This is an optimization exercise on Yosys and OpenROAD, whose aim is small area, a short achievable clock period and few clock cycles, not a production implementation. RTL that was checked went through simulation tests only; none was proved equivalent to the original. Not every run is shown, and edits may drop behaviour that the tests do not exercise. The RTL of runs 3, 4 and 11 to 16 was laid out without a check of its function.

### design/flow/design.v
module vDFF(clk,D,Q);
  parameter n=1;
  input clk;
  input [n-1:0] D;
  output [n-1:0] Q;
  reg [n-1:0] Q;
  always @(posedge clk)
    Q <= D;
endmodule
module load_enable_reg(clk, in, load, to_dec);
	parameter n = 16;
	input clk, load;
	input [n-1:0] in;
	output [n-1:0] to_dec;
	wire [n-1:0] next_to_dec;
	reg [n-1:0] to_dec;
	assign next_to_dec = load ? in : to_dec;
	always @(posedge clk) begin
		to_dec <= next_to_dec;
	end
endmodule
module shifter(in, shift, sout);
    input [15:0] in;
    input [1:0] shift;
    output [15:0] sout;
    reg [15:0] sout;
    always @* begin
         case (shift)
				2'b00: sout = in;
				2'b01: begin
							sout = in << 1;
							sout[0] = 1'b0;
						 end
				2'b10: begin
							sout = in >> 1;
							sout[15] = 1'b0;
						 end
				2'b11: begin
							sout = in >> 1;
							sout[15] = in[15];
						 end
			endcase
    end
endmodule
module ALU(Ain, Bin, ALUop, out, Z, N, V);
    input [15:0] Ain, Bin;
    input [1:0] ALUop;
    output [15:0] out;
    output Z, N, V;
    reg [15:0] out;
	 reg Z, N, V;
	 wire nV;
	 wire [15:0] otherout;
	 AddSub #(16) checkOverflow(Ain, Bin, ALUop[0], otherout, nV);
    always @* begin 
        case (ALUop)
            2'b00: out = Ain + Bin;		
            2'b01: out = Ain - Bin; 		
            2'b10: out = Ain & Bin;
            2'b11: out = ~Bin;
            default: out = 16'b0;
        endcase
        if (out == 16'b0)
            Z = 1'b1;
        else
            Z = 1'b0;
		  if (out[15] == 1'b1)
				N = 1'b1;
		  else
				N = 1'b0;
		  if (ALUop !== 2'b00 && ALUop !== 2'b01)
				V = 1'b0;
		  else
				V = nV;
    end  
endmodule
module AddSub(a, b, sub, s, ovf);
  parameter n = 16 ;
  input [n-1:0] a, b ;
  input sub ;            
  output [n-1:0] s ;
  output ovf ;           
  wire c1, c2 ;          
  wire ovf = c1 ^ c2 ;   
  Adder1 #(n-1) ai(a[n-2:0], b[n-2:0]^{n-1{sub}}, sub, c1, s[n-2:0]) ;
  Adder1 #(1)   as(a[n-1], b[n-1]^sub, c1, c2, s[n-1]) ;
endmodule
module Adder1(a,b,cin,cout,s) ;
  parameter n = 8 ;
  input [n-1:0] a, b ;
  input cin ;
  output [n-1:0] s ;
  output cout ;
  wire [n-1:0] s;
  wire cout ;
  assign {cout, s} = a + b + cin ;
endmodule 
module regfile(data_in, writenum, write, readnum, clk, data_out);
	input [15:0] data_in;
	input [2:0] writenum, readnum;
	input write, clk;
	output [15:0] data_out;
	wire [15:0] data_out;
	wire [7:0] hot_write_position;
	wire [7:0] hot_read_position;
	wire [15:0] R0, R1, R2, R3, R4, R5, R6, R7;
	Decode writing(writenum, hot_write_position);
	Decode reading(readnum, hot_read_position);
	vDDFE STORE0(clk, hot_write_position[0] & write, data_in, R0);
	vDDFE STORE1(clk, hot_write_position[1] & write, data_in, R1);
	vDDFE STORE2(clk, hot_write_position[2] & write, data_in, R2);
	vDDFE STORE3(clk, hot_write_position[3] & write, data_in, R3);
	vDDFE STORE4(clk, hot_write_position[4] & write, data_in, R4);
	vDDFE STORE5(clk, hot_write_position[5] & write, data_in, R5);
	vDDFE STORE6(clk, hot_write_position[6] & write, data_in, R6);
	vDDFE STORE7(clk, hot_write_position[7] & write, data_in, R7);
	DataoutMux pickValue(R0, R1, R2, R3, 
								R4, R5, R6, R7, hot_read_position, data_out);
endmodule
module vDDFE(clk, load, indata, outdata);
	parameter n = 16;		 
	input clk, load;
	input [n-1:0] indata;
	output [n-1:0] outdata;
	reg [n-1:0] outdata;
	wire [n-1:0] nextdata;
	assign nextdata = load ? indata : outdata;
	always @(posedge clk)
		outdata <= nextdata;			 
endmodule
module Decode(binpos, hotpos);
	input [2:0] binpos;
	output [7:0] hotpos;
	reg [7:0] hotpos;
	always @* begin
		case (binpos)
			0: hotpos = 8'b00000001;
			1: hotpos = 8'b00000010;
			2: hotpos = 8'b00000100;
			3: hotpos = 8'b00001000;
			4: hotpos = 8'b00010000;
			5: hotpos = 8'b00100000;
			6: hotpos = 8'b01000000;
			7: hotpos = 8'b10000000;
			default: hotpos = 8'b00000000;
		endcase
	end
endmodule
module DataoutMux(outR0, outR1, outR2, outR3, outR4, outR5, outR6, outR7, select, out);
	input [15:0] outR0, outR1, outR2, outR3, outR4, outR5, outR6, outR7;
	input [7:0] select;
	output [15:0] out;
	reg [15:0] out;
	always @* begin
		case(select)
			8'b00000001: out = outR0;
			8'b00000010: out = outR1;
			8'b00000100: out = outR2;
			8'b00001000: out = outR3;
			8'b00010000: out = outR4;
			8'b00100000: out = outR5;
			8'b01000000: out = outR6;
			8'b10000000: out = outR7;
			default: out = 16'b0;			 
		endcase
	end
endmodule
module datapath(clk, readnum, vsel, loada, loadb, shift, asel, bsel, ALUop, loadc, loads, writenum, write, mdata, sximm8, sximm5, PC, statusOut, datapath_out);
	input clk, loada, loadb, asel, bsel, loadc, loads, write;
	input [2:0] readnum, writenum;
	input [3:0] vsel;
	input [1:0] shift, ALUop;
	input [7:0] PC;
	input [15:0] mdata, sximm8, sximm5;
	output [2:0] statusOut;
	output [15:0] datapath_out;
	wire [15:0] data_out_reg, data_to_regfile, data_to_shifter, data_to_operandsA, data_to_operandsB;
	wire [15:0] data_to_ALUA, data_to_ALUB, data_to_c, data_back, datapath_out;
	wire Z, N, V;
	regfile REGFILE(data_to_regfile, writenum, write, readnum, clk, data_out_reg);
	pipelineRegs Aregs(data_out_reg, loada, clk, data_to_operandsA);
	pipelineRegs Bregs(data_out_reg, loadb, clk, data_to_shifter);
	shifter SHIFT(data_to_shifter, shift, data_to_operandsB);
	operandMux Amux(data_to_operandsA, 16'b0, asel, data_to_ALUA);
	operandMux Bmux(data_to_operandsB, sximm5, bsel, data_to_ALUB);
	ALU compute(data_to_ALUA, data_to_ALUB, ALUop, data_to_c, Z, N, V);
	statusReg status(Z, N, V, clk, loads, statusOut);
	pipelineRegs C(data_to_c, loadc, clk, data_back);
	assign datapath_out = data_back;
	writebackMux writeback(mdata, sximm8, {8'b0, PC}, data_back, vsel, data_to_regfile);
endmodule
module writebackMux(mdata, sximm8, zeros_PC, C, vsel, data_out);
	input [3:0] vsel;
	input [15:0] mdata, sximm8, C, zeros_PC;
	output [15:0] data_out;
	reg [15:0] data_out;
	always @* begin
		case (vsel)
			4'b0001: data_out = C;
			4'b0010: data_out = zeros_PC;
			4'b0100: data_out = sximm8;
			4'b1000: data_out = mdata;
			default: data_out = 16'b0;
		endcase
	end
endmodule
module pipelineRegs(data_in, load, clk, data_out);
	input [15:0] data_in;
	input load, clk;
	output [15:0] data_out;
	reg [15:0] data_out;
	wire [15:0] next_out;
	assign next_out = load ? data_in : data_out;		 
	always @(posedge clk) 
		data_out <= next_out;
endmodule
module operandMux(data_in, alternate_data, sel, out);
	input [15:0] data_in, alternate_data;
	input sel;
	output [15:0] out;
	reg [15:0] out;
	always @* begin
		case (sel)
			0: out = data_in;
			1: out = alternate_data;
			default: out = 16'b0;
		endcase
	end
endmodule
module statusReg(Z, N, V, clk, loads, statusOut);
		input Z, loads, clk, N, V;
		output [2:0] statusOut;
		reg [2:0] statusOut;
		wire [2:0] next_statusOut;
		assign next_statusOut = loads ? {N, V, Z} : statusOut;			 
		always @(posedge clk) 
			statusOut <= next_statusOut;
endmodule
module instruction_decoder(regout, nsel, opcode, ALUop, sximm5, sximm8, shift, readnum, writenum, cond);
    parameter n = 1;
    input [15:0] regout;
    input [2:0] nsel;
    output [2:0] opcode;
    output [1:0] ALUop;
    output [15:0] sximm5;
    output [15:0] sximm8;
    output [1:0] shift;
    output [2:0] readnum, cond;
    output [2:0] writenum;
    wire [2:0] Rn;
    wire [2:0] Rd;
    wire [2:0] Rm;
    wire [2:0] Rout;
    wire [4:0] imm5;
    wire [7:0] imm8;
	 wire [2:0] cond;
    assign opcode = regout[15:13];
    assign ALUop =  regout[12:11];
    assign shift = (regout[15] & ~regout[14] & ~regout[13]) ? 2'b0 : regout[4:3];		 
    assign imm5 = regout[4:0];
    assign imm8 = regout[7:0];
    SignExtend #(5,16) se1(imm5,sximm5);
    SignExtend #(8,16) se2(imm8,sximm8);
	 assign cond = (opcode == 3'b001) ? regout[10:8] : 3'b0;
    assign Rn = (opcode == 3'b001) ? 3'b0 : regout[10:8];
    assign Rd = regout[7:5]; 
    assign Rm = regout[2:0];
    Mux3 #(3) mx1(Rn,Rd,Rm,nsel,Rout);
    assign readnum = Rout;
    assign writenum = Rout;
endmodule
module SignExtend(a, b) ; 
    parameter n=2 ;
    parameter m=4 ; 
    input [n-1:0] a ; 
    output [m-1:0] b ;
    assign b = {{n{a[n-1]}},a};
endmodule
module Mux3(a2,a1,a0,s,b);
    parameter k=1;
    input [k-1:0] a0,a1,a2;
    input [2:0] s;
    output [k-1:0] b;
    wire [k-1:0] b = ({k{s[2]}} & a0) |
                      ({k{s[1]}} & a1) |
                      ({k{s[0]}} & a2);
endmodule
module statusComp(N, Z, V, cond, out);
	input N, Z, V;
	input [2:0] cond;
	output out;
	reg out;
	always @* begin
		case (cond)
			3'b001: out = (Z == 1'b1) ? 1'b1 : 1'b0;
			3'b010: out = (Z == 1'b0) ? 1'b1 : 1'b0;
			3'b011: out = N ^ V ? 1'b1 : 1'b0;
			3'b100: out = (N ^ V | (Z == 1'b1)) ? 1'b1 : 1'b0;
			3'b000: out = 1'b1;			 
			default: out = 1'b0;
		endcase
	end
endmodule
module fsm(clk, reset, opcode, op, stats, vsel, asel, bsel, nsel, loada, loadb, loadc, loads, write, load_ir, load_PC, mem_cmd, addr_sel, load_addr, reset_PC, load_sx, halt, load_r7);
	input reset, clk, stats; 
	input [2:0] opcode;
	input [1:0] op;
	output asel, bsel, loada, loadb, loadc, loads, write, load_ir, load_PC, addr_sel, load_addr, reset_PC, load_sx, halt, load_r7;
	output [1:0] mem_cmd;
	output [3:0] vsel;
	output [2:0] nsel;		 
	wire [4:0] p;
	wire [4:0] next_state_reset; 
	reg [4:0] next_state;
	reg [1:0] mem_cmd;
	reg asel, bsel, loada, loadb, loadc, loads, write, load_ir, load_PC, addr_sel, load_addr, reset_PC, load_sx, halt, load_r7;
	reg [3:0] vsel;
	reg [2:0] nsel;
	assign next_state_reset = reset ? 5'b00000 : next_state;
	always @* begin
		casex({p, reset, opcode, op, stats})
			{5'b00000, 7'b1xxxxxx}: begin 
				next_state = 5'b00000;
				reset_PC = 1;
				load_PC = 1;
				load_ir = 0;
				addr_sel = 0;
				mem_cmd = 2'b00;
				load_addr = 0;
				load_sx = 0;
				load_r7 = 0;
				asel = 0;
				bsel = 0;
				loada = 0;
				loadb = 0;
				loadc = 0;
				loads = 0; 
				write = 0;
				vsel = 0;
				nsel = 3'b0;
				halt = 0;
			end
			{5'b00000, 7'b0xxxxxx}: begin 
				next_state = 5'b01000;
				reset_PC = 1;
				load_PC = 1;
				load_ir = 0;
				addr_sel = 0;
				mem_cmd = 2'b00;
				load_addr = 0;
				load_sx = 0;
				load_r7 = 0;
				asel = 0;
				bsel = 0;
				loada = 0;
				loadb = 0;
				loadc = 0;
				loads = 0; 
				write = 0;
				vsel = 0;
				nsel = 3'b0;
				halt = 0;
			end
			{5'b01000, 7'b0xxxxxx}: begin
				next_state = 5'b01100;
				reset_PC = 0;
				load_PC = 0;
				load_ir = 0;
				addr_sel = 1;
				mem_cmd = 2'b10;
				load_addr = 0;
				load_sx = 0;
				load_r7 = 0;
				asel = 0;
				bsel = 0;
				loada = 0;
				loadb = 0;
				loadc = 0;
				loads = 0; 
				write = 0;
				vsel = 4'b1000;
				nsel = 3'b0;
				halt = 0;
			end
			{5'b01100, 7'b0xxxxxx}: begin
				next_state = 5'b01110;
				reset_PC = 0;
				load_PC = 0;
				load_ir = 1;
				addr_sel = 1;
				mem_cmd = 2'b10;
				load_addr = 0;
				load_sx = 0;
				load_r7 = 0;
				asel = 0;
				bsel = 0;
				loada = 0;
				loadb = 0;
				loadc = 0;
				loads = 0; 
				write = 0;
				vsel = 4'b1000;
				nsel = 3'b0;
				halt = 0;
			end
			{5'b01110, 7'b001011x}: begin
				next_state = 5'b00001;
				reset_PC = 0;
				load_PC = 0;
				load_ir = 0;
				addr_sel = 1;
				mem_cmd = 2'b00;
				load_addr = 0;
				load_sx = 0;
				load_r7 = 0;
				asel = 0;
				bsel = 0;
				loada = 0;
				loadb = 0;
				loadc = 0;
				loads = 0; 
				write = 0;
				vsel = 4'b1000;
				nsel = 3'b0;
				halt = 0;
			end
			{5'b01110, 7'b0xxxxxx}: begin
				next_state = 5'b00001;
				reset_PC = 0;
				load_PC = 1;
				load_ir = 0;
				addr_sel = 0;
				mem_cmd = 2'b00;
				load_addr = 0;
				load_sx = 0;
				load_r7 = 0;
				asel = 0;
				bsel = 0;
				loada = 0;
				loadb = 0;
				loadc = 0;
				loads = 0; 
				write = 0;
				vsel = 4'b1000;
				nsel = 3'b0;
				halt = 0;
			end
			{5'b00001, 7'b011010x}: begin 
				next_state = 5'b00010;
				reset_PC = 0;
				load_PC = 0;
				load_ir = 0;
				addr_sel = 0;
				mem_cmd = 2'b00;
				load_addr = 0;
				load_sx = 0;
				load_r7 = 0;
				asel = 0;
				bsel = 0;
				loada = 0;
				loadb = 0;
				loadc = 0;
				loads = 0; 
				write = 1;
				vsel = 4'b0100;
				nsel = 3'b001;		 
				halt = 0;
			end
			{5'b00001, 7'b011000x}, {5'b00001, 7'b010111x}: begin
				next_state = 5'b00011;
				reset_PC = 0;
				load_PC = 0;
				load_ir = 0;
				addr_sel = 0;
				mem_cmd = 2'b00;
				load_addr = 0;
				load_sx = 0;
				load_r7 = 0;
				asel = 0;
				bsel = 0;
				loada = 0;
				loadb = 0;
				loadc = 0;
				loads = 0; 
				write = 0;
				vsel = 4'b0100;
				nsel = 3'b100;		
				halt = 0;
			end
			{5'b00001, 7'b001000x}: begin
				next_state = 5'b00011;
				reset_PC = 0;
				load_PC = 0;
				load_ir = 0;
				addr_sel = 0;
				mem_cmd = 2'b00;
				load_addr = 0;
				load_sx = 0;
				load_r7 = 0;
				asel = 0;
				bsel = 0;
				loada = 0;
				loadb = 0;
				loadc = 0;
				loads = 0; 
				write = 0;
				vsel = 4'b0001;
				nsel = 3'b010;		
				halt = 0;
			end
			{5'b00001, 7'b001100x}, {5'b00001, 7'b010000x}: begin
				next_state = 5'b00111;
				reset_PC = 0;
				load_PC = 0;
				load_ir = 0;
				addr_sel = 0;
				mem_cmd = 2'b00;
				load_addr = 0;
				load_sx = 0;
				load_r7 = 0;
				asel = 0;
				bsel = 0;
				loada = 1;
				loadb = 0;
				loadc = 0;
				loads = 0; 
				write = 0;
				vsel = 4'b1000;
				nsel = 3'b001;	
				halt = 0;
			end
			{5'b00001, 7'b011100x}: begin
				next_state = 5'b01010;
				reset_PC = 0;
				load_PC = 0;
				load_ir = 0;
				addr_sel = 1;
				mem_cmd = 2'b00;
				load_addr = 0;
				load_sx = 0;
				load_r7 = 0;
				asel = 0;
				bsel = 0;
				loada = 0;
				loadb = 0;
				loadc = 0;
				loads = 0; 
				write = 0;
				vsel = 4'b0000;
				nsel = 3'b000;	
				halt = 1;
			end
			{5'b00001, 7'b0001001}: begin
				next_state = 5'b01000;			 
				reset_PC = 0;
				load_PC = 1;		 
				load_ir = 0;
				addr_sel = 1;
				mem_cmd = 2'b10;		 
				load_addr = 0;
				load_sx = 1;			 
				load_r7 = 0;
				asel = 0;
				bsel = 0;
				loada = 0;
				loadb = 0;
				loadc = 0;
				loads = 0; 
				write = 0;
				vsel = 4'b0000;
				nsel = 3'b000;	
				halt = 0;
			end
			{5'b00001, 7'b0001000}: begin
				next_state = 5'b01000;			 
				reset_PC = 0;
				load_PC = 0;		
				load_ir = 0;
				addr_sel = 1;
				mem_cmd = 2'b10;		 
				load_addr = 0;
				load_sx = 0;			 
				load_r7 = 0;
				asel = 0;
				bsel = 0;
				loada = 0;
				loadb = 0;
				loadc = 0;
				loads = 0; 
				write = 0;
				vsel = 4'b0000;
				nsel = 3'b000;	
				halt = 0;
			end
			{5'b00001, 7'b001011x}: begin
				next_state = 5'b00010;
				reset_PC = 0;
				load_PC = 1;		
				load_ir = 0;
				addr_sel = 1;
				mem_cmd = 2'b00;		
				load_addr = 0;
				load_sx = 0;			 
				load_r7 = 0;
				asel = 0;
				bsel = 0;
				loada = 0;
				loadb = 0;
				loadc = 0;
				loads = 0; 
				write = 0;			 
				vsel = 4'b0010;	 
				nsel = 3'b001;	
				halt = 0;
			end
			{5'b00010, 7'b001011x}: begin
				next_state = 5'b01111;
				reset_PC = 0;
				load_PC = 1;		 
				load_ir = 0;
				addr_sel = 1;
				mem_cmd = 2'b10;
				load_addr = 0;
				load_sx = 1;
				load_r7 = 0;
				asel = 0;
				bsel = 0;
				loada = 0;
				loadb = 0;
				loadc = 0;
				loads = 0; 
				write = 1;			 
				vsel = 4'b0010;	 
				nsel = 3'b001;	
				halt = 0;
			end
			{5'b01111, 7'b001011x}: begin
				next_state = 5'b01000;
				reset_PC = 0;
				load_PC = 0;		
				load_ir = 0;
				addr_sel = 1;
				mem_cmd = 2'b10;
				load_addr = 0;
				load_sx = 0;
				load_r7 = 0;
				asel = 0;
				bsel = 0;
				loada = 0;
				loadb = 0;
				loadc = 0;
				loads = 0; 
				write = 0;			
				vsel = 4'b0010;	 
				nsel = 3'b000;	
				halt = 0;
			end
			{5'b01010, 7'b0xxxxxx}: begin
				next_state = reset ? 5'b00000 : 5'b01010;
				reset_PC = 1;
				load_PC = 0;
				load_ir = 0;
				addr_sel = 0;
				mem_cmd = 2'b00;
				load_addr = 0;
				load_sx = 0;
				load_r7 = 0;
				asel = 0;
				bsel = 0;
				loada = 0;
				loadb = 0;
				loadc = 0;
				loads = 0; 
				write = 0;
				vsel = 4'b0000;
				nsel = 3'b000;	
				halt = 1;
			end
			{5'b00011, 7'b011000x}, {5'b00011, 7'b110111x}: begin
				next_state = 5'b00110;
				reset_PC = 0;
				load_PC = 0;
				load_ir = 0;
				addr_sel = 0;
				mem_cmd = 2'b00;
				load_addr = 0;
				load_sx = 0;
				load_r7 = 0;
				asel = 1;
				bsel = 0;
				loada = 0;
				loadb = 1;
				loadc = 0;
				loads = 0; 
				write = 0;
				vsel = 4'b0100;
				nsel = 3'b100;		 
				halt = 0;
			end
			{5'b00011, 7'b001000x}: begin
				next_state = 5'b00110;
				reset_PC = 0;
				load_PC = 0;
				load_ir = 0;
				addr_sel = 0;
				mem_cmd = 2'b00;
				load_addr = 0;
				load_sx = 0;
				load_r7 = 0;
				asel = 1;
				bsel = 0;
				loada = 0;
				loadb = 1;
				loadc = 0;
				loads = 0; 
				write = 0;
				vsel = 4'b0001;
				nsel = 3'b010;		 
				halt = 0;
			end
			{5'b00011, 7'b010101x}: begin
				next_state = 5'b00101;
				reset_PC = 0;
				load_PC = 0;
				load_ir = 0;
				addr_sel = 0;
				mem_cmd = 2'b00;
				load_addr = 0;
				load_sx = 0;
				load_r7 = 0;
				asel = 0;
				bsel = 0;
				loada = 0;
				loadb = 1;
				loadc = 0;
				loads = 0; 
				write = 0;
				vsel = 4'b0001;
				nsel = 3'b100;		
			   halt = 0;	
			end
			{5'b00111, 7'b001100x}, {5'b00111, 7'b010000x}: begin
				next_state = 5'b00110;
				reset_PC = 0;
				load_PC = 0;
				load_ir = 0;
				addr_sel = 0;
				mem_cmd = 2'b00;
				load_addr = 0;
				load_sx = 0;
				load_r7 = 0;
				asel = 0;
				bsel = 1;			 
				loada = 1;
				loadb = 0;
				loadc = 0;			
				loads = 0; 
				write = 0;
				vsel = 4'b0001;
				nsel = 3'b001;
				halt = 0;
			end
			{5'b00110, 7'b001100x}, {5'b00110, 7'b010000x}: begin
				next_state = 5'b00100;					 
				reset_PC = 0;
				load_PC = 0;
				load_ir = 0;
				addr_sel = 0;
				mem_cmd = 2'b00;
				load_addr = 1;	
				load_sx = 0;
				load_r7 = 0;
				asel = 0;
				bsel = 1;
				loada = 0;
				loadb = 0;
				loadc = 1;		 
				loads = 0; 
				write = 0;
				vsel = 4'b0001;
				nsel = 3'b001;	
		      halt = 0;		
			end
			{5'b00110, 7'b001000x}: begin
				next_state = 5'b01111;
				reset_PC = 0;
				load_PC = 0;		 
				load_ir = 0;
				addr_sel = 0;
				mem_cmd = 2'b00;
				load_addr = 0;
				load_sx = 0;
				load_r7 = 1;
				asel = 1;
				bsel = 0;
				loada = 0;
				loadb = 0;
				loadc = 1;
				loads = 0;
				write = 0;
				vsel = 4'b0001;
				nsel = 3'b010;
				halt = 0;
			end
			{5'b10110, 7'b010000x}: begin
				next_state = 5'b01111;
				reset_PC = 0;
				load_PC = 0;
				load_ir = 0;
				addr_sel = 1;
				mem_cmd = 2'b00;
				load_addr = 0;	
				load_sx = 0;
				load_r7 = 0;
				asel = 1;
				bsel = 0;
				loada = 0;
				loadb = 0;
				loadc = 1;		 
				loads = 0; 
				write = 0;
				vsel = 4'b0001;
				nsel = 3'b000;	
				halt = 0;
			end
			{5'b00100, 7'b001100x}: begin
				next_state = 5'b01111;
				reset_PC = 0;
				load_PC = 0;
				load_ir = 0;
				addr_sel = 0;
				mem_cmd = 2'b00;			 
				load_addr = 1;
				load_sx = 0;
				load_r7 = 0;
				asel = 0;
				bsel = 0;
				loada = 0;
				loadb = 0;
				loadc = 0;		
				loads = 0; 
				write = 0;
				vsel = 4'b1000;		 
				nsel = 3'b010;			 
				halt = 0;
			end
			{5'b00100, 7'b010000x}: begin
				next_state = 5'b00011;
				reset_PC = 0;
				load_PC = 0;
				load_ir = 0;
				addr_sel = 0;
				mem_cmd = 2'b00;			 
				load_addr = 1;
				load_sx = 0;
				load_r7 = 0;
				asel = 0;
				bsel = 0;
				loada = 0;
				loadb = 0;
				loadc = 0;		
				loads = 0; 
				write = 0;
				vsel = 4'b1000;		 
				nsel = 3'b010;			 
				halt = 0;
			end
			{5'b00011, 7'b010000x}: begin
				next_state = 5'b10110;
				reset_PC = 0;
				load_PC = 0;
				load_ir = 0;
				addr_sel = 0;
				mem_cmd = 2'b00;
				load_addr = 0;
				load_sx = 0;
				load_r7 = 0;
				asel = 1;
				bsel = 0;
				loada = 0;
				loadb = 1;
				loadc = 0;
				loads = 0; 
				write = 0;
				vsel = 4'b1000;
				nsel = 3'b010;	
				halt = 0;
			end
			{5'b01111, 7'b001000x}: begin
				reset_PC = 0;
				next_state = 5'b01000;
				load_PC = 1;
				load_ir = 0;
				addr_sel = 1;				 
				mem_cmd = 2'b10;			 
				load_addr = 0;
				load_sx = 0;
				load_r7 = 1;
				asel = 0;
				bsel = 0;
				loada = 0;
				loadb = 0;
				loadc = 0;		
				loads = 0; 
				write = 0;
				vsel = 4'b1000;		 
				nsel = 3'b010;		
			   halt = 0;	
			end
			{5'b01111, 7'b001100x}, {5'b01111, 7'b000100x}: begin
				next_state = 5'b00010;
				reset_PC = 0;
				load_PC = 0;
				load_ir = 0;
				addr_sel = 0;
				mem_cmd = 2'b10;			 
				load_addr = 1;
				load_sx = 0;
				load_r7 = 0;
				asel = 0;
				bsel = 0;
				loada = 0;
				loadb = 0;
				loadc = 0;		
				loads = 0; 
				write = 0;
				vsel = 4'b1000;		 
				nsel = 3'b010;		
			   halt = 0;	
			end
			{5'b01111, 7'b010000x}: begin
				next_state = 5'b01000;
				reset_PC = 0;
				load_PC = 0;
				load_ir = 0;
				addr_sel = 0;
				mem_cmd = 2'b01;			 
				load_addr = 0;
				load_sx = 0;
				load_r7 = 0;
				asel = 0;
				bsel = 0;
				loada = 0;
				loadb = 0;
				loadc = 0;		
				loads = 0; 
				write = 0;
				vsel = 4'b1000;		 
				nsel = 3'b010;	
				halt = 0;
			end
			{5'b00010, 7'b001100x}, {5'b00010, 7'b000100x}: begin
				next_state = 5'b01000;
				reset_PC = 0;
				load_PC = 0;
				load_ir = 0;
				addr_sel = 0;
				mem_cmd = 2'b10;
				load_addr = 0;
				load_sx = 0;
				load_r7 = 0;
				asel = 0;
				bsel = 0;
				loada = 0;
				loadb = 0;
				loadc = 0;
				loads = 0; 
				write = 1;
				vsel = 4'b1000;
				nsel = 3'b010;
				halt = 0;
			end
			{5'b00011, 7'b010000x}: begin
				next_state = 5'b10110;
				reset_PC = 0;
				load_PC = 0;
				load_ir = 0;
				addr_sel = 0;
				mem_cmd = 2'b00;
				load_addr = 0;
				load_sx = 0;
				load_r7 = 0;
				asel = 1;
				bsel = 0;
				loada = 0;
				loadb = 1;
				loadc = 0;
				loads = 0; 
				write = 0;
				vsel = 4'b0100;
				nsel = 3'b010;	
				halt = 0;
			end
			{5'b00011, 7'b0xxxxxx}: begin
				next_state = 5'b00110;
				reset_PC = 0;
				load_PC = 0;
				load_ir = 0;
				addr_sel = 0;
				mem_cmd = 2'b00;
				load_addr = 0;
				load_sx = 0;
				load_r7 = 0;
				asel = 0;
				bsel = 0;
				loada = 0;
				loadb = 1;
				loadc = 0;
				loads = 0; 
				write = 0;
				vsel = 4'b0100;
				nsel = 3'b100;		 
				halt = 0;
			end
			{5'b00001, 7'b0101xxx}: begin
				next_state = 5'b00111;
				reset_PC = 0;
				load_PC = 0;
				load_ir = 0;
				addr_sel = 0;
				mem_cmd = 2'b00;
				load_addr = 0;
				load_sx = 0;
				load_r7 = 0;
				asel = 0;
				bsel = 0;
				loada = 0;
				loadb = 0;
				loadc = 0;
				loads = 0; 
				write = 0;
				vsel = 4'b0001;
				nsel = 3'b001;		
			   halt = 0;	
			end
			{5'b00111, 7'b0xxxxxx}: begin
				next_state = 5'b00011;
				reset_PC = 0;
				load_PC = 0;
				load_ir = 0;
				addr_sel = 0;
				mem_cmd = 2'b00;
				load_addr = 0;
				load_sx = 0;
				load_r7 = 0;
				asel = 0;
				bsel = 0;
				loada = 1;
				loadb = 0;
				loadc = 0;			
				loads = 0; 
				write = 0;
				vsel = 4'b0001;
				nsel = 3'b001;
				halt = 0;
			end
			{5'b00111, 7'b0101xxx}: begin
				next_state = 5'b00011;
				reset_PC = 0;
				load_PC = 0;
				load_ir = 0;
				addr_sel = 0;
				mem_cmd = 2'b00;
				load_addr = 0;
				load_sx = 0;
				load_r7 = 0;
				asel = 0;
				bsel = 0;
				loada = 1;
				loadb = 0;
				loadc = 0;
				loads = 0; 
				write = 0;
				vsel = 4'b0001;
				nsel = 3'b001;		 
				halt = 0;
			end
			{5'b00110, 7'b011000x}: begin
				next_state = 5'b00010;
				reset_PC = 0;
				load_PC = 0;
				load_ir = 0;
				addr_sel = 0;
				mem_cmd = 2'b00;
				load_addr = 0;
				load_sx = 0;
				load_r7 = 0;
				asel = 1;
				bsel = 0;
				loada = 0;
				loadb = 0;
				loadc = 1;		 
				loads = 0; 
				write = 0;
				vsel = 4'b0001;
				nsel = 3'b000;			
				halt = 0;
			end
			{5'b00110, 7'b0xxxxxx}: begin
				next_state = 5'b00010;
				reset_PC = 0;
				load_PC = 0;
				load_ir = 0;
				addr_sel = 0;
				mem_cmd = 2'b00;
				load_addr = 0;
				load_sx = 0;
				load_r7 = 0;
				asel = 0;
				bsel = 0;
				loada = 0;
				loadb = 0;
				loadc = 1;		 
				loads = 0; 
				write = 0;
				vsel = 4'b0001;
				nsel = 3'b000;		
		   	halt = 0;	
			end
			{5'b00101, 7'b010101x}: begin
				next_state = 5'b01000;			 
				reset_PC = 0;
				load_PC = 0;
				load_ir = 0;
				addr_sel = 0;
				mem_cmd = 2'b00;
				load_addr = 0;
				load_sx = 0;
				load_r7 = 0;
				asel = 0;
				bsel = 0;
				loada = 0;
				loadb = 0;
				loadc = 0;
				loads = 1; 			 
				write = 0;
				vsel = 4'b0001;
				nsel = 3'b000;
				halt = 0;
			end
			{5'b00010, 7'b011010x}: begin 
				next_state = 5'b01000;
				reset_PC = 0;
				load_PC = 0;
				load_ir = 0;
				addr_sel = 0;
				mem_cmd = 2'b00;
				load_addr = 0;
				load_sx = 0;
				load_r7 = 0;
				asel = 0;
				bsel = 0;
				loada = 0;
				loadb = 0;
				loadc = 0;
				loads = 0; 
				write = 0;
				vsel = 4'b0001;
				nsel = 3'b001;			 
				halt = 0;
			end
			{5'b00010, 7'b0xxxxxx}: begin
				next_state = 5'b01000;
				reset_PC = 0;
				load_PC = 0;
				load_ir = 0;
				addr_sel = 0;
				mem_cmd = 2'b00;
				load_addr = 0;
				load_sx = 0;
				load_r7 = 0;
				asel = 0;
				bsel = 0;
				loada = 0;
				loadb = 0;
				loadc = 0;
				loads = 0; 
				write = 1;
				vsel = 4'b0001;			 
				nsel = 3'b010;		 
				halt = 0;
			end
			default: begin
				next_state = 5'b00000;
				reset_PC = 1'b1;
				load_PC = 0;
				load_ir = 0;
				addr_sel = 0;
				mem_cmd = 2'b00;
				load_addr = 0;
				load_sx = 0;
				load_r7 = 0;
				asel = 0;
				bsel = 0;
				loada = 0;
				loadb = 0;
				loadc = 0;
				loads = 0; 
				write = 0;
				vsel = 0;
				nsel = 3'b0;
				halt = 0;
			end
		endcase
	end
	vDFF #(5) updateState(clk, next_state_reset, p);
endmodule
module cpu(clk, reset, in, out, mem_addr, mem_cmd, halt);
    input clk, reset;
    input [15:0] in;					 
    output [15:0] out;
	 output [8:0] mem_addr;		 
	 output [1:0] mem_cmd;
	 output halt;
    wire [15:0] reg_to_dec, sximm5, sximm8, mdata;
	 wire [8:0] next_pc, PC, data_to_mem_addr;
	 wire [7:0] PC_indata;
	 wire [3:0] vsel;
	 wire [2:0] opcode, readnum, writenum, statusOut, nsel, cond;
	 wire [1:0] ALUop, shift, mem_cmd;
	 wire asel, bsel, loada, loadb, loadc, loads, write, load_ir, load_PC, addr_sel, load_addr, reset_PC, stats, load_sx, load_r7, N, V, Z;
	 assign N = statusOut[2];
	 assign V = statusOut[1];
	 assign Z = statusOut[0];
	 load_enable_reg #(16) instruction_register(clk, in, load_ir, reg_to_dec);
	 load_enable_reg #(9) pc(clk, next_pc, load_PC, PC);
	 assign PC_indata = PC[7:0];
	 load_enable_reg #(9) data_addr(clk, out[8:0], load_addr, data_to_mem_addr);
	 instruction_decoder #(16) decode(reg_to_dec, nsel, opcode, ALUop, sximm5, sximm8, shift, readnum, writenum, cond);
	 datapath DP(clk, readnum, vsel, loada, loadb, shift, asel, bsel, ALUop, loadc, loads, writenum, write, in, sximm8, sximm5, PC_indata, statusOut, out);
	 fsm FSM(clk, reset, opcode, ALUop, stats, vsel, asel, bsel, nsel, loada, loadb, loadc, loads, write, load_ir, load_PC, mem_cmd, addr_sel, load_addr, reset_PC, load_sx, halt, load_r7);
	 general_2MUX #(9) addrMUX(addr_sel, data_to_mem_addr, PC, mem_addr);
     toPC to_pc(load_r7, out[8:0], load_sx, sximm8[8:0], PC, reset_PC, next_pc);
	 statusComp comparestats(N, Z, V, cond, stats);
endmodule
module toPC(load_r7, r7_in, load_sx, sxim8, PC, reset_pc, next_pc);
	input load_sx, reset_pc, load_r7;
	input [8:0] sxim8, PC, r7_in;
	output [8:0] next_pc;
	wire [8:0] pc_added, r7mux_out, loop_back;
	assign loop_back = PC + 9'b000000001;
    general_2MUX #(9) loadR7(load_r7, loop_back, r7_in, r7mux_out);
	assign pc_added = load_sx ? (r7mux_out + sxim8 - 9'b000000001) : r7mux_out;
	general_2MUX #(9) loadMux(reset_pc, pc_added, 9'b0, next_pc);
endmodule
module general_2MUX(sel, in0, in1, out);
	parameter n = 9;
	input sel;
	input [n-1:0] in0, in1;
	output [n-1:0] out;
	assign out = sel ? in1 : in0;
endmodule
### design/flow/run.sh
#!/bin/bash
# synth_recipe.tcl (not shown) runs the flow's synth.tcl, then flattens the netlist and writes it again
# the make line also repeats each setting of config.mk as NAME=value (left out here)
make -C /OpenROAD-flow-scripts/flow DESIGN_CONFIG=/design/flow/config.mk WORK_HOME=/design/flow/orfs CLKGATE_MAP_FILE= SYNTH_SCRIPT=/design/flow/synth_recipe.tcl finish
### design/flow/config.mk
export PLATFORM = sky130hd
export DESIGN_NAME = cpu
export DESIGN_NICKNAME = cpu
export VERILOG_FILES = /design/flow/design.v
export SDC_FILE = /design/flow/constraint.sdc
export NUM_CORES = 4
export LEC_CHECK = 0
export CAP_MARGIN = 20
export CORE_MARGIN = 2
export CORE_UTILIZATION = 40
export SLEW_MARGIN = 20
### design/flow/constraint.sdc
create_clock -name core_clock -period 10.0 [get_ports {clk}]
set_input_delay 2.0000 -clock core_clock [delete_from_list [all_inputs] [get_ports {clk}]]
set_output_delay 2.0000 -clock core_clock [all_outputs]
set_load 0.01 [all_outputs]
### Clock nets, run 1

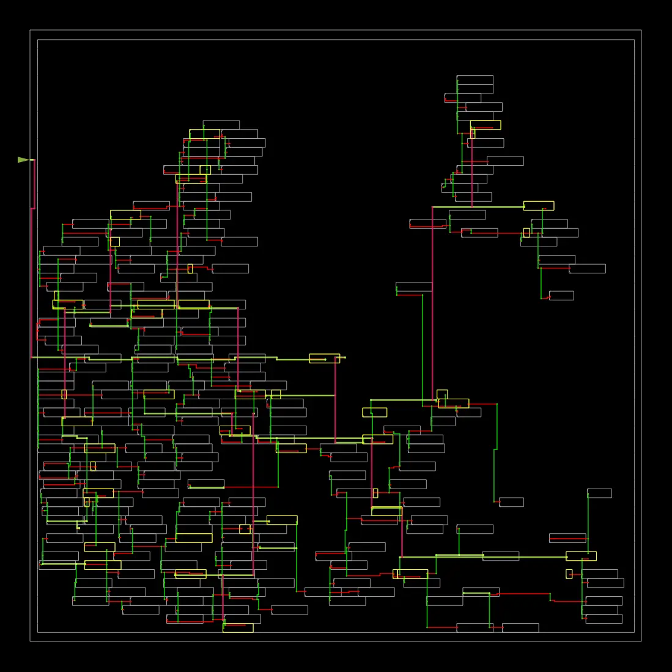
clk_buf instances: 29
clk sink count: 218
seq_cells: 218

### Metal layers overlaid, run 1

Scale: 2 px per um. Only two layers are drawn.
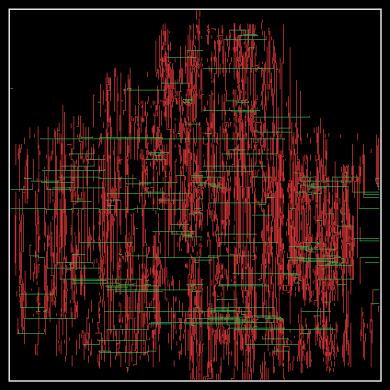
metal 2: shown in red, wire length 19700 um. metal 3: shown in green, wire length 2700 um.
vias post-DR: 10500
routed len/inst: 24.0 um
Routed WL: 41.2 mm
GRT Overall Usage: 0.241

### Placement by cell class, run 1

Scale: 2 px per um. Fill, decap, tap and diode cells in gray.
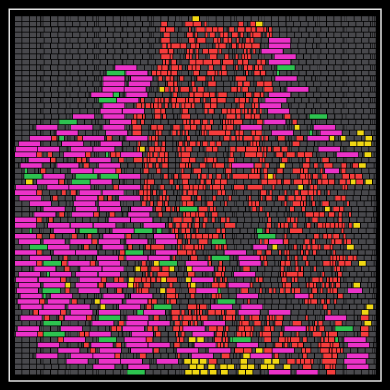
sequential cells: shown in magenta, cells 218, share of their area 45%. clock drivers and dummy loads: shown in green, cells 44, share of their area 5.7%. combinational and other logic: shown in red, cells 941, share of their area 45%. remaining buffers and delay cells: shown in yellow, cells 69, share of their area 4.4%.
row count: 66
fin util: 0.459
Design Area, Final: 14900 um2
Seq/total area: 0.436

### Power grid, run 1

Scale: 2 px per um. Pins as bars on the die edge. Tap cells in gray.
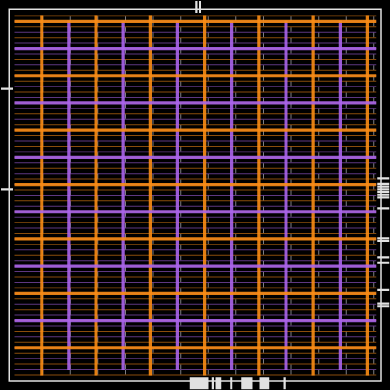
VSS: shown in orange. VDD: shown in purple.
46 signal pins sit on the boundary. 67 met1 rails follow the rows.
die height: 185 um
Die Width: 185 um

run 1: cell type report:
class | instances | area (um2)
Tap cell | 442 | 553
Clock buffer | 29 | 641
Inverter | 51 | 191
Timing Repair Buffer | 69 | 631
Multi-Input combinational cell | 890 | 6210
Fill cell | 2968 | 17600
Clock inverter | 15 | 176
Sequential cell | 218 | 6500
run 1: cells by family after synthesis:
family	share of synthesized area
buffers and inverters	0.0368
AO/OA/AOI/OAI	0.174
AND/OR/NAND/NOR	0.180
multiplexers	0.0294
flip-flops	0.495
XOR/XNOR	0.0392
adder cells (fa/ha/maj)	0.0454
run 1: tightest hold or removal path: stages (launching register included):
cell and delay [ns]:
edfxtp_1 0.32, a22oi_1 0.07, nand4_1 0.09
run 1: per-layer routing:
metal	vias to the layer above	track usage	routed length, um
li1	4801	-	-
met1	5142	0.325	17600
met2	441	0.407	19700
met3	73	0.0309	2700
met4	0	0.0708	1170
met5	-	0	0
==> reports/results.tsv, run 1 <==
stage	metric	value	unit
timing	setup-tns-final	0	ns
die	io_pins	46	
critical_path	rr_startpoint	instruction_register.to_dec[4]	
flow_run	drv_cap	0	
clocking	cts_buffer_depth	3	
clocking	cts-root-buf	clkbuf_16	
critical_path	cp-end-kind	flop	
clocking	cts_tree	done	
timing	relSlewSlack	0.292	
clocking	cts.hold.buffers_added	0	
critical_path	worst_ep_required_time	10.37	ns
clocking	cts_setup_buffers	0	
detailed_routing	dr.pass1.iters	6	
detailed_routing	via_per_inst	6.10	
clocking	cts_resized	0	
timing	min_period	7.53	ns
synth	ys_types	106	
synth	synth_top_flop_cell	edfxtp_1	
timing	whs	0.597	ns
timing	tightest_slew	1.06	ns
synth	async_reset_ff_frac	0	
timing	rsz0062_at_grt	false	
global_route	grt_pass1_vias	9928	
synth	synthesis.area	13100	um2
finish	drive_above_1_share	0.108	
finish	syn_to_final_growth	13.4	%
clocking	clkLatencyLatePin	0.54	ns
placed_design	dp.final_hpwl	29.7	mm
detailed_routing	ant_nets	0	
die	core_area	32500	um2
clocking	h-tree-depth	1	
timing	slew_viol_final	0	
critical_path	r2r_slack	3.03	ns
finish	finalNonFillerCells	1714	
global_route	gr-total-overflow	0	
critical_path	cpPeakStageDelay	0.71	ns
critical_path	critPathLaunch	reset	
synth	synth_warnings	14	
synth	synthesis.nets	1287	
critical_path	start_kind	primary input	
critical_path	crit_fanout	15	
run_status	outcome	finished clean	
synth	avgSynthCellArea	10.7	um2
finish	layout_commonest_cell	edfxtp_1	
Testbench counts for the RTL of run 1, summed over its fixed seeds: cycles 171,155.
### Track usage over the die, run 1

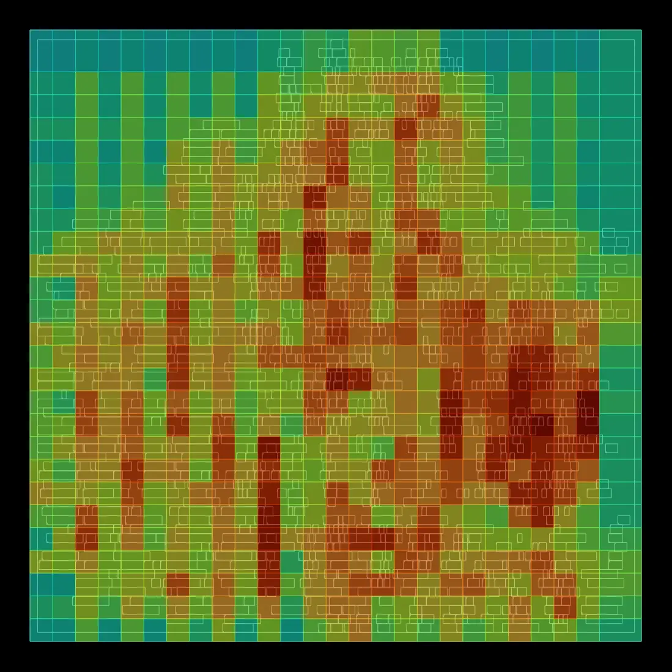

## Run 2: files that changed since run 1, shown whole
==> design/flow/design.v <==
module cpu(clk, reset, in, out, mem_addr, mem_cmd, halt);
  input clk, reset;
  input [15:0] in;
  output [15:0] out;
  output [8:0] mem_addr;
  output [1:0] mem_cmd;
  output halt;
  reg [15:0] R [0:7];
  reg [15:0] ir;
  reg        ir_v;      
  reg        infl;      
  reg [8:0]  pcf;       
  reg        go;        
  reg        ldwb;      
  reg [2:0]  ld_rd;
  reg        halted;
  reg        fn, fv, fz;
  wire [2:0] op   = ir[15:13];
  wire       exec = go & ir_v & ~ldwb & ~halted;
  wire       i_mov = (op == 3'b110);
  wire       i_movi = i_mov & ir[12];
  wire       i_alu = (op == 3'b101);
  wire       i_ldr = (op == 3'b011);
  wire       i_str = (op == 3'b100);
  wire       i_b   = (op == 3'b001);
  wire       i_bl  = (op == 3'b010) & ir[12];
  wire       i_bx  = (op == 3'b010) & ~ir[12];
  wire       i_hlt = (op == 3'b111);
  wire [2:0]  rb_sel = (i_str | i_bx) ? ir[7:5] : ir[2:0];
  wire [15:0] ra = R[ir[10:8]];
  wire [15:0] rb = R[rb_sel];
  reg [15:0] sb;
  always @* begin
    case (ir[4:3])
      2'b00: sb = rb;
      2'b01: sb = {rb[14:0], 1'b0};
      2'b10: sb = {1'b0, rb[15:1]};
      default: sb = {rb[15], rb[15:1]};
    endcase
  end
  wire        sub = ir[11];
  wire [15:0] bx  = sub ? ~sb : sb;
  wire [15:0] sum = ra + bx + {15'b0, sub};
  reg  [15:0] res;
  always @* begin
    if (i_mov) res = sb;
    else case (ir[12:11])
      2'b00: res = sum;
      2'b01: res = sum;
      2'b10: res = ra & sb;
      default: res = ~sb;
    endcase
  end
  wire i_cmp = i_alu & (ir[12:11] == 2'b01);
  wire [8:0] pce = pcf - {8'b0, infl};           
  wire [8:0] btgt = pce + {ir[7], ir[7:0]};
  reg take;
  always @* begin
    case (ir[10:8])
      3'b000: take = 1'b1;
      3'b001: take = fz;
      3'b010: take = ~fz;
      3'b011: take = fn ^ fv;
      3'b100: take = (fn ^ fv) | fz;
      default: take = 1'b0;
    endcase
  end
  wire redirect = exec & ((i_b & take) | i_bl | i_bx);
  wire [8:0] rtgt = i_bx ? rb[8:0] : btgt;
  wire [8:0] agen  = ra[8:0] + {{4{ir[4]}}, ir[4:0]};
  wire       dmem  = exec & (i_ldr | i_str);
  wire       fetch = go & ~halted & ~dmem & ~(exec & i_hlt);
  wire [8:0] faddr = redirect ? rtgt : pcf;
  assign mem_addr = dmem ? agen : faddr;
  assign mem_cmd  = dmem ? (i_str ? 2'b01 : 2'b10) : (fetch ? 2'b10 : 2'b00);
  assign out      = rb;
  assign halt     = halted | (exec & i_hlt);
  wire sthit = exec & i_str & infl & (agen == pce);
  reg        we;
  reg [2:0]  wa;
  reg [15:0] wd;
  always @* begin
    we = 1'b0; wa = ir[7:5]; wd = res;
    if (ldwb) begin
      we = go; wa = ld_rd; wd = in;
    end else if (exec) begin
      if (i_movi) begin
        we = 1'b1; wa = ir[10:8]; wd = {{8{ir[7]}}, ir[7:0]};
      end else if (i_bl) begin
        we = 1'b1; wa = 3'b111; wd = {8'b0, pce[7:0]};
      end else if (i_mov | (i_alu & ~i_cmp)) begin
        we = 1'b1;
      end
    end
  end
  always @(posedge clk)
    if (we) R[wa] <= wd;
  always @(posedge clk) begin
    if (reset) begin
      go <= 1'b0; ir_v <= 1'b0; infl <= 1'b0; ldwb <= 1'b0; halted <= 1'b0;
      pcf <= 9'd0;
    end else begin
      go <= 1'b1;
      if (go) begin
        infl <= fetch;
        if (fetch) pcf <= faddr + 9'd1;
        else if (sthit) pcf <= pce;
        if (~(ir_v & ldwb)) begin
          ir   <= in;
          ir_v <= infl & ~redirect & ~sthit;
        end
        ldwb <= exec & i_ldr;
        if (exec & i_hlt) halted <= 1'b1;
      end
    end
  end
  always @(posedge clk) begin
    if (exec & i_ldr) ld_rd <= ir[7:5];
    if (exec & i_cmp) begin
      fn <= sum[15];
      fz <= (sum == 16'b0);
      fv <= (ra[15] ^ sb[15]) & (sum[15] ^ ra[15]);
    end
  end
endmodule
### Track usage over the die, run 2

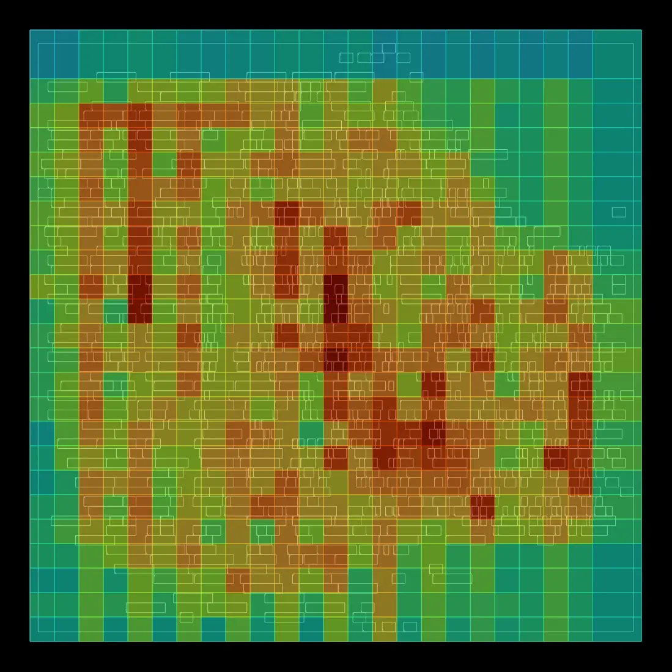
GRT Overall Usage: 0.223
routed len/inst: 22.6 um
layer with the highest usage: met2
fin util: 0.461

### Clock nets, run 2

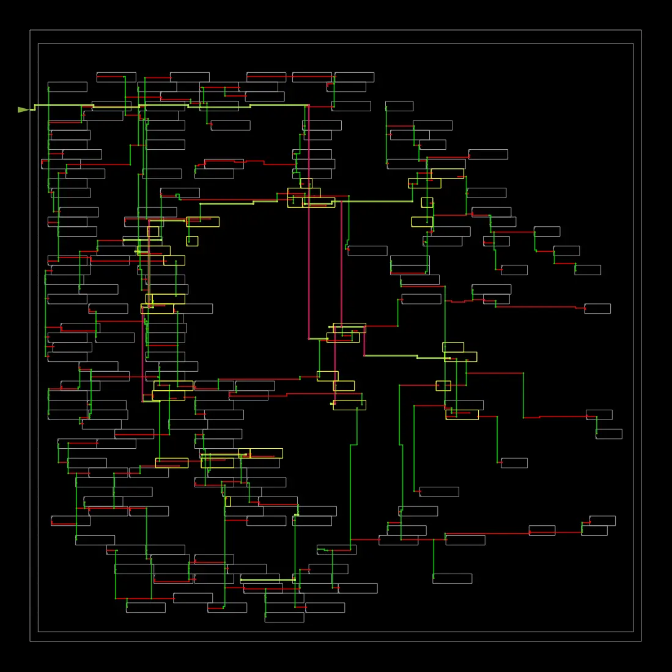
clk latency of the worst-skew pair: 0.44 ns
total CTS buffers: 17

==> reports/results.tsv, run 2 <==
stage	metric	value	unit	change
critical_path	start_kind	flop		
clocking	cts_setup_buffers	0		unchanged
timing	setup-tns-final	0	ns	unchanged
detailed_routing	via_per_inst	5.85		-4.1%
clocking	cts_tree	done		
global_route	gr-total-overflow	0		unchanged
critical_path	crit_fanout	32		+17
critical_path	worst_ep_required_time	8.00	ns	-2.37 ns
synth	avgSynthCellArea	11.4	um2	+6.5%
finish	drive_above_1_share	0.164		+0.0554
run_status	outcome	finished clean		
global_route	grt_pass1_vias	8182		-18%
finish	finalNonFillerCells	1415		-17%
critical_path	r2r_slack	3.29	ns	+0.26 ns
timing	min_period	7.01	ns	-0.519 ns
detailed_routing	ant_nets	0		unchanged
clocking	h-tree-depth	4		+3
die	io_pins	46		unchanged
synth	ys_types	76		-28%
synth	synth_warnings	1		-13
synth	synthesis.nets	1050		-18%
Testbench counts for the RTL of run 2, summed over its fixed seeds: cycles 34,507.
### Power grid, run 2

Scale: 3 px per um. Pins as bars on the die edge. Tap cells in gray.
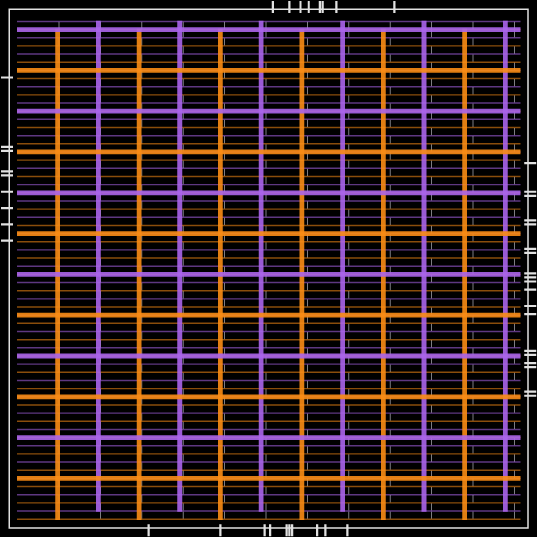
VDD: shown in purple. VSS: shown in orange.
The core has 61 rows. 12 straps on met5.
standard cell core area: 27900 um2
die height: 172 um
Die Width: 172 um

run 2: cell types whose count changed in the layout (fill, tap and decap cells not counted), sizes merged, moves of 18 or more:
cell / delta
mux2: +36
nand3: -18
mux2i: +95
nand4: -25
a22oi: -66
edfxtp: -63
mux4: +35
nor2: -22
nand2: -32
run 2: metal layers:
metal,vias to the layer above,share of wire,global-route usage
met5,-,0,0
met2,252,0.48,0.365
met3,33,0.056,0.0366
met4,0,0.012,0.0475
met1,4147,0.46,0.312
li1,3843,-,-
run 2: cell type report:
class | instances | area (um2) | area share
repair buffers | 62 | 578 | 0.0450
well taps | 378 | 473 | 0.0368
clock inverters | 15 | 186 | 0.0145
clock buffers | 17 | 425 | 0.0331
inverters | 31 | 116 | 0.00906
multi-input cells | 745 | 6220 | 0.484
flip-flops and latches | 167 | 4850 | 0.377
run 2: logic make-up after synthesis:
kind of cell / count (synthesis) / share of synthesized area
mux: 201 / 0.223
compound gates: 191 / 0.115
xor+xnor: 71 / 0.0572
flops: 167 / 0.427
fa+ha+maj: 40 / 0.0461
simple gates: 242 / 0.102
buf+inv: 80 / 0.0298
### Placement by cell class, run 2

Scale: 2 px per um. Fill, decap, tap and diode cells in gray.
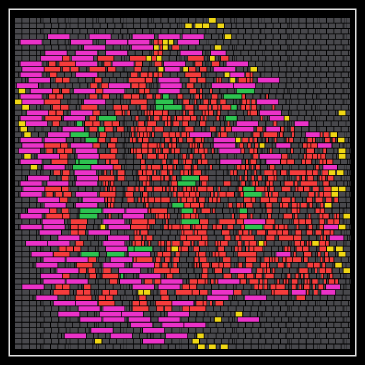

==> run 3: a larger rewrite; changed files in full <==
==> design/flow/design.v <==
module cpu(clk, reset, in, out, mem_addr, mem_cmd, halt);
  input clk, reset;
  input [15:0] in;
  output [15:0] out;
  output [8:0] mem_addr;
  output [1:0] mem_cmd;
  output halt;
  reg [15:0] R0, R1, R2, R3, R4, R5, R6, R7;
  reg [12:0] ir;        
  reg        ir_v;      
  reg [8:0]  pce;       
  reg        infl;      
  reg [8:0]  pcf;       
  reg        go;        
  reg        ldwb;      
  reg [2:0]  ld_rd;
  reg        halted;
  reg        fn, fv, fz;
  reg c_mov, c_movi, c_alu, c_ldr, c_str, c_b, c_bl, c_bx, c_hlt;
  reg [2:0] rbs;        
  wire exec = go & ir_v & ~ldwb & ~halted;
  function [15:0] rsel(input [2:0] s, input [15:0] a0, a1, a2, a3, a4, a5, a6, a7);
    case (s)
      3'd0: rsel = a0; 3'd1: rsel = a1; 3'd2: rsel = a2; 3'd3: rsel = a3;
      3'd4: rsel = a4; 3'd5: rsel = a5; 3'd6: rsel = a6; default: rsel = a7;
    endcase
  endfunction
  wire [15:0] ra = rsel(ir[10:8], R0, R1, R2, R3, R4, R5, R6, R7);
  wire [15:0] rb = rsel(rbs, R0, R1, R2, R3, R4, R5, R6, R7);
  reg [15:0] sb;
  always @* begin
    case (ir[4:3])
      2'b00: sb = rb;
      2'b01: sb = {rb[14:0], 1'b0};
      2'b10: sb = {1'b0, rb[15:1]};
      default: sb = {rb[15], rb[15:1]};
    endcase
  end
  function [15:0] ksadd(input [15:0] a, input [15:0] b, input ci);
    reg [15:0] g, p, t;
    integer i, d;
    begin
      g = a & b; p = a ^ b; t = p;
      g[0] = g[0] | (p[0] & ci);
      for (d = 1; d < 16; d = d * 2)
        for (i = 15; i >= d; i = i - 1) begin
          g[i] = g[i] | (p[i] & g[i-d]);
          p[i] = p[i] & p[i-d];
        end
      ksadd = t ^ {g[14:0], ci};
    end
  endfunction
  wire        sub = ir[11];
  wire [15:0] sum = ksadd(ra, sub ? ~sb : sb, sub);
  reg  [15:0] res;
  always @* begin
    if (c_mov) res = sb;
    else case (ir[12:11])
      2'b10: res = ra & sb;
      2'b11: res = ~sb;
      default: res = sum;
    endcase
  end
  wire c_cmp = c_alu & (ir[12:11] == 2'b01);
  wire [8:0] btgt = pce + {ir[7], ir[7:0]};
  reg take;
  always @* begin
    case (ir[10:8])
      3'b000: take = 1'b1;
      3'b001: take = fz;
      3'b010: take = ~fz;
      3'b011: take = fn ^ fv;
      3'b100: take = (fn ^ fv) | fz;
      default: take = 1'b0;
    endcase
  end
  wire redirect = exec & ((c_b & take) | c_bl | c_bx);
  wire [8:0] rtgt = c_bx ? rb[8:0] : btgt;
  wire [8:0] agen  = ra[8:0] + {{4{ir[4]}}, ir[4:0]};
  wire       dmem  = exec & (c_ldr | c_str);
  wire       fetch = go & ~halted & ~dmem & ~(exec & c_hlt);
  wire [8:0] faddr = redirect ? rtgt : pcf;
  assign mem_addr = dmem ? agen : faddr;
  assign mem_cmd  = {fetch | (dmem & c_ldr), dmem & c_str};
  assign out      = rb;
  assign halt     = halted | (exec & c_hlt);
  wire sthit = exec & c_str & infl & (agen == pce);
  reg        we;
  reg [2:0]  wa;
  reg [15:0] wd;
  always @* begin
    we = 1'b0; wa = ir[7:5]; wd = res;
    if (ldwb) begin
      we = go; wa = ld_rd; wd = in;
    end else if (exec) begin
      if (c_movi) begin
        we = 1'b1; wa = ir[10:8]; wd = {{8{ir[7]}}, ir[7:0]};
      end else if (c_bl) begin
        we = 1'b1; wa = 3'b111; wd = {8'b0, pce[7:0]};
      end else if (c_mov | (c_alu & ~c_cmp)) begin
        we = 1'b1;
      end
    end
  end
  always @(posedge clk) begin
    if (we & (wa == 3'd0)) R0 <= wd;
    if (we & (wa == 3'd1)) R1 <= wd;
    if (we & (wa == 3'd2)) R2 <= wd;
    if (we & (wa == 3'd3)) R3 <= wd;
    if (we & (wa == 3'd4)) R4 <= wd;
    if (we & (wa == 3'd5)) R5 <= wd;
    if (we & (wa == 3'd6)) R6 <= wd;
    if (we & (wa == 3'd7)) R7 <= wd;
  end
  wire ir_ld = ~(ir_v & ldwb);
  always @(posedge clk) begin
    if (reset) begin
      go <= 1'b0; ir_v <= 1'b0; infl <= 1'b0; ldwb <= 1'b0; halted <= 1'b0;
      pcf <= 9'd0;
    end else begin
      go <= 1'b1;
      if (go) begin
        infl <= fetch;
        if (fetch) pcf <= faddr + 9'd1;
        else if (sthit) pcf <= pce;
        if (ir_ld) ir_v <= infl & ~redirect & ~sthit;
        ldwb <= exec & c_ldr;
        if (exec & c_hlt) halted <= 1'b1;
      end
    end
  end
  always @(posedge clk) begin
    if (ir_ld) begin
      ir    <= in[12:0];
      pce   <= pcf;
      c_mov <= in[15:13] == 3'b110;
      c_movi <= (in[15:13] == 3'b110) & in[12];
      c_alu <= in[15:13] == 3'b101;
      c_ldr <= in[15:13] == 3'b011;
      c_str <= in[15:13] == 3'b100;
      c_b   <= in[15:13] == 3'b001;
      c_bl  <= (in[15:13] == 3'b010) & in[12];
      c_bx  <= (in[15:13] == 3'b010) & ~in[12];
      c_hlt <= in[15:13] == 3'b111;
      rbs   <= (in[15:13] == 3'b100 || in[15:13] == 3'b010) ? in[7:5] : in[2:0];
    end
    if (exec & c_ldr) ld_rd <= ir[7:5];
    if (exec & c_cmp) begin
      fn <= sum[15];
      fz <= (ra == sb);
      fv <= (ra[15] ^ sb[15]) & (sum[15] ^ ra[15]);
    end
  end
endmodule
### Placement by cell class, run 3

Scale: 2 px per um. Fill, decap, tap and diode cells in gray.
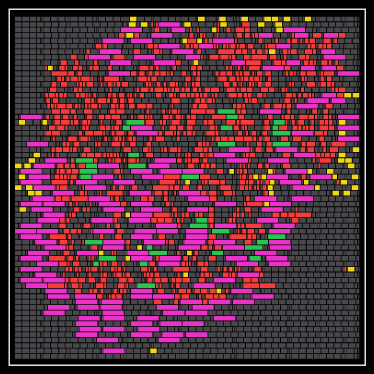
combinational and other logic: shown in red, cells 876, share of their area 49%. clock drivers and dummy loads: shown in green, cells 32, share of their area 4.9%. sequential cells: shown in magenta, cells 182, share of their area 41%. remaining buffers and delay cells: shown in yellow, cells 71, share of their area 5.0%.
Seq/total area: 0.395
Design Area, Final: 13500 um2
fin util: 0.456

### Clock nets, run 3

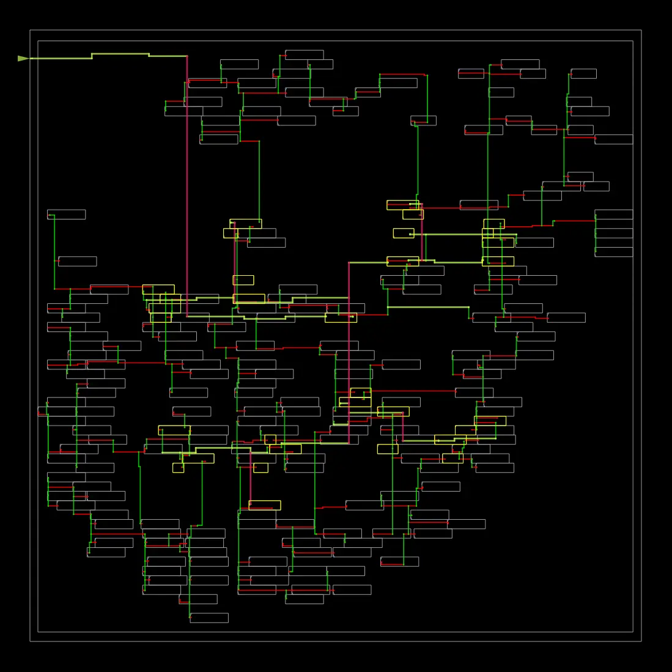
clk_buf instances: 17
clk sink count: 182
clk latency of the worst-skew pair: 0.45 ns
seq_cells: 182

==> reports/results.tsv, run 3 <==
stage	metric	value	unit	change
die	tap_cells	390		+3.2%
critical_path	start_kind	flop		
detailed_routing	met2WireLength	16.8	mm	+11%
detailed_routing	routed.top_layer	met4		
detailed_routing	routed-wl-met3	3.04	mm	+69%
die	dieWidth	177	um	+2.8%
run_status	outcome	finished clean		
timing	setup-tns-final	0	ns	unchanged
clocking	cts_tree	done		
clocking	tritoncts.num_buffers	17		unchanged
detailed_routing	ant_nets	0		unchanged
finish	clock_area_frac	0.0472		-0.000395
global_route	grt_pass1_vias	8991		+9.9%
clocking	h-tree-depth	4		unchanged
die	io_pins	46		unchanged
synth	avgSynthCellArea	10.7	um2	-6.7%
die	core_area	29600	um2	+6.1%
finish	inverters	36		+16%
finish	multi_input_comb_area	6250	um2	+0.48%
synth	synth_warnings	1		unchanged
finish	finalNonFillerCells	1552		+9.7%
timing	min_period	7.20	ns	+0.189 ns
critical_path	worst_ep_required_time	8.00	ns	about the same
critical_path	crit_fanout	32		unchanged
global_route	gr-total-overflow	0		unchanged
detailed_routing	wl_met1	16.4	mm	+13%
### Track usage over the die, run 3

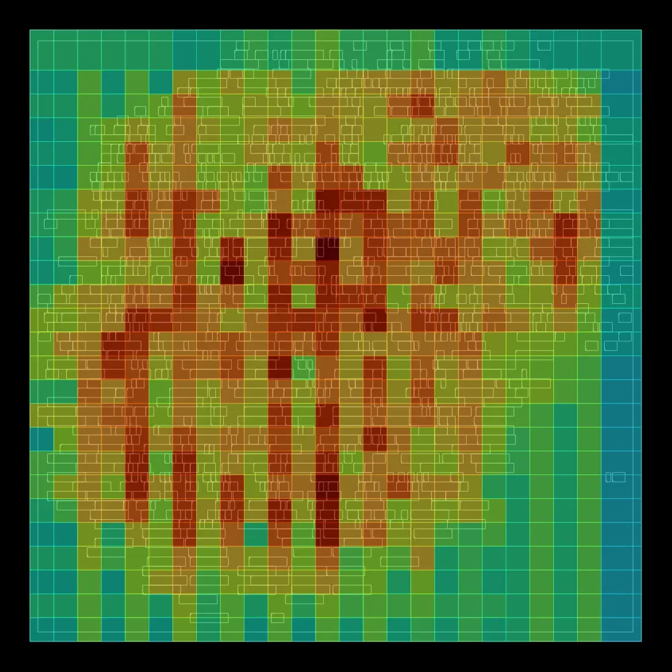
met3 usage: 0.0496
GRT Overall Usage: 0.240
routed len/inst: 24.0 um
global-route met1 utilization: 0.338

-- run 3: cell count changes after synthesis, sizes merged, moves of 10 or more --
cell	change
o21ai	+29
buf	+16
mux4	-18
ha	+10
mux2	-21
mux2i	-65
a211oi	+17
edfxtp	+18
nor2	+39
a22oi	+11
a21oi	+38
-- run 3: logic make-up (layout without fill, tap and decap cells) --
| group | Yosys count | in the layout | synth area share |
|---|---|---|---|
| buffers and inverters | 103 | 139 | 0.0374 |
| DFF | 182 | 182 | 0.444 |
| and+or+nand+nor | 301 | 301 | 0.125 |
| adders and majority gates | 50 | 50 | 0.0540 |
| muxes | 97 | 97 | 0.102 |
| AOI/OAI and AO/OA | 336 | 336 | 0.194 |
| other | 0 | 1 | 0 |
| xor gates and xnor gates | 56 | 56 | 0.0438 |
-- run 3: worst max-delay path, stage by stage, from the launching register on --
cell             delay, ns
edfxtp_1              0.84
buf_4                 0.52
nand2b_1              0.21
o221ai_1              0.17
a21oi_1               0.46
ha_1                  0.29
inv_1                 0.07
fa_1                  0.42
nor2b_1               0.16
nor3_1                0.06
o21bai_1              0.19
a21oi_1               0.15
o21a_1                0.27
xor2_1                0.19
mux2_2                0.28
clkdlybuf4s50_1       0.47
### Clock network drawn from the DEF, run 3

Scale: 3 px per um.
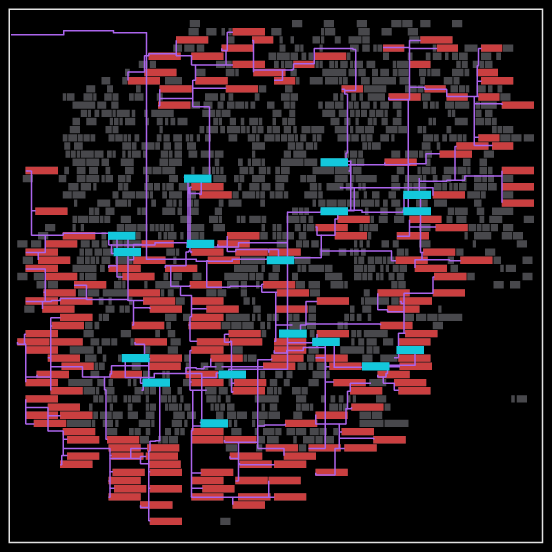

==> run 3 -> run 4 <==
--- a/design/flow/config.mk
+++ b/design/flow/config.mk
@@ -8,4 +8,5 @@
 export CAP_MARGIN = 20
 export CORE_MARGIN = 2
 export CORE_UTILIZATION = 40
+export SETUP_SLACK_MARGIN = 5
 export SLEW_MARGIN = 20
### Clock network drawn from the DEF, run 4

Scale: 3 px per um.
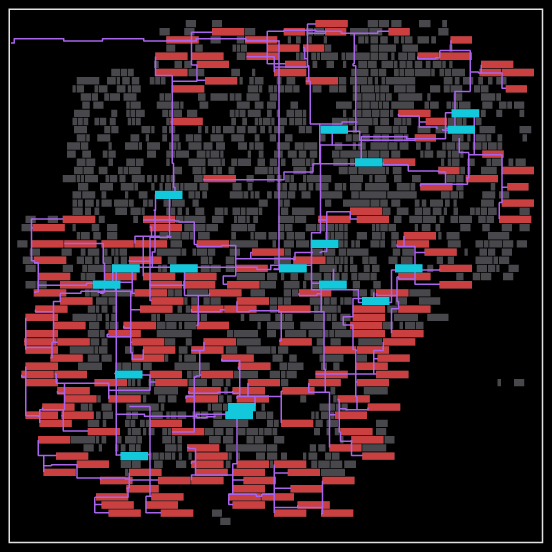
clock wires: shown in purple, length 2540 um. flip-flops: shown in red, count 182. clock drivers: shown in cyan, count 17.
Position of the flops: spread over the die.
clk_skew: 0.0137 ns

### Clock nets, run 4

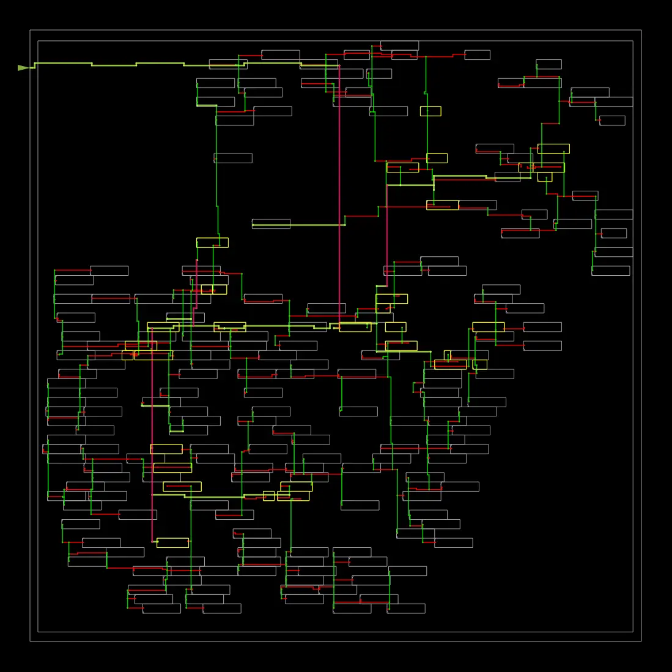

==> reports/results.tsv, run 4 <==
stage	metric	value	unit	change
synth	synth_compound_area_frac	0.194		unchanged
detailed_routing	routed-wl-met3	3.15	mm	+3.7%
critical_path	cpMaxStageDelayCell	edfxtp_1		
detailed_routing	wl_per_cell	24.7	um	+2.9%
critical_path	crit_buf_inv	3		unchanged
synth	synth_adder_area_share	0.0540		unchanged
timing	finalHoldViolCount	0		
critical_path	r2r_slack	5.09	ns	
critical_path	worst_ep_required_time	8.00	ns	about the same
synth	synthXorXnorAreaFrac	0.0438		unchanged
global_route	grt_pass1_vias	9571		+6.5%
critical_path	cpPeakStageDelay	0.43	ns	-0.41 ns
min_path	hold_depth	0		
critical_path	crit_fanout	20		-38%
die	core_area	29600	um2	unchanged
synth	ys_types	94		
finish	inverters	36		unchanged
timing	whs	0.461	ns	
critical_path	crit_path_cell_trace	buf_12, or2_1, o22a_2, a21oi_4, ha_4, inv_2, fa_2, nor2b_4, nor3_2, o21bai_1, a21oi_2, o21a_1, xor2_1, mux2_4, buf_6		
die	io_pins	46		unchanged
critical_path	critPathTopFamily	compound AO/OA/AOI/OAI gates		
synth	synth_top_family_by_area	compound AO/OA/AOI/OAI gates		
die	start_util	0.406		
detailed_routing	wl_met1	17.1	mm	+4.5%
synth	synthTopCellsByArea	edfxtp_1 (42%), ha_1 (4.9%), mux2i_1 (4.1%), a21oi_1 (3.3%), xnor2_1 (3.3%)		
critical_path	crit_arrival	3.68	ns	
clocking	tritoncts.num_buffers	17		unchanged
clocking	clkLatencyLatePin	0.45	ns	about the same
timing	setup-tns-final	0	ns	unchanged
die	dieWidth	177	um	unchanged
global_route	grt_util_met1	0.349		+0.0104
placed_design	place.gp.congestion	0.856		
timing	min_period	5.68	ns	-1.52 ns
synth	synth-simple-area-share	0.125		unchanged
critical_path	path_class	reg -> out		
finish	antenna_cells	0		
global_route	met3_usage	0.0490		-0.000644
global_route	gr-total-overflow	0		unchanged
finish	clock_area_frac	0.0446		-0.00268
clocking	h-tree-depth	4		unchanged
finish	seq_cell_count	182		unchanged
clocking	cts_num_sinks	182		unchanged
finish	seq_share	0.364		-0.0310
detailed_routing	routed.top_layer	met4		
critical_path	start_kind	flop		
finish	multi_input_area_share	0.461		
synth	avgSynthCellArea	10.7	um2	unchanged
synth	synth_warnings	1		unchanged
synth	synth_edf_count	168		
finish	clkbuf_count	17		unchanged
die	std_cell_rows	63		
synth	yosysMostFrequentCell	edfxtp_1		
die	tap_cells	390		unchanged
clocking	cts_tree	done		
detailed_routing	ant_nets	0		unchanged
run_status	outcome	finished clean		
finish	multi_input_comb_area	6750	um2	+8.0%
clocking	cts-root-buf	clkbuf_16		
detailed_routing	met2WireLength	18.0	mm	+7.0%
### Metal layers overlaid, run 4

Scale: 3 px per um. Only two layers are drawn.
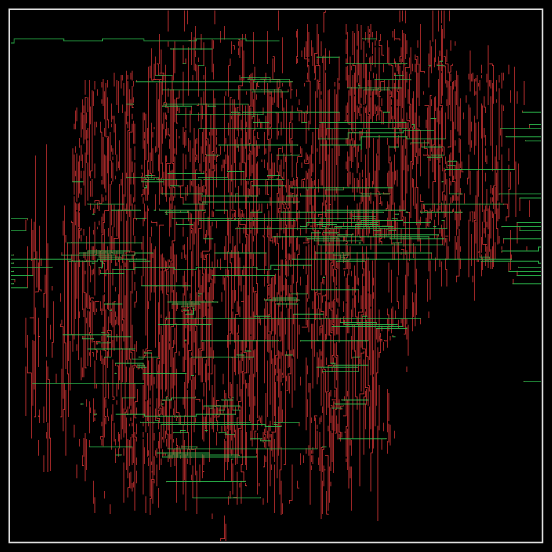
metal 2: shown in red, wire length 18000 um. metal 3: shown in green, wire length 3150 um.
vias post-DR: 9859
Routed WL: 39.7 mm

run 4: how the worst max path moves through the flow:
stage	slack, ns	endpoint	cells after the start	startpoint
finish	4.32	mem_addr[8]	15	ir[10]
global route	4.22	mem_addr[8]	16	ir[8]
CTS	4.29	mem_addr[8]	16	ir[8]
detailed placement	3.48	mem_addr[8]	15	ir[8]
global placement	3.54	mem_addr[7]	13	ir[8]
floorplan	5.00	mem_addr[8]	16	ir[10]
run 4: metrics by stage:
step / util / cells / area, um2
floorplan: - / 1125 / 12100
global placement: 0.434 / 1516 / 12800
detailed placement: 0.435 / 1516 / 12800
CTS: 0.484 / 1589 / 14300
global route: 0.495 / 1606 / 14600
finish: 0.495 / 1606 / 14600
run 4: kinds of logic after synthesis:
group | Yosys count
AOI/OAI and AO/OA | 336
and+or+nand+nor | 301
DFF | 182
buffers and inverters | 103
muxes | 97
xor gates and xnor gates | 56
adders and majority gates | 50
### Placement by cell class, run 4

Scale: 2 px per um. Fill, decap, tap and diode cells in gray.
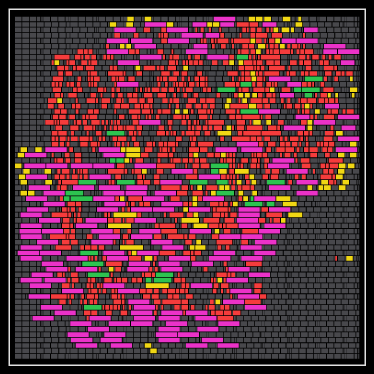

## Run 5: files that changed since run 4, shown whole
removed: design/flow/run.sh
==> design/flow/design.v <==
module cpu(clk, reset, in, out, mem_addr, mem_cmd, halt);
  input clk, reset;
  input [15:0] in;
  output [15:0] out;
  output [8:0] mem_addr;
  output [1:0] mem_cmd;
  output halt;
  reg [15:0] R0, R1, R2, R3, R4, R5, R6, R7;
  reg [12:0] ir;        
  reg        ir_v;      
  reg [8:0]  pce;       
  reg [8:0]  mar;       
  reg        hz;        
  reg        infl;      
  reg [8:0]  pcf;       
  reg        go;        
  reg        ldwb;      
  reg [2:0]  ld_rd;
  reg        halted;
  reg        fn, fv, fz;
  reg c_mov, c_movi, c_alu, c_cmp, c_ldr, c_str, c_b, c_bl, c_bx, c_hlt;
  reg c_wr;             
  reg [2:0] wa_r;
  reg [2:0] rbs;        
  function [15:0] rsel(input [2:0] s, input [15:0] a0, a1, a2, a3, a4, a5, a6, a7);
    case (s)
      3'd0: rsel = a0; 3'd1: rsel = a1; 3'd2: rsel = a2; 3'd3: rsel = a3;
      3'd4: rsel = a4; 3'd5: rsel = a5; 3'd6: rsel = a6; default: rsel = a7;
    endcase
  endfunction
  function [15:0] ksadd(input [15:0] a, input [15:0] b, input ci);
    reg [15:0] g, p, t;
    integer i, d;
    begin
      g = a & b; p = a ^ b; t = p;
      g[0] = g[0] | (p[0] & ci);
      for (d = 1; d < 16; d = d * 2)
        for (i = 15; i >= d; i = i - 1) begin
          g[i] = g[i] | (p[i] & g[i-d]);
          p[i] = p[i] & p[i-d];
        end
      ksadd = t ^ {g[14:0], ci};
    end
  endfunction
  wire exec = go & ir_v & ~ldwb & ~halted;
  wire hzst = exec & hz;                        
  wire run  = exec & ~hz;                       
  wire [15:0] ra = rsel(ir[10:8], R0, R1, R2, R3, R4, R5, R6, R7);
  wire [15:0] rb = rsel(rbs, R0, R1, R2, R3, R4, R5, R6, R7);
  reg [15:0] sb;
  always @* begin
    case (ir[4:3])
      2'b00: sb = rb;
      2'b01: sb = {rb[14:0], 1'b0};
      2'b10: sb = {1'b0, rb[15:1]};
      default: sb = {rb[15], rb[15:1]};
    endcase
  end
  wire        sub = ir[11];
  wire [15:0] sum = ksadd(ra, sub ? ~sb : sb, sub);
  reg  [15:0] res;
  always @* begin
    if (c_mov) res = sb;
    else case (ir[12:11])
      2'b10: res = ra & sb;
      2'b11: res = ~sb;
      default: res = sum;
    endcase
  end
  reg take;
  always @* begin
    case (ir[10:8])
      3'b000: take = 1'b1;
      3'b001: take = fz;
      3'b010: take = ~fz;
      3'b011: take = fn ^ fv;
      3'b100: take = (fn ^ fv) | fz;
      default: take = 1'b0;
    endcase
  end
  wire redirect = run & ((c_b & take) | c_bl | c_bx);
  wire dmem  = run & (c_ldr | c_str);
  wire fetch = go & ~halted & ~dmem & ~(run & c_hlt);
  assign mem_addr = (dmem | redirect) ? mar : (hzst ? pce : pcf);
  assign mem_cmd  = {fetch | (dmem & c_ldr), dmem & c_str};
  assign out      = rb;
  assign halt     = halted | (run & c_hlt);
  wire sthit = run & c_str & infl & (mar == pce);
  wire        we = ldwb ? go : (run & c_wr & ~c_ldr);
  wire [2:0]  wa = ldwb ? ld_rd : wa_r;
  reg  [15:0] wd;
  always @* begin
    if (ldwb) wd = in;
    else if (c_movi) wd = {{8{ir[7]}}, ir[7:0]};
    else if (c_bl) wd = {8'b0, pce[7:0]};
    else wd = res;
  end
  always @(posedge clk) begin
    if (we & (wa == 3'd0)) R0 <= wd;
    if (we & (wa == 3'd1)) R1 <= wd;
    if (we & (wa == 3'd2)) R2 <= wd;
    if (we & (wa == 3'd3)) R3 <= wd;
    if (we & (wa == 3'd4)) R4 <= wd;
    if (we & (wa == 3'd5)) R5 <= wd;
    if (we & (wa == 3'd6)) R6 <= wd;
    if (we & (wa == 3'd7)) R7 <= wd;
  end
  wire [2:0] iop  = in[15:13];
  wire       d_mov = iop == 3'b110;
  wire       d_alu = iop == 3'b101;
  wire       d_ldr = iop == 3'b011;
  wire       d_str = iop == 3'b100;
  wire       d_b   = iop == 3'b001;
  wire       d_bl  = (iop == 3'b010) & in[12];
  wire       d_bx  = (iop == 3'b010) & ~in[12];
  wire       d_jmp = d_b | d_bl;
  wire [2:0] d_rs  = in[10:8] | (in[7:5] & {3{~in[15] & in[14] & ~in[13]}});
  wire [15:0] d_rv = rsel(d_rs, R0, R1, R2, R3, R4, R5, R6, R7);
  wire [8:0] d_mar = d_jmp ? pcf + {in[7], in[7:0]} : d_rv[8:0] + {{4{in[4]}}, in[4:0]};
  wire       d_hz  = (d_ldr | d_str | d_bx) & exec & c_wr & (wa_r == d_rs);
  wire [8:0] e_mar = c_bx ? rb[8:0] : ra[8:0] + {{4{ir[4]}}, ir[4:0]};
  wire ir_ld = ~(ir_v & (ldwb | hzst));
  always @(posedge clk) begin
    if (reset) begin
      go <= 1'b0; ir_v <= 1'b0; infl <= 1'b0; ldwb <= 1'b0; halted <= 1'b0;
      pcf <= 9'd0;
    end else begin
      go <= 1'b1;
      if (go) begin
        infl <= fetch;
        if (fetch) pcf <= mem_addr + 9'd1;
        else if (sthit) pcf <= pce;
        if (ir_ld) ir_v <= infl & ~redirect & ~sthit;
        ldwb <= run & c_ldr;
        if (run & c_hlt) halted <= 1'b1;
      end
    end
  end
  always @(posedge clk) begin
    if (ir_ld) begin
      ir    <= in[12:0];
      pce   <= pcf;
      mar   <= d_mar;
      hz    <= d_hz;
      c_mov <= d_mov;
      c_movi <= d_mov & in[12];
      c_alu <= d_alu;
      c_cmp <= d_alu & (in[12:11] == 2'b01);
      c_ldr <= d_ldr;
      c_str <= d_str;
      c_b   <= d_b;
      c_bl  <= d_bl;
      c_bx  <= d_bx;
      c_hlt <= iop == 3'b111;
      c_wr  <= d_mov | (d_alu & (in[12:11] != 2'b01)) | d_ldr | d_bl;
      wa_r  <= d_bl ? 3'd7 : (d_mov & in[12]) ? in[10:8] : in[7:5];
      rbs   <= (d_str | (iop == 3'b010)) ? in[7:5] : in[2:0];
    end else if (hzst) begin
      mar <= e_mar;
      hz  <= 1'b0;
    end
    if (run & c_ldr) ld_rd <= wa_r;
    if (run & c_cmp) begin
      fn <= sum[15];
      fz <= (ra == sb);
      fv <= (ra[15] ^ sb[15]) & (sum[15] ^ ra[15]);
    end
  end
endmodule
==> design/flow/flow/run.sh <==
#!/bin/bash
set -euo pipefail
bash standard.sh SETUP_SLACK_MARGIN=6.5 finish > standard_flow.log 2>&1
==> design/flow/standard.sh <==
#!/bin/bash
# synth_recipe.tcl (not shown) runs the flow's synth.tcl, then flattens the netlist and writes it again
# the make line also repeats each setting of config.mk as NAME=value (left out here)
make -C /OpenROAD-flow-scripts/flow DESIGN_CONFIG=/design/flow/config.mk WORK_HOME=/design/flow/orfs CLKGATE_MAP_FILE= SYNTH_SCRIPT=/design/flow/synth_recipe.tcl "${@:-finish}"
==> design/flow/config.mk <==
export PLATFORM = sky130hd
export DESIGN_NAME = cpu
export DESIGN_NICKNAME = cpu
export VERILOG_FILES = /design/flow/design.v
export SDC_FILE = /design/flow/constraint.sdc
export NUM_CORES = 4
export LEC_CHECK = 0
export CAP_MARGIN = 20
export CORE_MARGIN = 2
export CORE_UTILIZATION = 40
export SLEW_MARGIN = 20
### Placement by cell class, run 5

Scale: 2 px per um. Fill, decap, tap and diode cells in gray.
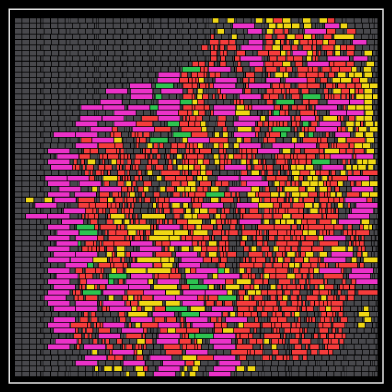
remaining buffers and delay cells: shown in yellow, cells 305, share of their area 18%. combinational and other logic: shown in red, cells 1037, share of their area 47%. clock drivers and dummy loads: shown in green, cells 32, share of their area 3.3%. sequential cells: shown in magenta, cells 196, share of their area 32%.
fin util: 0.575
standard cell core area: 32600 um2

### Metal layers overlaid, run 5

Scale: 2 px per um. Only two layers are drawn.
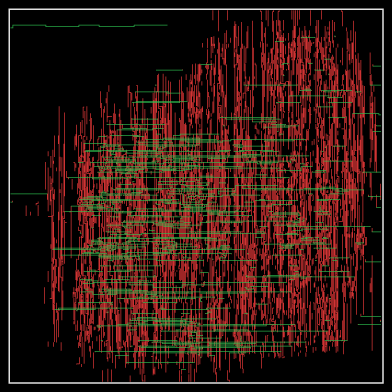
metal 3: shown in green, wire length 5980 um. metal 2: shown in red, wire length 24.3 mm.
GRT Overall Usage: 0.303
routed len/inst: 26.4 um

### Track usage over the die, run 5

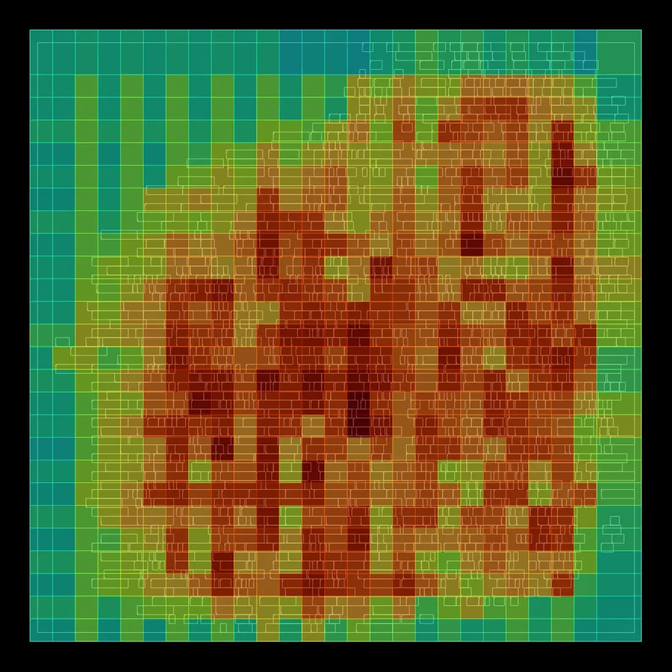
global-route met1 utilization: 0.381
met3 usage: 0.0925
met2 global-route usage: 0.481

==> reports/results.tsv, run 5 <==
stage	metric	value	unit	change
run_status	outcome	finished clean		
clocking	clkLatencyLatePin	0.46	ns	about the same
synth	synth_edf_count	182		+8.3%
critical_path	worst_ep_required_time	10.19	ns	+2.19 ns
critical_path	crit_fanout	6		-70%
critical_path	crit_arrival	5.25	ns	+1.57 ns
die	std_cell_rows	66		+4.8%
synth	yosysMostFrequentCell	edfxtp_1		
clocking	h-tree-depth	4		unchanged
global_route	grt_pass1_wl	76.2	mm	
clocking	cts-root-buf	clkbuf_16		
synth	seq_area_frac_synth	0.433		
die	dieArea	34600	um2	
synth	ys_types	87		-7.4%
critical_path	r2r_slack	5.14	ns	+0.05 ns
critical_path	crit_path_frequent_cell	a21oi_2		
die	start_util	0.407		+0.000537
synth	avgSynthCellArea	10.2	um2	-4.7%
synth	synthTopCellsByArea	edfxtp_1 (41%), ha_1 (5.2%), nand2_1 (3.8%), a21oi_1 (3.8%), mux2i_1 (3.5%)		
clocking	tritoncts.num_buffers	17		unchanged
placed_design	portBuffers	45		
critical_path	crit_path_cell_trace	buf_12, nor3b_4, a21oi_4, nand2_2, a21oi_2, a31oi_1, nor2_1, o32a_1, ha_4, fa_2, a21oi_2, nor2_1, nor2_2, o21bai_1, a21oi_2, buf_4, xor2_1, nand2_1, o21ai_1, a21oi_1		
timing	relSlewSlack	0.351		
timing	finalHoldViolCount	0		unchanged
critical_path	crit_cells	20		+5
placed_design	dp_cells	1740		+15%
detailed_routing	ant_nets	0		unchanged
placed_design	dpl-instance-area	14400	um2	+12%
clocking	cts_tree	done		
finish	antenna_cells	0		unchanged
synth	synth_warnings	1		unchanged
finish	stdcell_area	18700	um2	+28%
die	io_pins	46		unchanged
critical_path	cpPeakStageDelay	0.52	ns	+0.09 ns
critical_path	critPathLaunch	in[15]		
detailed_routing	wirelength	53.1	mm	+34%
global_route	grt_pass1_vias	12100		+27%
critical_path	crit_buf_inv	2		-1
detailed_routing	drt-initial-drc-count	1613		
critical_path	cp-endpoint	mar[6]		
critical_path	critPathTopFamily	compound AO/OA/AOI/OAI gates		
die	dieWidth	186	um	+5.0%
placed_design	place.gp.congestion	0.935		+9.3%
timing	whs	0.504	ns	+0.0423 ns
finish	finalNonFillerCells	2012		+25%
clocking	cts_num_sinks	196		+7.7%
critical_path	path_class	in -> reg		
Testbench counts for the RTL of run 5, summed over its fixed seeds: cycles 34,586.
==> run 5: logic make-up after synthesis <==
group	share of synthesized area
muxes	0.0909
adders and majority gates	0.0579
AOI/OAI and AO/OA	0.206
and+or+nand+nor	0.128
buffers and inverters	0.0376
xor gates and xnor gates	0.0461
DFF	0.433
==> run 5: per-layer routing <==
| layer | track usage | vias to the layer above | wire length [um] |
|---|---|---|---|
| met4 | 0.131 | 0 | 2560 |
| met3 | 0.0925 | 212 | 5980 |
| li1 | - | 5466 | - |
| met5 | 0 | - | 0 |
| met2 | 0.481 | 812 | 24300 |
| met1 | 0.381 | 6289 | 20300 |
==> run 5: worst min path at each step <==
stage / from / end / slack [ns] / depth (start not counted)
after floorplan: pcf[3] / pce[3] / 0.45 / 0
final: pcf[3] / pce[3] / 0.50 / 0
after CTS: pcf[4] / pce[4] / 0.50 / 0
after detailed placement: pcf[4] / pce[4] / 0.48 / 0
after global routing: pcf[6] / pce[6] / 0.52 / 0
after global placement: pcf[4] / pce[4] / 0.48 / 0
==> run 5: final cells by class <==
type                    count  area [um2]
inverters                  45         185
repair buffers            305        3230
well taps                 442         553
clock buffers              18         429
multi-input cells         992        8420
fillers                  2609       13900
flip-flops and latches    196        5760
clock inverters            14         166
### Clock nets, run 5

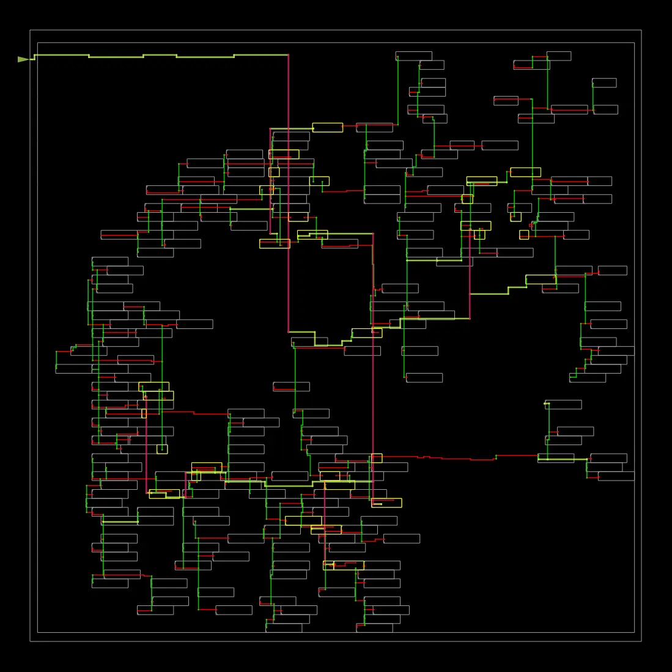

==> run 5 -> run 6 <==
==> design/flow/run.sh (new file) <==
#!/bin/bash
# synth_recipe.tcl (not shown) runs the flow's synth.tcl, then flattens the netlist and writes it again
# the make line also repeats each setting of config.mk as NAME=value (left out here)
make -C /OpenROAD-flow-scripts/flow DESIGN_CONFIG=/design/flow/config.mk WORK_HOME=/design/flow/orfs CLKGATE_MAP_FILE= SYNTH_SCRIPT=/design/flow/synth_recipe.tcl finish
--- a/design/flow/config.mk
+++ b/design/flow/config.mk
@@ -8,4 +8,5 @@
 export CAP_MARGIN = 20
 export CORE_MARGIN = 2
 export CORE_UTILIZATION = 40
+export SETUP_SLACK_MARGIN = 5
 export SLEW_MARGIN = 20
removed: design/flow/flow/run.sh
removed: design/flow/standard.sh
### Clock nets, run 6

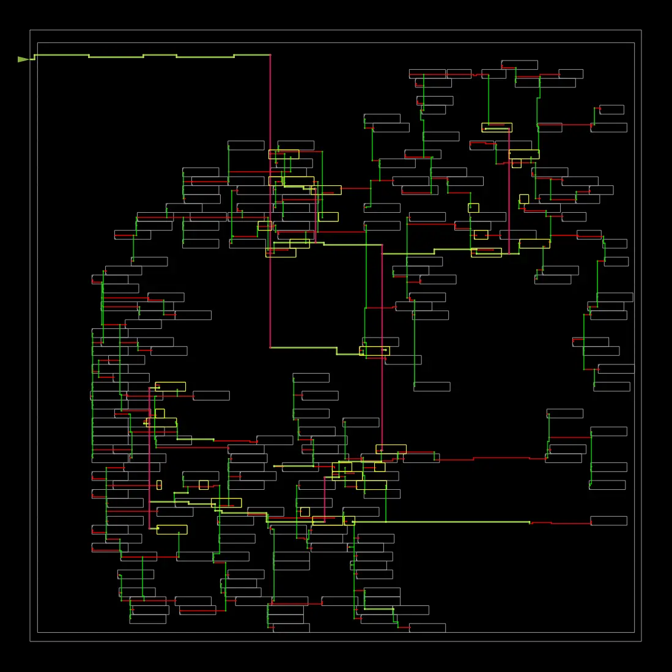
clk sink count: 196
clk_skew: 0.0180 ns
clk_buf instances: 18

### Track usage over the die, run 6

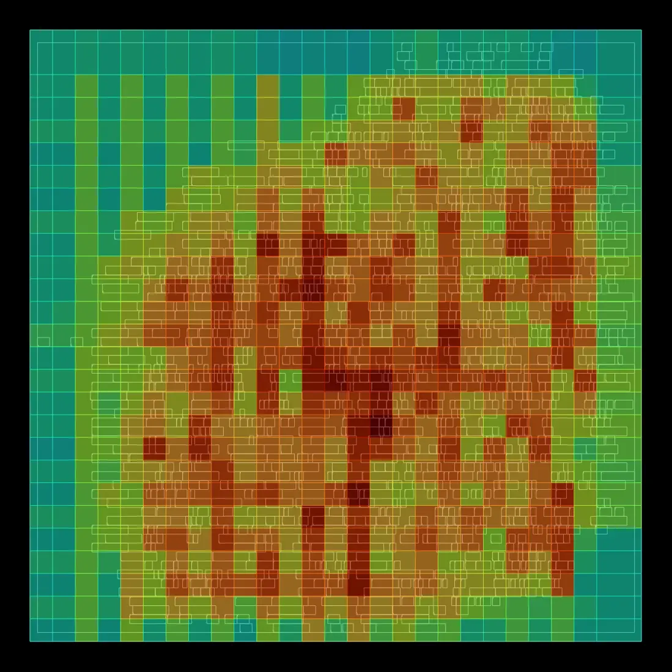
routed len/inst: 24.9 um
met3 usage: 0.0560

### Placement by cell class, run 6

Scale: 2 px per um. Fill, decap, tap and diode cells in gray.
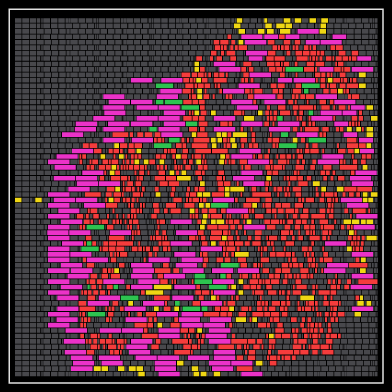
clock drivers and dummy loads: shown in green, cells 32, share of their area 3.8%. remaining buffers and delay cells: shown in yellow, cells 139, share of their area 8.4%. combinational and other logic: shown in red, cells 1038, share of their area 50%. sequential cells: shown in magenta, cells 196, share of their area 38%.
fin util: 0.486
Design Area, Final: 15800 um2
Seq/total area: 0.363

==> reports/results.tsv, run 6 <==
stage	metric	value	unit	change
critical_path	crit_path_cell_trace	buf_8, nor3b_4, buf_6, buf_6, a21o_4, nand2_2, a21oi_2, a31oi_1, nor2_1, o32a_1, ha_2, fa_2, a21oi_2, nor2_1, nor2_1, o21bai_1, a21oi_2, o21ai_2, xnor2_1, a21oi_1, o21bai_4		
synth	ys_types	87		unchanged
finish	signal_buffers	139		-54%
synth	synthTopCellsByArea	edfxtp_1 (41%), ha_1 (5.2%), nand2_1 (3.8%), a21oi_1 (3.8%), mux2i_1 (3.5%)		
global_route	grt_pass1_wl	66.2	mm	-13%
die	io_pins	46		unchanged
critical_path	crit_fanout	4		-2
finish	finalNonFillerCells	1847		-8.2%
die	dieArea	34600	um2	unchanged
min_path	worstHoldStart	infl		
placed_design	dp_cells	1739		-0.057%
finish	inverters	45		unchanged
global_route	grt_util_all_layers	0.262		-0.0405
placed_design	dpl-instance-area	14200	um2	-1.9%
critical_path	cpPeakStageDelay	0.40	ns	-0.12 ns
timing	relSlewSlack	0.366		+0.0141
critical_path	critPathTopFamily	compound AO/OA/AOI/OAI gates		
timing	whs	0.500	ns	-0.00366 ns
synth	seq_area_frac_synth	0.433		unchanged
clocking	tritoncts.num_buffers	17		unchanged
placed_design	portBuffers	45		unchanged
run_status	outcome	finished clean		
detailed_routing	ant_nets	0		unchanged
critical_path	path_class	in -> reg		
finish	seq_cell_count	196		unchanged
die	dieWidth	186	um	unchanged
finish	buf_share	0.0808		-0.0917
synth	synth_warnings	1		unchanged
synth	avgSynthCellArea	10.2	um2	unchanged
finish	comb.multi_input.count	993		+0.10%
global_route	grt_pass1_vias	10400		-14%
die	start_util	0.407		unchanged
finish	area.sequential	5750	um2	-0.22%
critical_path	worst_ep_required_time	10.18	ns	about the same
detailed_routing	wirelength	46.0	mm	-13%
finish	clock_area_frac	0.0363		+0.00456
die	core_area	32600	um2	unchanged
clocking	clkLatencyLatePin	0.46	ns	about the same
clocking	h-tree-depth	4		unchanged
critical_path	critPathLaunch	in[14]		
finish	multi_input_area_share	0.474		+0.0249
==> run 6: cell counts after synthesis <==
No cell type changed its count.
==> run 6: routing by layer <==
metal  vias to the layer above  global-route usage  part of all wire  routed length, um
met5                         -                   0                 0                  0
met1                      5611               0.356              0.41              19000
li1                       5138                   -                 -                  -
met4                         0              0.0869             0.029               1340
met3                        98              0.0560             0.098               4500
met2                       612               0.417              0.46              21100
==> run 6: final timing paths <==
check / end / slack [ns] / cells after the start
min reg2reg: infl / 0.50 / 2
max reg2reg: R7[14] / 5.09 / 20
max: mar[8] / 5.00 / 21
min: infl / 0.50 / 2
==> run 6: cell families (layout without fill, tap and decap cells) <==
kind of cell,after synthesis,count (layout),synth area share
compound gates,397,400,0.206
simple gates,367,369,0.128
flops,196,196,0.433
buf+inv,120,216,0.0376
mux,96,96,0.0909
xor+xnor,69,69,0.0461
fa+ha+maj,59,59,0.0579
### Metal layers overlaid, run 6

Scale: 2 px per um. Only two layers are drawn.
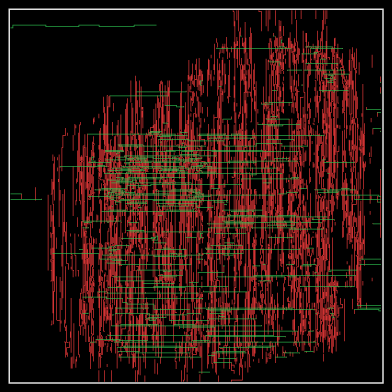

--- run 7 (changed files replaced; the others as in run 6) ---
==> design/flow/design.v <==
module cpu(clk, reset, in, out, mem_addr, mem_cmd, halt);
  input clk, reset;
  input [15:0] in;
  output [15:0] out;
  output [8:0] mem_addr;
  output [1:0] mem_cmd;
  output halt;
  reg [15:0] R0, R1, R2, R3, R4, R5, R6, R7;
  reg [12:0] ir;        
  reg        ir_v;      
  reg        xv;        
  reg [8:0]  pce;       
  reg [8:0]  mar;       
  reg        hz;        
  reg        infl;      
  reg [8:0]  pcf;       
  reg        go;        
  reg        ldwb;      
  reg [2:0]  ld_rd;
  reg        halted;
  reg        fz, flt;   
  reg c_mov, c_movi, c_bl, c_bx, c_ldr, c_str, c_hlt, c_add, c_cmp, c_and, c_mvn;
  reg c_wr;             
  reg [2:0] wa_r;
  reg j_al, j_eq, j_ne, j_lt, j_le;    
  reg [7:0] asel, bsel;                
  function [15:0] rsel(input [2:0] s, input [15:0] a0, a1, a2, a3, a4, a5, a6, a7);
    case (s)
      3'd0: rsel = a0; 3'd1: rsel = a1; 3'd2: rsel = a2; 3'd3: rsel = a3;
      3'd4: rsel = a4; 3'd5: rsel = a5; 3'd6: rsel = a6; default: rsel = a7;
    endcase
  endfunction
  function [15:0] hsel(input [7:0] s, input [15:0] a0, a1, a2, a3, a4, a5, a6, a7);
    hsel = ({16{s[0]}} & a0) | ({16{s[1]}} & a1) | ({16{s[2]}} & a2) | ({16{s[3]}} & a3) |
           ({16{s[4]}} & a4) | ({16{s[5]}} & a5) | ({16{s[6]}} & a6) | ({16{s[7]}} & a7);
  endfunction
  function [7:0] dec8(input [2:0] n);
    dec8 = 8'b1 << n;
  endfunction
  wire run  = xv & ~hz;                         
  wire hzst = xv & hz;                          
  wire [15:0] ra = hsel(asel, R0, R1, R2, R3, R4, R5, R6, R7);
  wire [15:0] rb = hsel(bsel, R0, R1, R2, R3, R4, R5, R6, R7);
  reg [15:0] sb;
  always @* begin
    case (ir[4:3])
      2'b00: sb = rb;
      2'b01: sb = {rb[14:0], 1'b0};
      2'b10: sb = {1'b0, rb[15:1]};
      default: sb = {rb[15], rb[15:1]};
    endcase
  end
  wire        sub = c_cmp;
  wire [15:0] sum = ra + (sub ? ~sb : sb) + {15'b0, sub};
  reg  [15:0] other;    
  always @* begin
    if (ldwb) other = in;
    else if (c_movi) other = {{8{ir[7]}}, ir[7:0]};
    else if (c_bl) other = {8'b0, pce[7:0]};
    else if (c_mov) other = sb;
    else if (c_and) other = ra & sb;
    else other = ~sb;
  end
  wire [15:0] wd = (c_add & ~ldwb) ? sum : other;
  wire take = j_al | (j_eq & fz) | (j_ne & ~fz) | (j_lt & flt) | (j_le & (flt | fz));
  wire redirect = run & take;
  wire dmem  = run & (c_ldr | c_str);
  wire fetch = go & ~halted & ~dmem & ~(run & c_hlt);
  assign mem_addr = (dmem | redirect) ? mar : (hzst ? pce : pcf);
  assign mem_cmd  = {fetch | (run & c_ldr), run & c_str};
  assign out      = rb;
  assign halt     = halted | (run & c_hlt);
  wire sthit = run & c_str & infl & (mar == pce);
  wire        we = ldwb ? go : (run & c_wr);
  wire [2:0]  wa = ldwb ? ld_rd : wa_r;
  always @(posedge clk) begin
    if (we & (wa == 3'd0)) R0 <= wd;
    if (we & (wa == 3'd1)) R1 <= wd;
    if (we & (wa == 3'd2)) R2 <= wd;
    if (we & (wa == 3'd3)) R3 <= wd;
    if (we & (wa == 3'd4)) R4 <= wd;
    if (we & (wa == 3'd5)) R5 <= wd;
    if (we & (wa == 3'd6)) R6 <= wd;
    if (we & (wa == 3'd7)) R7 <= wd;
  end
  wire [2:0] iop  = in[15:13];
  wire       d_mov = iop == 3'b110;
  wire       d_alu = iop == 3'b101;
  wire       d_ldr = iop == 3'b011;
  wire       d_str = iop == 3'b100;
  wire       d_b   = iop == 3'b001;
  wire       d_bl  = (iop == 3'b010) & in[12];
  wire       d_bx  = (iop == 3'b010) & ~in[12];
  wire [15:0] d_rv = rsel(in[10:8], R0, R1, R2, R3, R4, R5, R6, R7);
  wire [8:0] d_mar = (d_b | d_bl) ? pcf + {in[7], in[7:0]} : d_rv[8:0] + {{4{in[4]}}, in[4:0]};
  wire       d_hz  = ((d_ldr | d_str) & xv & (c_wr | c_ldr) & (wa_r == in[10:8])) | d_bx;
  wire [2:0] d_rb  = (d_str | (iop == 3'b010)) ? in[7:5] : in[2:0];
  wire [8:0] e_mar = c_bx ? rb[8:0] : ra[8:0] + {{4{ir[4]}}, ir[4:0]};
  wire ir_ld = ~(ir_v & (ldwb | hzst));
  reg  ir_v_n, ldwb_n, halted_n;
  always @* begin
    ir_v_n = ir_v; ldwb_n = 1'b0; halted_n = halted;
    if (go) begin
      if (ir_ld) ir_v_n = infl & ~redirect & ~sthit;
      ldwb_n = run & c_ldr;
      if (run & c_hlt) halted_n = 1'b1;
    end
  end
  always @(posedge clk) begin
    if (reset) begin
      go <= 1'b0; ir_v <= 1'b0; infl <= 1'b0; ldwb <= 1'b0; halted <= 1'b0; xv <= 1'b0;
      pcf <= 9'd0;
    end else begin
      go <= 1'b1;
      ir_v <= ir_v_n; ldwb <= ldwb_n; halted <= halted_n;
      xv <= go & ir_v_n & ~ldwb_n & ~halted_n;
      if (go) begin
        infl <= fetch;
        if (fetch) pcf <= mem_addr + 9'd1;
        else if (sthit) pcf <= pce;
      end
    end
  end
  always @(posedge clk) begin
    if (ir_ld) begin
      ir    <= in[12:0];
      pce   <= pcf;
      mar   <= d_mar;
      hz    <= d_hz;
      c_mov <= d_mov & ~in[12];
      c_movi <= d_mov & in[12];
      c_bl  <= d_bl;
      c_bx  <= d_bx;
      c_ldr <= d_ldr;
      c_str <= d_str;
      c_hlt <= iop == 3'b111;
      c_add <= d_alu & (in[12:11] == 2'b00);
      c_cmp <= d_alu & (in[12:11] == 2'b01);
      c_and <= d_alu & (in[12:11] == 2'b10);
      c_mvn <= d_alu & (in[12:11] == 2'b11);
      c_wr  <= d_mov | (d_alu & (in[12:11] != 2'b01)) | d_bl;
      wa_r  <= d_bl ? 3'd7 : (d_mov & in[12]) ? in[10:8] : in[7:5];
      j_al  <= (d_b & (in[10:8] == 3'b000)) | d_bl | d_bx;
      j_eq  <= d_b & (in[10:8] == 3'b001);
      j_ne  <= d_b & (in[10:8] == 3'b010);
      j_lt  <= d_b & (in[10:8] == 3'b011);
      j_le  <= d_b & (in[10:8] == 3'b100);
      asel  <= dec8(in[10:8]);
      bsel  <= dec8(d_rb);
    end else if (hzst) begin
      mar <= e_mar;
      hz  <= 1'b0;
    end
    if (run & c_ldr) ld_rd <= ir[7:5];
    if (run & c_cmp) begin
      fz  <= (ra == sb);
      flt <= (ra[15] ^ sb[15]) ? ra[15] : sum[15];
    end
  end
endmodule
### Metal layers overlaid, run 7

Scale: 2 px per um. Only two layers are drawn.
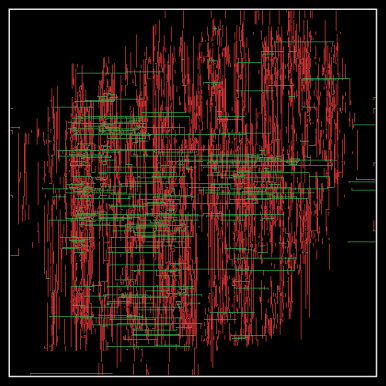
metal 2: shown in red, wire length 19100 um. metal 3: shown in green, wire length 4360 um.
Routed WL: 42.9 mm
routed len/inst: 25.9 um
vias post-DR: 10600

### Clock nets, run 7

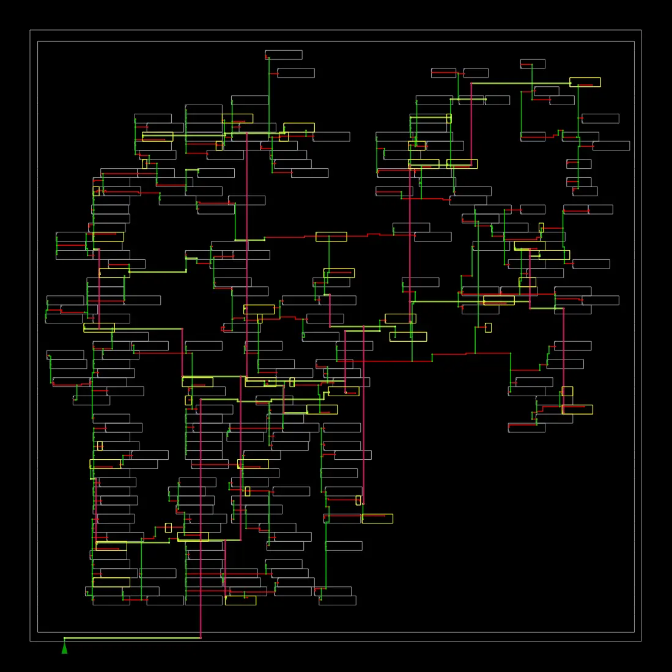
total CTS buffers: 26
clk sink count: 210

==> reports/results.tsv, run 7 <==
stage	metric	value	unit	change
timing	relSlewSlack	0.230		-0.135
critical_path	cpPeakStageDelay	0.50	ns	+0.10 ns
global_route	grt_pass1_wl	62.6	mm	-5.5%
finish	final_core_util	0.473		-0.0128
global_route	grt_util_met1	0.339		-0.0170
die	io_pins	46		unchanged
critical_path	crit_path_cell_trace	nor3b_1, o211ai_1, buf_4, o31ai_4, buf_12, mux2_2, clkdlybuf4s50_1		
critical_path	path_class	reg -> out		
placed_design	dpl-instance-area	13600	um2	-4.1%
min_path	worstHoldStart	ir[6]		
critical_path	critPathTopFamily	buffers and inverters		
synth	synthTopCellsByArea	edfxtp_1 (46%), a22oi_1 (7.6%), ha_1 (5.4%), xnor2_1 (2.9%), a21oi_1 (2.7%)		
detailed_routing	routed-wl-met3	4.36	mm	-3.1%
critical_path	critPathLaunch	j_le		
finish	stdcell_area	14900	um2	-5.8%
placed_design	portBuffers	45		unchanged
critical_path	crit_fanout	8		+4
global_route	met3_usage	0.0488		-0.00711
global_route	grt_pass1_vias	10100		-3.1%
global_route	grt_busiest_layer	met2		
finish	area.sequential	6160	um2	+7.1%
run_status	outcome	finished clean		
detailed_routing	ant_nets	0		unchanged
global_route	grt_util_all_layers	0.250		-0.0124
detailed_routing	met2WireLength	19.1	mm	-9.3%
timing	whs	0.459	ns	-0.0407 ns
synth	seq_area_frac_synth	0.481		+0.0478
Testbench counts for the RTL of run 7, summed over its fixed seeds: cycles 35,090.
### Power grid, run 7

Scale: 2 px per um. Pins as bars on the die edge. Tap cells in gray.
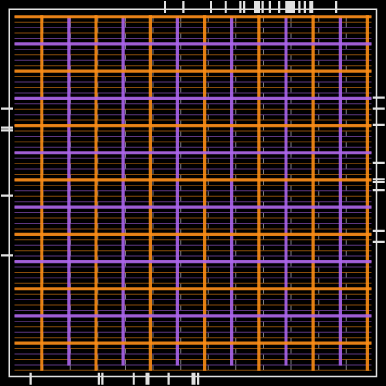
VSS: shown in orange. VDD: shown in purple.
46 signal pins sit on the boundary. 13 straps on met5. 66 met1 rails follow the rows. 13 straps on met4. 402 tap cells.
Die Width: 183 um
standard cell core area: 31600 um2
die height: 183 um

-- run 7: cell types whose count changed after synthesis, moves of 11 or more --
cell / delta
a211oi_1: -16
edfxtp_1: +13
nand2_1: -55
a22oi_1: +116
mux4_2: -11
nor2_1: -34
nand4_1: +24
a21oi_1: -30
mux2i_1: -12
-- run 7: cell type report --
cell class | count | share of cell area
multi-input combinational | 855 | 0.417
tap | 402 | 0.0337
inverter | 53 | 0.0138
clock inverter | 10 | 0.00704
timing repair buffer | 94 | 0.0671
sequential | 210 | 0.413
clock buffer | 36 | 0.0489
-- run 7: cells by family after synthesis --
group / share of synthesized area
AO/OA/AOI/OAI: 0.204
flip-flops: 0.481
AND/OR/NAND/NOR: 0.108
multiplexers: 0.0582
XOR/XNOR: 0.0479
buffers and inverters: 0.0414
adder cells (fa/ha/maj): 0.0600
-- run 7: path summary, 6_finish.rpt --
check | cells after the start | end | slack (ns)
hold / removal | 0 | ld_rd[1] | 0.46
setup reg to reg | 15 | R5[15] | 5.35
setup / recovery | 7 | mem_addr[0] | 5.18
hold reg to reg | 0 | ld_rd[1] | 0.46
### Placement by cell class, run 7

Scale: 2 px per um. Fill, decap, tap and diode cells in gray.
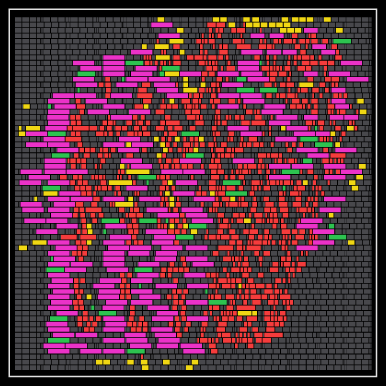

==> run 7 -> run 8 <==
==> design/flow/flow/run.sh (new file) <==
#!/bin/bash
set -euo pipefail
bash standard.sh SETUP_SLACK_MARGIN=6.0 finish > standard_flow.log 2>&1
==> design/flow/standard.sh (new file) <==
#!/bin/bash
# synth_recipe.tcl (not shown) runs the flow's synth.tcl, then flattens the netlist and writes it again
# the make line also repeats each setting of config.mk as NAME=value (left out here)
make -C /OpenROAD-flow-scripts/flow DESIGN_CONFIG=/design/flow/config.mk WORK_HOME=/design/flow/orfs CLKGATE_MAP_FILE= SYNTH_SCRIPT=/design/flow/synth_recipe.tcl "${@:-finish}"
--- a/design/flow/config.mk
+++ b/design/flow/config.mk
@@ -8,5 +8,4 @@
 export CAP_MARGIN = 20
 export CORE_MARGIN = 2
 export CORE_UTILIZATION = 40
-export SETUP_SLACK_MARGIN = 5
 export SLEW_MARGIN = 20
removed: design/flow/run.sh
### Placement by cell class, run 8

Scale: 2 px per um. Fill, decap, tap and diode cells in gray.
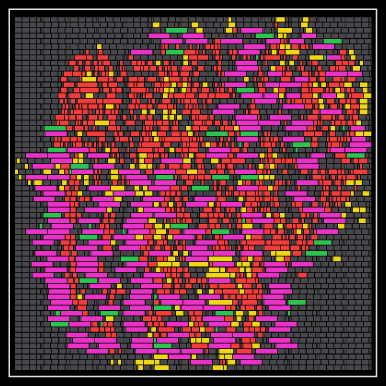
remaining buffers and delay cells: shown in yellow, cells 220, share of their area 13%. combinational and other logic: shown in red, cells 908, share of their area 43%. sequential cells: shown in magenta, cells 210, share of their area 38%. clock drivers and dummy loads: shown in green, cells 46, share of their area 5.2%.
Seq/total area: 0.371
row count: 65
fin util: 0.526
Design Area, Final: 16600 um2

### Metal layers overlaid, run 8

Scale: 2 px per um. Only two layers are drawn.
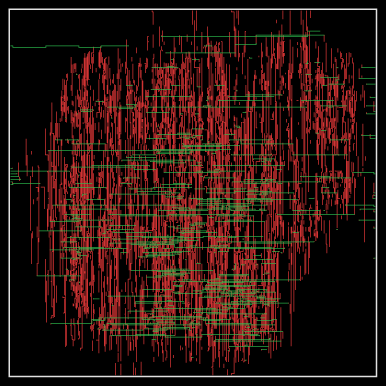
metal 2: shown in red, wire length 20.9 mm. metal 3: shown in green, wire length 4600 um.
GRT Overall Usage: 0.275
vias post-DR: 11300
Routed WL: 46.5 mm
routed len/inst: 26.1 um

==> reports/results.tsv, run 8 <==
stage	metric	value	unit	change
synth	synth_top_family_by_area	compound AO/OA/AOI/OAI gates		
detailed_routing	ant_nets	0		unchanged
synth	synthTopCellsByArea	edfxtp_1 (46%), a22oi_1 (7.6%), ha_1 (5.4%), xnor2_1 (2.9%), a21oi_1 (2.7%)		
min_path	hold_depth	0		unchanged
die	io_pins	46		unchanged
critical_path	cpPeakStageDelay	0.44	ns	-0.06 ns
critical_path	critPathTopFamily	compound AO/OA/AOI/OAI gates		
global_route	grt_busiest_layer	met2		
timing	whs	0.472	ns	+0.0130 ns
clocking	tritoncts.num_buffers	26		unchanged
global_route	grt_pass1_wl	69.2	mm	+10%
global_route	grt_pass1_vias	11100		+10%
die	core_area	31600	um2	unchanged
die	dieWidth	183	um	unchanged
placed_design	dpl-instance-area	13700	um2	+0.57%
synth	synth-simple-area-share	0.108		unchanged
critical_path	reg2reg_depth	21		+6
synth	synthXorXnorAreaFrac	0.0479		unchanged
synth	synth_adder_area_share	0.0600		unchanged
critical_path	crit_fanout	6		-2
clocking	cts_num_sinks	210		unchanged
critical_path	rr_endpoint	R1[15]		
run_status	outcome	finished clean		
placed_design	portBuffers	45		unchanged
### Track usage over the die, run 8

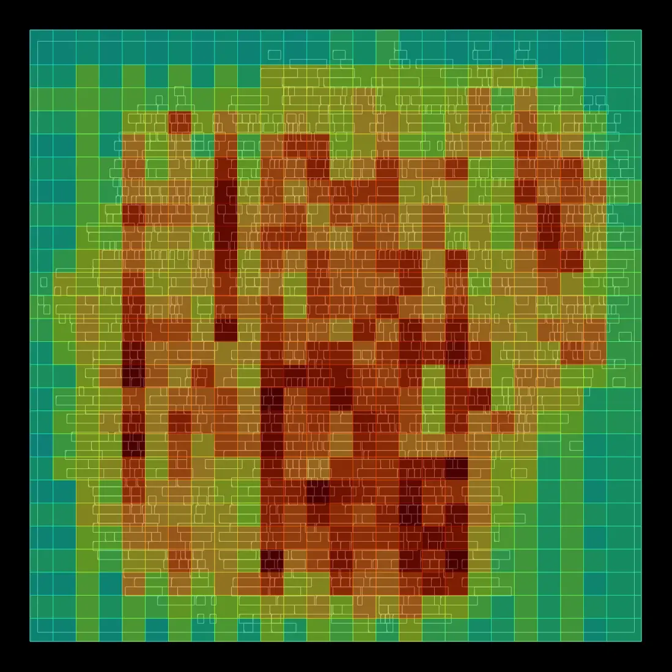
met2 global-route usage: 0.442
met3 usage: 0.0578
global-route met1 utilization: 0.347

==> run 8: changes by cell type in the layout (fill, tap and decap cells not counted), moves of 6 or more <==
cell,change
buf_8,+6
mux2_4,+8
a22oi_2,+24
clkdlybuf4s50_1,-30
a21oi_1,-12
buf_6,+46
buf_4,+90
o21ai_0,-9
o21ai_2,+9
mux2_2,-8
a21oi_2,+9
a22oi_1,-24
==> run 8: layout make-up <==
| type | instances | area, um2 |
|---|---|---|
| fillers | 2653 | 15000 |
| clock buffers | 36 | 688 |
| clock inverters | 10 | 150 |
| flip-flops and latches | 210 | 6160 |
| well taps | 402 | 503 |
| repair buffers | 220 | 2110 |
| multi-input cells | 855 | 6760 |
| inverters | 53 | 214 |
==> run 8: worst max-delay path by stage <==
stage / start / end / slack (ns) / depth (start not counted)
detailed placement: in[8] / mar[8] / 4.21 / 17
global route: in[9] / mar[8] / 5.58 / 14
finish: j_ne / mem_addr[2] / 5.69 / 7
CTS: j_le / mem_addr[2] / 5.64 / 7
floorplan: in[9] / mar[8] / 5.27 / 13
global placement: in[8] / mar[8] / 4.28 / 17
### Power grid, run 8

Scale: 2 px per um. Pins as bars on the die edge. Tap cells in gray.
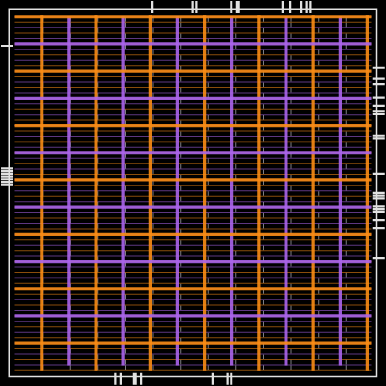

==> run 8 -> run 9 <==
==> design/flow/flow/run.sh (replaced) <==
#!/bin/bash
set -euo pipefail
bash standard.sh SETUP_SLACK_MARGIN=5.6 finish > standard_flow.log 2>&1
### Power grid, run 9

Scale: 2 px per um. Pins as bars on the die edge. Tap cells in gray.
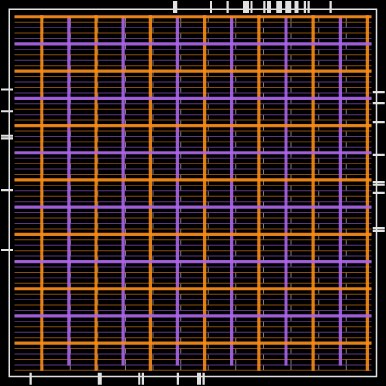
VDD: shown in purple. VSS: shown in orange.
13 straps on met5. 402 tap cells.

### Metal layers overlaid, run 9

Scale: 2 px per um. Only two layers are drawn.
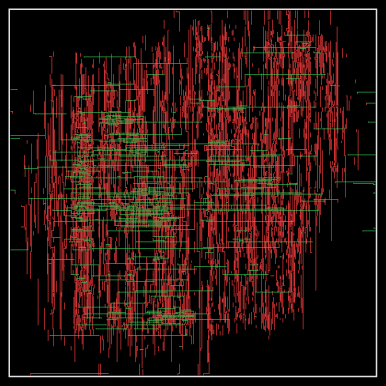
metal 3: shown in green, wire length 4380 um. metal 2: shown in red, wire length 19700 um.
routed len/inst: 25.8 um
GRT Overall Usage: 0.256

### Clock network drawn from the DEF, run 9

Scale: 3 px per um.
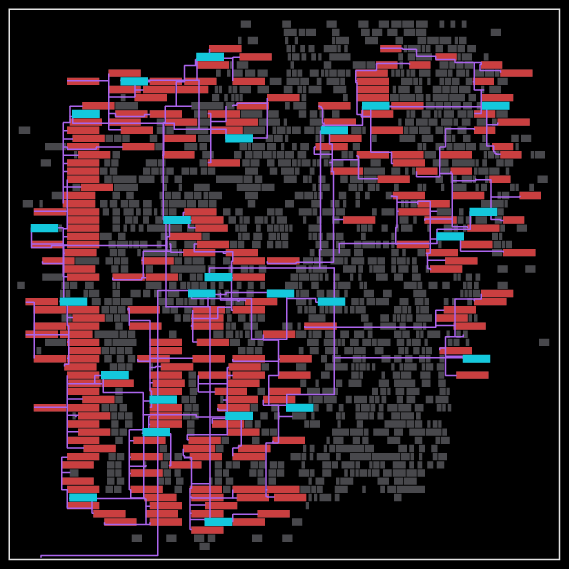
clock wires: shown in purple, length 2770 um. clock drivers: shown in cyan, count 24. flip-flops: shown in red, count 210.
Position of the flops: spread over the die.
clk_skew: 0.0249 ns
clk latency of the worst-skew pair: 0.56 ns

==> reports/results.tsv, run 9 <==
stage	metric	value	unit	change
synth	synth-simple-area-share	0.108		unchanged
global_route	grt_busiest_layer	met2		
die	start_util	0.406		
finish	stdcell_area	15500	um2	-6.6%
clocking	cts_num_sinks	210		unchanged
placed_design	dpl-instance-area	13600	um2	-0.27%
critical_path	cpMaxStageDelayCell	edfxtp_1		
detailed_routing	wirelength	44.1	mm	-5.2%
finish	nFillCells	2793		+5.3%
placed_design	place.gp.congestion	0.931		
critical_path	critPathTopFamily	buffers and inverters		
global_route	grtUsageMet2	0.398		-0.0440
global_route	grt_util_met1	0.350		+0.00298
global_route	grt_max_degree	38		
global_route	met3_usage	0.0457		-0.0121
global_route	grt_pass1_wl	64.1	mm	-7.4%
global_route	grt_pass1_vias	10300		-7.4%
die	core_area	31600	um2	unchanged
critical_path	crit_buf_inv	4		
timing	post-route-period-util	0.446		
run_status	outcome	finished clean		
synth	synthXorXnorAreaFrac	0.0479		unchanged
critical_path	crit_fanout	5		-1
clocking	tritoncts.num_buffers	24		-7.7%
clocking	cts_setup_buffers	45		
synth	synthTopCellsByArea	edfxtp_1 (46%), a22oi_1 (7.6%), ha_1 (5.4%), xnor2_1 (2.9%), a21oi_1 (2.7%)		
detailed_routing	ant_nets	0		unchanged
synth	synth_adder_area_share	0.0600		unchanged
synth	synth_top_family_by_area	compound AO/OA/AOI/OAI gates		
timing	slew_viol_final	0		
die	std_cell_rows	65		unchanged
detailed_routing	drt-initial-drc-count	1235		
detailed_routing	vias	10800		-3.9%
run 9: metrics by stage:
step / setup WS [ns] / util / cells / hold WS [ns]
floorplan: 5.27 / - / 1193 / 0.426
CTS: 5.44 / 0.479 / 1679 / 0.449
detailed placement: 4.18 / 0.432 / 1586 / 0.448
finish: 5.54 / 0.491 / 1707 / 0.452
global route: 5.47 / 0.491 / 1707 / 0.461
global placement: 4.26 / 0.432 / 1586 / 0.435
run 9: area by class of cell:
type / count / area [um2] / share of cell area
clock buffers: 35 / 672 / 0.0434
flip-flops and latches: 210 / 6160 / 0.398
multi-input cells: 856 / 6460 / 0.417
repair buffers: 142 / 1380 / 0.0893
clock inverters: 9 / 103 / 0.00663
well taps: 402 / 503 / 0.0325
inverters: 53 / 210 / 0.0136
run 9: final timing paths:
path         startpoint           to  slack [ns]  depth (start not counted)
max                j_le  mem_addr[3]        5.54                          8
min               ir[6]     ld_rd[1]        0.45                          0
max reg2reg     asel[2]        R3[8]        5.77                         13
min reg2reg       ir[6]     ld_rd[1]        0.45                          0
### Clock nets, run 9

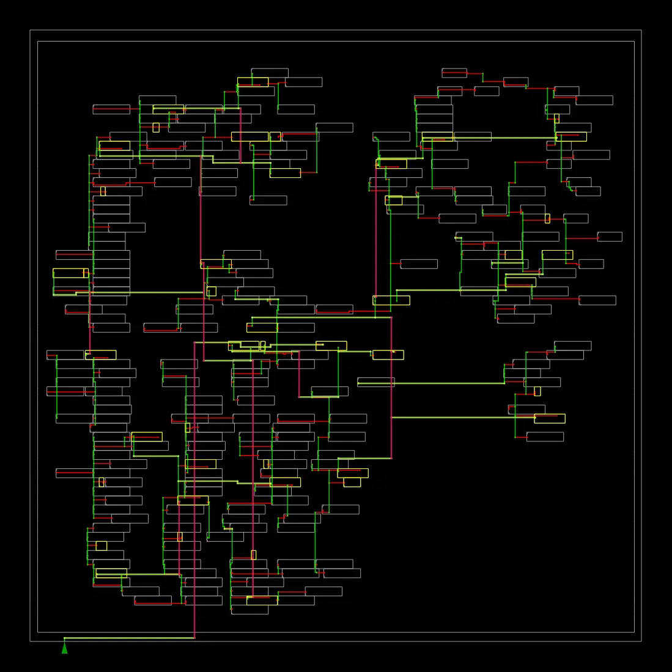

==> run 9 -> run 10 <==
==> design/flow/flow/run.sh (replaced) <==
#!/bin/bash
set -euo pipefail
bash standard.sh SETUP_SLACK_MARGIN=5.6 "BUFFER_PORTS_ARGS=-buffer_cell sky130_fd_sc_hd__buf_4" finish > standard_flow.log 2>&1
### Clock nets, run 10

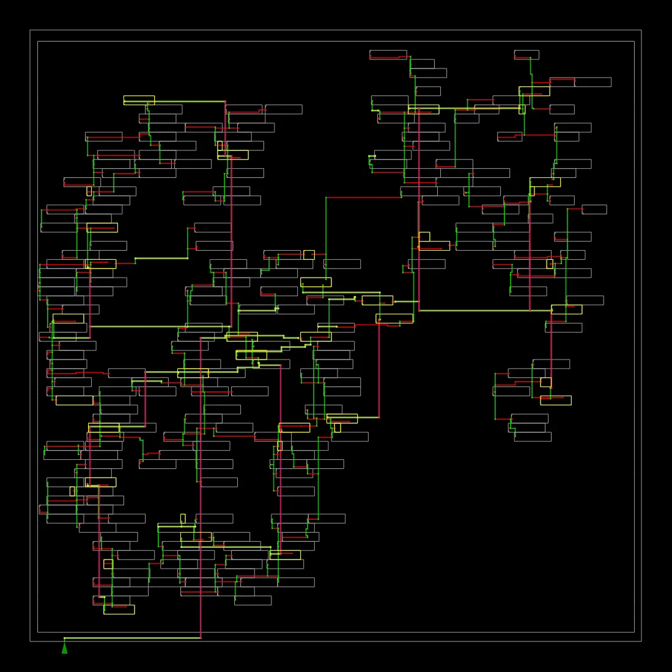
clk_skew: 0.0336 ns
total CTS buffers: 24
clk_buf instances: 26

### Clock network drawn from the DEF, run 10

Scale: 3 px per um.
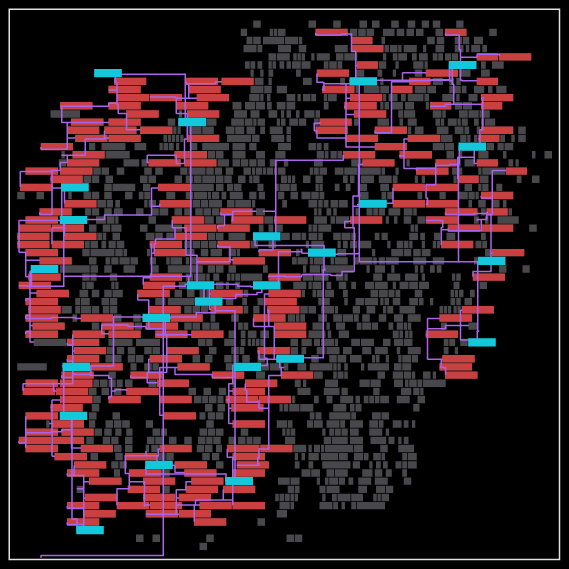
clock drivers: shown in cyan, count 24. clock wires: shown in purple, length 2830 um. flip-flops: shown in red, count 210.
There are 25 routed clock nets. Position of the flops: spread over the die.

==> reports/results.tsv, run 10 <==
stage	metric	value	unit	change
detailed_routing	drt-initial-drc-count	1389		+12%
detailed_routing	wl_per_cell	26.6	um	+2.8%
placed_design	pre_cts_slack	4.54	ns	+0.365 ns
die	std_cell_rows	65		unchanged
finish	stdcell_area	15200	um2	-1.9%
synth	synth-simple-area-share	0.108		unchanged
placed_design	place.gp.congestion	0.924		-0.79%
die	start_util	0.406		unchanged
critical_path	crit_cells	7		-1
detailed_routing	wirelength	45.0	mm	+2.1%
min_path	whs_endpoint	ld_rd[1]		
synth	synth_top_family_by_area	compound AO/OA/AOI/OAI gates		
critical_path	critPathTopFamily	buffers and inverters		
synth	synthTopCellsByArea	edfxtp_1 (46%), a22oi_1 (7.6%), ha_1 (5.4%), xnor2_1 (2.9%), a21oi_1 (2.7%)		
timing	setup_ws	5.55	ns	+0.00869 ns
detailed_routing	vias	11000		+1.6%
critical_path	cp-endpoint	mem_addr[3]		
clocking	clkLatencyLatePin	0.56	ns	about the same
global_route	grt_max_degree	50		+32%
min_path	worstHoldStart	ir[6]		
timing	post-route-period-util	0.445		-0.000869
critical_path	r2r_slack	5.70	ns	-0.07 ns
placed_design	dp_cells	1578		-0.50%
clocking	cts_num_sinks	210		unchanged
synth	synth_adder_area_share	0.0600		unchanged
run_status	outcome	finished clean		
timing	slew_viol_final	0		unchanged
critical_path	critPathLaunch	j_le		
finish	finalNonFillerCells	1695		-0.70%
placed_design	dpl-instance-area	13500	um2	-1.2%
finish	final_core_util	0.481		-0.00936
### Track usage over the die, run 10

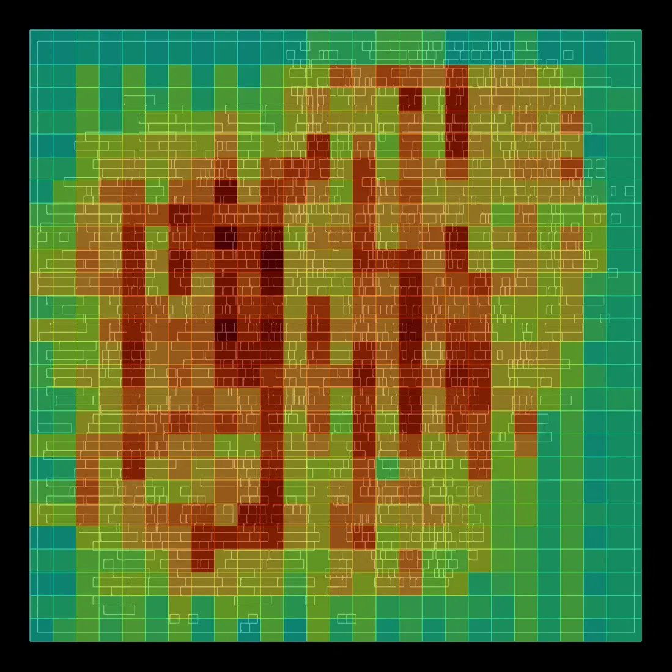
global-route met1 utilization: 0.366
GRT Overall Usage: 0.261
met2 global-route usage: 0.405
met3 usage: 0.0473

run 10: cell counts after synthesis:
Identical to the previous run, type by type.
run 10: what timing repair did:
| action | in CTS | in global routing |
|---|---|---|
| endpoints found under the setup margin | 82 | 95 |
| setup buffers | 38 | 37 |
| gates resized for setup | 37 | 36 |
| pin swaps | 8 | 24 |
| gates cloned | 1 | 2 |
run 10: layer usage:
metal  up-vias  wire (um)  GRT usage
li1       4769          -          -
met1      5344      18400      0.366
met2       711      20000      0.405
met3       172       4530     0.0473
met4         0       2140     0.0954
met5         -          0          0
run 10: layout make-up:
| class | count | area (um2) |
|---|---|---|
| Fill cell | 2827 | 16400 |
| Multi-Input combinational cell | 855 | 6410 |
| Sequential cell | 210 | 6160 |
| Timing Repair Buffer | 136 | 1180 |
| Clock buffer | 26 | 608 |
| Tap cell | 402 | 503 |
| Inverter | 53 | 206 |
| Clock inverter | 13 | 124 |
### Placement by cell class, run 10

Scale: 2 px per um. Fill, decap, tap and diode cells in gray.
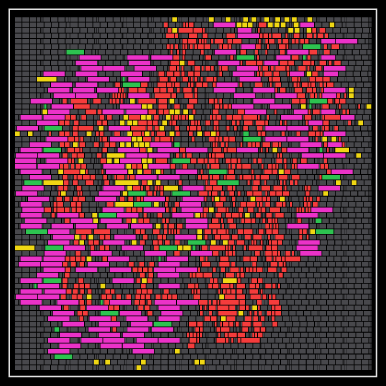

==> run 10 -> run 11 <==
--- a/design/flow/design.v
+++ b/design/flow/design.v
@@ -9,6 +9,10 @@
   reg [12:0] ir;        
   reg        ir_v;      
   reg        xv;        
+  reg        rn;        
+  reg        hs;        
+  reg        mi, md;    
+  reg        r_ld, r_eq, r_ne, r_lt, r_le;   
   reg [8:0]  pce;       
   reg [8:0]  mar;       
   reg        hz;        
@@ -37,8 +41,9 @@
   function [7:0] dec8(input [2:0] n);
     dec8 = 8'b1 << n;
   endfunction
-  wire run  = xv & ~hz;                         
-  wire hzst = xv & hz;                          
+  wire run  = rn;                               
+  wire hzst = hs;                               
+  wire [8:0] mar_e = {mar[8:5] + {md, md, md, mi | md}, mar[4:0]};
   wire [15:0] ra = hsel(asel, R0, R1, R2, R3, R4, R5, R6, R7);
   wire [15:0] rb = hsel(bsel, R0, R1, R2, R3, R4, R5, R6, R7);
   reg [15:0] sb;
@@ -62,15 +67,15 @@
     else other = ~sb;
   end
   wire [15:0] wd = (c_add & ~ldwb) ? sum : other;
-  wire take = j_al | (j_eq & fz) | (j_ne & ~fz) | (j_lt & flt) | (j_le & (flt | fz));
-  wire redirect = run & take;
+  wire redirect = run & (j_al | (j_eq & fz) | (j_ne & ~fz) | (j_lt & flt) | (j_le & (flt | fz)));
+  wire msel = r_ld | (r_eq & fz) | (r_ne & ~fz) | (r_lt & flt) | (r_le & (flt | fz));
   wire dmem  = run & (c_ldr | c_str);
   wire fetch = go & ~halted & ~dmem & ~(run & c_hlt);
-  assign mem_addr = (dmem | redirect) ? mar : (hzst ? pce : pcf);
+  assign mem_addr = msel ? mar_e : (hzst ? pce : pcf);
   assign mem_cmd  = {fetch | (run & c_ldr), run & c_str};
   assign out      = rb;
   assign halt     = halted | (run & c_hlt);
-  wire sthit = run & c_str & infl & (mar == pce);
+  wire sthit = run & c_str & infl & (mar_e == pce);
   wire        we = ldwb ? go : (run & c_wr);
   wire [2:0]  wa = ldwb ? ld_rd : wa_r;
   always @(posedge clk) begin
@@ -92,12 +97,24 @@
   wire       d_bl  = (iop == 3'b010) & in[12];
   wire       d_bx  = (iop == 3'b010) & ~in[12];
   wire [15:0] d_rv = rsel(in[10:8], R0, R1, R2, R3, R4, R5, R6, R7);
-  wire [8:0] d_mar = (d_b | d_bl) ? pcf + {in[7], in[7:0]} : d_rv[8:0] + {{4{in[4]}}, in[4:0]};
+  wire [5:0] d_lo  = {1'b0, d_rv[4:0]} + {1'b0, in[4:0]};
+  wire       d_jmp = d_b | d_bl;
+  wire [8:0] d_mar = d_jmp ? pcf + {in[7], in[7:0]} : {d_rv[8:5], d_lo[4:0]};
+  wire       d_mi  = ~d_jmp & d_lo[5] & ~in[4];
+  wire       d_md  = ~d_jmp & ~d_lo[5] & in[4];
   wire       d_hz  = ((d_ldr | d_str) & xv & (c_wr | c_ldr) & (wa_r == in[10:8])) | d_bx;
   wire [2:0] d_rb  = (d_str | (iop == 3'b010)) ? in[7:5] : in[2:0];
   wire [8:0] e_mar = c_bx ? rb[8:0] : ra[8:0] + {{4{ir[4]}}, ir[4:0]};
   wire ir_ld = ~(ir_v & (ldwb | hzst));
   reg  ir_v_n, ldwb_n, halted_n;
+  wire xv_n = go & ir_v_n & ~ldwb_n & ~halted_n;
+  wire hz_n   = ir_ld ? d_hz : (hzst ? 1'b0 : hz);
+  wire ldst_n = ir_ld ? (d_ldr | d_str) : (c_ldr | c_str);
+  wire jal_n  = ir_ld ? ((d_b & (in[10:8] == 3'b000)) | d_bl | d_bx) : j_al;
+  wire jeq_n  = ir_ld ? (d_b & (in[10:8] == 3'b001)) : j_eq;
+  wire jne_n  = ir_ld ? (d_b & (in[10:8] == 3'b010)) : j_ne;
+  wire jlt_n  = ir_ld ? (d_b & (in[10:8] == 3'b011)) : j_lt;
+  wire jle_n  = ir_ld ? (d_b & (in[10:8] == 3'b100)) : j_le;
   always @* begin
     ir_v_n = ir_v; ldwb_n = 1'b0; halted_n = halted;
     if (go) begin
@@ -109,11 +126,19 @@
   always @(posedge clk) begin
     if (reset) begin
       go <= 1'b0; ir_v <= 1'b0; infl <= 1'b0; ldwb <= 1'b0; halted <= 1'b0; xv <= 1'b0;
+      rn <= 1'b0; hs <= 1'b0; r_ld <= 1'b0; r_eq <= 1'b0; r_ne <= 1'b0; r_lt <= 1'b0; r_le <= 1'b0;
       pcf <= 9'd0;
     end else begin
       go <= 1'b1;
       ir_v <= ir_v_n; ldwb <= ldwb_n; halted <= halted_n;
-      xv <= go & ir_v_n & ~ldwb_n & ~halted_n;
+      xv <= xv_n;
+      rn <= xv_n & ~hz_n;
+      hs <= xv_n & hz_n;
+      r_ld <= xv_n & ~hz_n & (ldst_n | jal_n);
+      r_eq <= xv_n & ~hz_n & jeq_n;
+      r_ne <= xv_n & ~hz_n & jne_n;
+      r_lt <= xv_n & ~hz_n & jlt_n;
+      r_le <= xv_n & ~hz_n & jle_n;
       if (go) begin
         infl <= fetch;
         if (fetch) pcf <= mem_addr + 9'd1;
@@ -126,6 +151,8 @@
       ir    <= in[12:0];
       pce   <= pcf;
       mar   <= d_mar;
+      mi    <= d_mi;
+      md    <= d_md;
       hz    <= d_hz;
       c_mov <= d_mov & ~in[12];
       c_movi <= d_mov & in[12];
@@ -149,6 +176,8 @@
       bsel  <= dec8(d_rb);
     end else if (hzst) begin
       mar <= e_mar;
+      mi  <= 1'b0;
+      md  <= 1'b0;
       hz  <= 1'b0;
     end
     if (run & c_ldr) ld_rd <= ir[7:5];
==> design/flow/flow/run.sh (replaced) <==
#!/bin/bash
set -euo pipefail
bash standard.sh SETUP_SLACK_MARGIN=5.6 finish > standard_flow.log 2>&1
### Placement by cell class, run 11

Scale: 2 px per um. Fill, decap, tap and diode cells in gray.
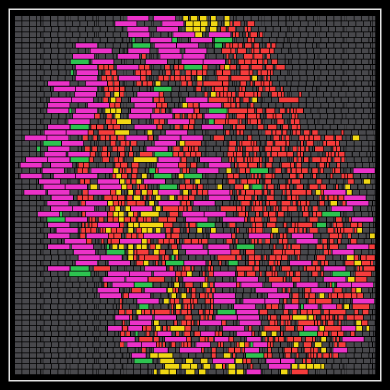
sequential cells: shown in magenta, cells 219, share of their area 41%. remaining buffers and delay cells: shown in yellow, cells 151, share of their area 9.1%. clock drivers and dummy loads: shown in green, cells 47, share of their area 5.5%. combinational and other logic: shown in red, cells 927, share of their area 44%.
Seq/total area: 0.396
Design Area, Final: 15900 um2
row count: 66
standard cell core area: 32400 um2

### Power grid, run 11

Scale: 2 px per um. Pins as bars on the die edge. Tap cells in gray.
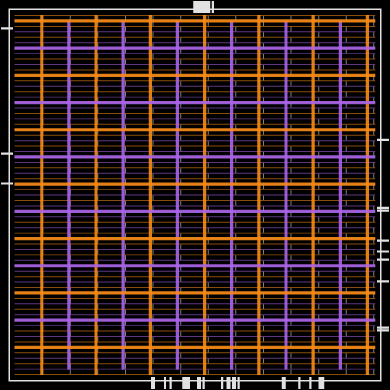
VSS: shown in orange. VDD: shown in purple.
67 met1 rails follow the rows. 46 signal pins sit on the boundary. 442 tap cells. 13 straps on met5. The core has 66 rows.
die height: 185 um
Die Width: 185 um

### Clock network drawn from the DEF, run 11

Scale: 3 px per um.
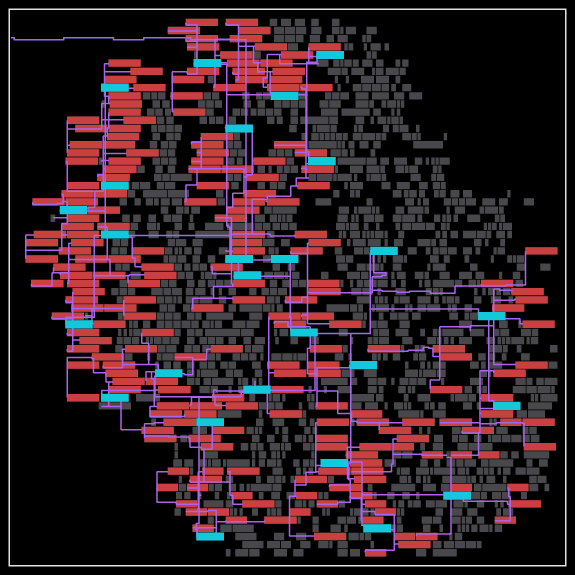
clock drivers: shown in cyan, count 26. flip-flops: shown in red, count 219. clock wires: shown in purple, length 3020 um.
There are 27 routed clock nets. Position of the flops: spread over the die.
clk latency of the worst-skew pair: 0.54 ns
clk_skew: 0.0234 ns

==> reports/results.tsv, run 11 <==
stage	metric	value	unit	change
run_status	outcome	finished clean		
global_route	grt_busiest_layer	met2		
finish	nFillCells	2890		+2.2%
finish	drive_above_1_share	0.174		
timing	setup_ws	5.50	ns	-0.0532 ns
finish	clock_area_frac	0.0528		+0.00461
detailed_routing	vias	11300		+3.2%
timing	slew_viol_final	0		unchanged
finish	inverters	60		+13%
finish	area.sequential	6300	um2	+2.3%
clocking	cts_num_sinks	219		+4.3%
finish	signal_buffers	151		+11%
detailed_routing	wirelength	45.9	mm	+1.9%
die	dieArea	34200	um2	
global_route	met3_usage	0.0462		-0.00105
finish	multi_input_comb_area	6580	um2	+2.7%
global_route	grt_max_degree	60		+20%
placed_design	pre_cts_slack	4.52	ns	-0.0204 ns
detailed_routing	routed.top_layer	met4		
detailed_routing	met2WireLength	20.4	mm	+2.1%
finish	seq_cell_count	219		+4.3%
synth	synthesis.nets	1308		
synth	synth_top_family_by_area	compound AO/OA/AOI/OAI gates		
global_route	grt_util_all_layers	0.262		+0.000960
global_route	grtUsageMet2	0.411		+0.00562
detailed_routing	drt-initial-drc-count	1455		+4.8%
finish	area_dominant_class	multi-input combinational cells		
global_route	antenna_found_initial	0		
finish	buf_share	0.0876		+0.00974
placed_design	dpl-instance-area	13900	um2	+3.5%
timing	post-route-period-util	0.450		+0.00532
finish	comb.multi_input.count	867		+1.4%
die	tap_cells	442		+10%
global_route	grt_util_met1	0.355		-0.0107
detailed_routing	routed-wl-met3	4.63	mm	+2.2%
synth	synth-simple-area-share	0.108		about the same
finish	finalNonFillerCells	1786		+5.4%
synth	synth_adder_area_share	0.0601		+0.000135
placed_design	place.gp.congestion	0.929		+0.56%
detailed_routing	wl_per_cell	25.7	um	-3.3%
clocking	tritoncts.num_buffers	26		+8.3%
## run 11: changes by cell type in the layout (fill, tap and decap cells not counted), sizes merged, moves of 6 or more
cell / delta
clkbuf: +12
nor3: -9
nand3: -8
nor2: +6
o211ai: +6
dfxtp: +13
a211oi: +10
nand2b: +9
mux2i: +17
clkdlybuf4s50: +36
buf: -29
mux2: -16
## run 11: worst max-delay path, delay by kind of cell (launching register included)
kind	cells	cell delay, ns
flops	1	0.46
buf+inv	4	0.86
mux	1	0.23
compound gates	1	0.21
simple gates	1	0.20
## run 11: cells by family (layout without fill, tap and decap cells)
kind of cell	Yosys count	in the layout
adders and majority gates	60	60
xor gates and xnor gates	67	67
muxes	65	65
buffers and inverters	145	258
AOI/OAI and AO/OA	387	387
DFF	219	219
and+or+nand+nor	287	288
## run 11: path summary, 6_finish.rpt
path           start           to  slack [ns]
max               fz  mem_addr[2]        5.50
min           halted       halted        0.48
max reg2reg  asel[7]       R3[14]        5.71
min reg2reg   halted       halted        0.48
## run 11: repair_timing
item,in CTS,in global routing
gates resized for setup,56,33
hold buffers,0,0
gates cloned,3,1
pin swaps,5,11
setup endpoints to repair,96,99
buffers inserted,47,39
### Clock nets, run 11

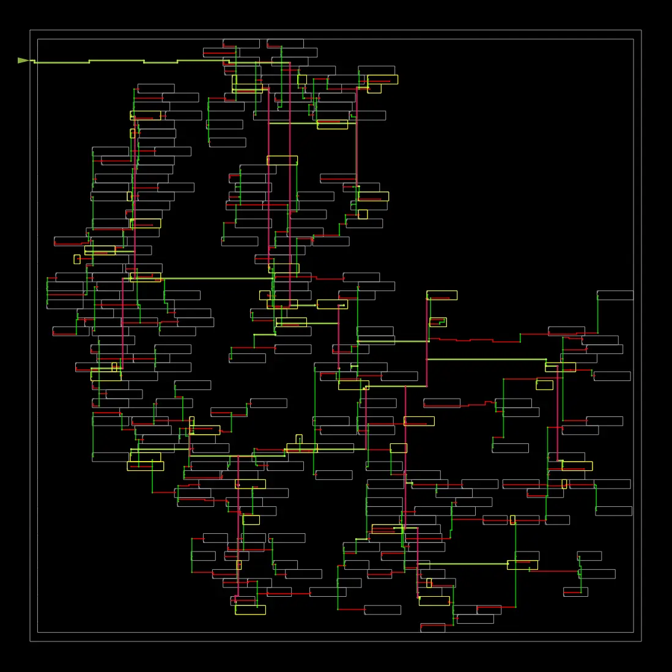

==> run 11 -> run 12 <==
==> design/flow/flow/run.sh (replaced) <==
#!/bin/bash
set -euo pipefail
bash standard.sh SETUP_SLACK_MARGIN=5.6 "BUFFER_PORTS_ARGS=-buffer_cell sky130_fd_sc_hd__buf_4" finish > standard_flow.log 2>&1
### Clock nets, run 12

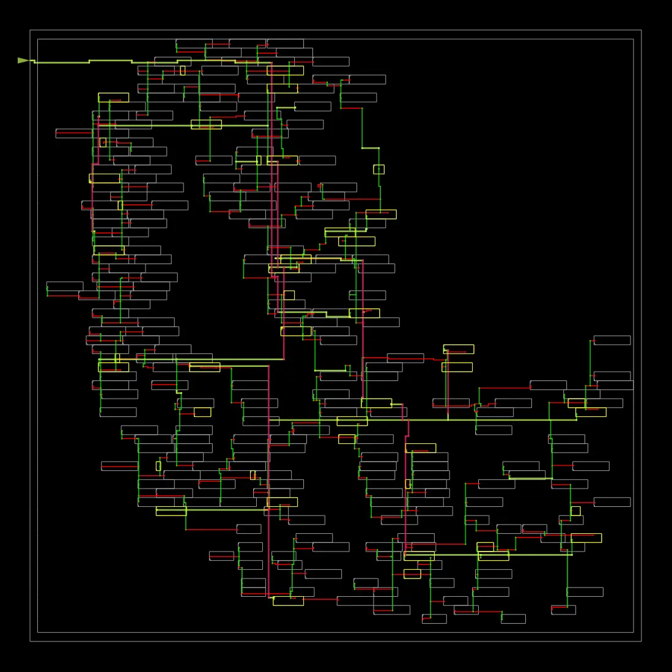
clk_buf instances: 36
clk_skew: 0.0186 ns

### Track usage over the die, run 12

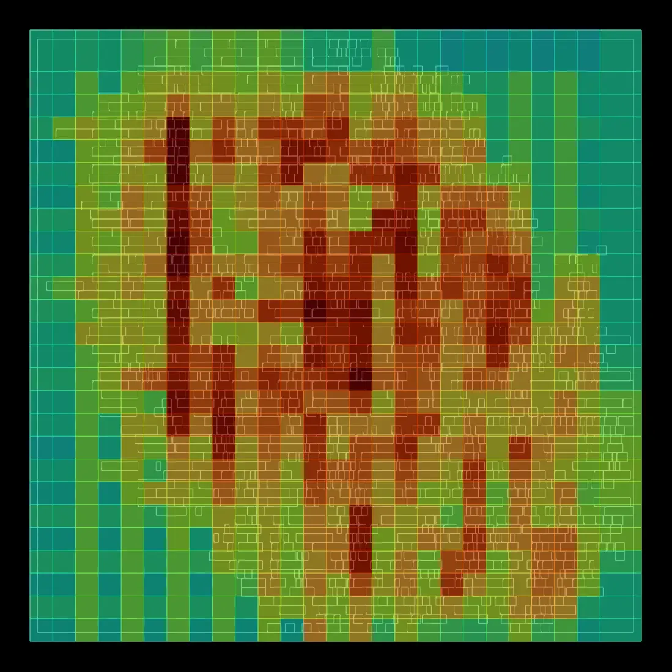
fin util: 0.469
met3 usage: 0.0596
global-route met1 utilization: 0.334

==> reports/results.tsv, run 12 <==
stage	metric	value	unit	change
run_status	outcome	finished clean		
finish	inverters	60		unchanged
detailed_routing	routed-wl-met3	4.68	mm	+1.1%
placed_design	place.gp.congestion	0.932		+0.29%
clocking	tritoncts.num_buffers	24		-7.7%
finish	signal_buffers	100		-34%
synth	synth_adder_area_share	0.0601		unchanged
min_path	worstHoldStart	j_lt		
timing	slew_viol_final	0		unchanged
die	dieWidth	185	um	unchanged
synth	synth_top_family_by_area	compound AO/OA/AOI/OAI gates		
timing	rsz0062_at_grt	false		
detailed_routing	drt-initial-drc-count	1590		+9.3%
die	tap_cells	442		unchanged
global_route	grt_util_all_layers	0.256		-0.00561
detailed_routing	vias	10900		-3.5%
finish	nFillCells	2959		+2.4%
global_route	antenna_found_initial	0		unchanged
critical_path	critPathTopFamily	adder cells		
finish	comb.multi_input.count	867		unchanged
global_route	grtUsageMet2	0.406		-0.00479
die	std_cell_rows	66		unchanged
timing	post-route-period-util	0.434		-0.0165
critical_path	crit_arrival	2.34	ns	
timing	setup-tns-final	0	ns	
finish	buf_share	0.0508		-0.0368
detailed_routing	met2WireLength	20.1	mm	-1.5%
synth	synthesis.nets	1308		unchanged
die	dieArea	34200	um2	unchanged
detailed_routing	routed.top_layer	met4		
placed_design	dpl-instance-area	13800	um2	-0.79%
global_route	grt_busiest_layer	met2		
critical_path	crit_fanout	3		
global_route	grt_max_degree	59		-1.7%
finish	area_dominant_class	multi-input combinational cells		
critical_path	crit_buf_inv	2		-2
die	core_area	32400	um2	unchanged
finish	multi_input_comb_area	6490	um2	-1.4%
die	fp.dieH	185	um	unchanged
finish	clock_area_frac	0.0551		+0.00227
critical_path	critPathLaunch	md		
critical_path	rr_startpoint	asel[0]		
finish	drive_above_1_share	0.167		-0.00744
synth	async_reset_ff_frac	0		
timing	relSlewSlack	0.274		
clocking	cts_num_sinks	219		unchanged
finish	seq_cell_count	219		unchanged
finish	area.sequential	6300	um2	about the same
clocking	cts_buffer_depth	3		
detailed_routing	wl_per_cell	25.8	um	+0.49%
detailed_routing	wirelength	44.7	mm	-2.5%
clocking	clkLatencyLatePin	0.53	ns	about the same
### Placement by cell class, run 12

Scale: 2 px per um. Fill, decap, tap and diode cells in gray.
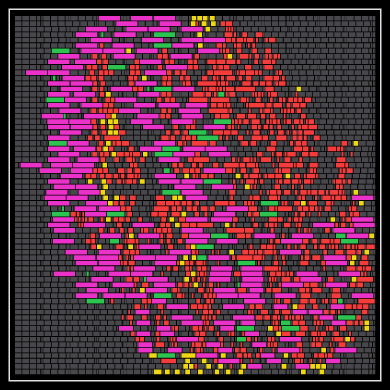
sequential cells: shown in magenta, cells 219, share of their area 43%. remaining buffers and delay cells: shown in yellow, cells 100, share of their area 5.3%. clock drivers and dummy loads: shown in green, cells 44, share of their area 5.7%. combinational and other logic: shown in red, cells 927, share of their area 46%.
Seq/total area: 0.415
Design Area, Final: 15200 um2

run 12: final timing paths:
kind / to / slack [ns] / depth (start not counted)
worst min-delay path: j_lt / 0.48 / 2
worst min register to register: j_lt / 0.48 / 2
worst max register to register: R6[14] / 5.70 / 13
worst max-delay path: mem_addr[6] / 5.66 / 6
run 12: through the flow:
step	hold WS [ns]	worst slack, ns	cells	util
floorplan	0.426	5.55	1230	-
global placement	0.454	5.05	1649	0.427
detailed placement	0.470	4.87	1649	0.427
CTS	0.484	5.53	1719	0.462
global route	0.504	5.60	1732	0.469
finish	0.480	5.66	1732	0.469
run 12: timing repair:
item,in CTS,in global routing
setup buffers,26,12
hold buffers,0,0
endpoints found under the setup margin,89,85
cloned,0,1
pin swaps,1,5
resized for setup,18,29
### Clock network drawn from the DEF, run 12

Scale: 3 px per um.
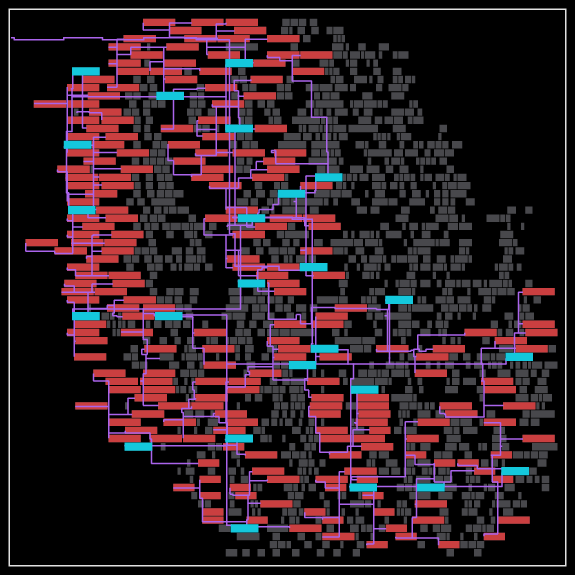

==> run 12 -> run 13 <==
--- a/design/flow/config.mk
+++ b/design/flow/config.mk
@@ -8,4 +8,5 @@
 export CAP_MARGIN = 20
 export CORE_MARGIN = 2
 export CORE_UTILIZATION = 40
+export CTS_BUF_LIST = sky130_fd_sc_hd__clkbuf_4
 export SLEW_MARGIN = 20
### Clock network drawn from the DEF, run 13

Scale: 3 px per um.
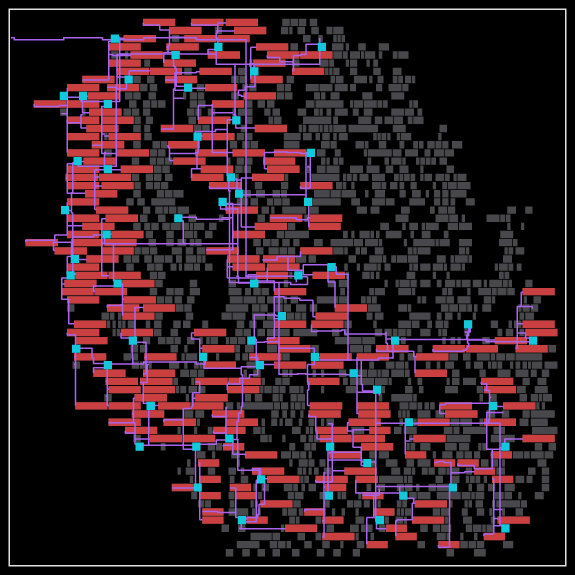
clock wires: shown in purple, length 3140 um. flip-flops: shown in red, count 219. clock drivers: shown in cyan, count 58.
There are 59 routed clock nets.
clk_skew: 0.0764 ns

### Clock nets, run 13

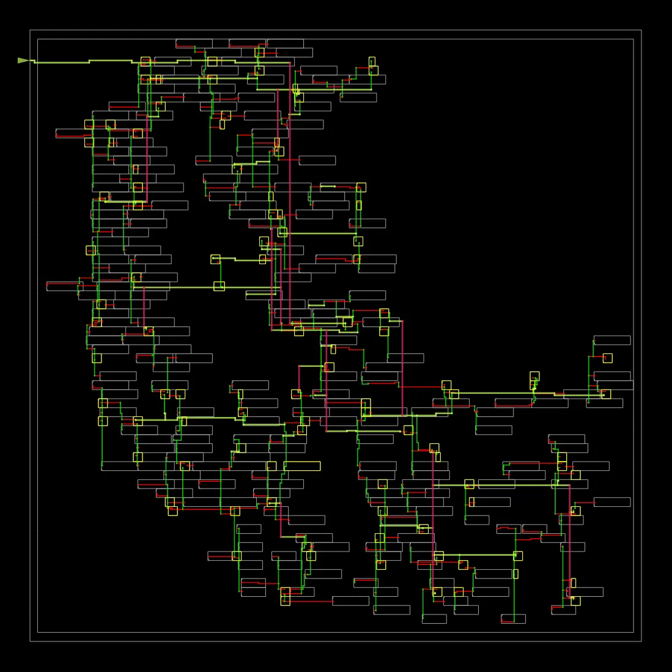
clk_buf instances: 83
clk sink count: 219

### Metal layers overlaid, run 13

Scale: 2 px per um. Only two layers are drawn.
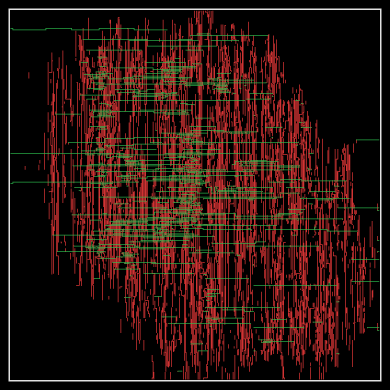
metal 3: shown in green, wire length 4620 um. metal 2: shown in red, wire length 20.7 mm.
GRT Overall Usage: 0.259
vias post-DR: 11200
routed len/inst: 24.9 um
Routed WL: 44.9 mm

==> reports/results.tsv, run 13 <==
stage	metric	value	unit	change
finish	stdcell_area	15200	um2	+0.35%
timing	whs	0.479	ns	-0.000935 ns
critical_path	crit_arrival	2.35	ns	about the same
critical_path	critPathTopFamily	flip-flops		
critical_path	critPathLaunch	fz		
min_path	whs_endpoint	halted		
run_status	outcome	finished clean		
clocking	cts_buffer_depth	3		unchanged
placed_design	pre_cts_slack	4.87	ns	unchanged
finish	finalNonFillerCells	1804		+4.2%
finish	drive_above_1_share	0.208		+0.0413
placed_design	place.gp.congestion	0.932		unchanged
min_path	worstHoldStart	halted		
critical_path	rr_endpoint	R4[4]		
global_route	grt_max_degree	59		unchanged
critical_path	crit_buf_inv	3		+1
synth	async_reset_ff_frac	0		unchanged
timing	post-route-period-util	0.435		+0.000858
timing	slew_viol_final	0		unchanged
placed_design	dp_cells	1649		unchanged
die	core_area	32400	um2	unchanged
clocking	tritoncts.num_buffers	58		+140%
detailed_routing	drt-initial-drc-count	1533		-3.6%
timing	rsz0062_at_grt	true		
die	std_cell_rows	66		unchanged
timing	relSlewSlack	0.288		+0.0141
die	dieWidth	185	um	unchanged
[run 13: cells by family after synthesis]
group,after synthesis,share of synthesized area
XOR/XNOR,67,0.0459
adder cells (fa/ha/maj),60,0.0601
buffers and inverters,145,0.0445
multiplexers,65,0.0546
AND/OR/NAND/NOR,287,0.108
AO/OA/AOI/OAI,387,0.206
flip-flops,219,0.480
[run 13: layer usage]
metal / GRT usage / up-vias / part of all wire
li1: - / 4937 / -
met5: 0 / - / 0
met2: 0.413 / 667 / 0.46
met4: 0.117 / 0 / 0.040
met3: 0.0637 / 134 / 0.10
met1: 0.333 / 5443 / 0.40
[run 13: area by class of cell]
cell class                 instances  area [um2]
clock inverter                    22         118
inverter                          60         225
timing repair buffer             110         842
clock buffer                      83         623
multi-input combinational        867        6570
sequential                       219        6300
antenna                            1        2.50
fill                            3011       17100
tap                              442         553
[run 13: how the worst max path moves through the flow]
stage,endpoint,cells past startpoint
finish,mem_addr[0],6
global placement,R3[14],15
floorplan,mar[4],13
global route,out[10],5
CTS,mem_addr[6],6
detailed placement,R7[14],15
### Track usage over the die, run 13

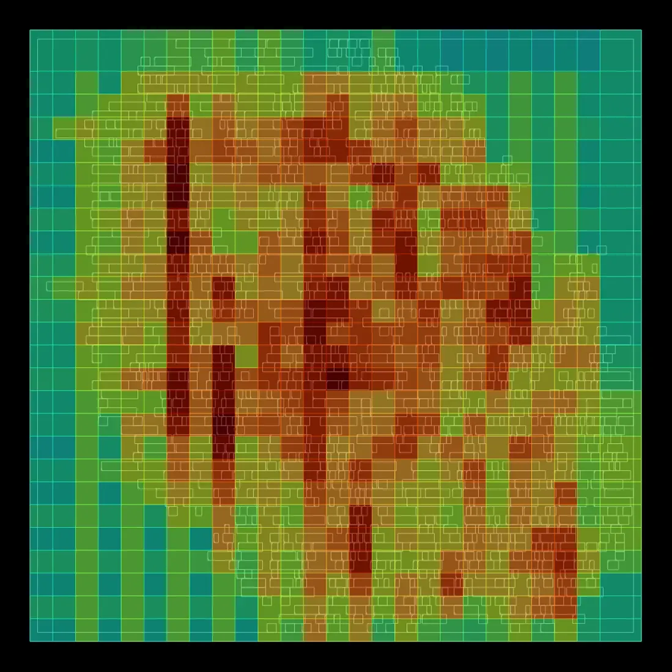

==> run 13 -> run 14 <==
--- a/design/flow/config.mk
+++ b/design/flow/config.mk
@@ -8,5 +8,5 @@
 export CAP_MARGIN = 20
 export CORE_MARGIN = 2
 export CORE_UTILIZATION = 40
-export CTS_BUF_LIST = sky130_fd_sc_hd__clkbuf_4
+export CTS_BUF_LIST = sky130_fd_sc_hd__clkbuf_8
 export SLEW_MARGIN = 20
### Track usage over the die, run 14

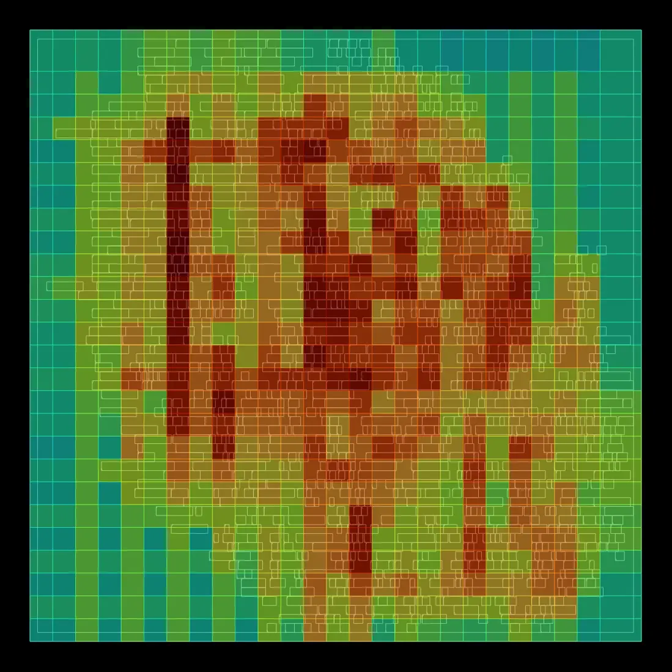
fin util: 0.468
GRT Overall Usage: 0.258
met2 global-route usage: 0.408

### Placement by cell class, run 14

Scale: 2 px per um. Fill, decap, tap and diode cells in gray.
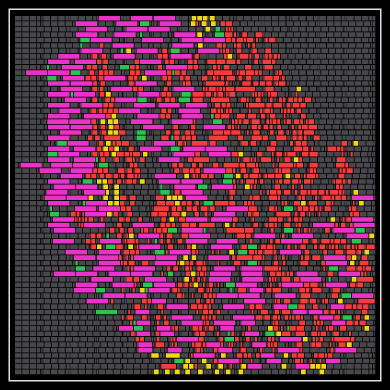
clock drivers and dummy loads: shown in green, cells 71, share of their area 5.2%. combinational and other logic: shown in red, cells 927, share of their area 46%. sequential cells: shown in magenta, cells 219, share of their area 43%. remaining buffers and delay cells: shown in yellow, cells 107, share of their area 5.6%.
Seq/total area: 0.415
Design Area, Final: 15200 um2

==> reports/results.tsv, run 14 <==
stage	metric	value	unit	change
critical_path	critPathTopFamily	adder cells		
global_route	grt_max_degree	59		unchanged
clocking	cts_buffer_depth	3		unchanged
critical_path	crit_cells	6		unchanged
placed_design	dp_cells	1649		unchanged
timing	whs	0.479	ns	+0.0000350 ns
finish	drive_above_1_share	0.180		-0.0282
die	dieWidth	185	um	unchanged
global_route	grt_busiest_layer	met2		
min_path	worstHoldStart	j_lt		
die	std_cell_rows	66		unchanged
timing	fin_skew	0.0460	ns	-0.0303 ns
timing	slew_viol_final	0		unchanged
critical_path	crit_buf_inv	2		-1
critical_path	crit_arrival	2.34	ns	about the same
global_route	antenna_found_initial	1		
timing	relSlewSlack	0.283		-0.00514
run_status	outcome	finished clean		
placed_design	place.gp.congestion	0.932		unchanged
detailed_routing	drt-initial-drc-count	1530		-0.20%
critical_path	rr_endpoint	R5[14]		
critical_path	cp-endpoint	mem_addr[6]		
timing	rsz0062_at_grt	true		
global_route	grt_util_met1	0.326		-0.00622
detailed_routing	wl_met1	18.0	mm	+0.87%
detailed_routing	routed.top_layer	met4		
finish	area.sequential	6300	um2	about the same
timing	post-route-period-util	0.434		about the same
critical_path	critPathLaunch	md		
### Metal layers overlaid, run 14

Scale: 2 px per um. Only two layers are drawn.
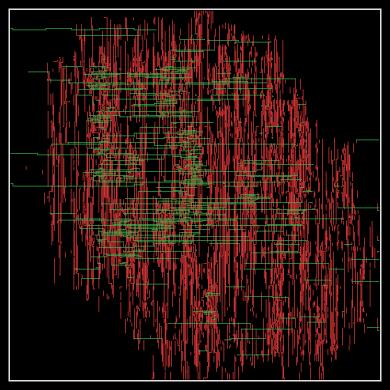
metal 3: shown in green, wire length 4540 um. metal 2: shown in red, wire length 20.1 mm.
Routed WL: 44.9 mm
vias post-DR: 11100
routed len/inst: 25.4 um

run 14: cell count changes in the layout (fill, tap and decap cells not counted), sizes merged:
cell	delta
inv	+10
buf	-4
clkinvlp	+3
clkinv	-9
clkbuf	-37
run 14: area by class of cell:
type | count | area share
multi-input cells | 867 | 0.428
flip-flops and latches | 219 | 0.415
repair buffers | 107 | 0.0539
clock buffers | 45 | 0.0409
well taps | 442 | 0.0365
inverters | 60 | 0.0154
clock inverters | 26 | 0.00966
diodes | 1 | 0.000165
run 14: logic make-up (layout without fill, tap and decap cells):
| group | count (synthesis) | after routing | share of synthesized area |
|---|---|---|---|
| AOI/OAI and AO/OA | 387 | 387 | 0.206 |
| xor gates and xnor gates | 67 | 67 | 0.0459 |
| adders and majority gates | 60 | 60 | 0.0601 |
| buffers and inverters | 145 | 238 | 0.0445 |
| DFF | 219 | 219 | 0.480 |
| muxes | 65 | 65 | 0.0546 |
| other | 0 | 1 | 0 |
| and+or+nand+nor | 287 | 288 | 0.108 |
run 14: what timing repair did:
item | CTS | global route
endpoints found under the setup margin | 90 | 82
gates cloned | 0 | 1
gates resized for setup | 21 | 28
buffers inserted | 29 | 16
pin swaps | 2 | 5
### Clock nets, run 14

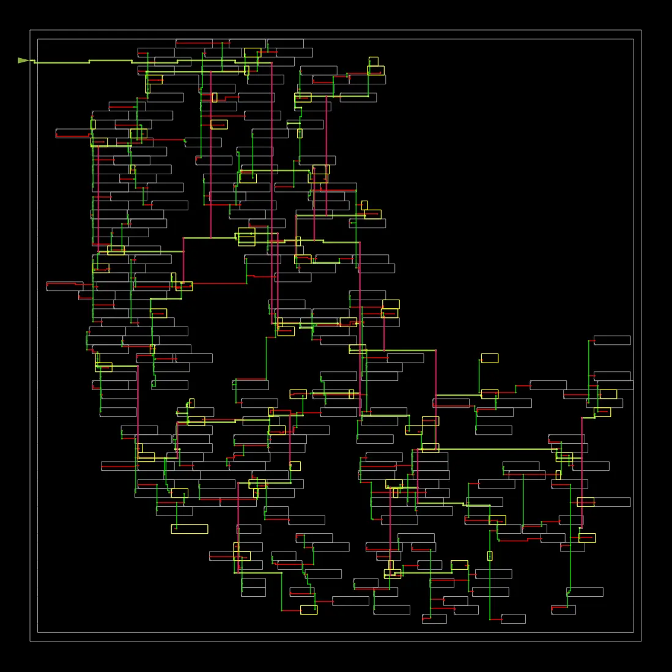

==> run 14 -> run 15 <==
==> design/flow/flow/run.sh (replaced) <==
#!/bin/bash
set -euo pipefail
bash standard.sh SETUP_SLACK_MARGIN=6.0 "BUFFER_PORTS_ARGS=-buffer_cell sky130_fd_sc_hd__buf_4" finish > standard_flow.log 2>&1
--- a/design/flow/config.mk
+++ b/design/flow/config.mk
@@ -8,5 +8,4 @@
 export CAP_MARGIN = 20
 export CORE_MARGIN = 2
 export CORE_UTILIZATION = 40
-export CTS_BUF_LIST = sky130_fd_sc_hd__clkbuf_8
 export SLEW_MARGIN = 20
### Clock nets, run 15

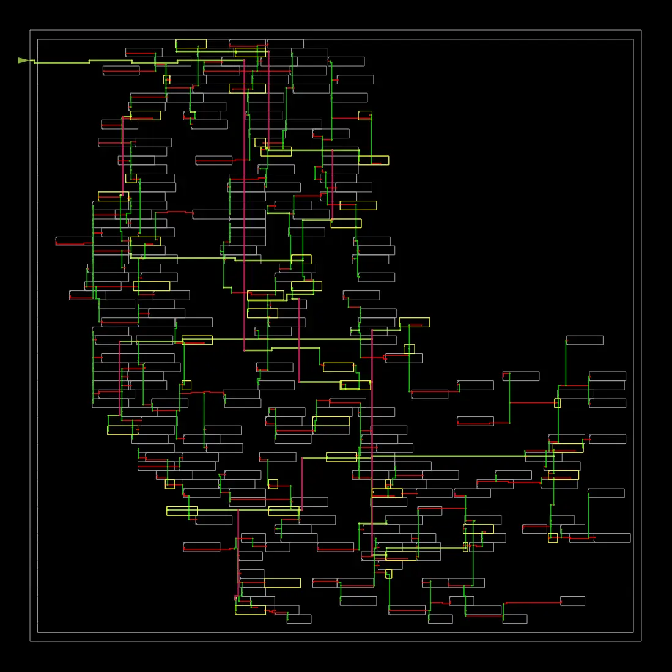
seq_cells: 219
clk_buf instances: 24

### Power grid, run 15

Scale: 2 px per um. Pins as bars on the die edge. Tap cells in gray.
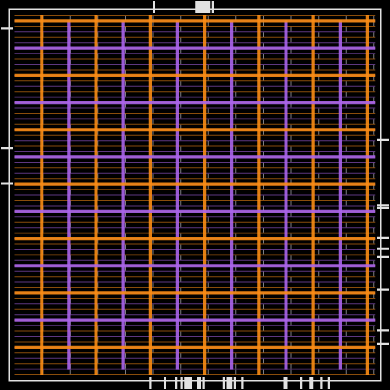
VDD: shown in purple. VSS: shown in orange.
67 met1 rails follow the rows. 46 signal pins sit on the boundary. 442 tap cells.

==> reports/results.tsv, run 15 <==
stage	metric	value	unit	change
critical_path	crit_cells	6		unchanged
finish	drive_above_1_share	0.265		+0.0849
die	dieWidth	185	um	unchanged
finish	final_core_util	0.511		+0.0427
critical_path	critPathLaunch	md		
critical_path	critPathTopFamily	adder cells		
timing	rsz0062_at_grt	true		
run_status	outcome	finished clean		
global_route	antenna_found_initial	0		-1
die	std_cell_rows	66		unchanged
critical_path	crit_arrival	2.15	ns	-0.19 ns
finish	antenna_cells	0		-1
critical_path	rr_endpoint	R1[15]		
detailed_routing	wirelength	46.3	mm	+3.1%
critical_path	cp-endpoint	mem_addr[6]		
synth	synthXorXnorAreaFrac	0.0459		unchanged
synth	synth_adder_area_share	0.0601		unchanged
synth	synth_top_family_by_area	compound AO/OA/AOI/OAI gates		
detailed_routing	drt-initial-drc-count	1397		-8.7%
placed_design	place.gp.congestion	0.918		-1.5%
synth	synth-simple-area-share	0.108		unchanged
### Clock network drawn from the DEF, run 15

Scale: 3 px per um.
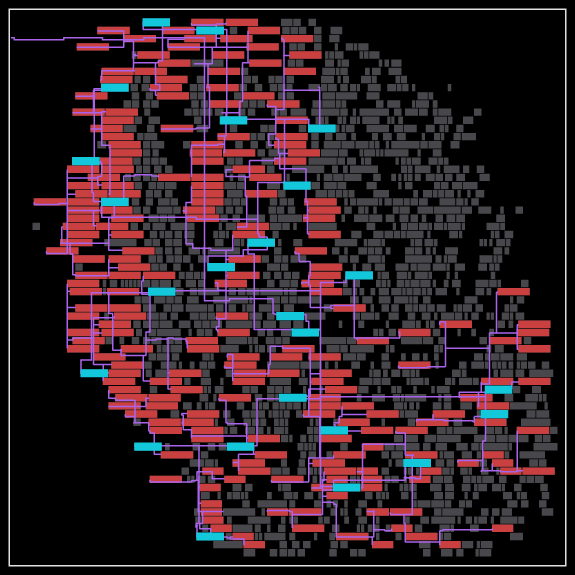
flip-flops: shown in red, count 219. clock wires: shown in purple, length 2850 um. clock drivers: shown in cyan, count 24.
There are 25 routed clock nets.
clk_skew: 0.0320 ns
clk latency of the worst-skew pair: 0.55 ns

run 15: per-stage QoR:
step	std cells	setup WS [ns]	hold WS, ns	instance area [um2]
2_1_floorplan	1230	5.56	0.426	13200
3_3_place_gp	1647	4.96	0.455	13800
3_5_place_dp	1647	4.92	0.457	13800
4_1_cts	1773	5.82	0.475	15800
5_1_grt	1825	5.78	0.517	16500
6_report	1825	5.85	0.475	16500
run 15: area by class of cell:
type / count / area, um2 / share of cell area
clock inverter: 20 / 287 / 0.0173
multi-input combinational: 867 / 6820 / 0.412
timing repair buffer: 193 / 1750 / 0.105
sequential: 219 / 6300 / 0.381
inverter: 60 / 239 / 0.0144
clock buffer: 24 / 601 / 0.0363
tap: 442 / 553 / 0.0334
run 15: metal layers:
metal / vias to the layer above / share of wire / track usage
li1: 5000 / - / -
met1: 5576 / 0.39 / 0.345
met2: 759 / 0.46 / 0.428
met3: 168 / 0.11 / 0.0450
met4: 0 / 0.047 / 0.101
met5: - / 0 / 0
run 15: timing repair:
action	4_1_cts	5_1_grt
pin swaps	21	41
setup endpoints to repair	137	107
resized for setup	85	76
endpoints found under the hold margin	0	0
cloned	2	1
buffers inserted	80	50
### Placement by cell class, run 15

Scale: 2 px per um. Fill, decap, tap and diode cells in gray.
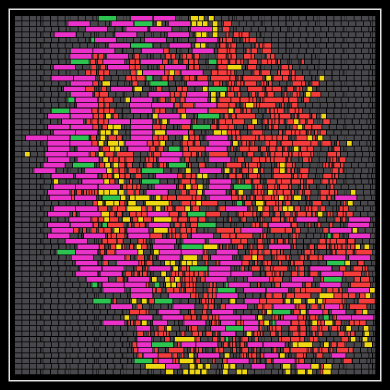

==> run 15 -> run 16 <==
==> design/flow/flow/run.sh (replaced) <==
#!/bin/bash
set -euo pipefail
bash standard.sh SETUP_SLACK_MARGIN=5.8 "BUFFER_PORTS_ARGS=-buffer_cell sky130_fd_sc_hd__buf_4" finish > standard_flow.log 2>&1
### Placement by cell class, run 16

Scale: 2 px per um. Fill, decap, tap and diode cells in gray.
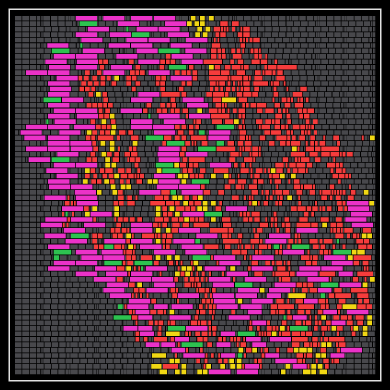
sequential cells: shown in magenta, cells 219, share of their area 41%. remaining buffers and delay cells: shown in yellow, cells 146, share of their area 7.8%. combinational and other logic: shown in red, cells 927, share of their area 45%. clock drivers and dummy loads: shown in green, cells 47, share of their area 5.6%.
Seq/total area: 0.399
Design Area, Final: 15800 um2
fin util: 0.488

### Clock network drawn from the DEF, run 16

Scale: 3 px per um.
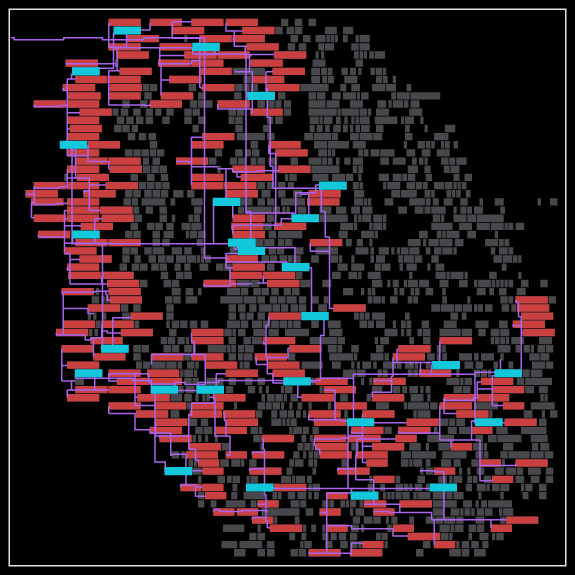
flip-flops: shown in red, count 219. clock wires: shown in purple, length 2820 um. clock drivers: shown in cyan, count 26.
Position of the flops: spread over the die.
clk latency of the worst-skew pair: 0.53 ns

### Track usage over the die, run 16

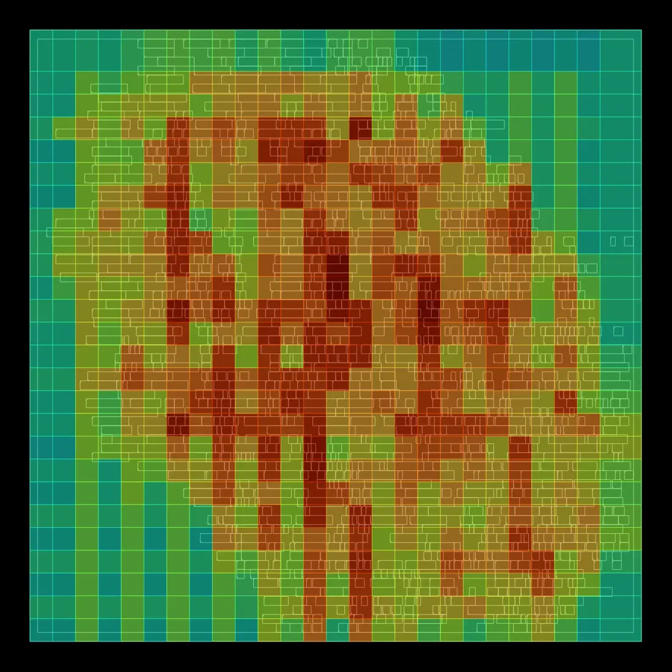
global-route met1 utilization: 0.344
routed len/inst: 25.6 um

==> reports/results.tsv, run 16 <==
stage	metric	value	unit	change
placed_design	pre_cts_slack	4.76	ns	-0.157 ns
detailed_routing	wirelength	45.5	mm	-1.6%
run_status	outcome	finished clean		
critical_path	crit_arrival	2.20	ns	+0.05 ns
synth	synth_top_area_cell	edfxtp_1		
timing	fin_skew	0.0152	ns	-0.0168 ns
global_route	met3_usage	0.0580		+0.0130
placed_design	dp_cells	1650		+0.18%
detailed_routing	met2WireLength	20.7	mm	-2.6%
finish	drive_above_1_share	0.214		-0.0503
detailed_routing	routed.top_layer	met4		
detailed_routing	drt-initial-drc-count	1668		+19%
timing	rsz0062_at_grt	true		
placed_design	dpl-instance-area	13800	um2	about the same
placed_design	place.gp.congestion	0.942		+2.6%
finish	nFillCells	2912		
die	std_cell_rows	66		unchanged
detailed_routing	via_per_inst	6.27		
timing	whs	0.479	ns	+0.00421 ns
critical_path	critPathTopFamily	flip-flops		
placed_design	portBuffers	45		
global_route	grtUsageMet2	0.419		-0.00899
global_route	antenna_found_initial	0		unchanged
critical_path	critPathLaunch	fz		
global_route	grt_busiest_layer	met2		
flow_run	drv_cap	0		
timing	setup_ws	5.80	ns	-0.0521 ns
detailed_routing	dr.pass1.iters	7		
run 16: worst paths after layout:
check	depth (start not counted)	end
worst max-delay path	6	mem_addr[5]
worst min-delay path	2	j_lt
worst max register to register	16	R6[15]
worst min register to register	2	j_lt
run 16: logic make-up after synthesis:
group,share of synthesized area
XOR/XNOR,0.0459
adder cells (fa/ha/maj),0.0601
AO/OA/AOI/OAI,0.206
AND/OR/NAND/NOR,0.108
multiplexers,0.0546
flip-flops,0.480
buffers and inverters,0.0445
run 16: cell type report:
cell class,instances,area (um2),area share
Clock buffer,31,701,0.0443
Tap cell,442,553,0.0350
Inverter,60,233,0.0147
Clock inverter,16,155,0.00982
Multi-Input combinational cell,867,6670,0.422
Timing Repair Buffer,146,1190,0.0753
Sequential cell,219,6300,0.399
run 16: timing repair:
action,4_1_cts,5_1_grt
pin swaps,7,18
endpoints found under the setup margin,114,105
gates resized for setup,47,53
gates cloned,1,1
setup buffers,38,44
### Clock nets, run 16

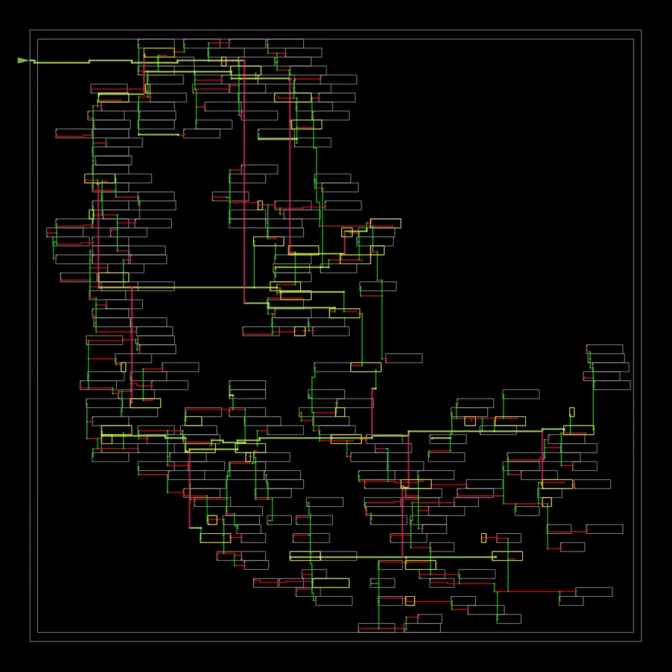

==> run 16 -> run 17 <==
--- a/design/flow/design.v
+++ b/design/flow/design.v
@@ -8,12 +8,10 @@
   reg [15:0] R0, R1, R2, R3, R4, R5, R6, R7;
   reg [12:0] ir;        
   reg        ir_v;      
-  reg        xv;        
   reg        rn;        
   reg        hs;        
   reg        mi, md;    
   reg        r_ld, r_eq, r_ne, r_lt, r_le;   
-  reg [8:0]  pce;       
   reg [8:0]  mar;       
   reg        hz;        
   reg        infl;      
@@ -41,6 +39,7 @@
   function [7:0] dec8(input [2:0] n);
     dec8 = 8'b1 << n;
   endfunction
+  wire [8:0] pce = pcf - {8'b0, infl};
   wire run  = rn;                               
   wire hzst = hs;                               
   wire [8:0] mar_e = {mar[8:5] + {md, md, md, mi | md}, mar[4:0]};
@@ -102,7 +101,7 @@
   wire [8:0] d_mar = d_jmp ? pcf + {in[7], in[7:0]} : {d_rv[8:5], d_lo[4:0]};
   wire       d_mi  = ~d_jmp & d_lo[5] & ~in[4];
   wire       d_md  = ~d_jmp & ~d_lo[5] & in[4];
-  wire       d_hz  = ((d_ldr | d_str) & xv & (c_wr | c_ldr) & (wa_r == in[10:8])) | d_bx;
+  wire       d_hz  = ((d_ldr | d_str) & (rn | hs) & (c_wr | c_ldr) & (wa_r == in[10:8])) | d_bx;
   wire [2:0] d_rb  = (d_str | (iop == 3'b010)) ? in[7:5] : in[2:0];
   wire [8:0] e_mar = c_bx ? rb[8:0] : ra[8:0] + {{4{ir[4]}}, ir[4:0]};
   wire ir_ld = ~(ir_v & (ldwb | hzst));
@@ -125,13 +124,12 @@
   end
   always @(posedge clk) begin
     if (reset) begin
-      go <= 1'b0; ir_v <= 1'b0; infl <= 1'b0; ldwb <= 1'b0; halted <= 1'b0; xv <= 1'b0;
+      go <= 1'b0; ir_v <= 1'b0; infl <= 1'b0; ldwb <= 1'b0; halted <= 1'b0;
       rn <= 1'b0; hs <= 1'b0; r_ld <= 1'b0; r_eq <= 1'b0; r_ne <= 1'b0; r_lt <= 1'b0; r_le <= 1'b0;
       pcf <= 9'd0;
     end else begin
       go <= 1'b1;
       ir_v <= ir_v_n; ldwb <= ldwb_n; halted <= halted_n;
-      xv <= xv_n;
       rn <= xv_n & ~hz_n;
       hs <= xv_n & hz_n;
       r_ld <= xv_n & ~hz_n & (ldst_n | jal_n);
@@ -149,7 +147,6 @@
   always @(posedge clk) begin
     if (ir_ld) begin
       ir    <= in[12:0];
-      pce   <= pcf;
       mar   <= d_mar;
       mi    <= d_mi;
       md    <= d_md;
@@ -180,7 +177,7 @@
       md  <= 1'b0;
       hz  <= 1'b0;
     end
-    if (run & c_ldr) ld_rd <= ir[7:5];
+    if (run & c_ldr) ld_rd <= wa_r;
     if (run & c_cmp) begin
       fz  <= (ra == sb);
       flt <= (ra[15] ^ sb[15]) ? ra[15] : sum[15];
==> design/flow/flow/run.sh (replaced) <==
#!/bin/bash
set -euo pipefail
bash standard.sh SETUP_SLACK_MARGIN=5.6 "BUFFER_PORTS_ARGS=-buffer_cell sky130_fd_sc_hd__buf_4" finish > standard_flow.log 2>&1
--- a/design/flow/config.mk
+++ b/design/flow/config.mk
@@ -8,4 +8,5 @@
 export CAP_MARGIN = 20
 export CORE_MARGIN = 2
 export CORE_UTILIZATION = 40
+export CTS_BUF_LIST = sky130_fd_sc_hd__clkbuf_8
 export SLEW_MARGIN = 20
### Clock nets, run 17

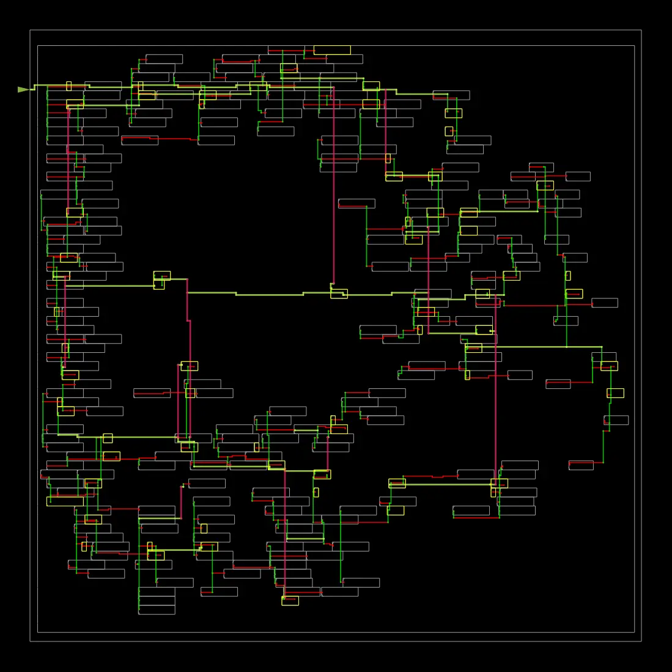
clk_buf instances: 42
clk_skew: 0.0477 ns
seq_cells: 209
clk sink count: 209

### Clock network drawn from the DEF, run 17

Scale: 3 px per um.
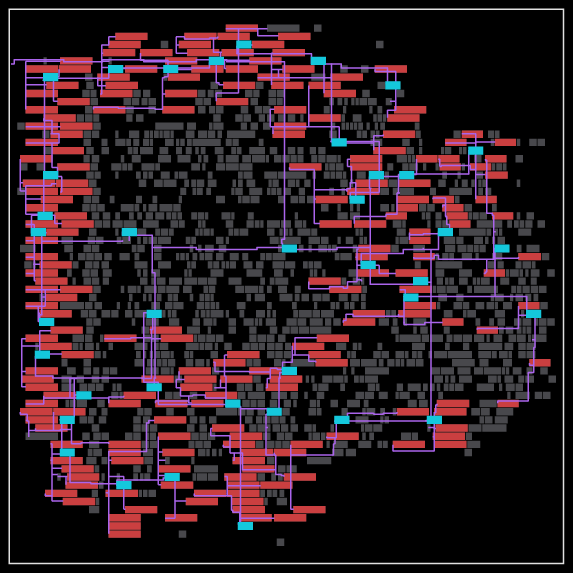
clock wires: shown in purple, length 2980 um. clock drivers: shown in cyan, count 38. flip-flops: shown in red, count 209.
Position of the flops: spread over the die.
clk latency of the worst-skew pair: 0.58 ns

==> reports/results.tsv, run 17 <==
stage	metric	value	unit	change
global_route	grtUsageMet2	0.392		-0.0276
timing	whs	0.475	ns	-0.00336 ns
synth	synthXorXnorAreaFrac	0.0638		+0.0178
finish	stdcell_area	15100	um2	-4.5%
global_route	grt_util_met1	0.354		+0.0100
detailed_routing	wirelength	44.4	mm	-2.5%
min_path	whs_endpoint	halted		
detailed_routing	met2WireLength	19.2	mm	-7.0%
flow_run	drv_cap	0		unchanged
placed_design	pre_cts_slack	4.99	ns	+0.229 ns
placed_design	dp_cells	1681		+1.9%
global_route	grt_busiest_layer	met2		
run_status	outcome	finished clean		
global_route	met3_usage	0.0664		+0.00839
synth	synth_adder_area_share	0.0626		+0.00245
min_path	worstHoldStart	halted		
min_path	hold_depth	2		unchanged
placed_design	place.gp.congestion	0.982		+4.2%
synth	synth_compound_area_frac	0.209		+0.00285
detailed_routing	wl_per_cell	24.6	um	-3.9%
critical_path	reg2reg_depth	13		-3
placed_design	portBuffers	45		unchanged
critical_path	crit_arrival	4.63	ns	+2.43 ns
finish	finalNonFillerCells	1806		
critical_path	rr_endpoint	R3[14]		
detailed_routing	via_per_inst	6.21		-0.97%
synth	synth-simple-area-share	0.123		+0.0147
global_route	antenna_found_initial	0		unchanged
synth	synth_top_area_cell	edfxtp_1		
placed_design	dpl-instance-area	13700	um2	-0.72%
critical_path	path_class	reg -> reg		
finish	drive_above_1_share	0.174		-0.0400
timing	rsz0062_at_grt	true		
synth	synth_top_family_by_area	compound AO/OA/AOI/OAI gates		
finish	final_core_util	0.475		-0.0133
detailed_routing	dr.pass1.iters	6		-1
Testbench counts for the RTL of run 17, summed over its fixed seeds: cycles 35,090.
### Placement by cell class, run 17

Scale: 2 px per um. Fill, decap, tap and diode cells in gray.
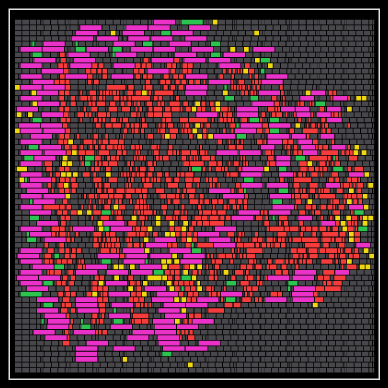
combinational and other logic: shown in red, cells 976, share of their area 47%. clock drivers and dummy loads: shown in green, cells 68, share of their area 5.2%. remaining buffers and delay cells: shown in yellow, cells 118, share of their area 6.2%. sequential cells: shown in magenta, cells 209, share of their area 41%.
row count: 65
standard cell core area: 31800 um2

## run 17: changes by cell type after synthesis, moves of 11 or more
cell / change
a21oi_1: +25
buf_2: -21
mux2i_1: -17
clkbuf_1: +13
xor2_1: +11
## run 17: repair_timing
action                                  CTS  global route
endpoints found under the setup margin   88            65
cloned                                    1             0
setup buffers                            31            24
hold endpoints to repair                  0             0
gates resized for setup                  20            16
pin swaps                                 0             9
## run 17: worst max-delay path by stage
stage / slack, ns / start / to / cells after the start
floorplan: 5.61 / in[8] / mar[4] / 14
global placement: 5.01 / ir[4] / R2[14] / 13
detailed placement: 4.99 / ir[4] / R2[14] / 13
CTS: 5.62 / fz / mem_addr[5] / 5
global route: 5.58 / md / mem_addr[7] / 6
finish: 5.67 / asel[5] / R3[14] / 13
## run 17: cell type report
class | count | area (um2)
clock buffers | 42 | 578
multi-input cells | 921 | 6670
fillers | 2945 | 16700
well taps | 435 | 544
inverters | 54 | 208
repair buffers | 118 | 903
flip-flops and latches | 209 | 6010
clock inverters | 26 | 183
repair inverters | 1 | 5.00
### Metal layers overlaid, run 17

Scale: 2 px per um. Only two layers are drawn.
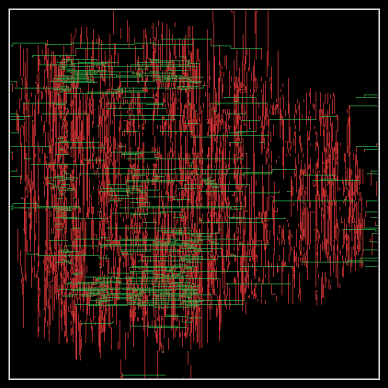

==> run 17 -> run 18 <==
--- a/design/flow/config.mk
+++ b/design/flow/config.mk
@@ -5,8 +5,9 @@
 export SDC_FILE = /design/flow/constraint.sdc
 export NUM_CORES = 4
 export LEC_CHECK = 0
+export ABC_AREA = 1
 export CAP_MARGIN = 20
 export CORE_MARGIN = 2
-export CORE_UTILIZATION = 40
+export CORE_UTILIZATION = 55
 export CTS_BUF_LIST = sky130_fd_sc_hd__clkbuf_8
 export SLEW_MARGIN = 20
### Metal layers overlaid, run 18

Scale: 3 px per um. Only two layers are drawn.
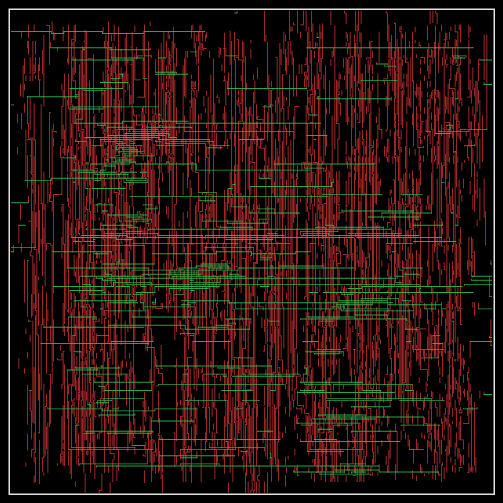
metal 3: shown in green, wire length 4610 um. metal 2: shown in red, wire length 20.4 mm.
Routed WL: 45.3 mm
routed len/inst: 21.2 um
GRT Overall Usage: 0.347
vias post-DR: 12600

### Clock nets, run 18

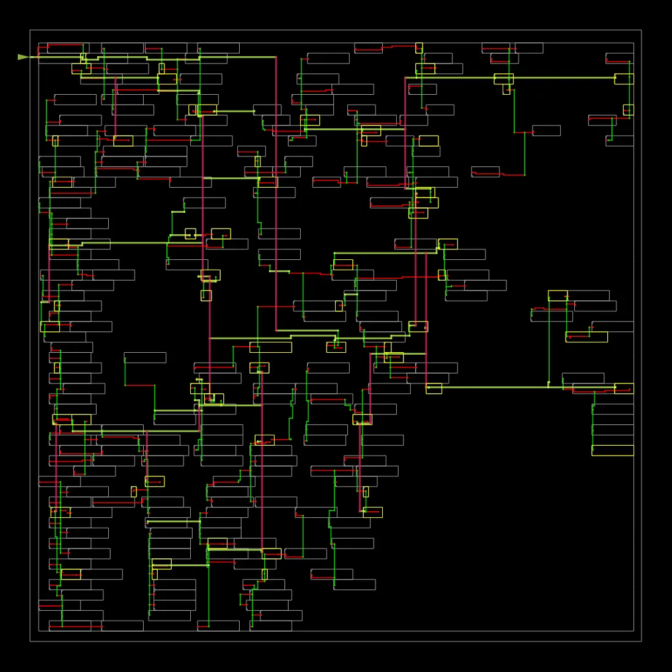
total CTS buffers: 38
clk_skew: 0.0368 ns
clk latency of the worst-skew pair: 0.55 ns
clk_buf instances: 39

### Track usage over the die, run 18

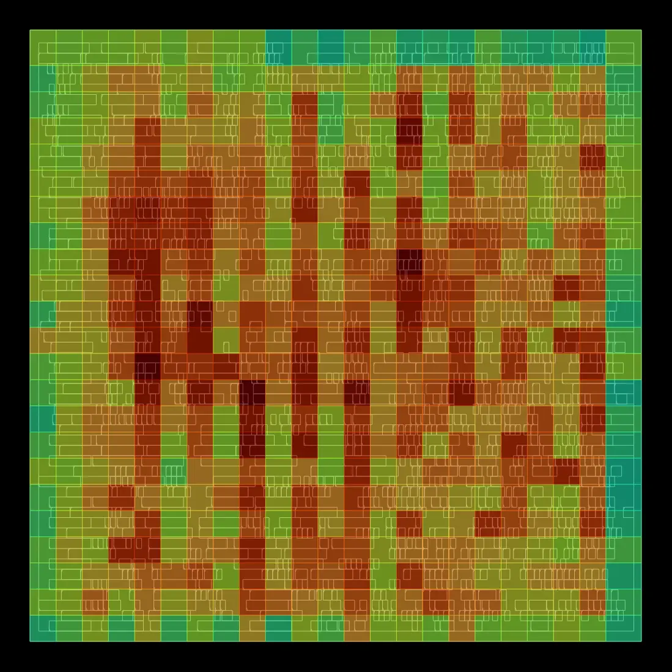
fin util: 0.630
global-route met1 utilization: 0.470
met3 usage: 0.0683

==> reports/results.tsv, run 18 <==
stage	metric	value	unit	change
critical_path	rr_endpoint	R0[14]		
synth	synth_compound_area_frac	0.142		-0.0671
detailed_routing	via_per_inst	5.92		-4.7%
timing	whs	0.484	ns	+0.00817 ns
critical_path	path_class	in -> reg		
critical_path	cp-endpoint	mar[4]		
synth	synth_top_area_cell	edfxtp_1		
critical_path	crit_cells	16		+3
min_path	whs_endpoint	halted		
synth	synth_adder_area_share	0.0599		-0.00273
detailed_routing	dr.pass1.iters	6		unchanged
finish	stdcell_area	15300	um2	+1.5%
clocking	cts_setup_buffers	14		-55%
critical_path	crit_arrival	4.66	ns	+0.03 ns
global_route	antenna_found_initial	1		+1
global_route	grt_busiest_layer	met2		
synth	synth_top_family_by_area	simple AND/OR/NAND/NOR gates		
die	std_cell_rows	57		-12%
timing	rsz0062_at_grt	true		
critical_path	reg2reg_depth	17		+4
run_status	outcome	finished clean		
flow_run	drv_cap	0		unchanged
min_path	hold_depth	2		unchanged
clocking	cts_num_sinks	209		unchanged
die	core_area	24300	um2	-24%
finish	drive_above_1_share	0.129		-0.0454
placed_design	portBuffers	45		unchanged
placed_design	dpl-instance-area	14200	um2	+3.2%
placed_design	place.gp.congestion	0.988		+0.65%
[run 18: cell types whose count changed after synthesis, sizes merged, moves of 40 or more]
cell	delta
a22oi	-131
nor2	+65
nand2	+455
nand3	+78
inv	+128
o21ai	+67
clkbuf	-40
[run 18: stage by stage]
stage           util  cells
6_report       0.630   2131
5_1_grt        0.630   2131
4_1_cts        0.618   2109
3_5_place_dp   0.582   2031
3_3_place_gp   0.582   2031
2_1_floorplan      -   1706
[run 18: cell type report]
class,instances,area [um2]
sequential,209,6010
multi-input combinational,1258,6720
clock inverter,25,211
timing repair buffer,93,736
tap,324,405
clock buffer,39,537
inverter,183,701
fill,2176,9000
### Clock network drawn from the DEF, run 18

Scale: 4 px per um.
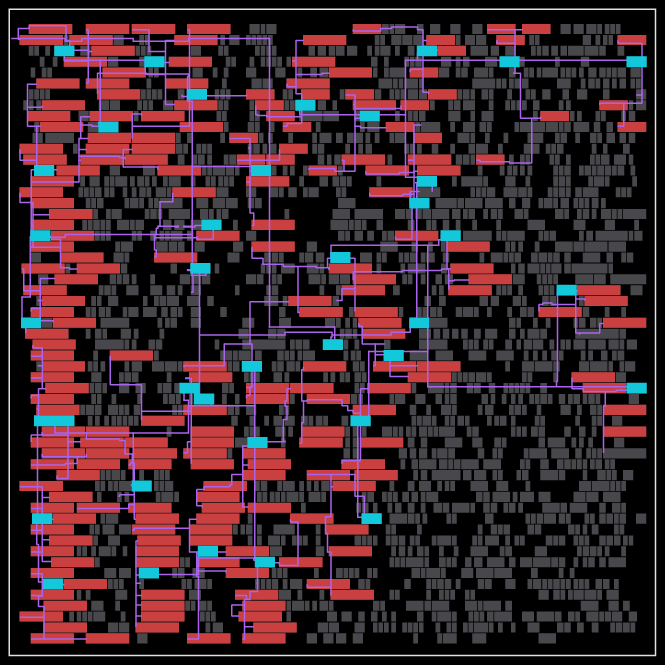

==> run 18 -> run 19 <==
--- a/design/flow/config.mk
+++ b/design/flow/config.mk
@@ -5,7 +5,6 @@
 export SDC_FILE = /design/flow/constraint.sdc
 export NUM_CORES = 4
 export LEC_CHECK = 0
-export ABC_AREA = 1
 export CAP_MARGIN = 20
 export CORE_MARGIN = 2
 export CORE_UTILIZATION = 55
### Clock network drawn from the DEF, run 19

Scale: 4 px per um.
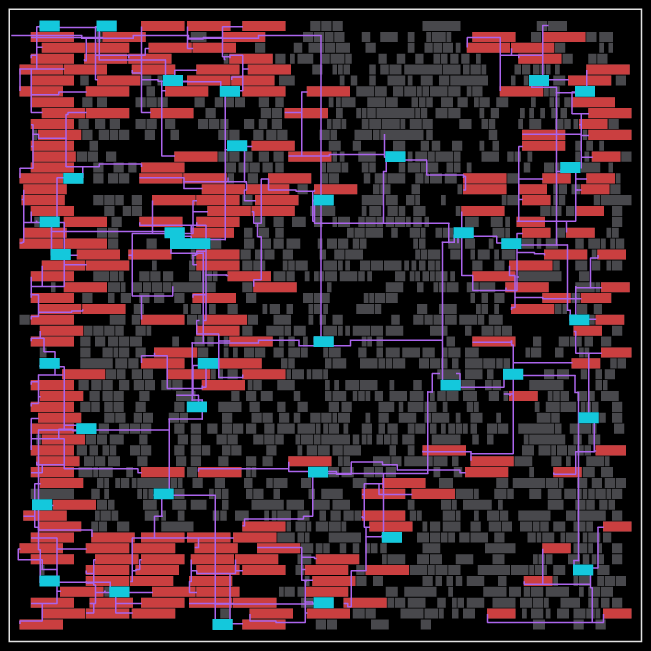
clock drivers: shown in cyan, count 36. flip-flops: shown in red, count 209. clock wires: shown in purple, length 2990 um.
There are 37 routed clock nets.
clk_skew: 0.0247 ns

### Placement by cell class, run 19

Scale: 2 px per um. Fill, decap, tap and diode cells in gray.
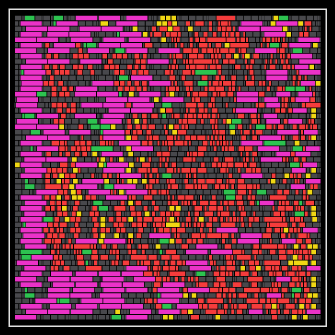
remaining buffers and delay cells: shown in yellow, cells 118, share of their area 6.3%. sequential cells: shown in magenta, cells 209, share of their area 41%. clock drivers and dummy loads: shown in green, cells 66, share of their area 5.3%. combinational and other logic: shown in red, cells 976, share of their area 47%.
standard cell core area: 23300 um2
row count: 56

### Metal layers overlaid, run 19

Scale: 3 px per um. Only two layers are drawn.
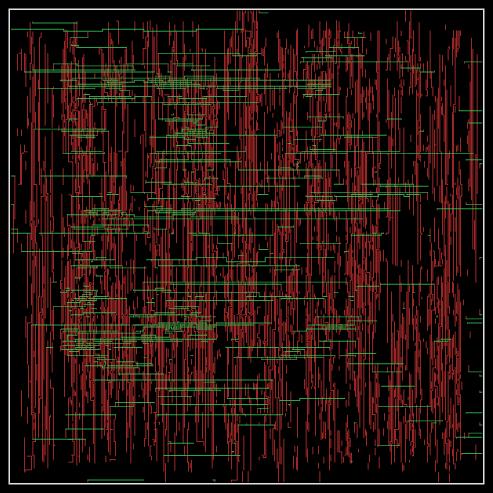
metal 3: shown in green, wire length 4140 um. metal 2: shown in red, wire length 19500 um.
routed len/inst: 25.3 um
Routed WL: 42.6 mm
vias post-DR: 11000
GRT Overall Usage: 0.342

==> reports/results.tsv, run 19 <==
stage	metric	value	unit	change
clocking	cts_num_sinks	209		unchanged
timing	whs	0.480	ns	-0.00366 ns
clocking	clkLatencyLatePin	0.55	ns	about the same
placed_design	portBuffers	45		unchanged
global_route	antenna_found_initial	2		+1
clocking	tritoncts.num_buffers	36		-5.3%
global_route	met3_usage	0.0624		-0.00590
finish	final_core_util	0.642		+0.0118
detailed_routing	via_per_inst	6.52		+10%
run_status	outcome	finished clean		
finish	drive_above_1_share	0.169		+0.0405
finish	finalNonFillerCells	1688		-21%
placed_design	dpl-instance-area	13600	um2	-4.0%
placed_design	dp_cells	1567		-23%
flow_run	drv_cap	0		unchanged
finish	nFillCells	1949		-10%
critical_path	path_class	reg -> out		
min_path	hold_depth	2		unchanged
timing	rsz0062_at_grt	false		
critical_path	crit_cells	6		-10
detailed_routing	dr.pass1.iters	7		+1
global_route	grt_busiest_layer	met2		
critical_path	crit_arrival	2.32	ns	-2.34 ns
critical_path	reg2reg_depth	15		-2
run 19: final cells by class:
cell class                      count  area [um2]  area share
Tap cell                          319         399      0.0267
Clock buffer                       40         551      0.0368
Timing Repair inverter              1        5.00    0.000334
Multi-Input combinational cell    921        6660       0.445
Timing Repair Buffer              118         915      0.0611
Sequential cell                   209        6010       0.401
Inverter                           54         206      0.0138
Clock inverter                     26         228      0.0152
run 19: path summary, 6_finish.rpt:
check / to
worst max-delay path: mem_addr[7]
worst min-delay path: halted
worst min register to register: halted
worst max register to register: R5[13]
run 19: logic make-up (layout without fill, tap and decap cells):
kind of cell | Yosys count | after routing | share of synthesized area
adder cells (fa/ha/maj) | 62 | 62 | 0.0626
flip-flops | 209 | 209 | 0.462
buffers and inverters | 136 | 239 | 0.0403
AND/OR/NAND/NOR | 318 | 318 | 0.123
AO/OA/AOI/OAI | 407 | 407 | 0.209
multiplexers | 45 | 45 | 0.0392
XOR/XNOR | 89 | 89 | 0.0638
run 19: what timing repair did:
item | CTS | global route
cloned | 1 | 0
buffers inserted | 18 | 35
resized for setup | 18 | 11
setup endpoints to repair | 71 | 94
pin swaps | 1 | 9
### Clock nets, run 19

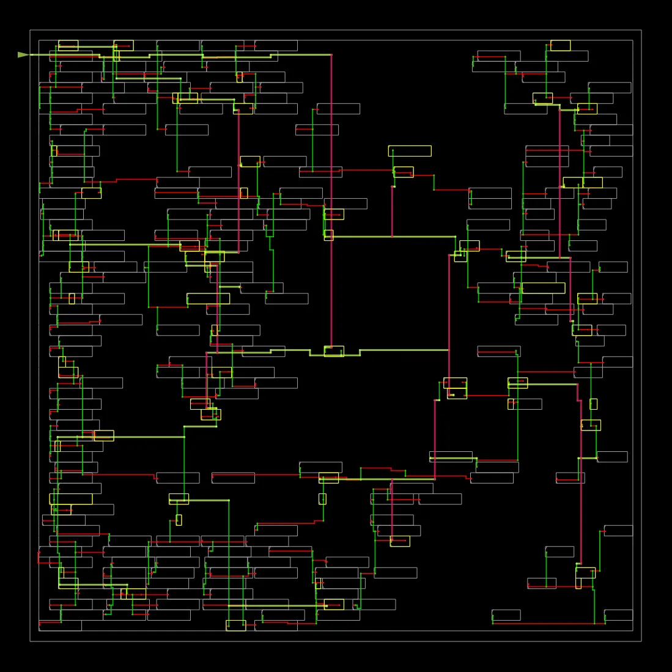

==> run 19 -> run 20 <==
--- a/design/flow/config.mk
+++ b/design/flow/config.mk
@@ -7,6 +7,6 @@
 export LEC_CHECK = 0
 export CAP_MARGIN = 20
 export CORE_MARGIN = 2
-export CORE_UTILIZATION = 55
+export CORE_UTILIZATION = 70
 export CTS_BUF_LIST = sky130_fd_sc_hd__clkbuf_8
 export SLEW_MARGIN = 20
### Clock nets, run 20

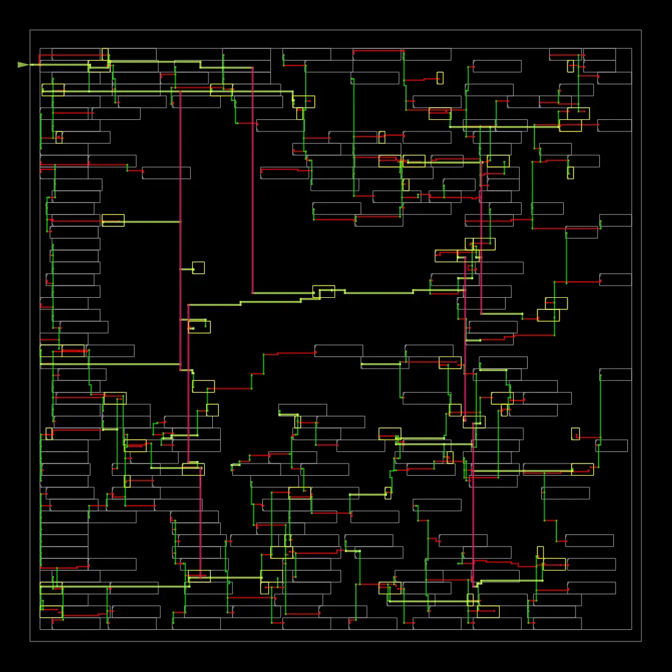
total CTS buffers: 36
clk_skew: 0.0341 ns
clk_buf instances: 38
clk latency of the worst-skew pair: 0.54 ns

### Placement by cell class, run 20

Scale: 3 px per um. Fill, decap, tap and diode cells in gray.
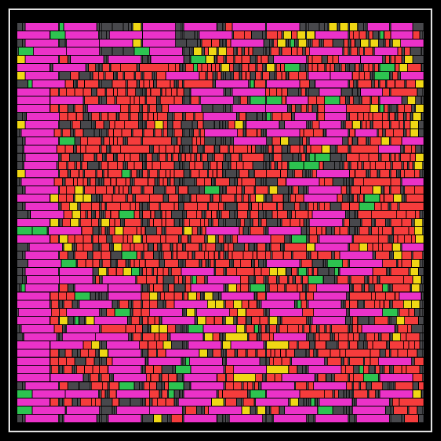
clock drivers and dummy loads: shown in green, cells 61, share of their area 4.3%. remaining buffers and delay cells: shown in yellow, cells 112, share of their area 6.2%. combinational and other logic: shown in red, cells 976, share of their area 48%. sequential cells: shown in magenta, cells 209, share of their area 42%.
fin util: 0.813
standard cell core area: 18100 um2
row count: 49
Seq/total area: 0.409
Design Area, Final: 14700 um2

==> reports/results.tsv, run 20 <==
stage	metric	value	unit	change
run_status	outcome	finished with violations		
run_status	failed_checks	max-capacitance violations, max-slew violations		
finish	nFillCells	1147		-41%
detailed_routing	wl_per_cell	27.2	um	+7.8%
timing	slew_viol_final	10		
placed_design	dpl-instance-area	13400	um2	-1.2%
global_route	grt_busiest_layer	met2		
timing	whs	0.481	ns	+0.00111 ns
synth	synth-simple-area-share	0.123		unchanged
critical_path	path_class	reg -> out		
critical_path	crit_arrival	2.35	ns	+0.03 ns
global_route	met3_usage	0.111		+0.0487
timing	rsz0062_at_grt	false		
clocking	cts_num_sinks	209		unchanged
detailed_routing	vias	11600		+5.8%
finish	drive_above_1_share	0.164		-0.00525
clocking	cts_resized	15		-3
synth	synth_top_family_by_area	compound AO/OA/AOI/OAI gates		
synth	synth_mux_area_frac	0.0392		unchanged
synth	synthXorXnorAreaFrac	0.0638		unchanged
detailed_routing	via_per_inst	7.34		+13%
finish	area.sequential	6010	um2	unchanged
flow_run	drv_cap	1		+1
clocking	cts_setup_buffers	29		+11
### Metal layers overlaid, run 20

Scale: 3 px per um. Only two layers are drawn.
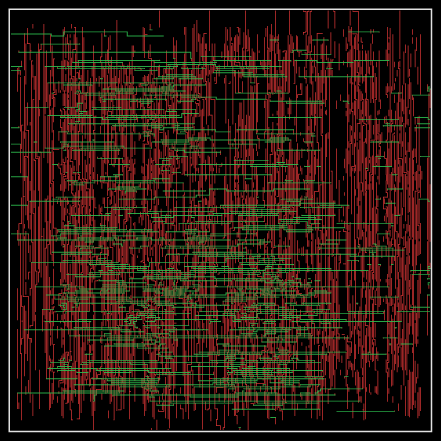
metal 2: shown in red, wire length 19400 um. metal 3: shown in green, wire length 6170 um.
GRT Overall Usage: 0.439
Routed WL: 43.2 mm

run 20: path summary, 6_finish.rpt:
| path | to | slack [ns] | cells after the start |
|---|---|---|---|
| max | mem_addr[7] | 5.65 | 6 |
| min | halted | 0.48 | 2 |
| max reg2reg | R1[14] | 5.71 | 13 |
| min reg2reg | halted | 0.48 | 2 |
run 20: metrics by stage:
step | utilization | setup slack (ns) | std cells
after floorplan | - | 5.61 | 1266
after global placement | 0.742 | 5.17 | 1472
after detailed placement | 0.742 | 5.07 | 1472
after CTS | 0.796 | 5.57 | 1563
after global routing | 0.813 | 5.56 | 1587
final | 0.813 | 5.65 | 1587
run 20: layout make-up:
type	instances	share of cell area
tap	229	0.0195
multi-input combinational	921	0.454
inverter	54	0.0143
sequential	209	0.409
timing repair buffer	112	0.0609
clock buffer	38	0.0356
timing repair inverter	1	0.000341
clock inverter	23	0.00690
run 20: tightest hold or removal path, stage by stage, from the launching register on:
cell	delay, ns
dfxtp_1	0.33
a31oi_1	0.04
nor2_1	0.07
run 20: per-layer routing:
metal	vias to the layer above	share of wire
met2	1061	0.45
met3	255	0.14
li1	4964	-
met5	-	0.00030
met4	2	0.071
met1	5363	0.34
### Clock network drawn from the DEF, run 20

Scale: 4 px per um.
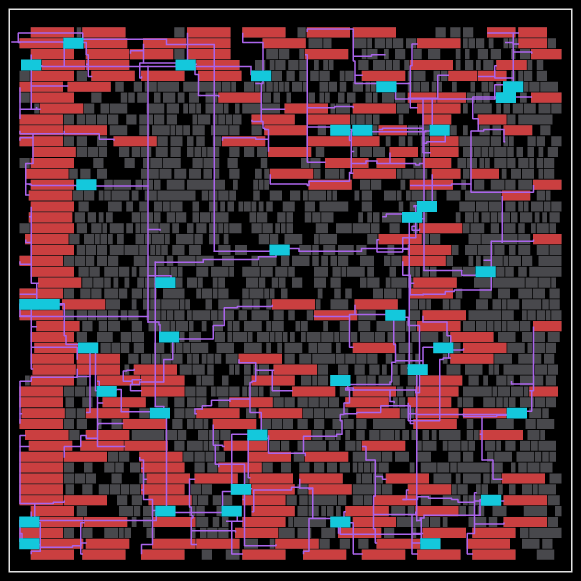

==> run 20 -> run 21 <==
--- a/design/flow/design.v
+++ b/design/flow/design.v
@@ -98,6 +98,12 @@
   wire [15:0] d_rv = rsel(in[10:8], R0, R1, R2, R3, R4, R5, R6, R7);
   wire [5:0] d_lo  = {1'b0, d_rv[4:0]} + {1'b0, in[4:0]};
   wire       d_jmp = d_b | d_bl;
+  wire       d_j   = d_b & (in[7:0] != 8'd0);
+  wire       d_jal = (d_j & (in[10:8] == 3'b000)) | (d_bl & (in[7:0] != 8'd0)) | d_bx;
+  wire       d_jeq = d_j & (in[10:8] == 3'b001);
+  wire       d_jne = d_j & (in[10:8] == 3'b010);
+  wire       d_jlt = d_j & (in[10:8] == 3'b011);
+  wire       d_jle = d_j & (in[10:8] == 3'b100);
   wire [8:0] d_mar = d_jmp ? pcf + {in[7], in[7:0]} : {d_rv[8:5], d_lo[4:0]};
   wire       d_mi  = ~d_jmp & d_lo[5] & ~in[4];
   wire       d_md  = ~d_jmp & ~d_lo[5] & in[4];
@@ -109,11 +115,11 @@
   wire xv_n = go & ir_v_n & ~ldwb_n & ~halted_n;
   wire hz_n   = ir_ld ? d_hz : (hzst ? 1'b0 : hz);
   wire ldst_n = ir_ld ? (d_ldr | d_str) : (c_ldr | c_str);
-  wire jal_n  = ir_ld ? ((d_b & (in[10:8] == 3'b000)) | d_bl | d_bx) : j_al;
-  wire jeq_n  = ir_ld ? (d_b & (in[10:8] == 3'b001)) : j_eq;
-  wire jne_n  = ir_ld ? (d_b & (in[10:8] == 3'b010)) : j_ne;
-  wire jlt_n  = ir_ld ? (d_b & (in[10:8] == 3'b011)) : j_lt;
-  wire jle_n  = ir_ld ? (d_b & (in[10:8] == 3'b100)) : j_le;
+  wire jal_n  = ir_ld ? d_jal : j_al;
+  wire jeq_n  = ir_ld ? d_jeq : j_eq;
+  wire jne_n  = ir_ld ? d_jne : j_ne;
+  wire jlt_n  = ir_ld ? d_jlt : j_lt;
+  wire jle_n  = ir_ld ? d_jle : j_le;
   always @* begin
     ir_v_n = ir_v; ldwb_n = 1'b0; halted_n = halted;
     if (go) begin
@@ -164,11 +170,11 @@
       c_mvn <= d_alu & (in[12:11] == 2'b11);
       c_wr  <= d_mov | (d_alu & (in[12:11] != 2'b01)) | d_bl;
       wa_r  <= d_bl ? 3'd7 : (d_mov & in[12]) ? in[10:8] : in[7:5];
-      j_al  <= (d_b & (in[10:8] == 3'b000)) | d_bl | d_bx;
-      j_eq  <= d_b & (in[10:8] == 3'b001);
-      j_ne  <= d_b & (in[10:8] == 3'b010);
-      j_lt  <= d_b & (in[10:8] == 3'b011);
-      j_le  <= d_b & (in[10:8] == 3'b100);
+      j_al  <= d_jal;
+      j_eq  <= d_jeq;
+      j_ne  <= d_jne;
+      j_lt  <= d_jlt;
+      j_le  <= d_jle;
       asel  <= dec8(in[10:8]);
       bsel  <= dec8(d_rb);
     end else if (hzst) begin
--- a/design/flow/config.mk
+++ b/design/flow/config.mk
@@ -7,6 +7,6 @@
 export LEC_CHECK = 0
 export CAP_MARGIN = 20
 export CORE_MARGIN = 2
-export CORE_UTILIZATION = 70
+export CORE_UTILIZATION = 62
 export CTS_BUF_LIST = sky130_fd_sc_hd__clkbuf_8
 export SLEW_MARGIN = 20
### Clock network drawn from the DEF, run 21

Scale: 4 px per um.
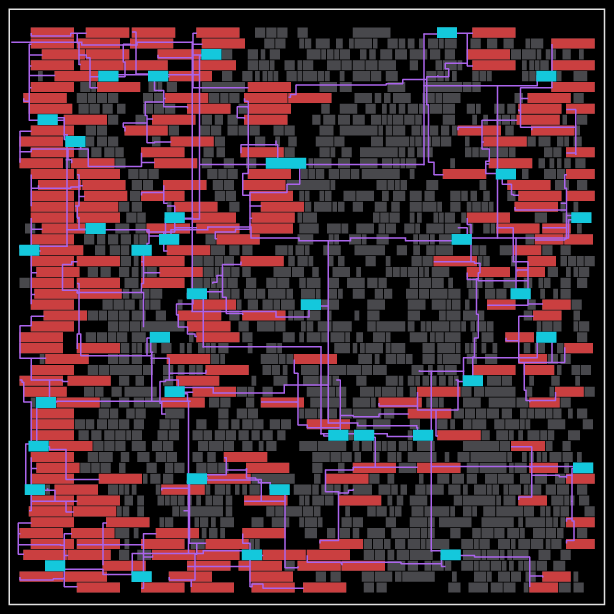
flip-flops: shown in red, count 209. clock drivers: shown in cyan, count 37. clock wires: shown in purple, length 2990 um.
Position of the flops: spread over the die.
clk_skew: 0.0272 ns
clk latency of the worst-skew pair: 0.57 ns

### Placement by cell class, run 21

Scale: 2 px per um. Fill, decap, tap and diode cells in gray.
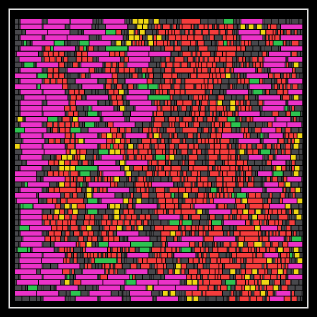
combinational and other logic: shown in red, cells 966, share of their area 47%. clock drivers and dummy loads: shown in green, cells 67, share of their area 5.5%. remaining buffers and delay cells: shown in yellow, cells 117, share of their area 6.1%. sequential cells: shown in magenta, cells 209, share of their area 41%.
row count: 52
Seq/total area: 0.405
standard cell core area: 20400 um2

### Metal layers overlaid, run 21

Scale: 3 px per um. Only two layers are drawn.
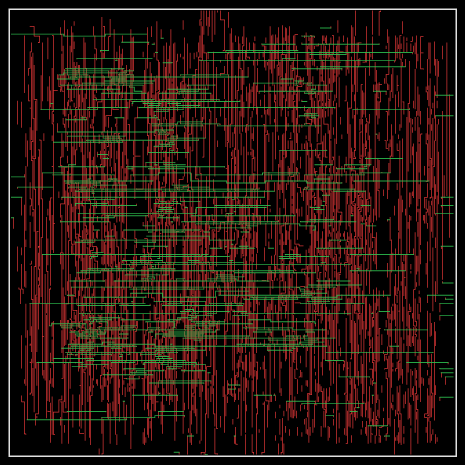
metal 2: shown in red, wire length 18500 um. metal 3: shown in green, wire length 4810 um.
vias post-DR: 11100
routed len/inst: 25.5 um
Routed WL: 41.5 mm

==> reports/results.tsv, run 21 <==
stage	metric	value	unit	change
run_status	outcome	finished clean		
synth	synthXorXnorAreaFrac	0.0594		-0.00438
finish	multi_input_area_share	0.446		-0.00756
clocking	cts_setup_buffers	27		-6.9%
critical_path	crit_arrival	2.42	ns	+0.07 ns
placed_design	dp_cells	1506		+2.3%
finish	seq_cell_count	209		unchanged
critical_path	r2r_slack	5.80	ns	+0.09 ns
critical_path	crit_cells	11		+5
timing	post-route-period-util	0.442		
die	tap_cells	270		+18%
global_route	grt_util_all_layers	0.374		-0.0651
detailed_routing	via_per_inst	6.82		-7.1%
synth	synth_top_family_by_area	compound AO/OA/AOI/OAI gates		
finish	clock_area_frac	0.0539		+0.0114
timing	slew_viol_final	0		-10
finish	area_dominant_class	multi-input combinational cells		
finish	nFillCells	1464		+28%
critical_path	path_class	reg -> out		
critical_path	reg2reg_depth	14		+1
finish	inverters	49		-11%
finish	buf_share	0.0597		-0.00119
finish	area.sequential	6010	um2	about the same
finish	clkbuf_count	40		+5.3%
synth	synth_mux_area_frac	0.0365		-0.00274
clocking	cts_resized	22		+7
timing	rsz0062_at_grt	true		
critical_path	rr_endpoint	R1[3]		
finish	finalNonFillerCells	1629		+2.6%
flow_run	drv_cap	0		-1
clocking	cts_num_sinks	209		unchanged
min_path	whs_endpoint	halted		
min_path	hold_depth	2		unchanged
finish	comb.multi_input.count	917		-0.43%
global_route	grt_busiest_layer	met2		
timing	whs	0.493	ns	+0.0122 ns
Testbench counts for the RTL of run 21, summed over its fixed seeds: cycles 34,686.
-- run 21: cell count changes after synthesis, sizes merged, moves of 5 or more --
cell and delta:
a21oi -21, o21ai -15, a211oi +9, nor2b +8, o211ai +7, a21boi +9, nand2 +6, inv -5
-- run 21: per-layer routing --
metal | vias to the layer above | share of wire
li1 | 4970 | -
met1 | 5238 | 0.39
met2 | 751 | 0.45
met3 | 148 | 0.12
met4 | 2 | 0.043
met5 | - | 0.00039
-- run 21: metrics by stage --
stage               setup WS [ns]  cell area (um2)   util
finish                       5.58            14800  0.729
floorplan                    5.59            12900      -
global route                 5.44            14800  0.729
global placement             5.11            13400  0.659
CTS                          5.56            14500  0.713
detailed placement           5.00            13400  0.659
-- run 21: worst min-delay path, cell delays in order, from the launching register on --
cell and delay [ns]:
dfxtp_1 0.33, a31oi_1 0.04, nor2_1 0.08
### Clock nets, run 21

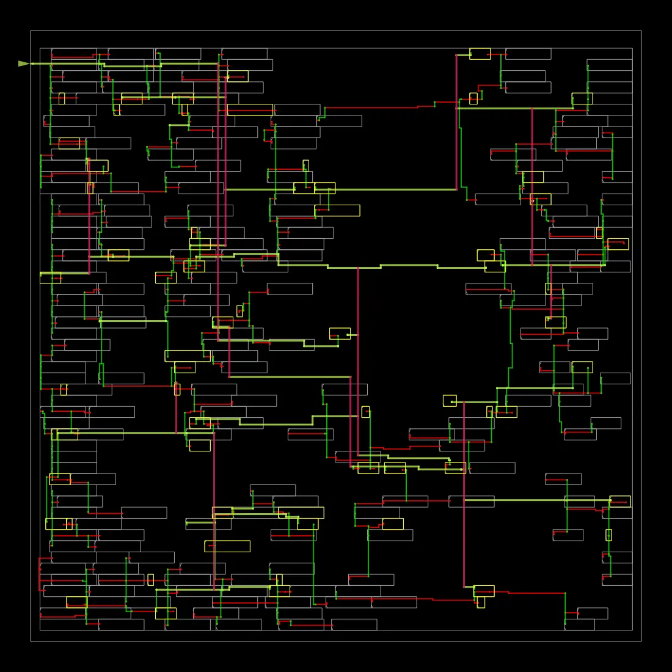

==> run 21 -> run 22 <==
--- a/design/flow/config.mk
+++ b/design/flow/config.mk
@@ -7,6 +7,7 @@
 export LEC_CHECK = 0
 export CAP_MARGIN = 20
 export CORE_MARGIN = 2
-export CORE_UTILIZATION = 62
+export CORE_UTILIZATION = 55
 export CTS_BUF_LIST = sky130_fd_sc_hd__clkbuf_8
 export SLEW_MARGIN = 20
+export TNS_END_PERCENT = 0
### Clock nets, run 22

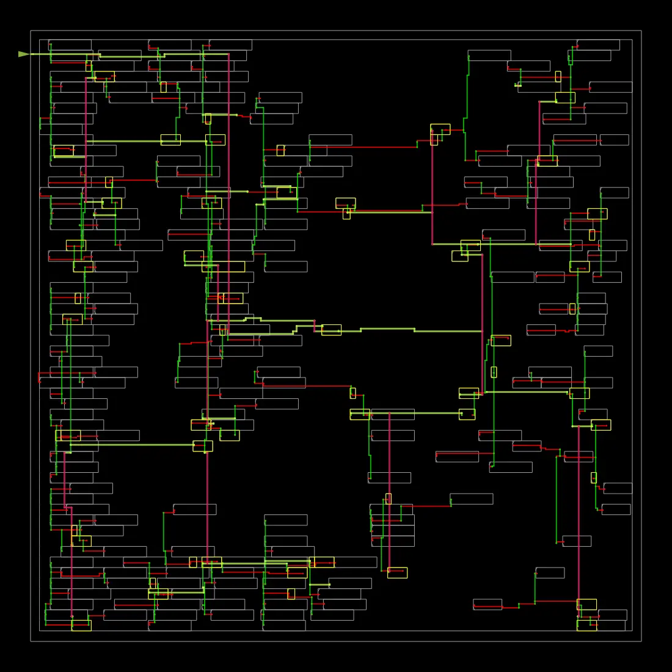
clk latency of the worst-skew pair: 0.56 ns
clk_skew: 0.0256 ns

### Power grid, run 22

Scale: 3 px per um. Pins as bars on the die edge. Tap cells in gray.
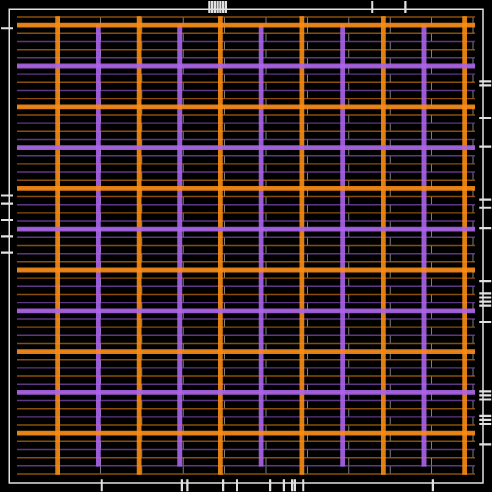
VDD: shown in purple. VSS: shown in orange.
57 met1 rails follow the rows. 11 straps on met4. 11 straps on met5. 46 signal pins sit on the boundary.
Die Width: 157 um
standard cell core area: 23300 um2
die height: 157 um

### Metal layers overlaid, run 22

Scale: 3 px per um. Only two layers are drawn.
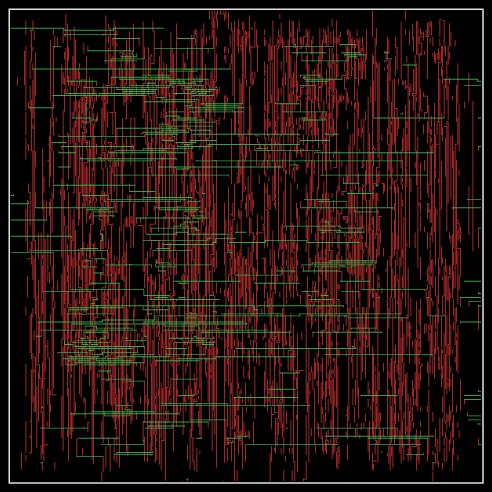
metal 3: shown in green, wire length 3940 um. metal 2: shown in red, wire length 19100 um.
GRT Overall Usage: 0.342
vias post-DR: 10900
routed len/inst: 25.6 um

==> reports/results.tsv, run 22 <==
stage	metric	value	unit	change
clocking	cts_setup_buffers	21		-22%
min_path	hold_depth	2		unchanged
critical_path	crit_cells	6		-5
placed_design	dpl-instance-area	13500	um2	+0.68%
global_route	grt_busiest_layer	met2		
timing	rsz0062_at_grt	true		
critical_path	crit_arrival	2.44	ns	+0.02 ns
flow_run	drv_cap	0		unchanged
finish	stdcell_area	14600	um2	-1.8%
timing	slew_viol_final	0		unchanged
die	std_cell_rows	56		+7.7%
clocking	cts_num_sinks	209		unchanged
critical_path	r2r_slack	5.66	ns	-0.14 ns
run_status	outcome	finished clean		
detailed_routing	routed.top_layer	met4		
min_path	whs_endpoint	halted		
placed_design	dp_cells	1558		+3.5%
finish	nFillCells	1950		+33%
==> run 22: final cells by class <==
cell class              instances  area, um2  area share
clock buffers                  38        523      0.0359
clock inverters                26        146      0.0100
inverters                      49        184      0.0126
multi-input cells             917       6590       0.452
flip-flops and latches        209       6010       0.412
well taps                     319        399      0.0274
repair buffers                 97        726      0.0498
==> run 22: worst max-delay path by stage <==
stage | startpoint | to | slack, ns
after floorplan | in[9] | mar[3] | 5.59
after global placement | bsel[6] | R0[14] | 5.02
after detailed placement | bsel[0] | R2[12] | 4.85
after CTS | bsel[3] | R0[9] | 5.44
after global routing | pcf[0] | mem_addr[6] | 5.42
final | md | mem_addr[7] | 5.56
==> run 22: cell families (layout without fill, tap and decap cells) <==
group,count (synthesis),count (layout),synth area share
buffers and inverters,132,210,0.0392
adders and majority gates,62,62,0.0629
DFF,209,209,0.464
AOI/OAI and AO/OA,396,396,0.211
and+or+nand+nor,332,332,0.127
xor gates and xnor gates,83,83,0.0594
muxes,44,44,0.0365
==> run 22: per-stage QoR <==
step	setup WS [ns]	utilization
2_1_floorplan	5.59	-
3_3_place_gp	5.02	0.580
3_5_place_dp	4.85	0.580
4_1_cts	5.44	0.619
5_1_grt	5.42	0.627
6_report	5.56	0.627
### Track usage over the die, run 22

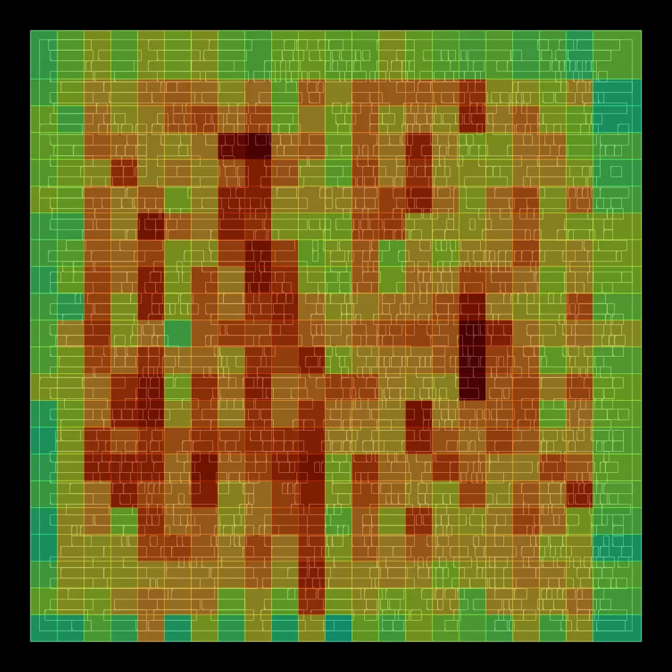

==> run 22 -> run 23 <==
--- a/design/flow/config.mk
+++ b/design/flow/config.mk
@@ -10,4 +10,3 @@
 export CORE_UTILIZATION = 55
 export CTS_BUF_LIST = sky130_fd_sc_hd__clkbuf_8
 export SLEW_MARGIN = 20
-export TNS_END_PERCENT = 0
### Track usage over the die, run 23

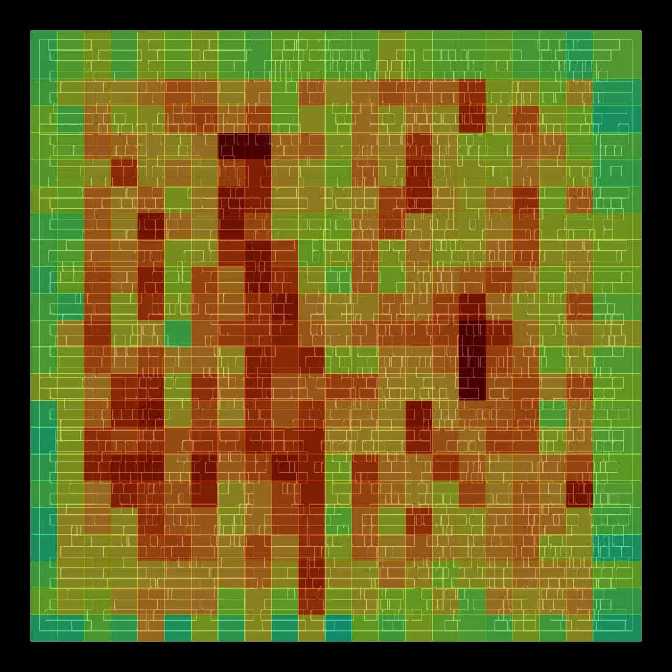
GRT Overall Usage: 0.343
routed len/inst: 25.5 um
fin util: 0.634
met3 usage: 0.0619
met2 global-route usage: 0.530

### Clock network drawn from the DEF, run 23

Scale: 4 px per um.
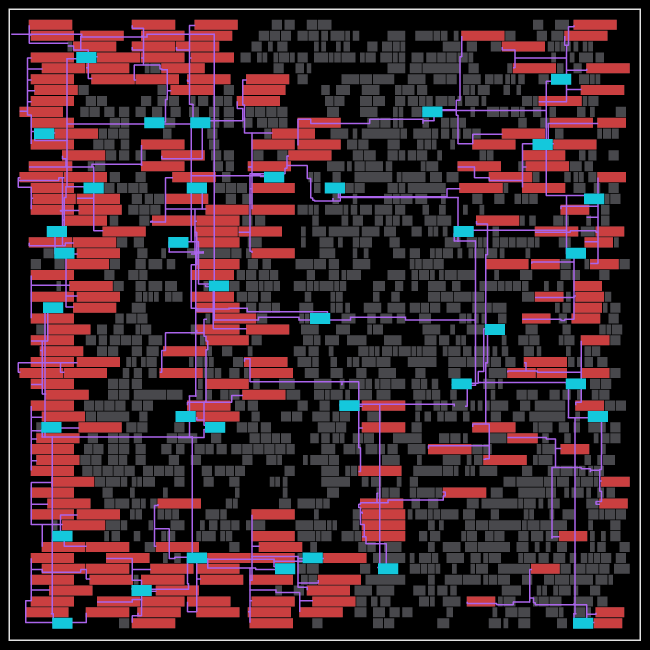
flip-flops: shown in red, count 209. clock wires: shown in purple, length 2830 um. clock drivers: shown in cyan, count 36.
There are 37 routed clock nets. Position of the flops: spread over the die.
clk_skew: 0.0317 ns

==> reports/results.tsv, run 23 <==
stage	metric	value	unit	change
run_status	outcome	finished clean		
die	tap_cells	319		unchanged
synth	synth_mux_area_frac	0.0365		unchanged
finish	area.sequential	6010	um2	about the same
synth	avgSynthCellArea	10.3	um2	
global_route	grt_pass1_wl	62.8	mm	
die	core_area	23300	um2	unchanged
finish	nFillCells	1940		-0.51%
placed_design	pre_cts_slack	4.85	ns	unchanged
die	fp.dieH	157	um	unchanged
synth	synth_adder_area_share	0.0629		unchanged
min_path	whs_endpoint	halted		
die	io_pins	46		
synth	async_reset_ff_frac	0		
critical_path	critPathLaunch	pcf[0]		
finish	area_dominant_class	multi-input combinational cells		
finish	multi_input_area_share	0.450		-0.00240
flow_run	drv_cap	0		unchanged
finish	signal_buffers	113		+16%
synth	synth_compound_area_frac	0.211		unchanged
global_route	grt_busiest_layer	met2		
clocking	clkLatencyLatePin	0.56	ns	about the same
finish	inverters	49		unchanged
critical_path	crit_buf_inv	3		
clocking	cts_num_sinks	209		unchanged
die	dieWidth	157	um	unchanged
finish	clock_area_frac	0.0454		-0.000511
min_path	hold_depth	2		unchanged
critical_path	cp-endpoint	mem_addr[6]		
timing	setup_ws	5.62	ns	+0.0629 ns
finish	comb.multi_input.count	917		unchanged
synth	synth-simple-area-share	0.127		unchanged
finish	buf_share	0.0576		+0.00785
finish	clkbuf_count	38		unchanged
timing	rsz0062_at_grt	true		
finish	multi_input_comb_area	6630	um2	+0.59%
finish	seq_cell_count	209		unchanged
placed_design	portBuffers	45		
critical_path	crit_arrival	2.38	ns	-0.06 ns
global_route	gr-total-overflow	0		
synth	synthXorXnorAreaFrac	0.0594		unchanged
detailed_routing	routed.top_layer	met4		
detailed_routing	vias	11000		+0.83%
### Placement by cell class, run 23

Scale: 2 px per um. Fill, decap, tap and diode cells in gray.
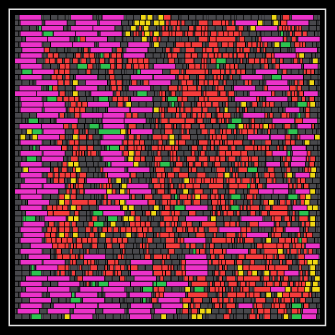
remaining buffers and delay cells: shown in yellow, cells 113, share of their area 5.9%. combinational and other logic: shown in red, cells 966, share of their area 48%. sequential cells: shown in magenta, cells 209, share of their area 42%. clock drivers and dummy loads: shown in green, cells 64, share of their area 4.7%.
Seq/total area: 0.408
row count: 56
Design Area, Final: 14700 um2

-- run 23: cell counts after synthesis --
Identical to the previous run, type by type.
-- run 23: kinds of logic after synthesis --
logic type / count (synthesis)
multiplexers: 44
AO/OA/AOI/OAI: 396
XOR/XNOR: 83
flip-flops: 209
AND/OR/NAND/NOR: 332
adder cells (fa/ha/maj): 62
buffers and inverters: 132
-- run 23: per-stage QoR --
stage                     std cells  utilization
after global placement         1558        0.580
after detailed placement       1558        0.580
after CTS                      1645        0.622
after floorplan                1258            -
final                          1671        0.634
after global routing           1671        0.634
-- run 23: worst min-delay path, cell delays in order, from the launching register on --
cell and delay, ns:
dfxtp_1 0.33, a31oi_1 0.04, nor2_1 0.07
### Clock nets, run 23

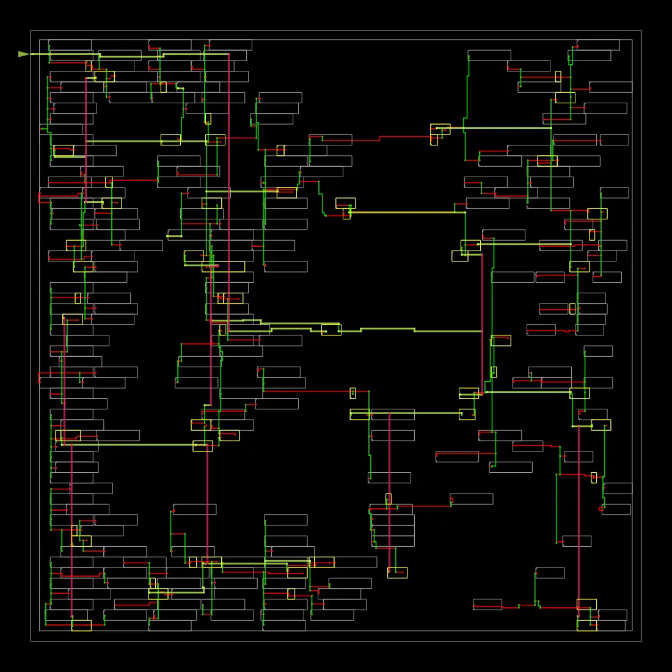

==> run 23 -> run 24 <==
--- a/design/flow/design.v
+++ b/design/flow/design.v
@@ -42,7 +42,10 @@
   wire [8:0] pce = pcf - {8'b0, infl};
   wire run  = rn;                               
   wire hzst = hs;                               
-  wire [8:0] mar_e = {mar[8:5] + {md, md, md, mi | md}, mar[4:0]};
+  wire [3:0] mar_hi = mar[8:5];
+  wire [3:0] mar_hp = mar_hi + 4'd1;
+  wire [3:0] mar_hm = mar_hi - 4'd1;
+  wire [8:0] mar_e = {mi ? mar_hp : md ? mar_hm : mar_hi, mar[4:0]};
   wire [15:0] ra = hsel(asel, R0, R1, R2, R3, R4, R5, R6, R7);
   wire [15:0] rb = hsel(bsel, R0, R1, R2, R3, R4, R5, R6, R7);
   reg [15:0] sb;
@@ -70,7 +73,7 @@
   wire msel = r_ld | (r_eq & fz) | (r_ne & ~fz) | (r_lt & flt) | (r_le & (flt | fz));
   wire dmem  = run & (c_ldr | c_str);
   wire fetch = go & ~halted & ~dmem & ~(run & c_hlt);
-  assign mem_addr = msel ? mar_e : (hzst ? pce : pcf);
+  assign mem_addr = msel ? mar_e : pcf;
   assign mem_cmd  = {fetch | (run & c_ldr), run & c_str};
   assign out      = rb;
   assign halt     = halted | (run & c_hlt);
@@ -145,7 +148,7 @@
       r_le <= xv_n & ~hz_n & jle_n;
       if (go) begin
         infl <= fetch;
-        if (fetch) pcf <= mem_addr + 9'd1;
+        if (fetch) pcf <= mem_addr + {8'b0, ~(xv_n & hz_n)};
         else if (sthit) pcf <= pce;
       end
     end
==> design/flow/flow/run.sh (replaced) <==
#!/bin/bash
set -euo pipefail
bash standard.sh SETUP_SLACK_MARGIN=6.0 "BUFFER_PORTS_ARGS=-buffer_cell sky130_fd_sc_hd__buf_4" finish > standard_flow.log 2>&1
### Clock nets, run 24

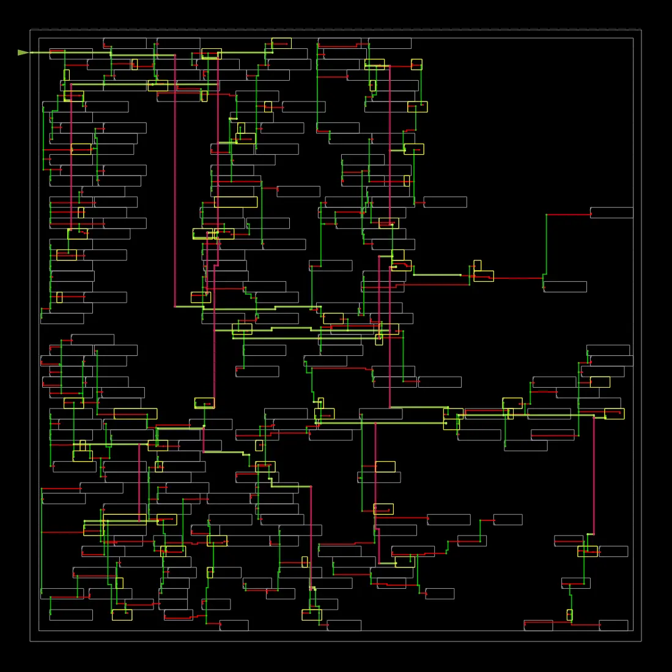
clk_skew: 0.0200 ns
clk latency of the worst-skew pair: 0.55 ns
clk_buf instances: 40
total CTS buffers: 37

### Power grid, run 24

Scale: 3 px per um. Pins as bars on the die edge. Tap cells in gray.
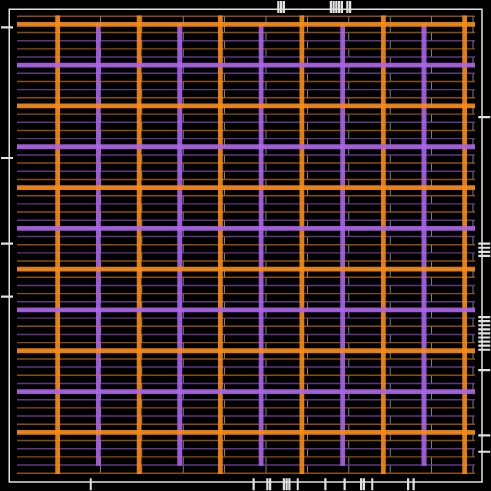
VDD: shown in purple. VSS: shown in orange.
57 met1 rails follow the rows. 11 straps on met4. 319 tap cells.
die height: 157 um
Die Width: 157 um

==> reports/results.tsv, run 24 <==
stage	metric	value	unit	change
synth	synth-simple-area-share	0.130		+0.00297
detailed_routing	wl_per_cell	26.4	um	+3.6%
timing	rsz0062_at_grt	true		
global_route	grt_pass1_wl	66.5	mm	+5.9%
global_route	gr-total-overflow	0		unchanged
global_route	grt_max_degree	42		
min_path	hp-class	reg -> reg		
clocking	cts_num_sinks	209		unchanged
flow_run	drv_cap	0		unchanged
min_path	hold_depth	2		unchanged
synth	async_reset_ff_frac	0		unchanged
die	std_cell_rows	56		unchanged
timing	min_period	4.20	ns	
placed_design	portBuffers	45		unchanged
die	io_pins	46		unchanged
finish	nFillCells	1715		-12%
timing	tightest_slew	1.18	ns	
global_route	grt_busiest_layer	met2		
synth	synthXorXnorAreaFrac	0.0569		-0.00251
synth	synth_mux_area_frac	0.0385		+0.00207
global_route	grt_util_all_layers	0.364		+0.0209
synth	avgSynthCellArea	10.4	um2	+1.3%
timing	setup_viol	0		
critical_path	cp-endpoint	R6[14]		
min_path	whs_endpoint	j_al		
clocking	cts_buffer_depth	3		
placed_design	pre_cts_slack	4.82	ns	-0.0309 ns
critical_path	crit_arrival	4.49	ns	+2.11 ns
synth	synthesis.area	12900	um2	
finish	finalNonFillerCells	1759		+5.3%
die	core_area	23300	um2	unchanged
finish	stdcell_area	16400	um2	+12%
detailed_routing	vias	11800		+7.2%
placed_design	dp_cells	1538		-1.3%
synth	synth_adder_area_share	0.0615		-0.00133
critical_path	critPathLaunch	bsel[1]		
finish	final_core_util	0.707		+0.0735
global_route	met3_usage	0.0840		+0.0220
timing	setup_ws	5.80	ns	+0.175 ns
global_route	grtUsageMet2	0.539		+0.00838
run_status	outcome	finished clean		
Testbench counts for the RTL of run 24, summed over its fixed seeds: cycles 34,686.
### Clock network drawn from the DEF, run 24

Scale: 4 px per um.
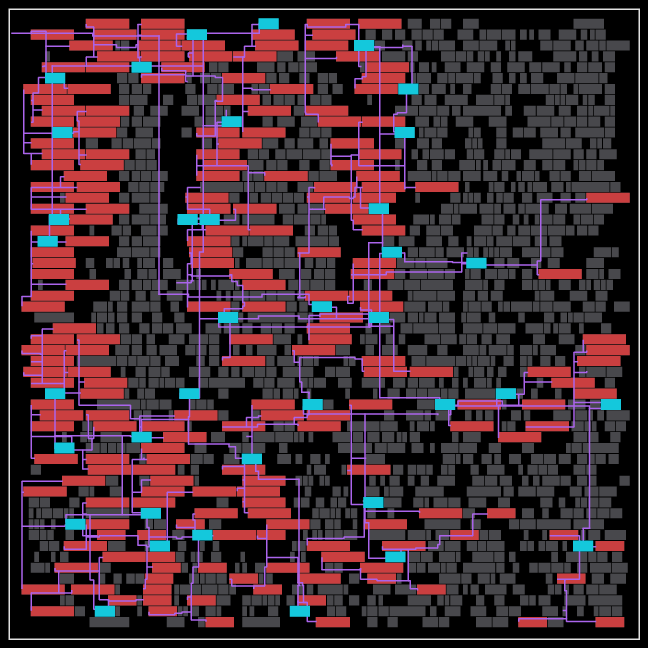
flip-flops: shown in red, count 209. clock drivers: shown in cyan, count 37. clock wires: shown in purple, length 2930 um.
Position of the flops: spread over the die.

-- run 24: cell type report --
class,count,area (um2),area share
Inverter,42,170,0.0103
Multi-Input combinational cell,901,7120,0.433
Clock buffer,40,551,0.0335
Tap cell,319,399,0.0243
Clock inverter,27,205,0.0125
Sequential cell,209,6010,0.365
Timing Repair Buffer,221,2000,0.121
-- run 24: worst max-delay path: stages (launching register included) --
cell and delay (ns):
edfxtp_1 0.46, buf_4 0.21, a22oi_1 0.29, nand4_4 0.20, a22o_4 0.30, mux2_4 0.31, fa_2 0.42, a21o_1 0.19
a21oi_2 0.19, nor2b_2 0.08, o211ai_1 0.24, a31oi_1 0.16, nand4_1 0.12, nand4b_1 0.16, xnor2_2 0.26, a222oi_1 0.12
buf_4 0.23
-- run 24: timing repair --
action	CTS	global route
pin swaps	31	74
gates resized for setup	102	133
hold buffers	0	0
gates cloned	2	1
buffers inserted	104	46
endpoints found under the setup margin	136	131
-- run 24: layer usage --
metal | vias up | share of wire
li1 | 5154 | -
met1 | 5649 | 0.40
met2 | 807 | 0.43
met3 | 176 | 0.12
met4 | 0 | 0.045
met5 | - | 0
### Metal layers overlaid, run 24

Scale: 3 px per um. Only two layers are drawn.
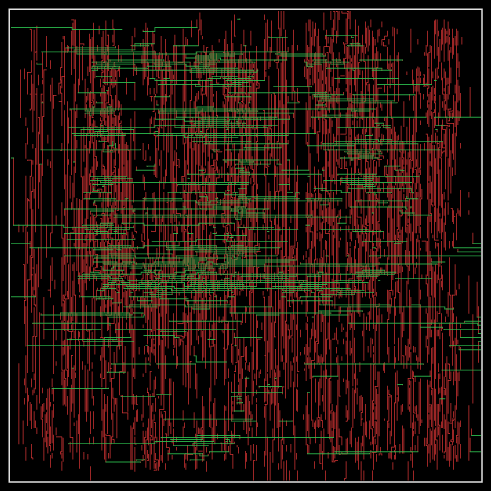

==> run 24 -> run 25 <==
==> design/flow/flow/run.sh (replaced) <==
#!/bin/bash
set -euo pipefail
bash standard.sh SETUP_SLACK_MARGIN=5.8 "BUFFER_PORTS_ARGS=-buffer_cell sky130_fd_sc_hd__buf_4" finish > standard_flow.log 2>&1
### Metal layers overlaid, run 25

Scale: 3 px per um. Only two layers are drawn.
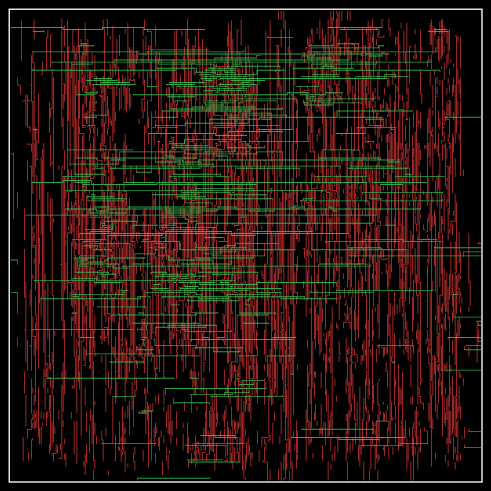
metal 2: shown in red, wire length 19600 um. metal 3: shown in green, wire length 5500 um.
GRT Overall Usage: 0.353
vias post-DR: 11500
routed len/inst: 26.1 um

### Placement by cell class, run 25

Scale: 2 px per um. Fill, decap, tap and diode cells in gray.
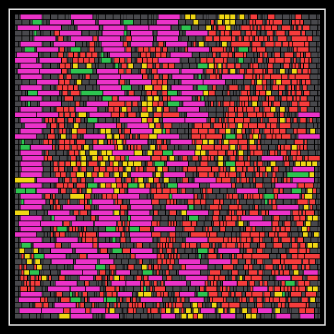
combinational and other logic: shown in red, cells 943, share of their area 46%. sequential cells: shown in magenta, cells 209, share of their area 40%. clock drivers and dummy loads: shown in green, cells 69, share of their area 5.1%. remaining buffers and delay cells: shown in yellow, cells 171, share of their area 9.1%.
fin util: 0.665
Design Area, Final: 15500 um2
Seq/total area: 0.388

==> reports/results.tsv, run 25 <==
stage	metric	value	unit	change
timing	tightest_slew	1.20	ns	+0.0243 ns
run_status	outcome	finished clean		
global_route	grtUsageMet2	0.526		-0.0123
critical_path	crit_arrival	4.72	ns	+0.23 ns
die	fp.dieH	157	um	unchanged
critical_path	crit_cells	15		-1
finish	nFillCells	1858		+8.3%
global_route	grt_busiest_layer	met2		
global_route	grt_max_degree	54		+29%
timing	setup_viol	0		unchanged
detailed_routing	routed-wl-met3	5.50	mm	-2.7%
clocking	cts.hold.buffers_added	0		unchanged
clocking	tritoncts.num_buffers	38		+2.7%
synth	synth_adder_area_share	0.0615		unchanged
synth	async_reset_ff_frac	0		unchanged
detailed_routing	met2WireLength	19.6	mm	-2.4%
clocking	cts_num_sinks	209		unchanged
die	io_pins	46		unchanged
synth	synthXorXnorAreaFrac	0.0569		unchanged
min_path	hp-class	reg -> reg		
finish	multi_input_comb_area	6760	um2	-5.0%
finish	area.sequential	6010	um2	about the same
critical_path	crit_buf_inv	1		-1
critical_path	critPathTopFamily	compound AO/OA/AOI/OAI gates		
die	dieWidth	157	um	unchanged
detailed_routing	wl_met1	18.0	mm	-3.1%
### Clock network drawn from the DEF, run 25

Scale: 4 px per um.
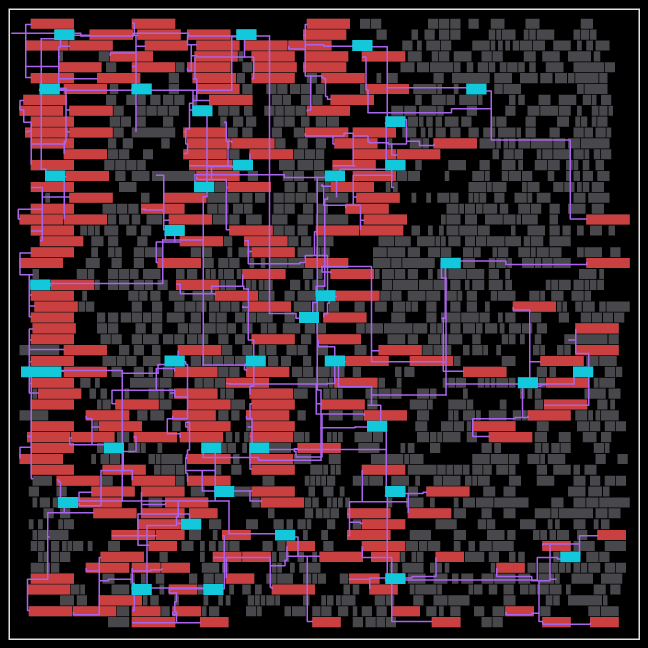
flip-flops: shown in red, count 209. clock drivers: shown in cyan, count 38. clock wires: shown in purple, length 3000 um.
There are 39 routed clock nets.
clk_skew: 0.0611 ns
clk latency of the worst-skew pair: 0.57 ns

## run 25: area by class of cell
cell class,count,share of cell area
Tap cell,319,0.0258
Clock buffer,41,0.0365
Sequential cell,209,0.388
Inverter,42,0.0107
Timing Repair Buffer,171,0.0889
Clock inverter,28,0.0134
Multi-Input combinational cell,901,0.437
## run 25: how the worst max path moves through the flow
stage / startpoint / to
6_report: bsel[4] / R3[14]
5_1_grt: bsel[1] / R4[14]
4_1_cts: bsel[7] / out[13]
3_5_place_dp: bsel[4] / R3[12]
3_3_place_gp: bsel[4] / R6[15]
2_1_floorplan: in[10] / mar[4]
## run 25: per-stage QoR
step / area (um2) / util / std cells / setup WS (ns)
floorplan: 13000 / - / 1238 / 5.61
global placement: 13500 / 0.579 / 1536 / 4.94
detailed placement: 13500 / 0.579 / 1537 / 4.83
CTS: 14800 / 0.634 / 1662 / 5.79
global route: 15500 / 0.665 / 1711 / 5.59
finish: 15500 / 0.665 / 1711 / 5.66
### Clock nets, run 25

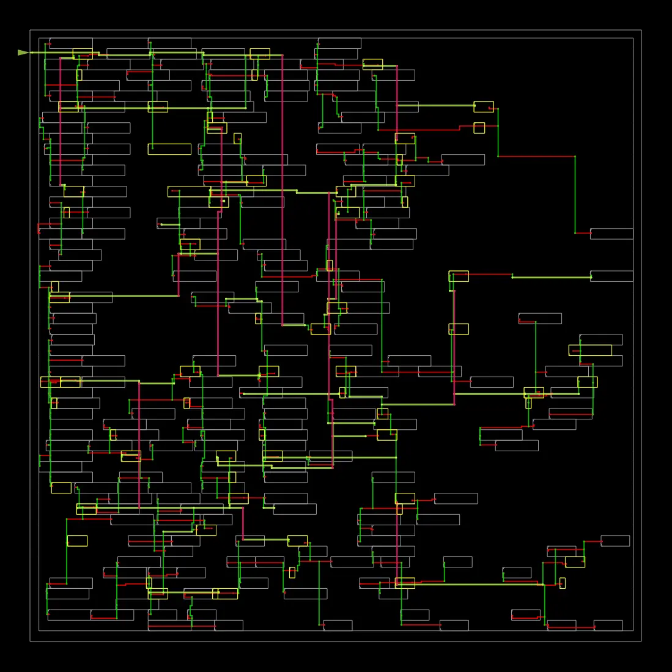

==> run 25 -> run 26 <==
==> design/flow/flow/run.sh (replaced) <==
#!/bin/bash
set -euo pipefail
bash standard.sh SETUP_SLACK_MARGIN=5.6 "BUFFER_PORTS_ARGS=-buffer_cell sky130_fd_sc_hd__buf_4" finish > standard_flow.log 2>&1
--- a/design/flow/config.mk
+++ b/design/flow/config.mk
@@ -7,6 +7,6 @@
 export LEC_CHECK = 0
 export CAP_MARGIN = 20
 export CORE_MARGIN = 2
-export CORE_UTILIZATION = 55
+export CORE_UTILIZATION = 48
 export CTS_BUF_LIST = sky130_fd_sc_hd__clkbuf_8
 export SLEW_MARGIN = 20
### Clock nets, run 26

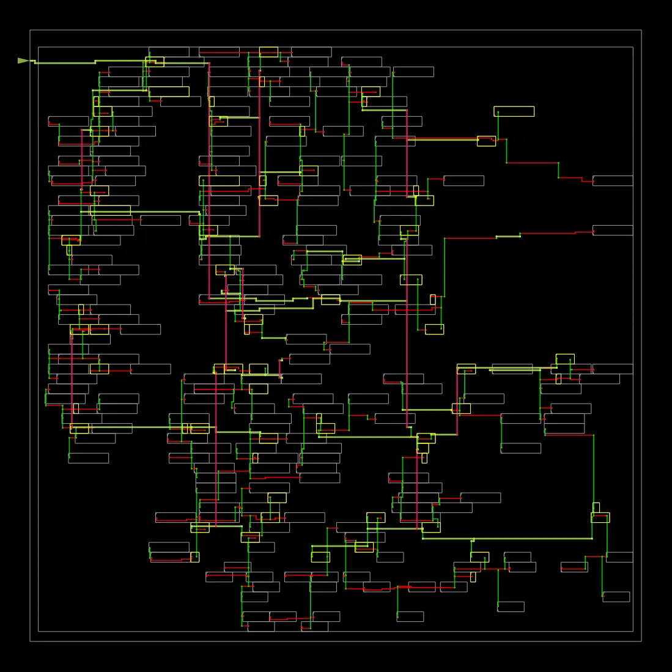
total CTS buffers: 38
clk_skew: 0.0354 ns

### Placement by cell class, run 26

Scale: 2 px per um. Fill, decap, tap and diode cells in gray.
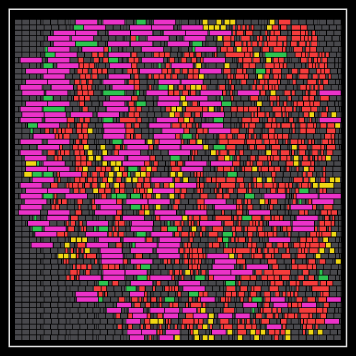
combinational and other logic: shown in red, cells 943, share of their area 46%. remaining buffers and delay cells: shown in yellow, cells 126, share of their area 6.7%. sequential cells: shown in magenta, cells 209, share of their area 42%. clock drivers and dummy loads: shown in green, cells 70, share of their area 5.7%.
row count: 59
Design Area, Final: 14900 um2
fin util: 0.568
Seq/total area: 0.403

### Clock network drawn from the DEF, run 26

Scale: 3 px per um.
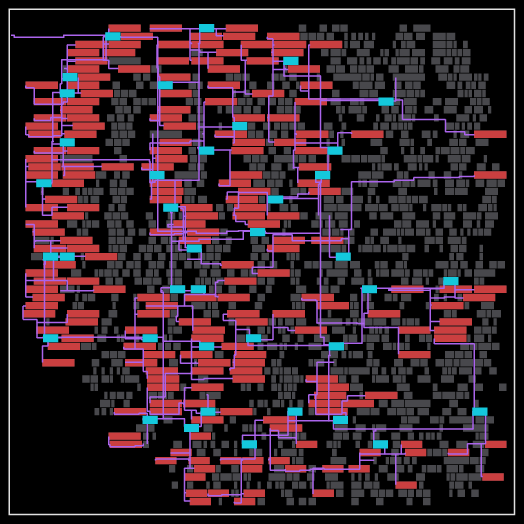
flip-flops: shown in red, count 209. clock wires: shown in purple, length 2950 um. clock drivers: shown in cyan, count 38.
There are 39 routed clock nets. Position of the flops: spread over the die.
clk latency of the worst-skew pair: 0.56 ns

==> reports/results.tsv, run 26 <==
stage	metric	value	unit	change
global_route	grtUsageMet2	0.458		-0.0678
finish	inverters	42		unchanged
clocking	cts_num_sinks	209		unchanged
synth	synth_adder_area_share	0.0615		unchanged
finish	area_dominant_class	multi-input combinational cells		
finish	clkbuf_count	43		+4.9%
critical_path	crit_arrival	2.32	ns	-2.40 ns
run_status	outcome	finished clean		
timing	setup_viol	0		unchanged
finish	signal_buffers	126		-26%
die	fp.dieH	168	um	+6.9%
timing	tightest_slew	1.18	ns	-0.0241 ns
die	dieWidth	168	um	+6.9%
finish	finalNonFillerCells	1684		-1.6%
clocking	cts.hold.buffers_added	0		unchanged
die	tap_cells	335		+5.0%
finish	nFillCells	2260		+22%
placed_design	dp_cells	1552		+0.98%
critical_path	crit_buf_inv	3		+2
detailed_routing	met2WireLength	19.0	mm	-2.9%
global_route	grt_util_all_layers	0.301		-0.0527
finish	seq_cell_count	209		unchanged
finish	multi_input_comb_area	6490	um2	-3.9%
finish	clock_area_frac	0.0554		+0.00553
min_path	hp-class	reg -> reg		
detailed_routing	routed-wl-met3	4.89	mm	-11%
global_route	grt_busiest_layer	met2		
-- run 26: timing repair --
action | in CTS | in global routing
setup endpoints to repair | 86 | 88
buffers inserted | 38 | 23
pin swaps | 7 | 9
resized for setup | 11 | 27
hold endpoints to repair | 0 | 0
-- run 26: worst max path at each step --
stage,start,slack (ns),endpoint
after floorplan,in[10],5.58,mar[4]
after CTS,bsel[4],5.61,R2[14]
after global routing,bsel[1],5.56,R5[15]
after detailed placement,bsel[3],4.69,R6[15]
final,bsel[1],5.68,out[12]
after global placement,in[10],4.74,mar[3]
-- run 26: cell families after synthesis --
| kind of cell | after synthesis |
|---|---|
| muxes | 45 |
| DFF | 209 |
| adders and majority gates | 61 |
| and+or+nand+nor | 322 |
| AOI/OAI and AO/OA | 391 |
| buffers and inverters | 128 |
| xor gates and xnor gates | 82 |

[static timing again, ports no longer ideal]
The results above use ideal ports. As a check the final layouts listed here were re-extracted and re-timed, cells and wires unchanged. Step 1 (the two cells are an assumption about what drives the block):
set clk [get_ports {clk}]
set_driving_cell -lib_cell sky130_fd_sc_hd__clkbuf_16 $clk
set_driving_cell -lib_cell sky130_fd_sc_hd__buf_2 [delete_from_list [all_inputs] $clk]
Step 2 times the ports against the registers' clock, not the clock port: input delays grow and output delays shrink by t, the midpoint of the rising clock arrivals with the driver on. Three values: no drivers, after step 1, after step 2; two values: the first two.
run	t, ns	setup WS [ns]	worst setup path after step 2	worst data-port slew with drivers (ns)
run 1	0.583	2.470 / 2.492 / 1.910	input to register	0.05
run 2	0.484	2.990 / 2.940 / 3.288	register to register	0.04
run 3	0.491	2.801 / 2.750 / 3.241	register to output	0.04
run 4	0.496	4.320 / 4.268 / 4.764	register to output	0.04
run 5	0.512	4.941 / 4.947 / 4.435	input to register	0.06
run 6	0.502	5.002 / 4.989 / 4.505	input to register	0.06
run 7	0.594	5.176 / 5.128 / 4.684	input to register	0.03
run 8	0.601	5.686 / 5.635 / 5.094	input to register	0.05
run 9	0.595	5.543 / 5.491 / 5.017	input to register	0.04
run 10	0.589	5.551 / 5.462 / 4.873	input to register	0.17
run 11	0.579	5.498 / 5.450 / 5.120	input to register	0.04
run 12	0.575	5.663 / 5.611 / 5.244	input to register	0.04
run 13	0.745	5.654 / 5.606 / 4.995	input to register	0.04
run 14	0.600	5.655 / 5.607 / 5.166	input to register	0.04
run 15	0.586	5.848 / 5.794 / 5.387	input to register	0.18
run 16	0.577	5.796 / 5.743 / 5.357	input to register	0.06
run 17	0.603	5.670 / 5.660 / 5.207	input to register	0.05
run 18	0.579	5.642 / 5.637 / 5.058	input to register	0.07
run 19	0.585	5.679 / 5.631 / 5.186	input to register	0.03
run 20	0.564	5.647 / 5.607 / 5.215	input to register	0.04
run 21	0.605	5.578 / 5.531 / 5.201	input to register	0.04
run 22	0.590	5.559 / 5.512 / 5.225	input to register	0.03
run 23	0.591	5.621 / 5.574 / 5.217	input to register	0.03
run 24	0.586	5.796 / 5.762 / 5.448	input to register	0.19
run 25	0.587	5.656 / 5.656 / 5.415	input to register	0.08
run 26	0.583	5.676 / 5.632 / 5.222	input to register	0.06
The setup slack of run 10, which loses most, moves by -0.089 ns with the drivers and by -0.678 ns with both steps.
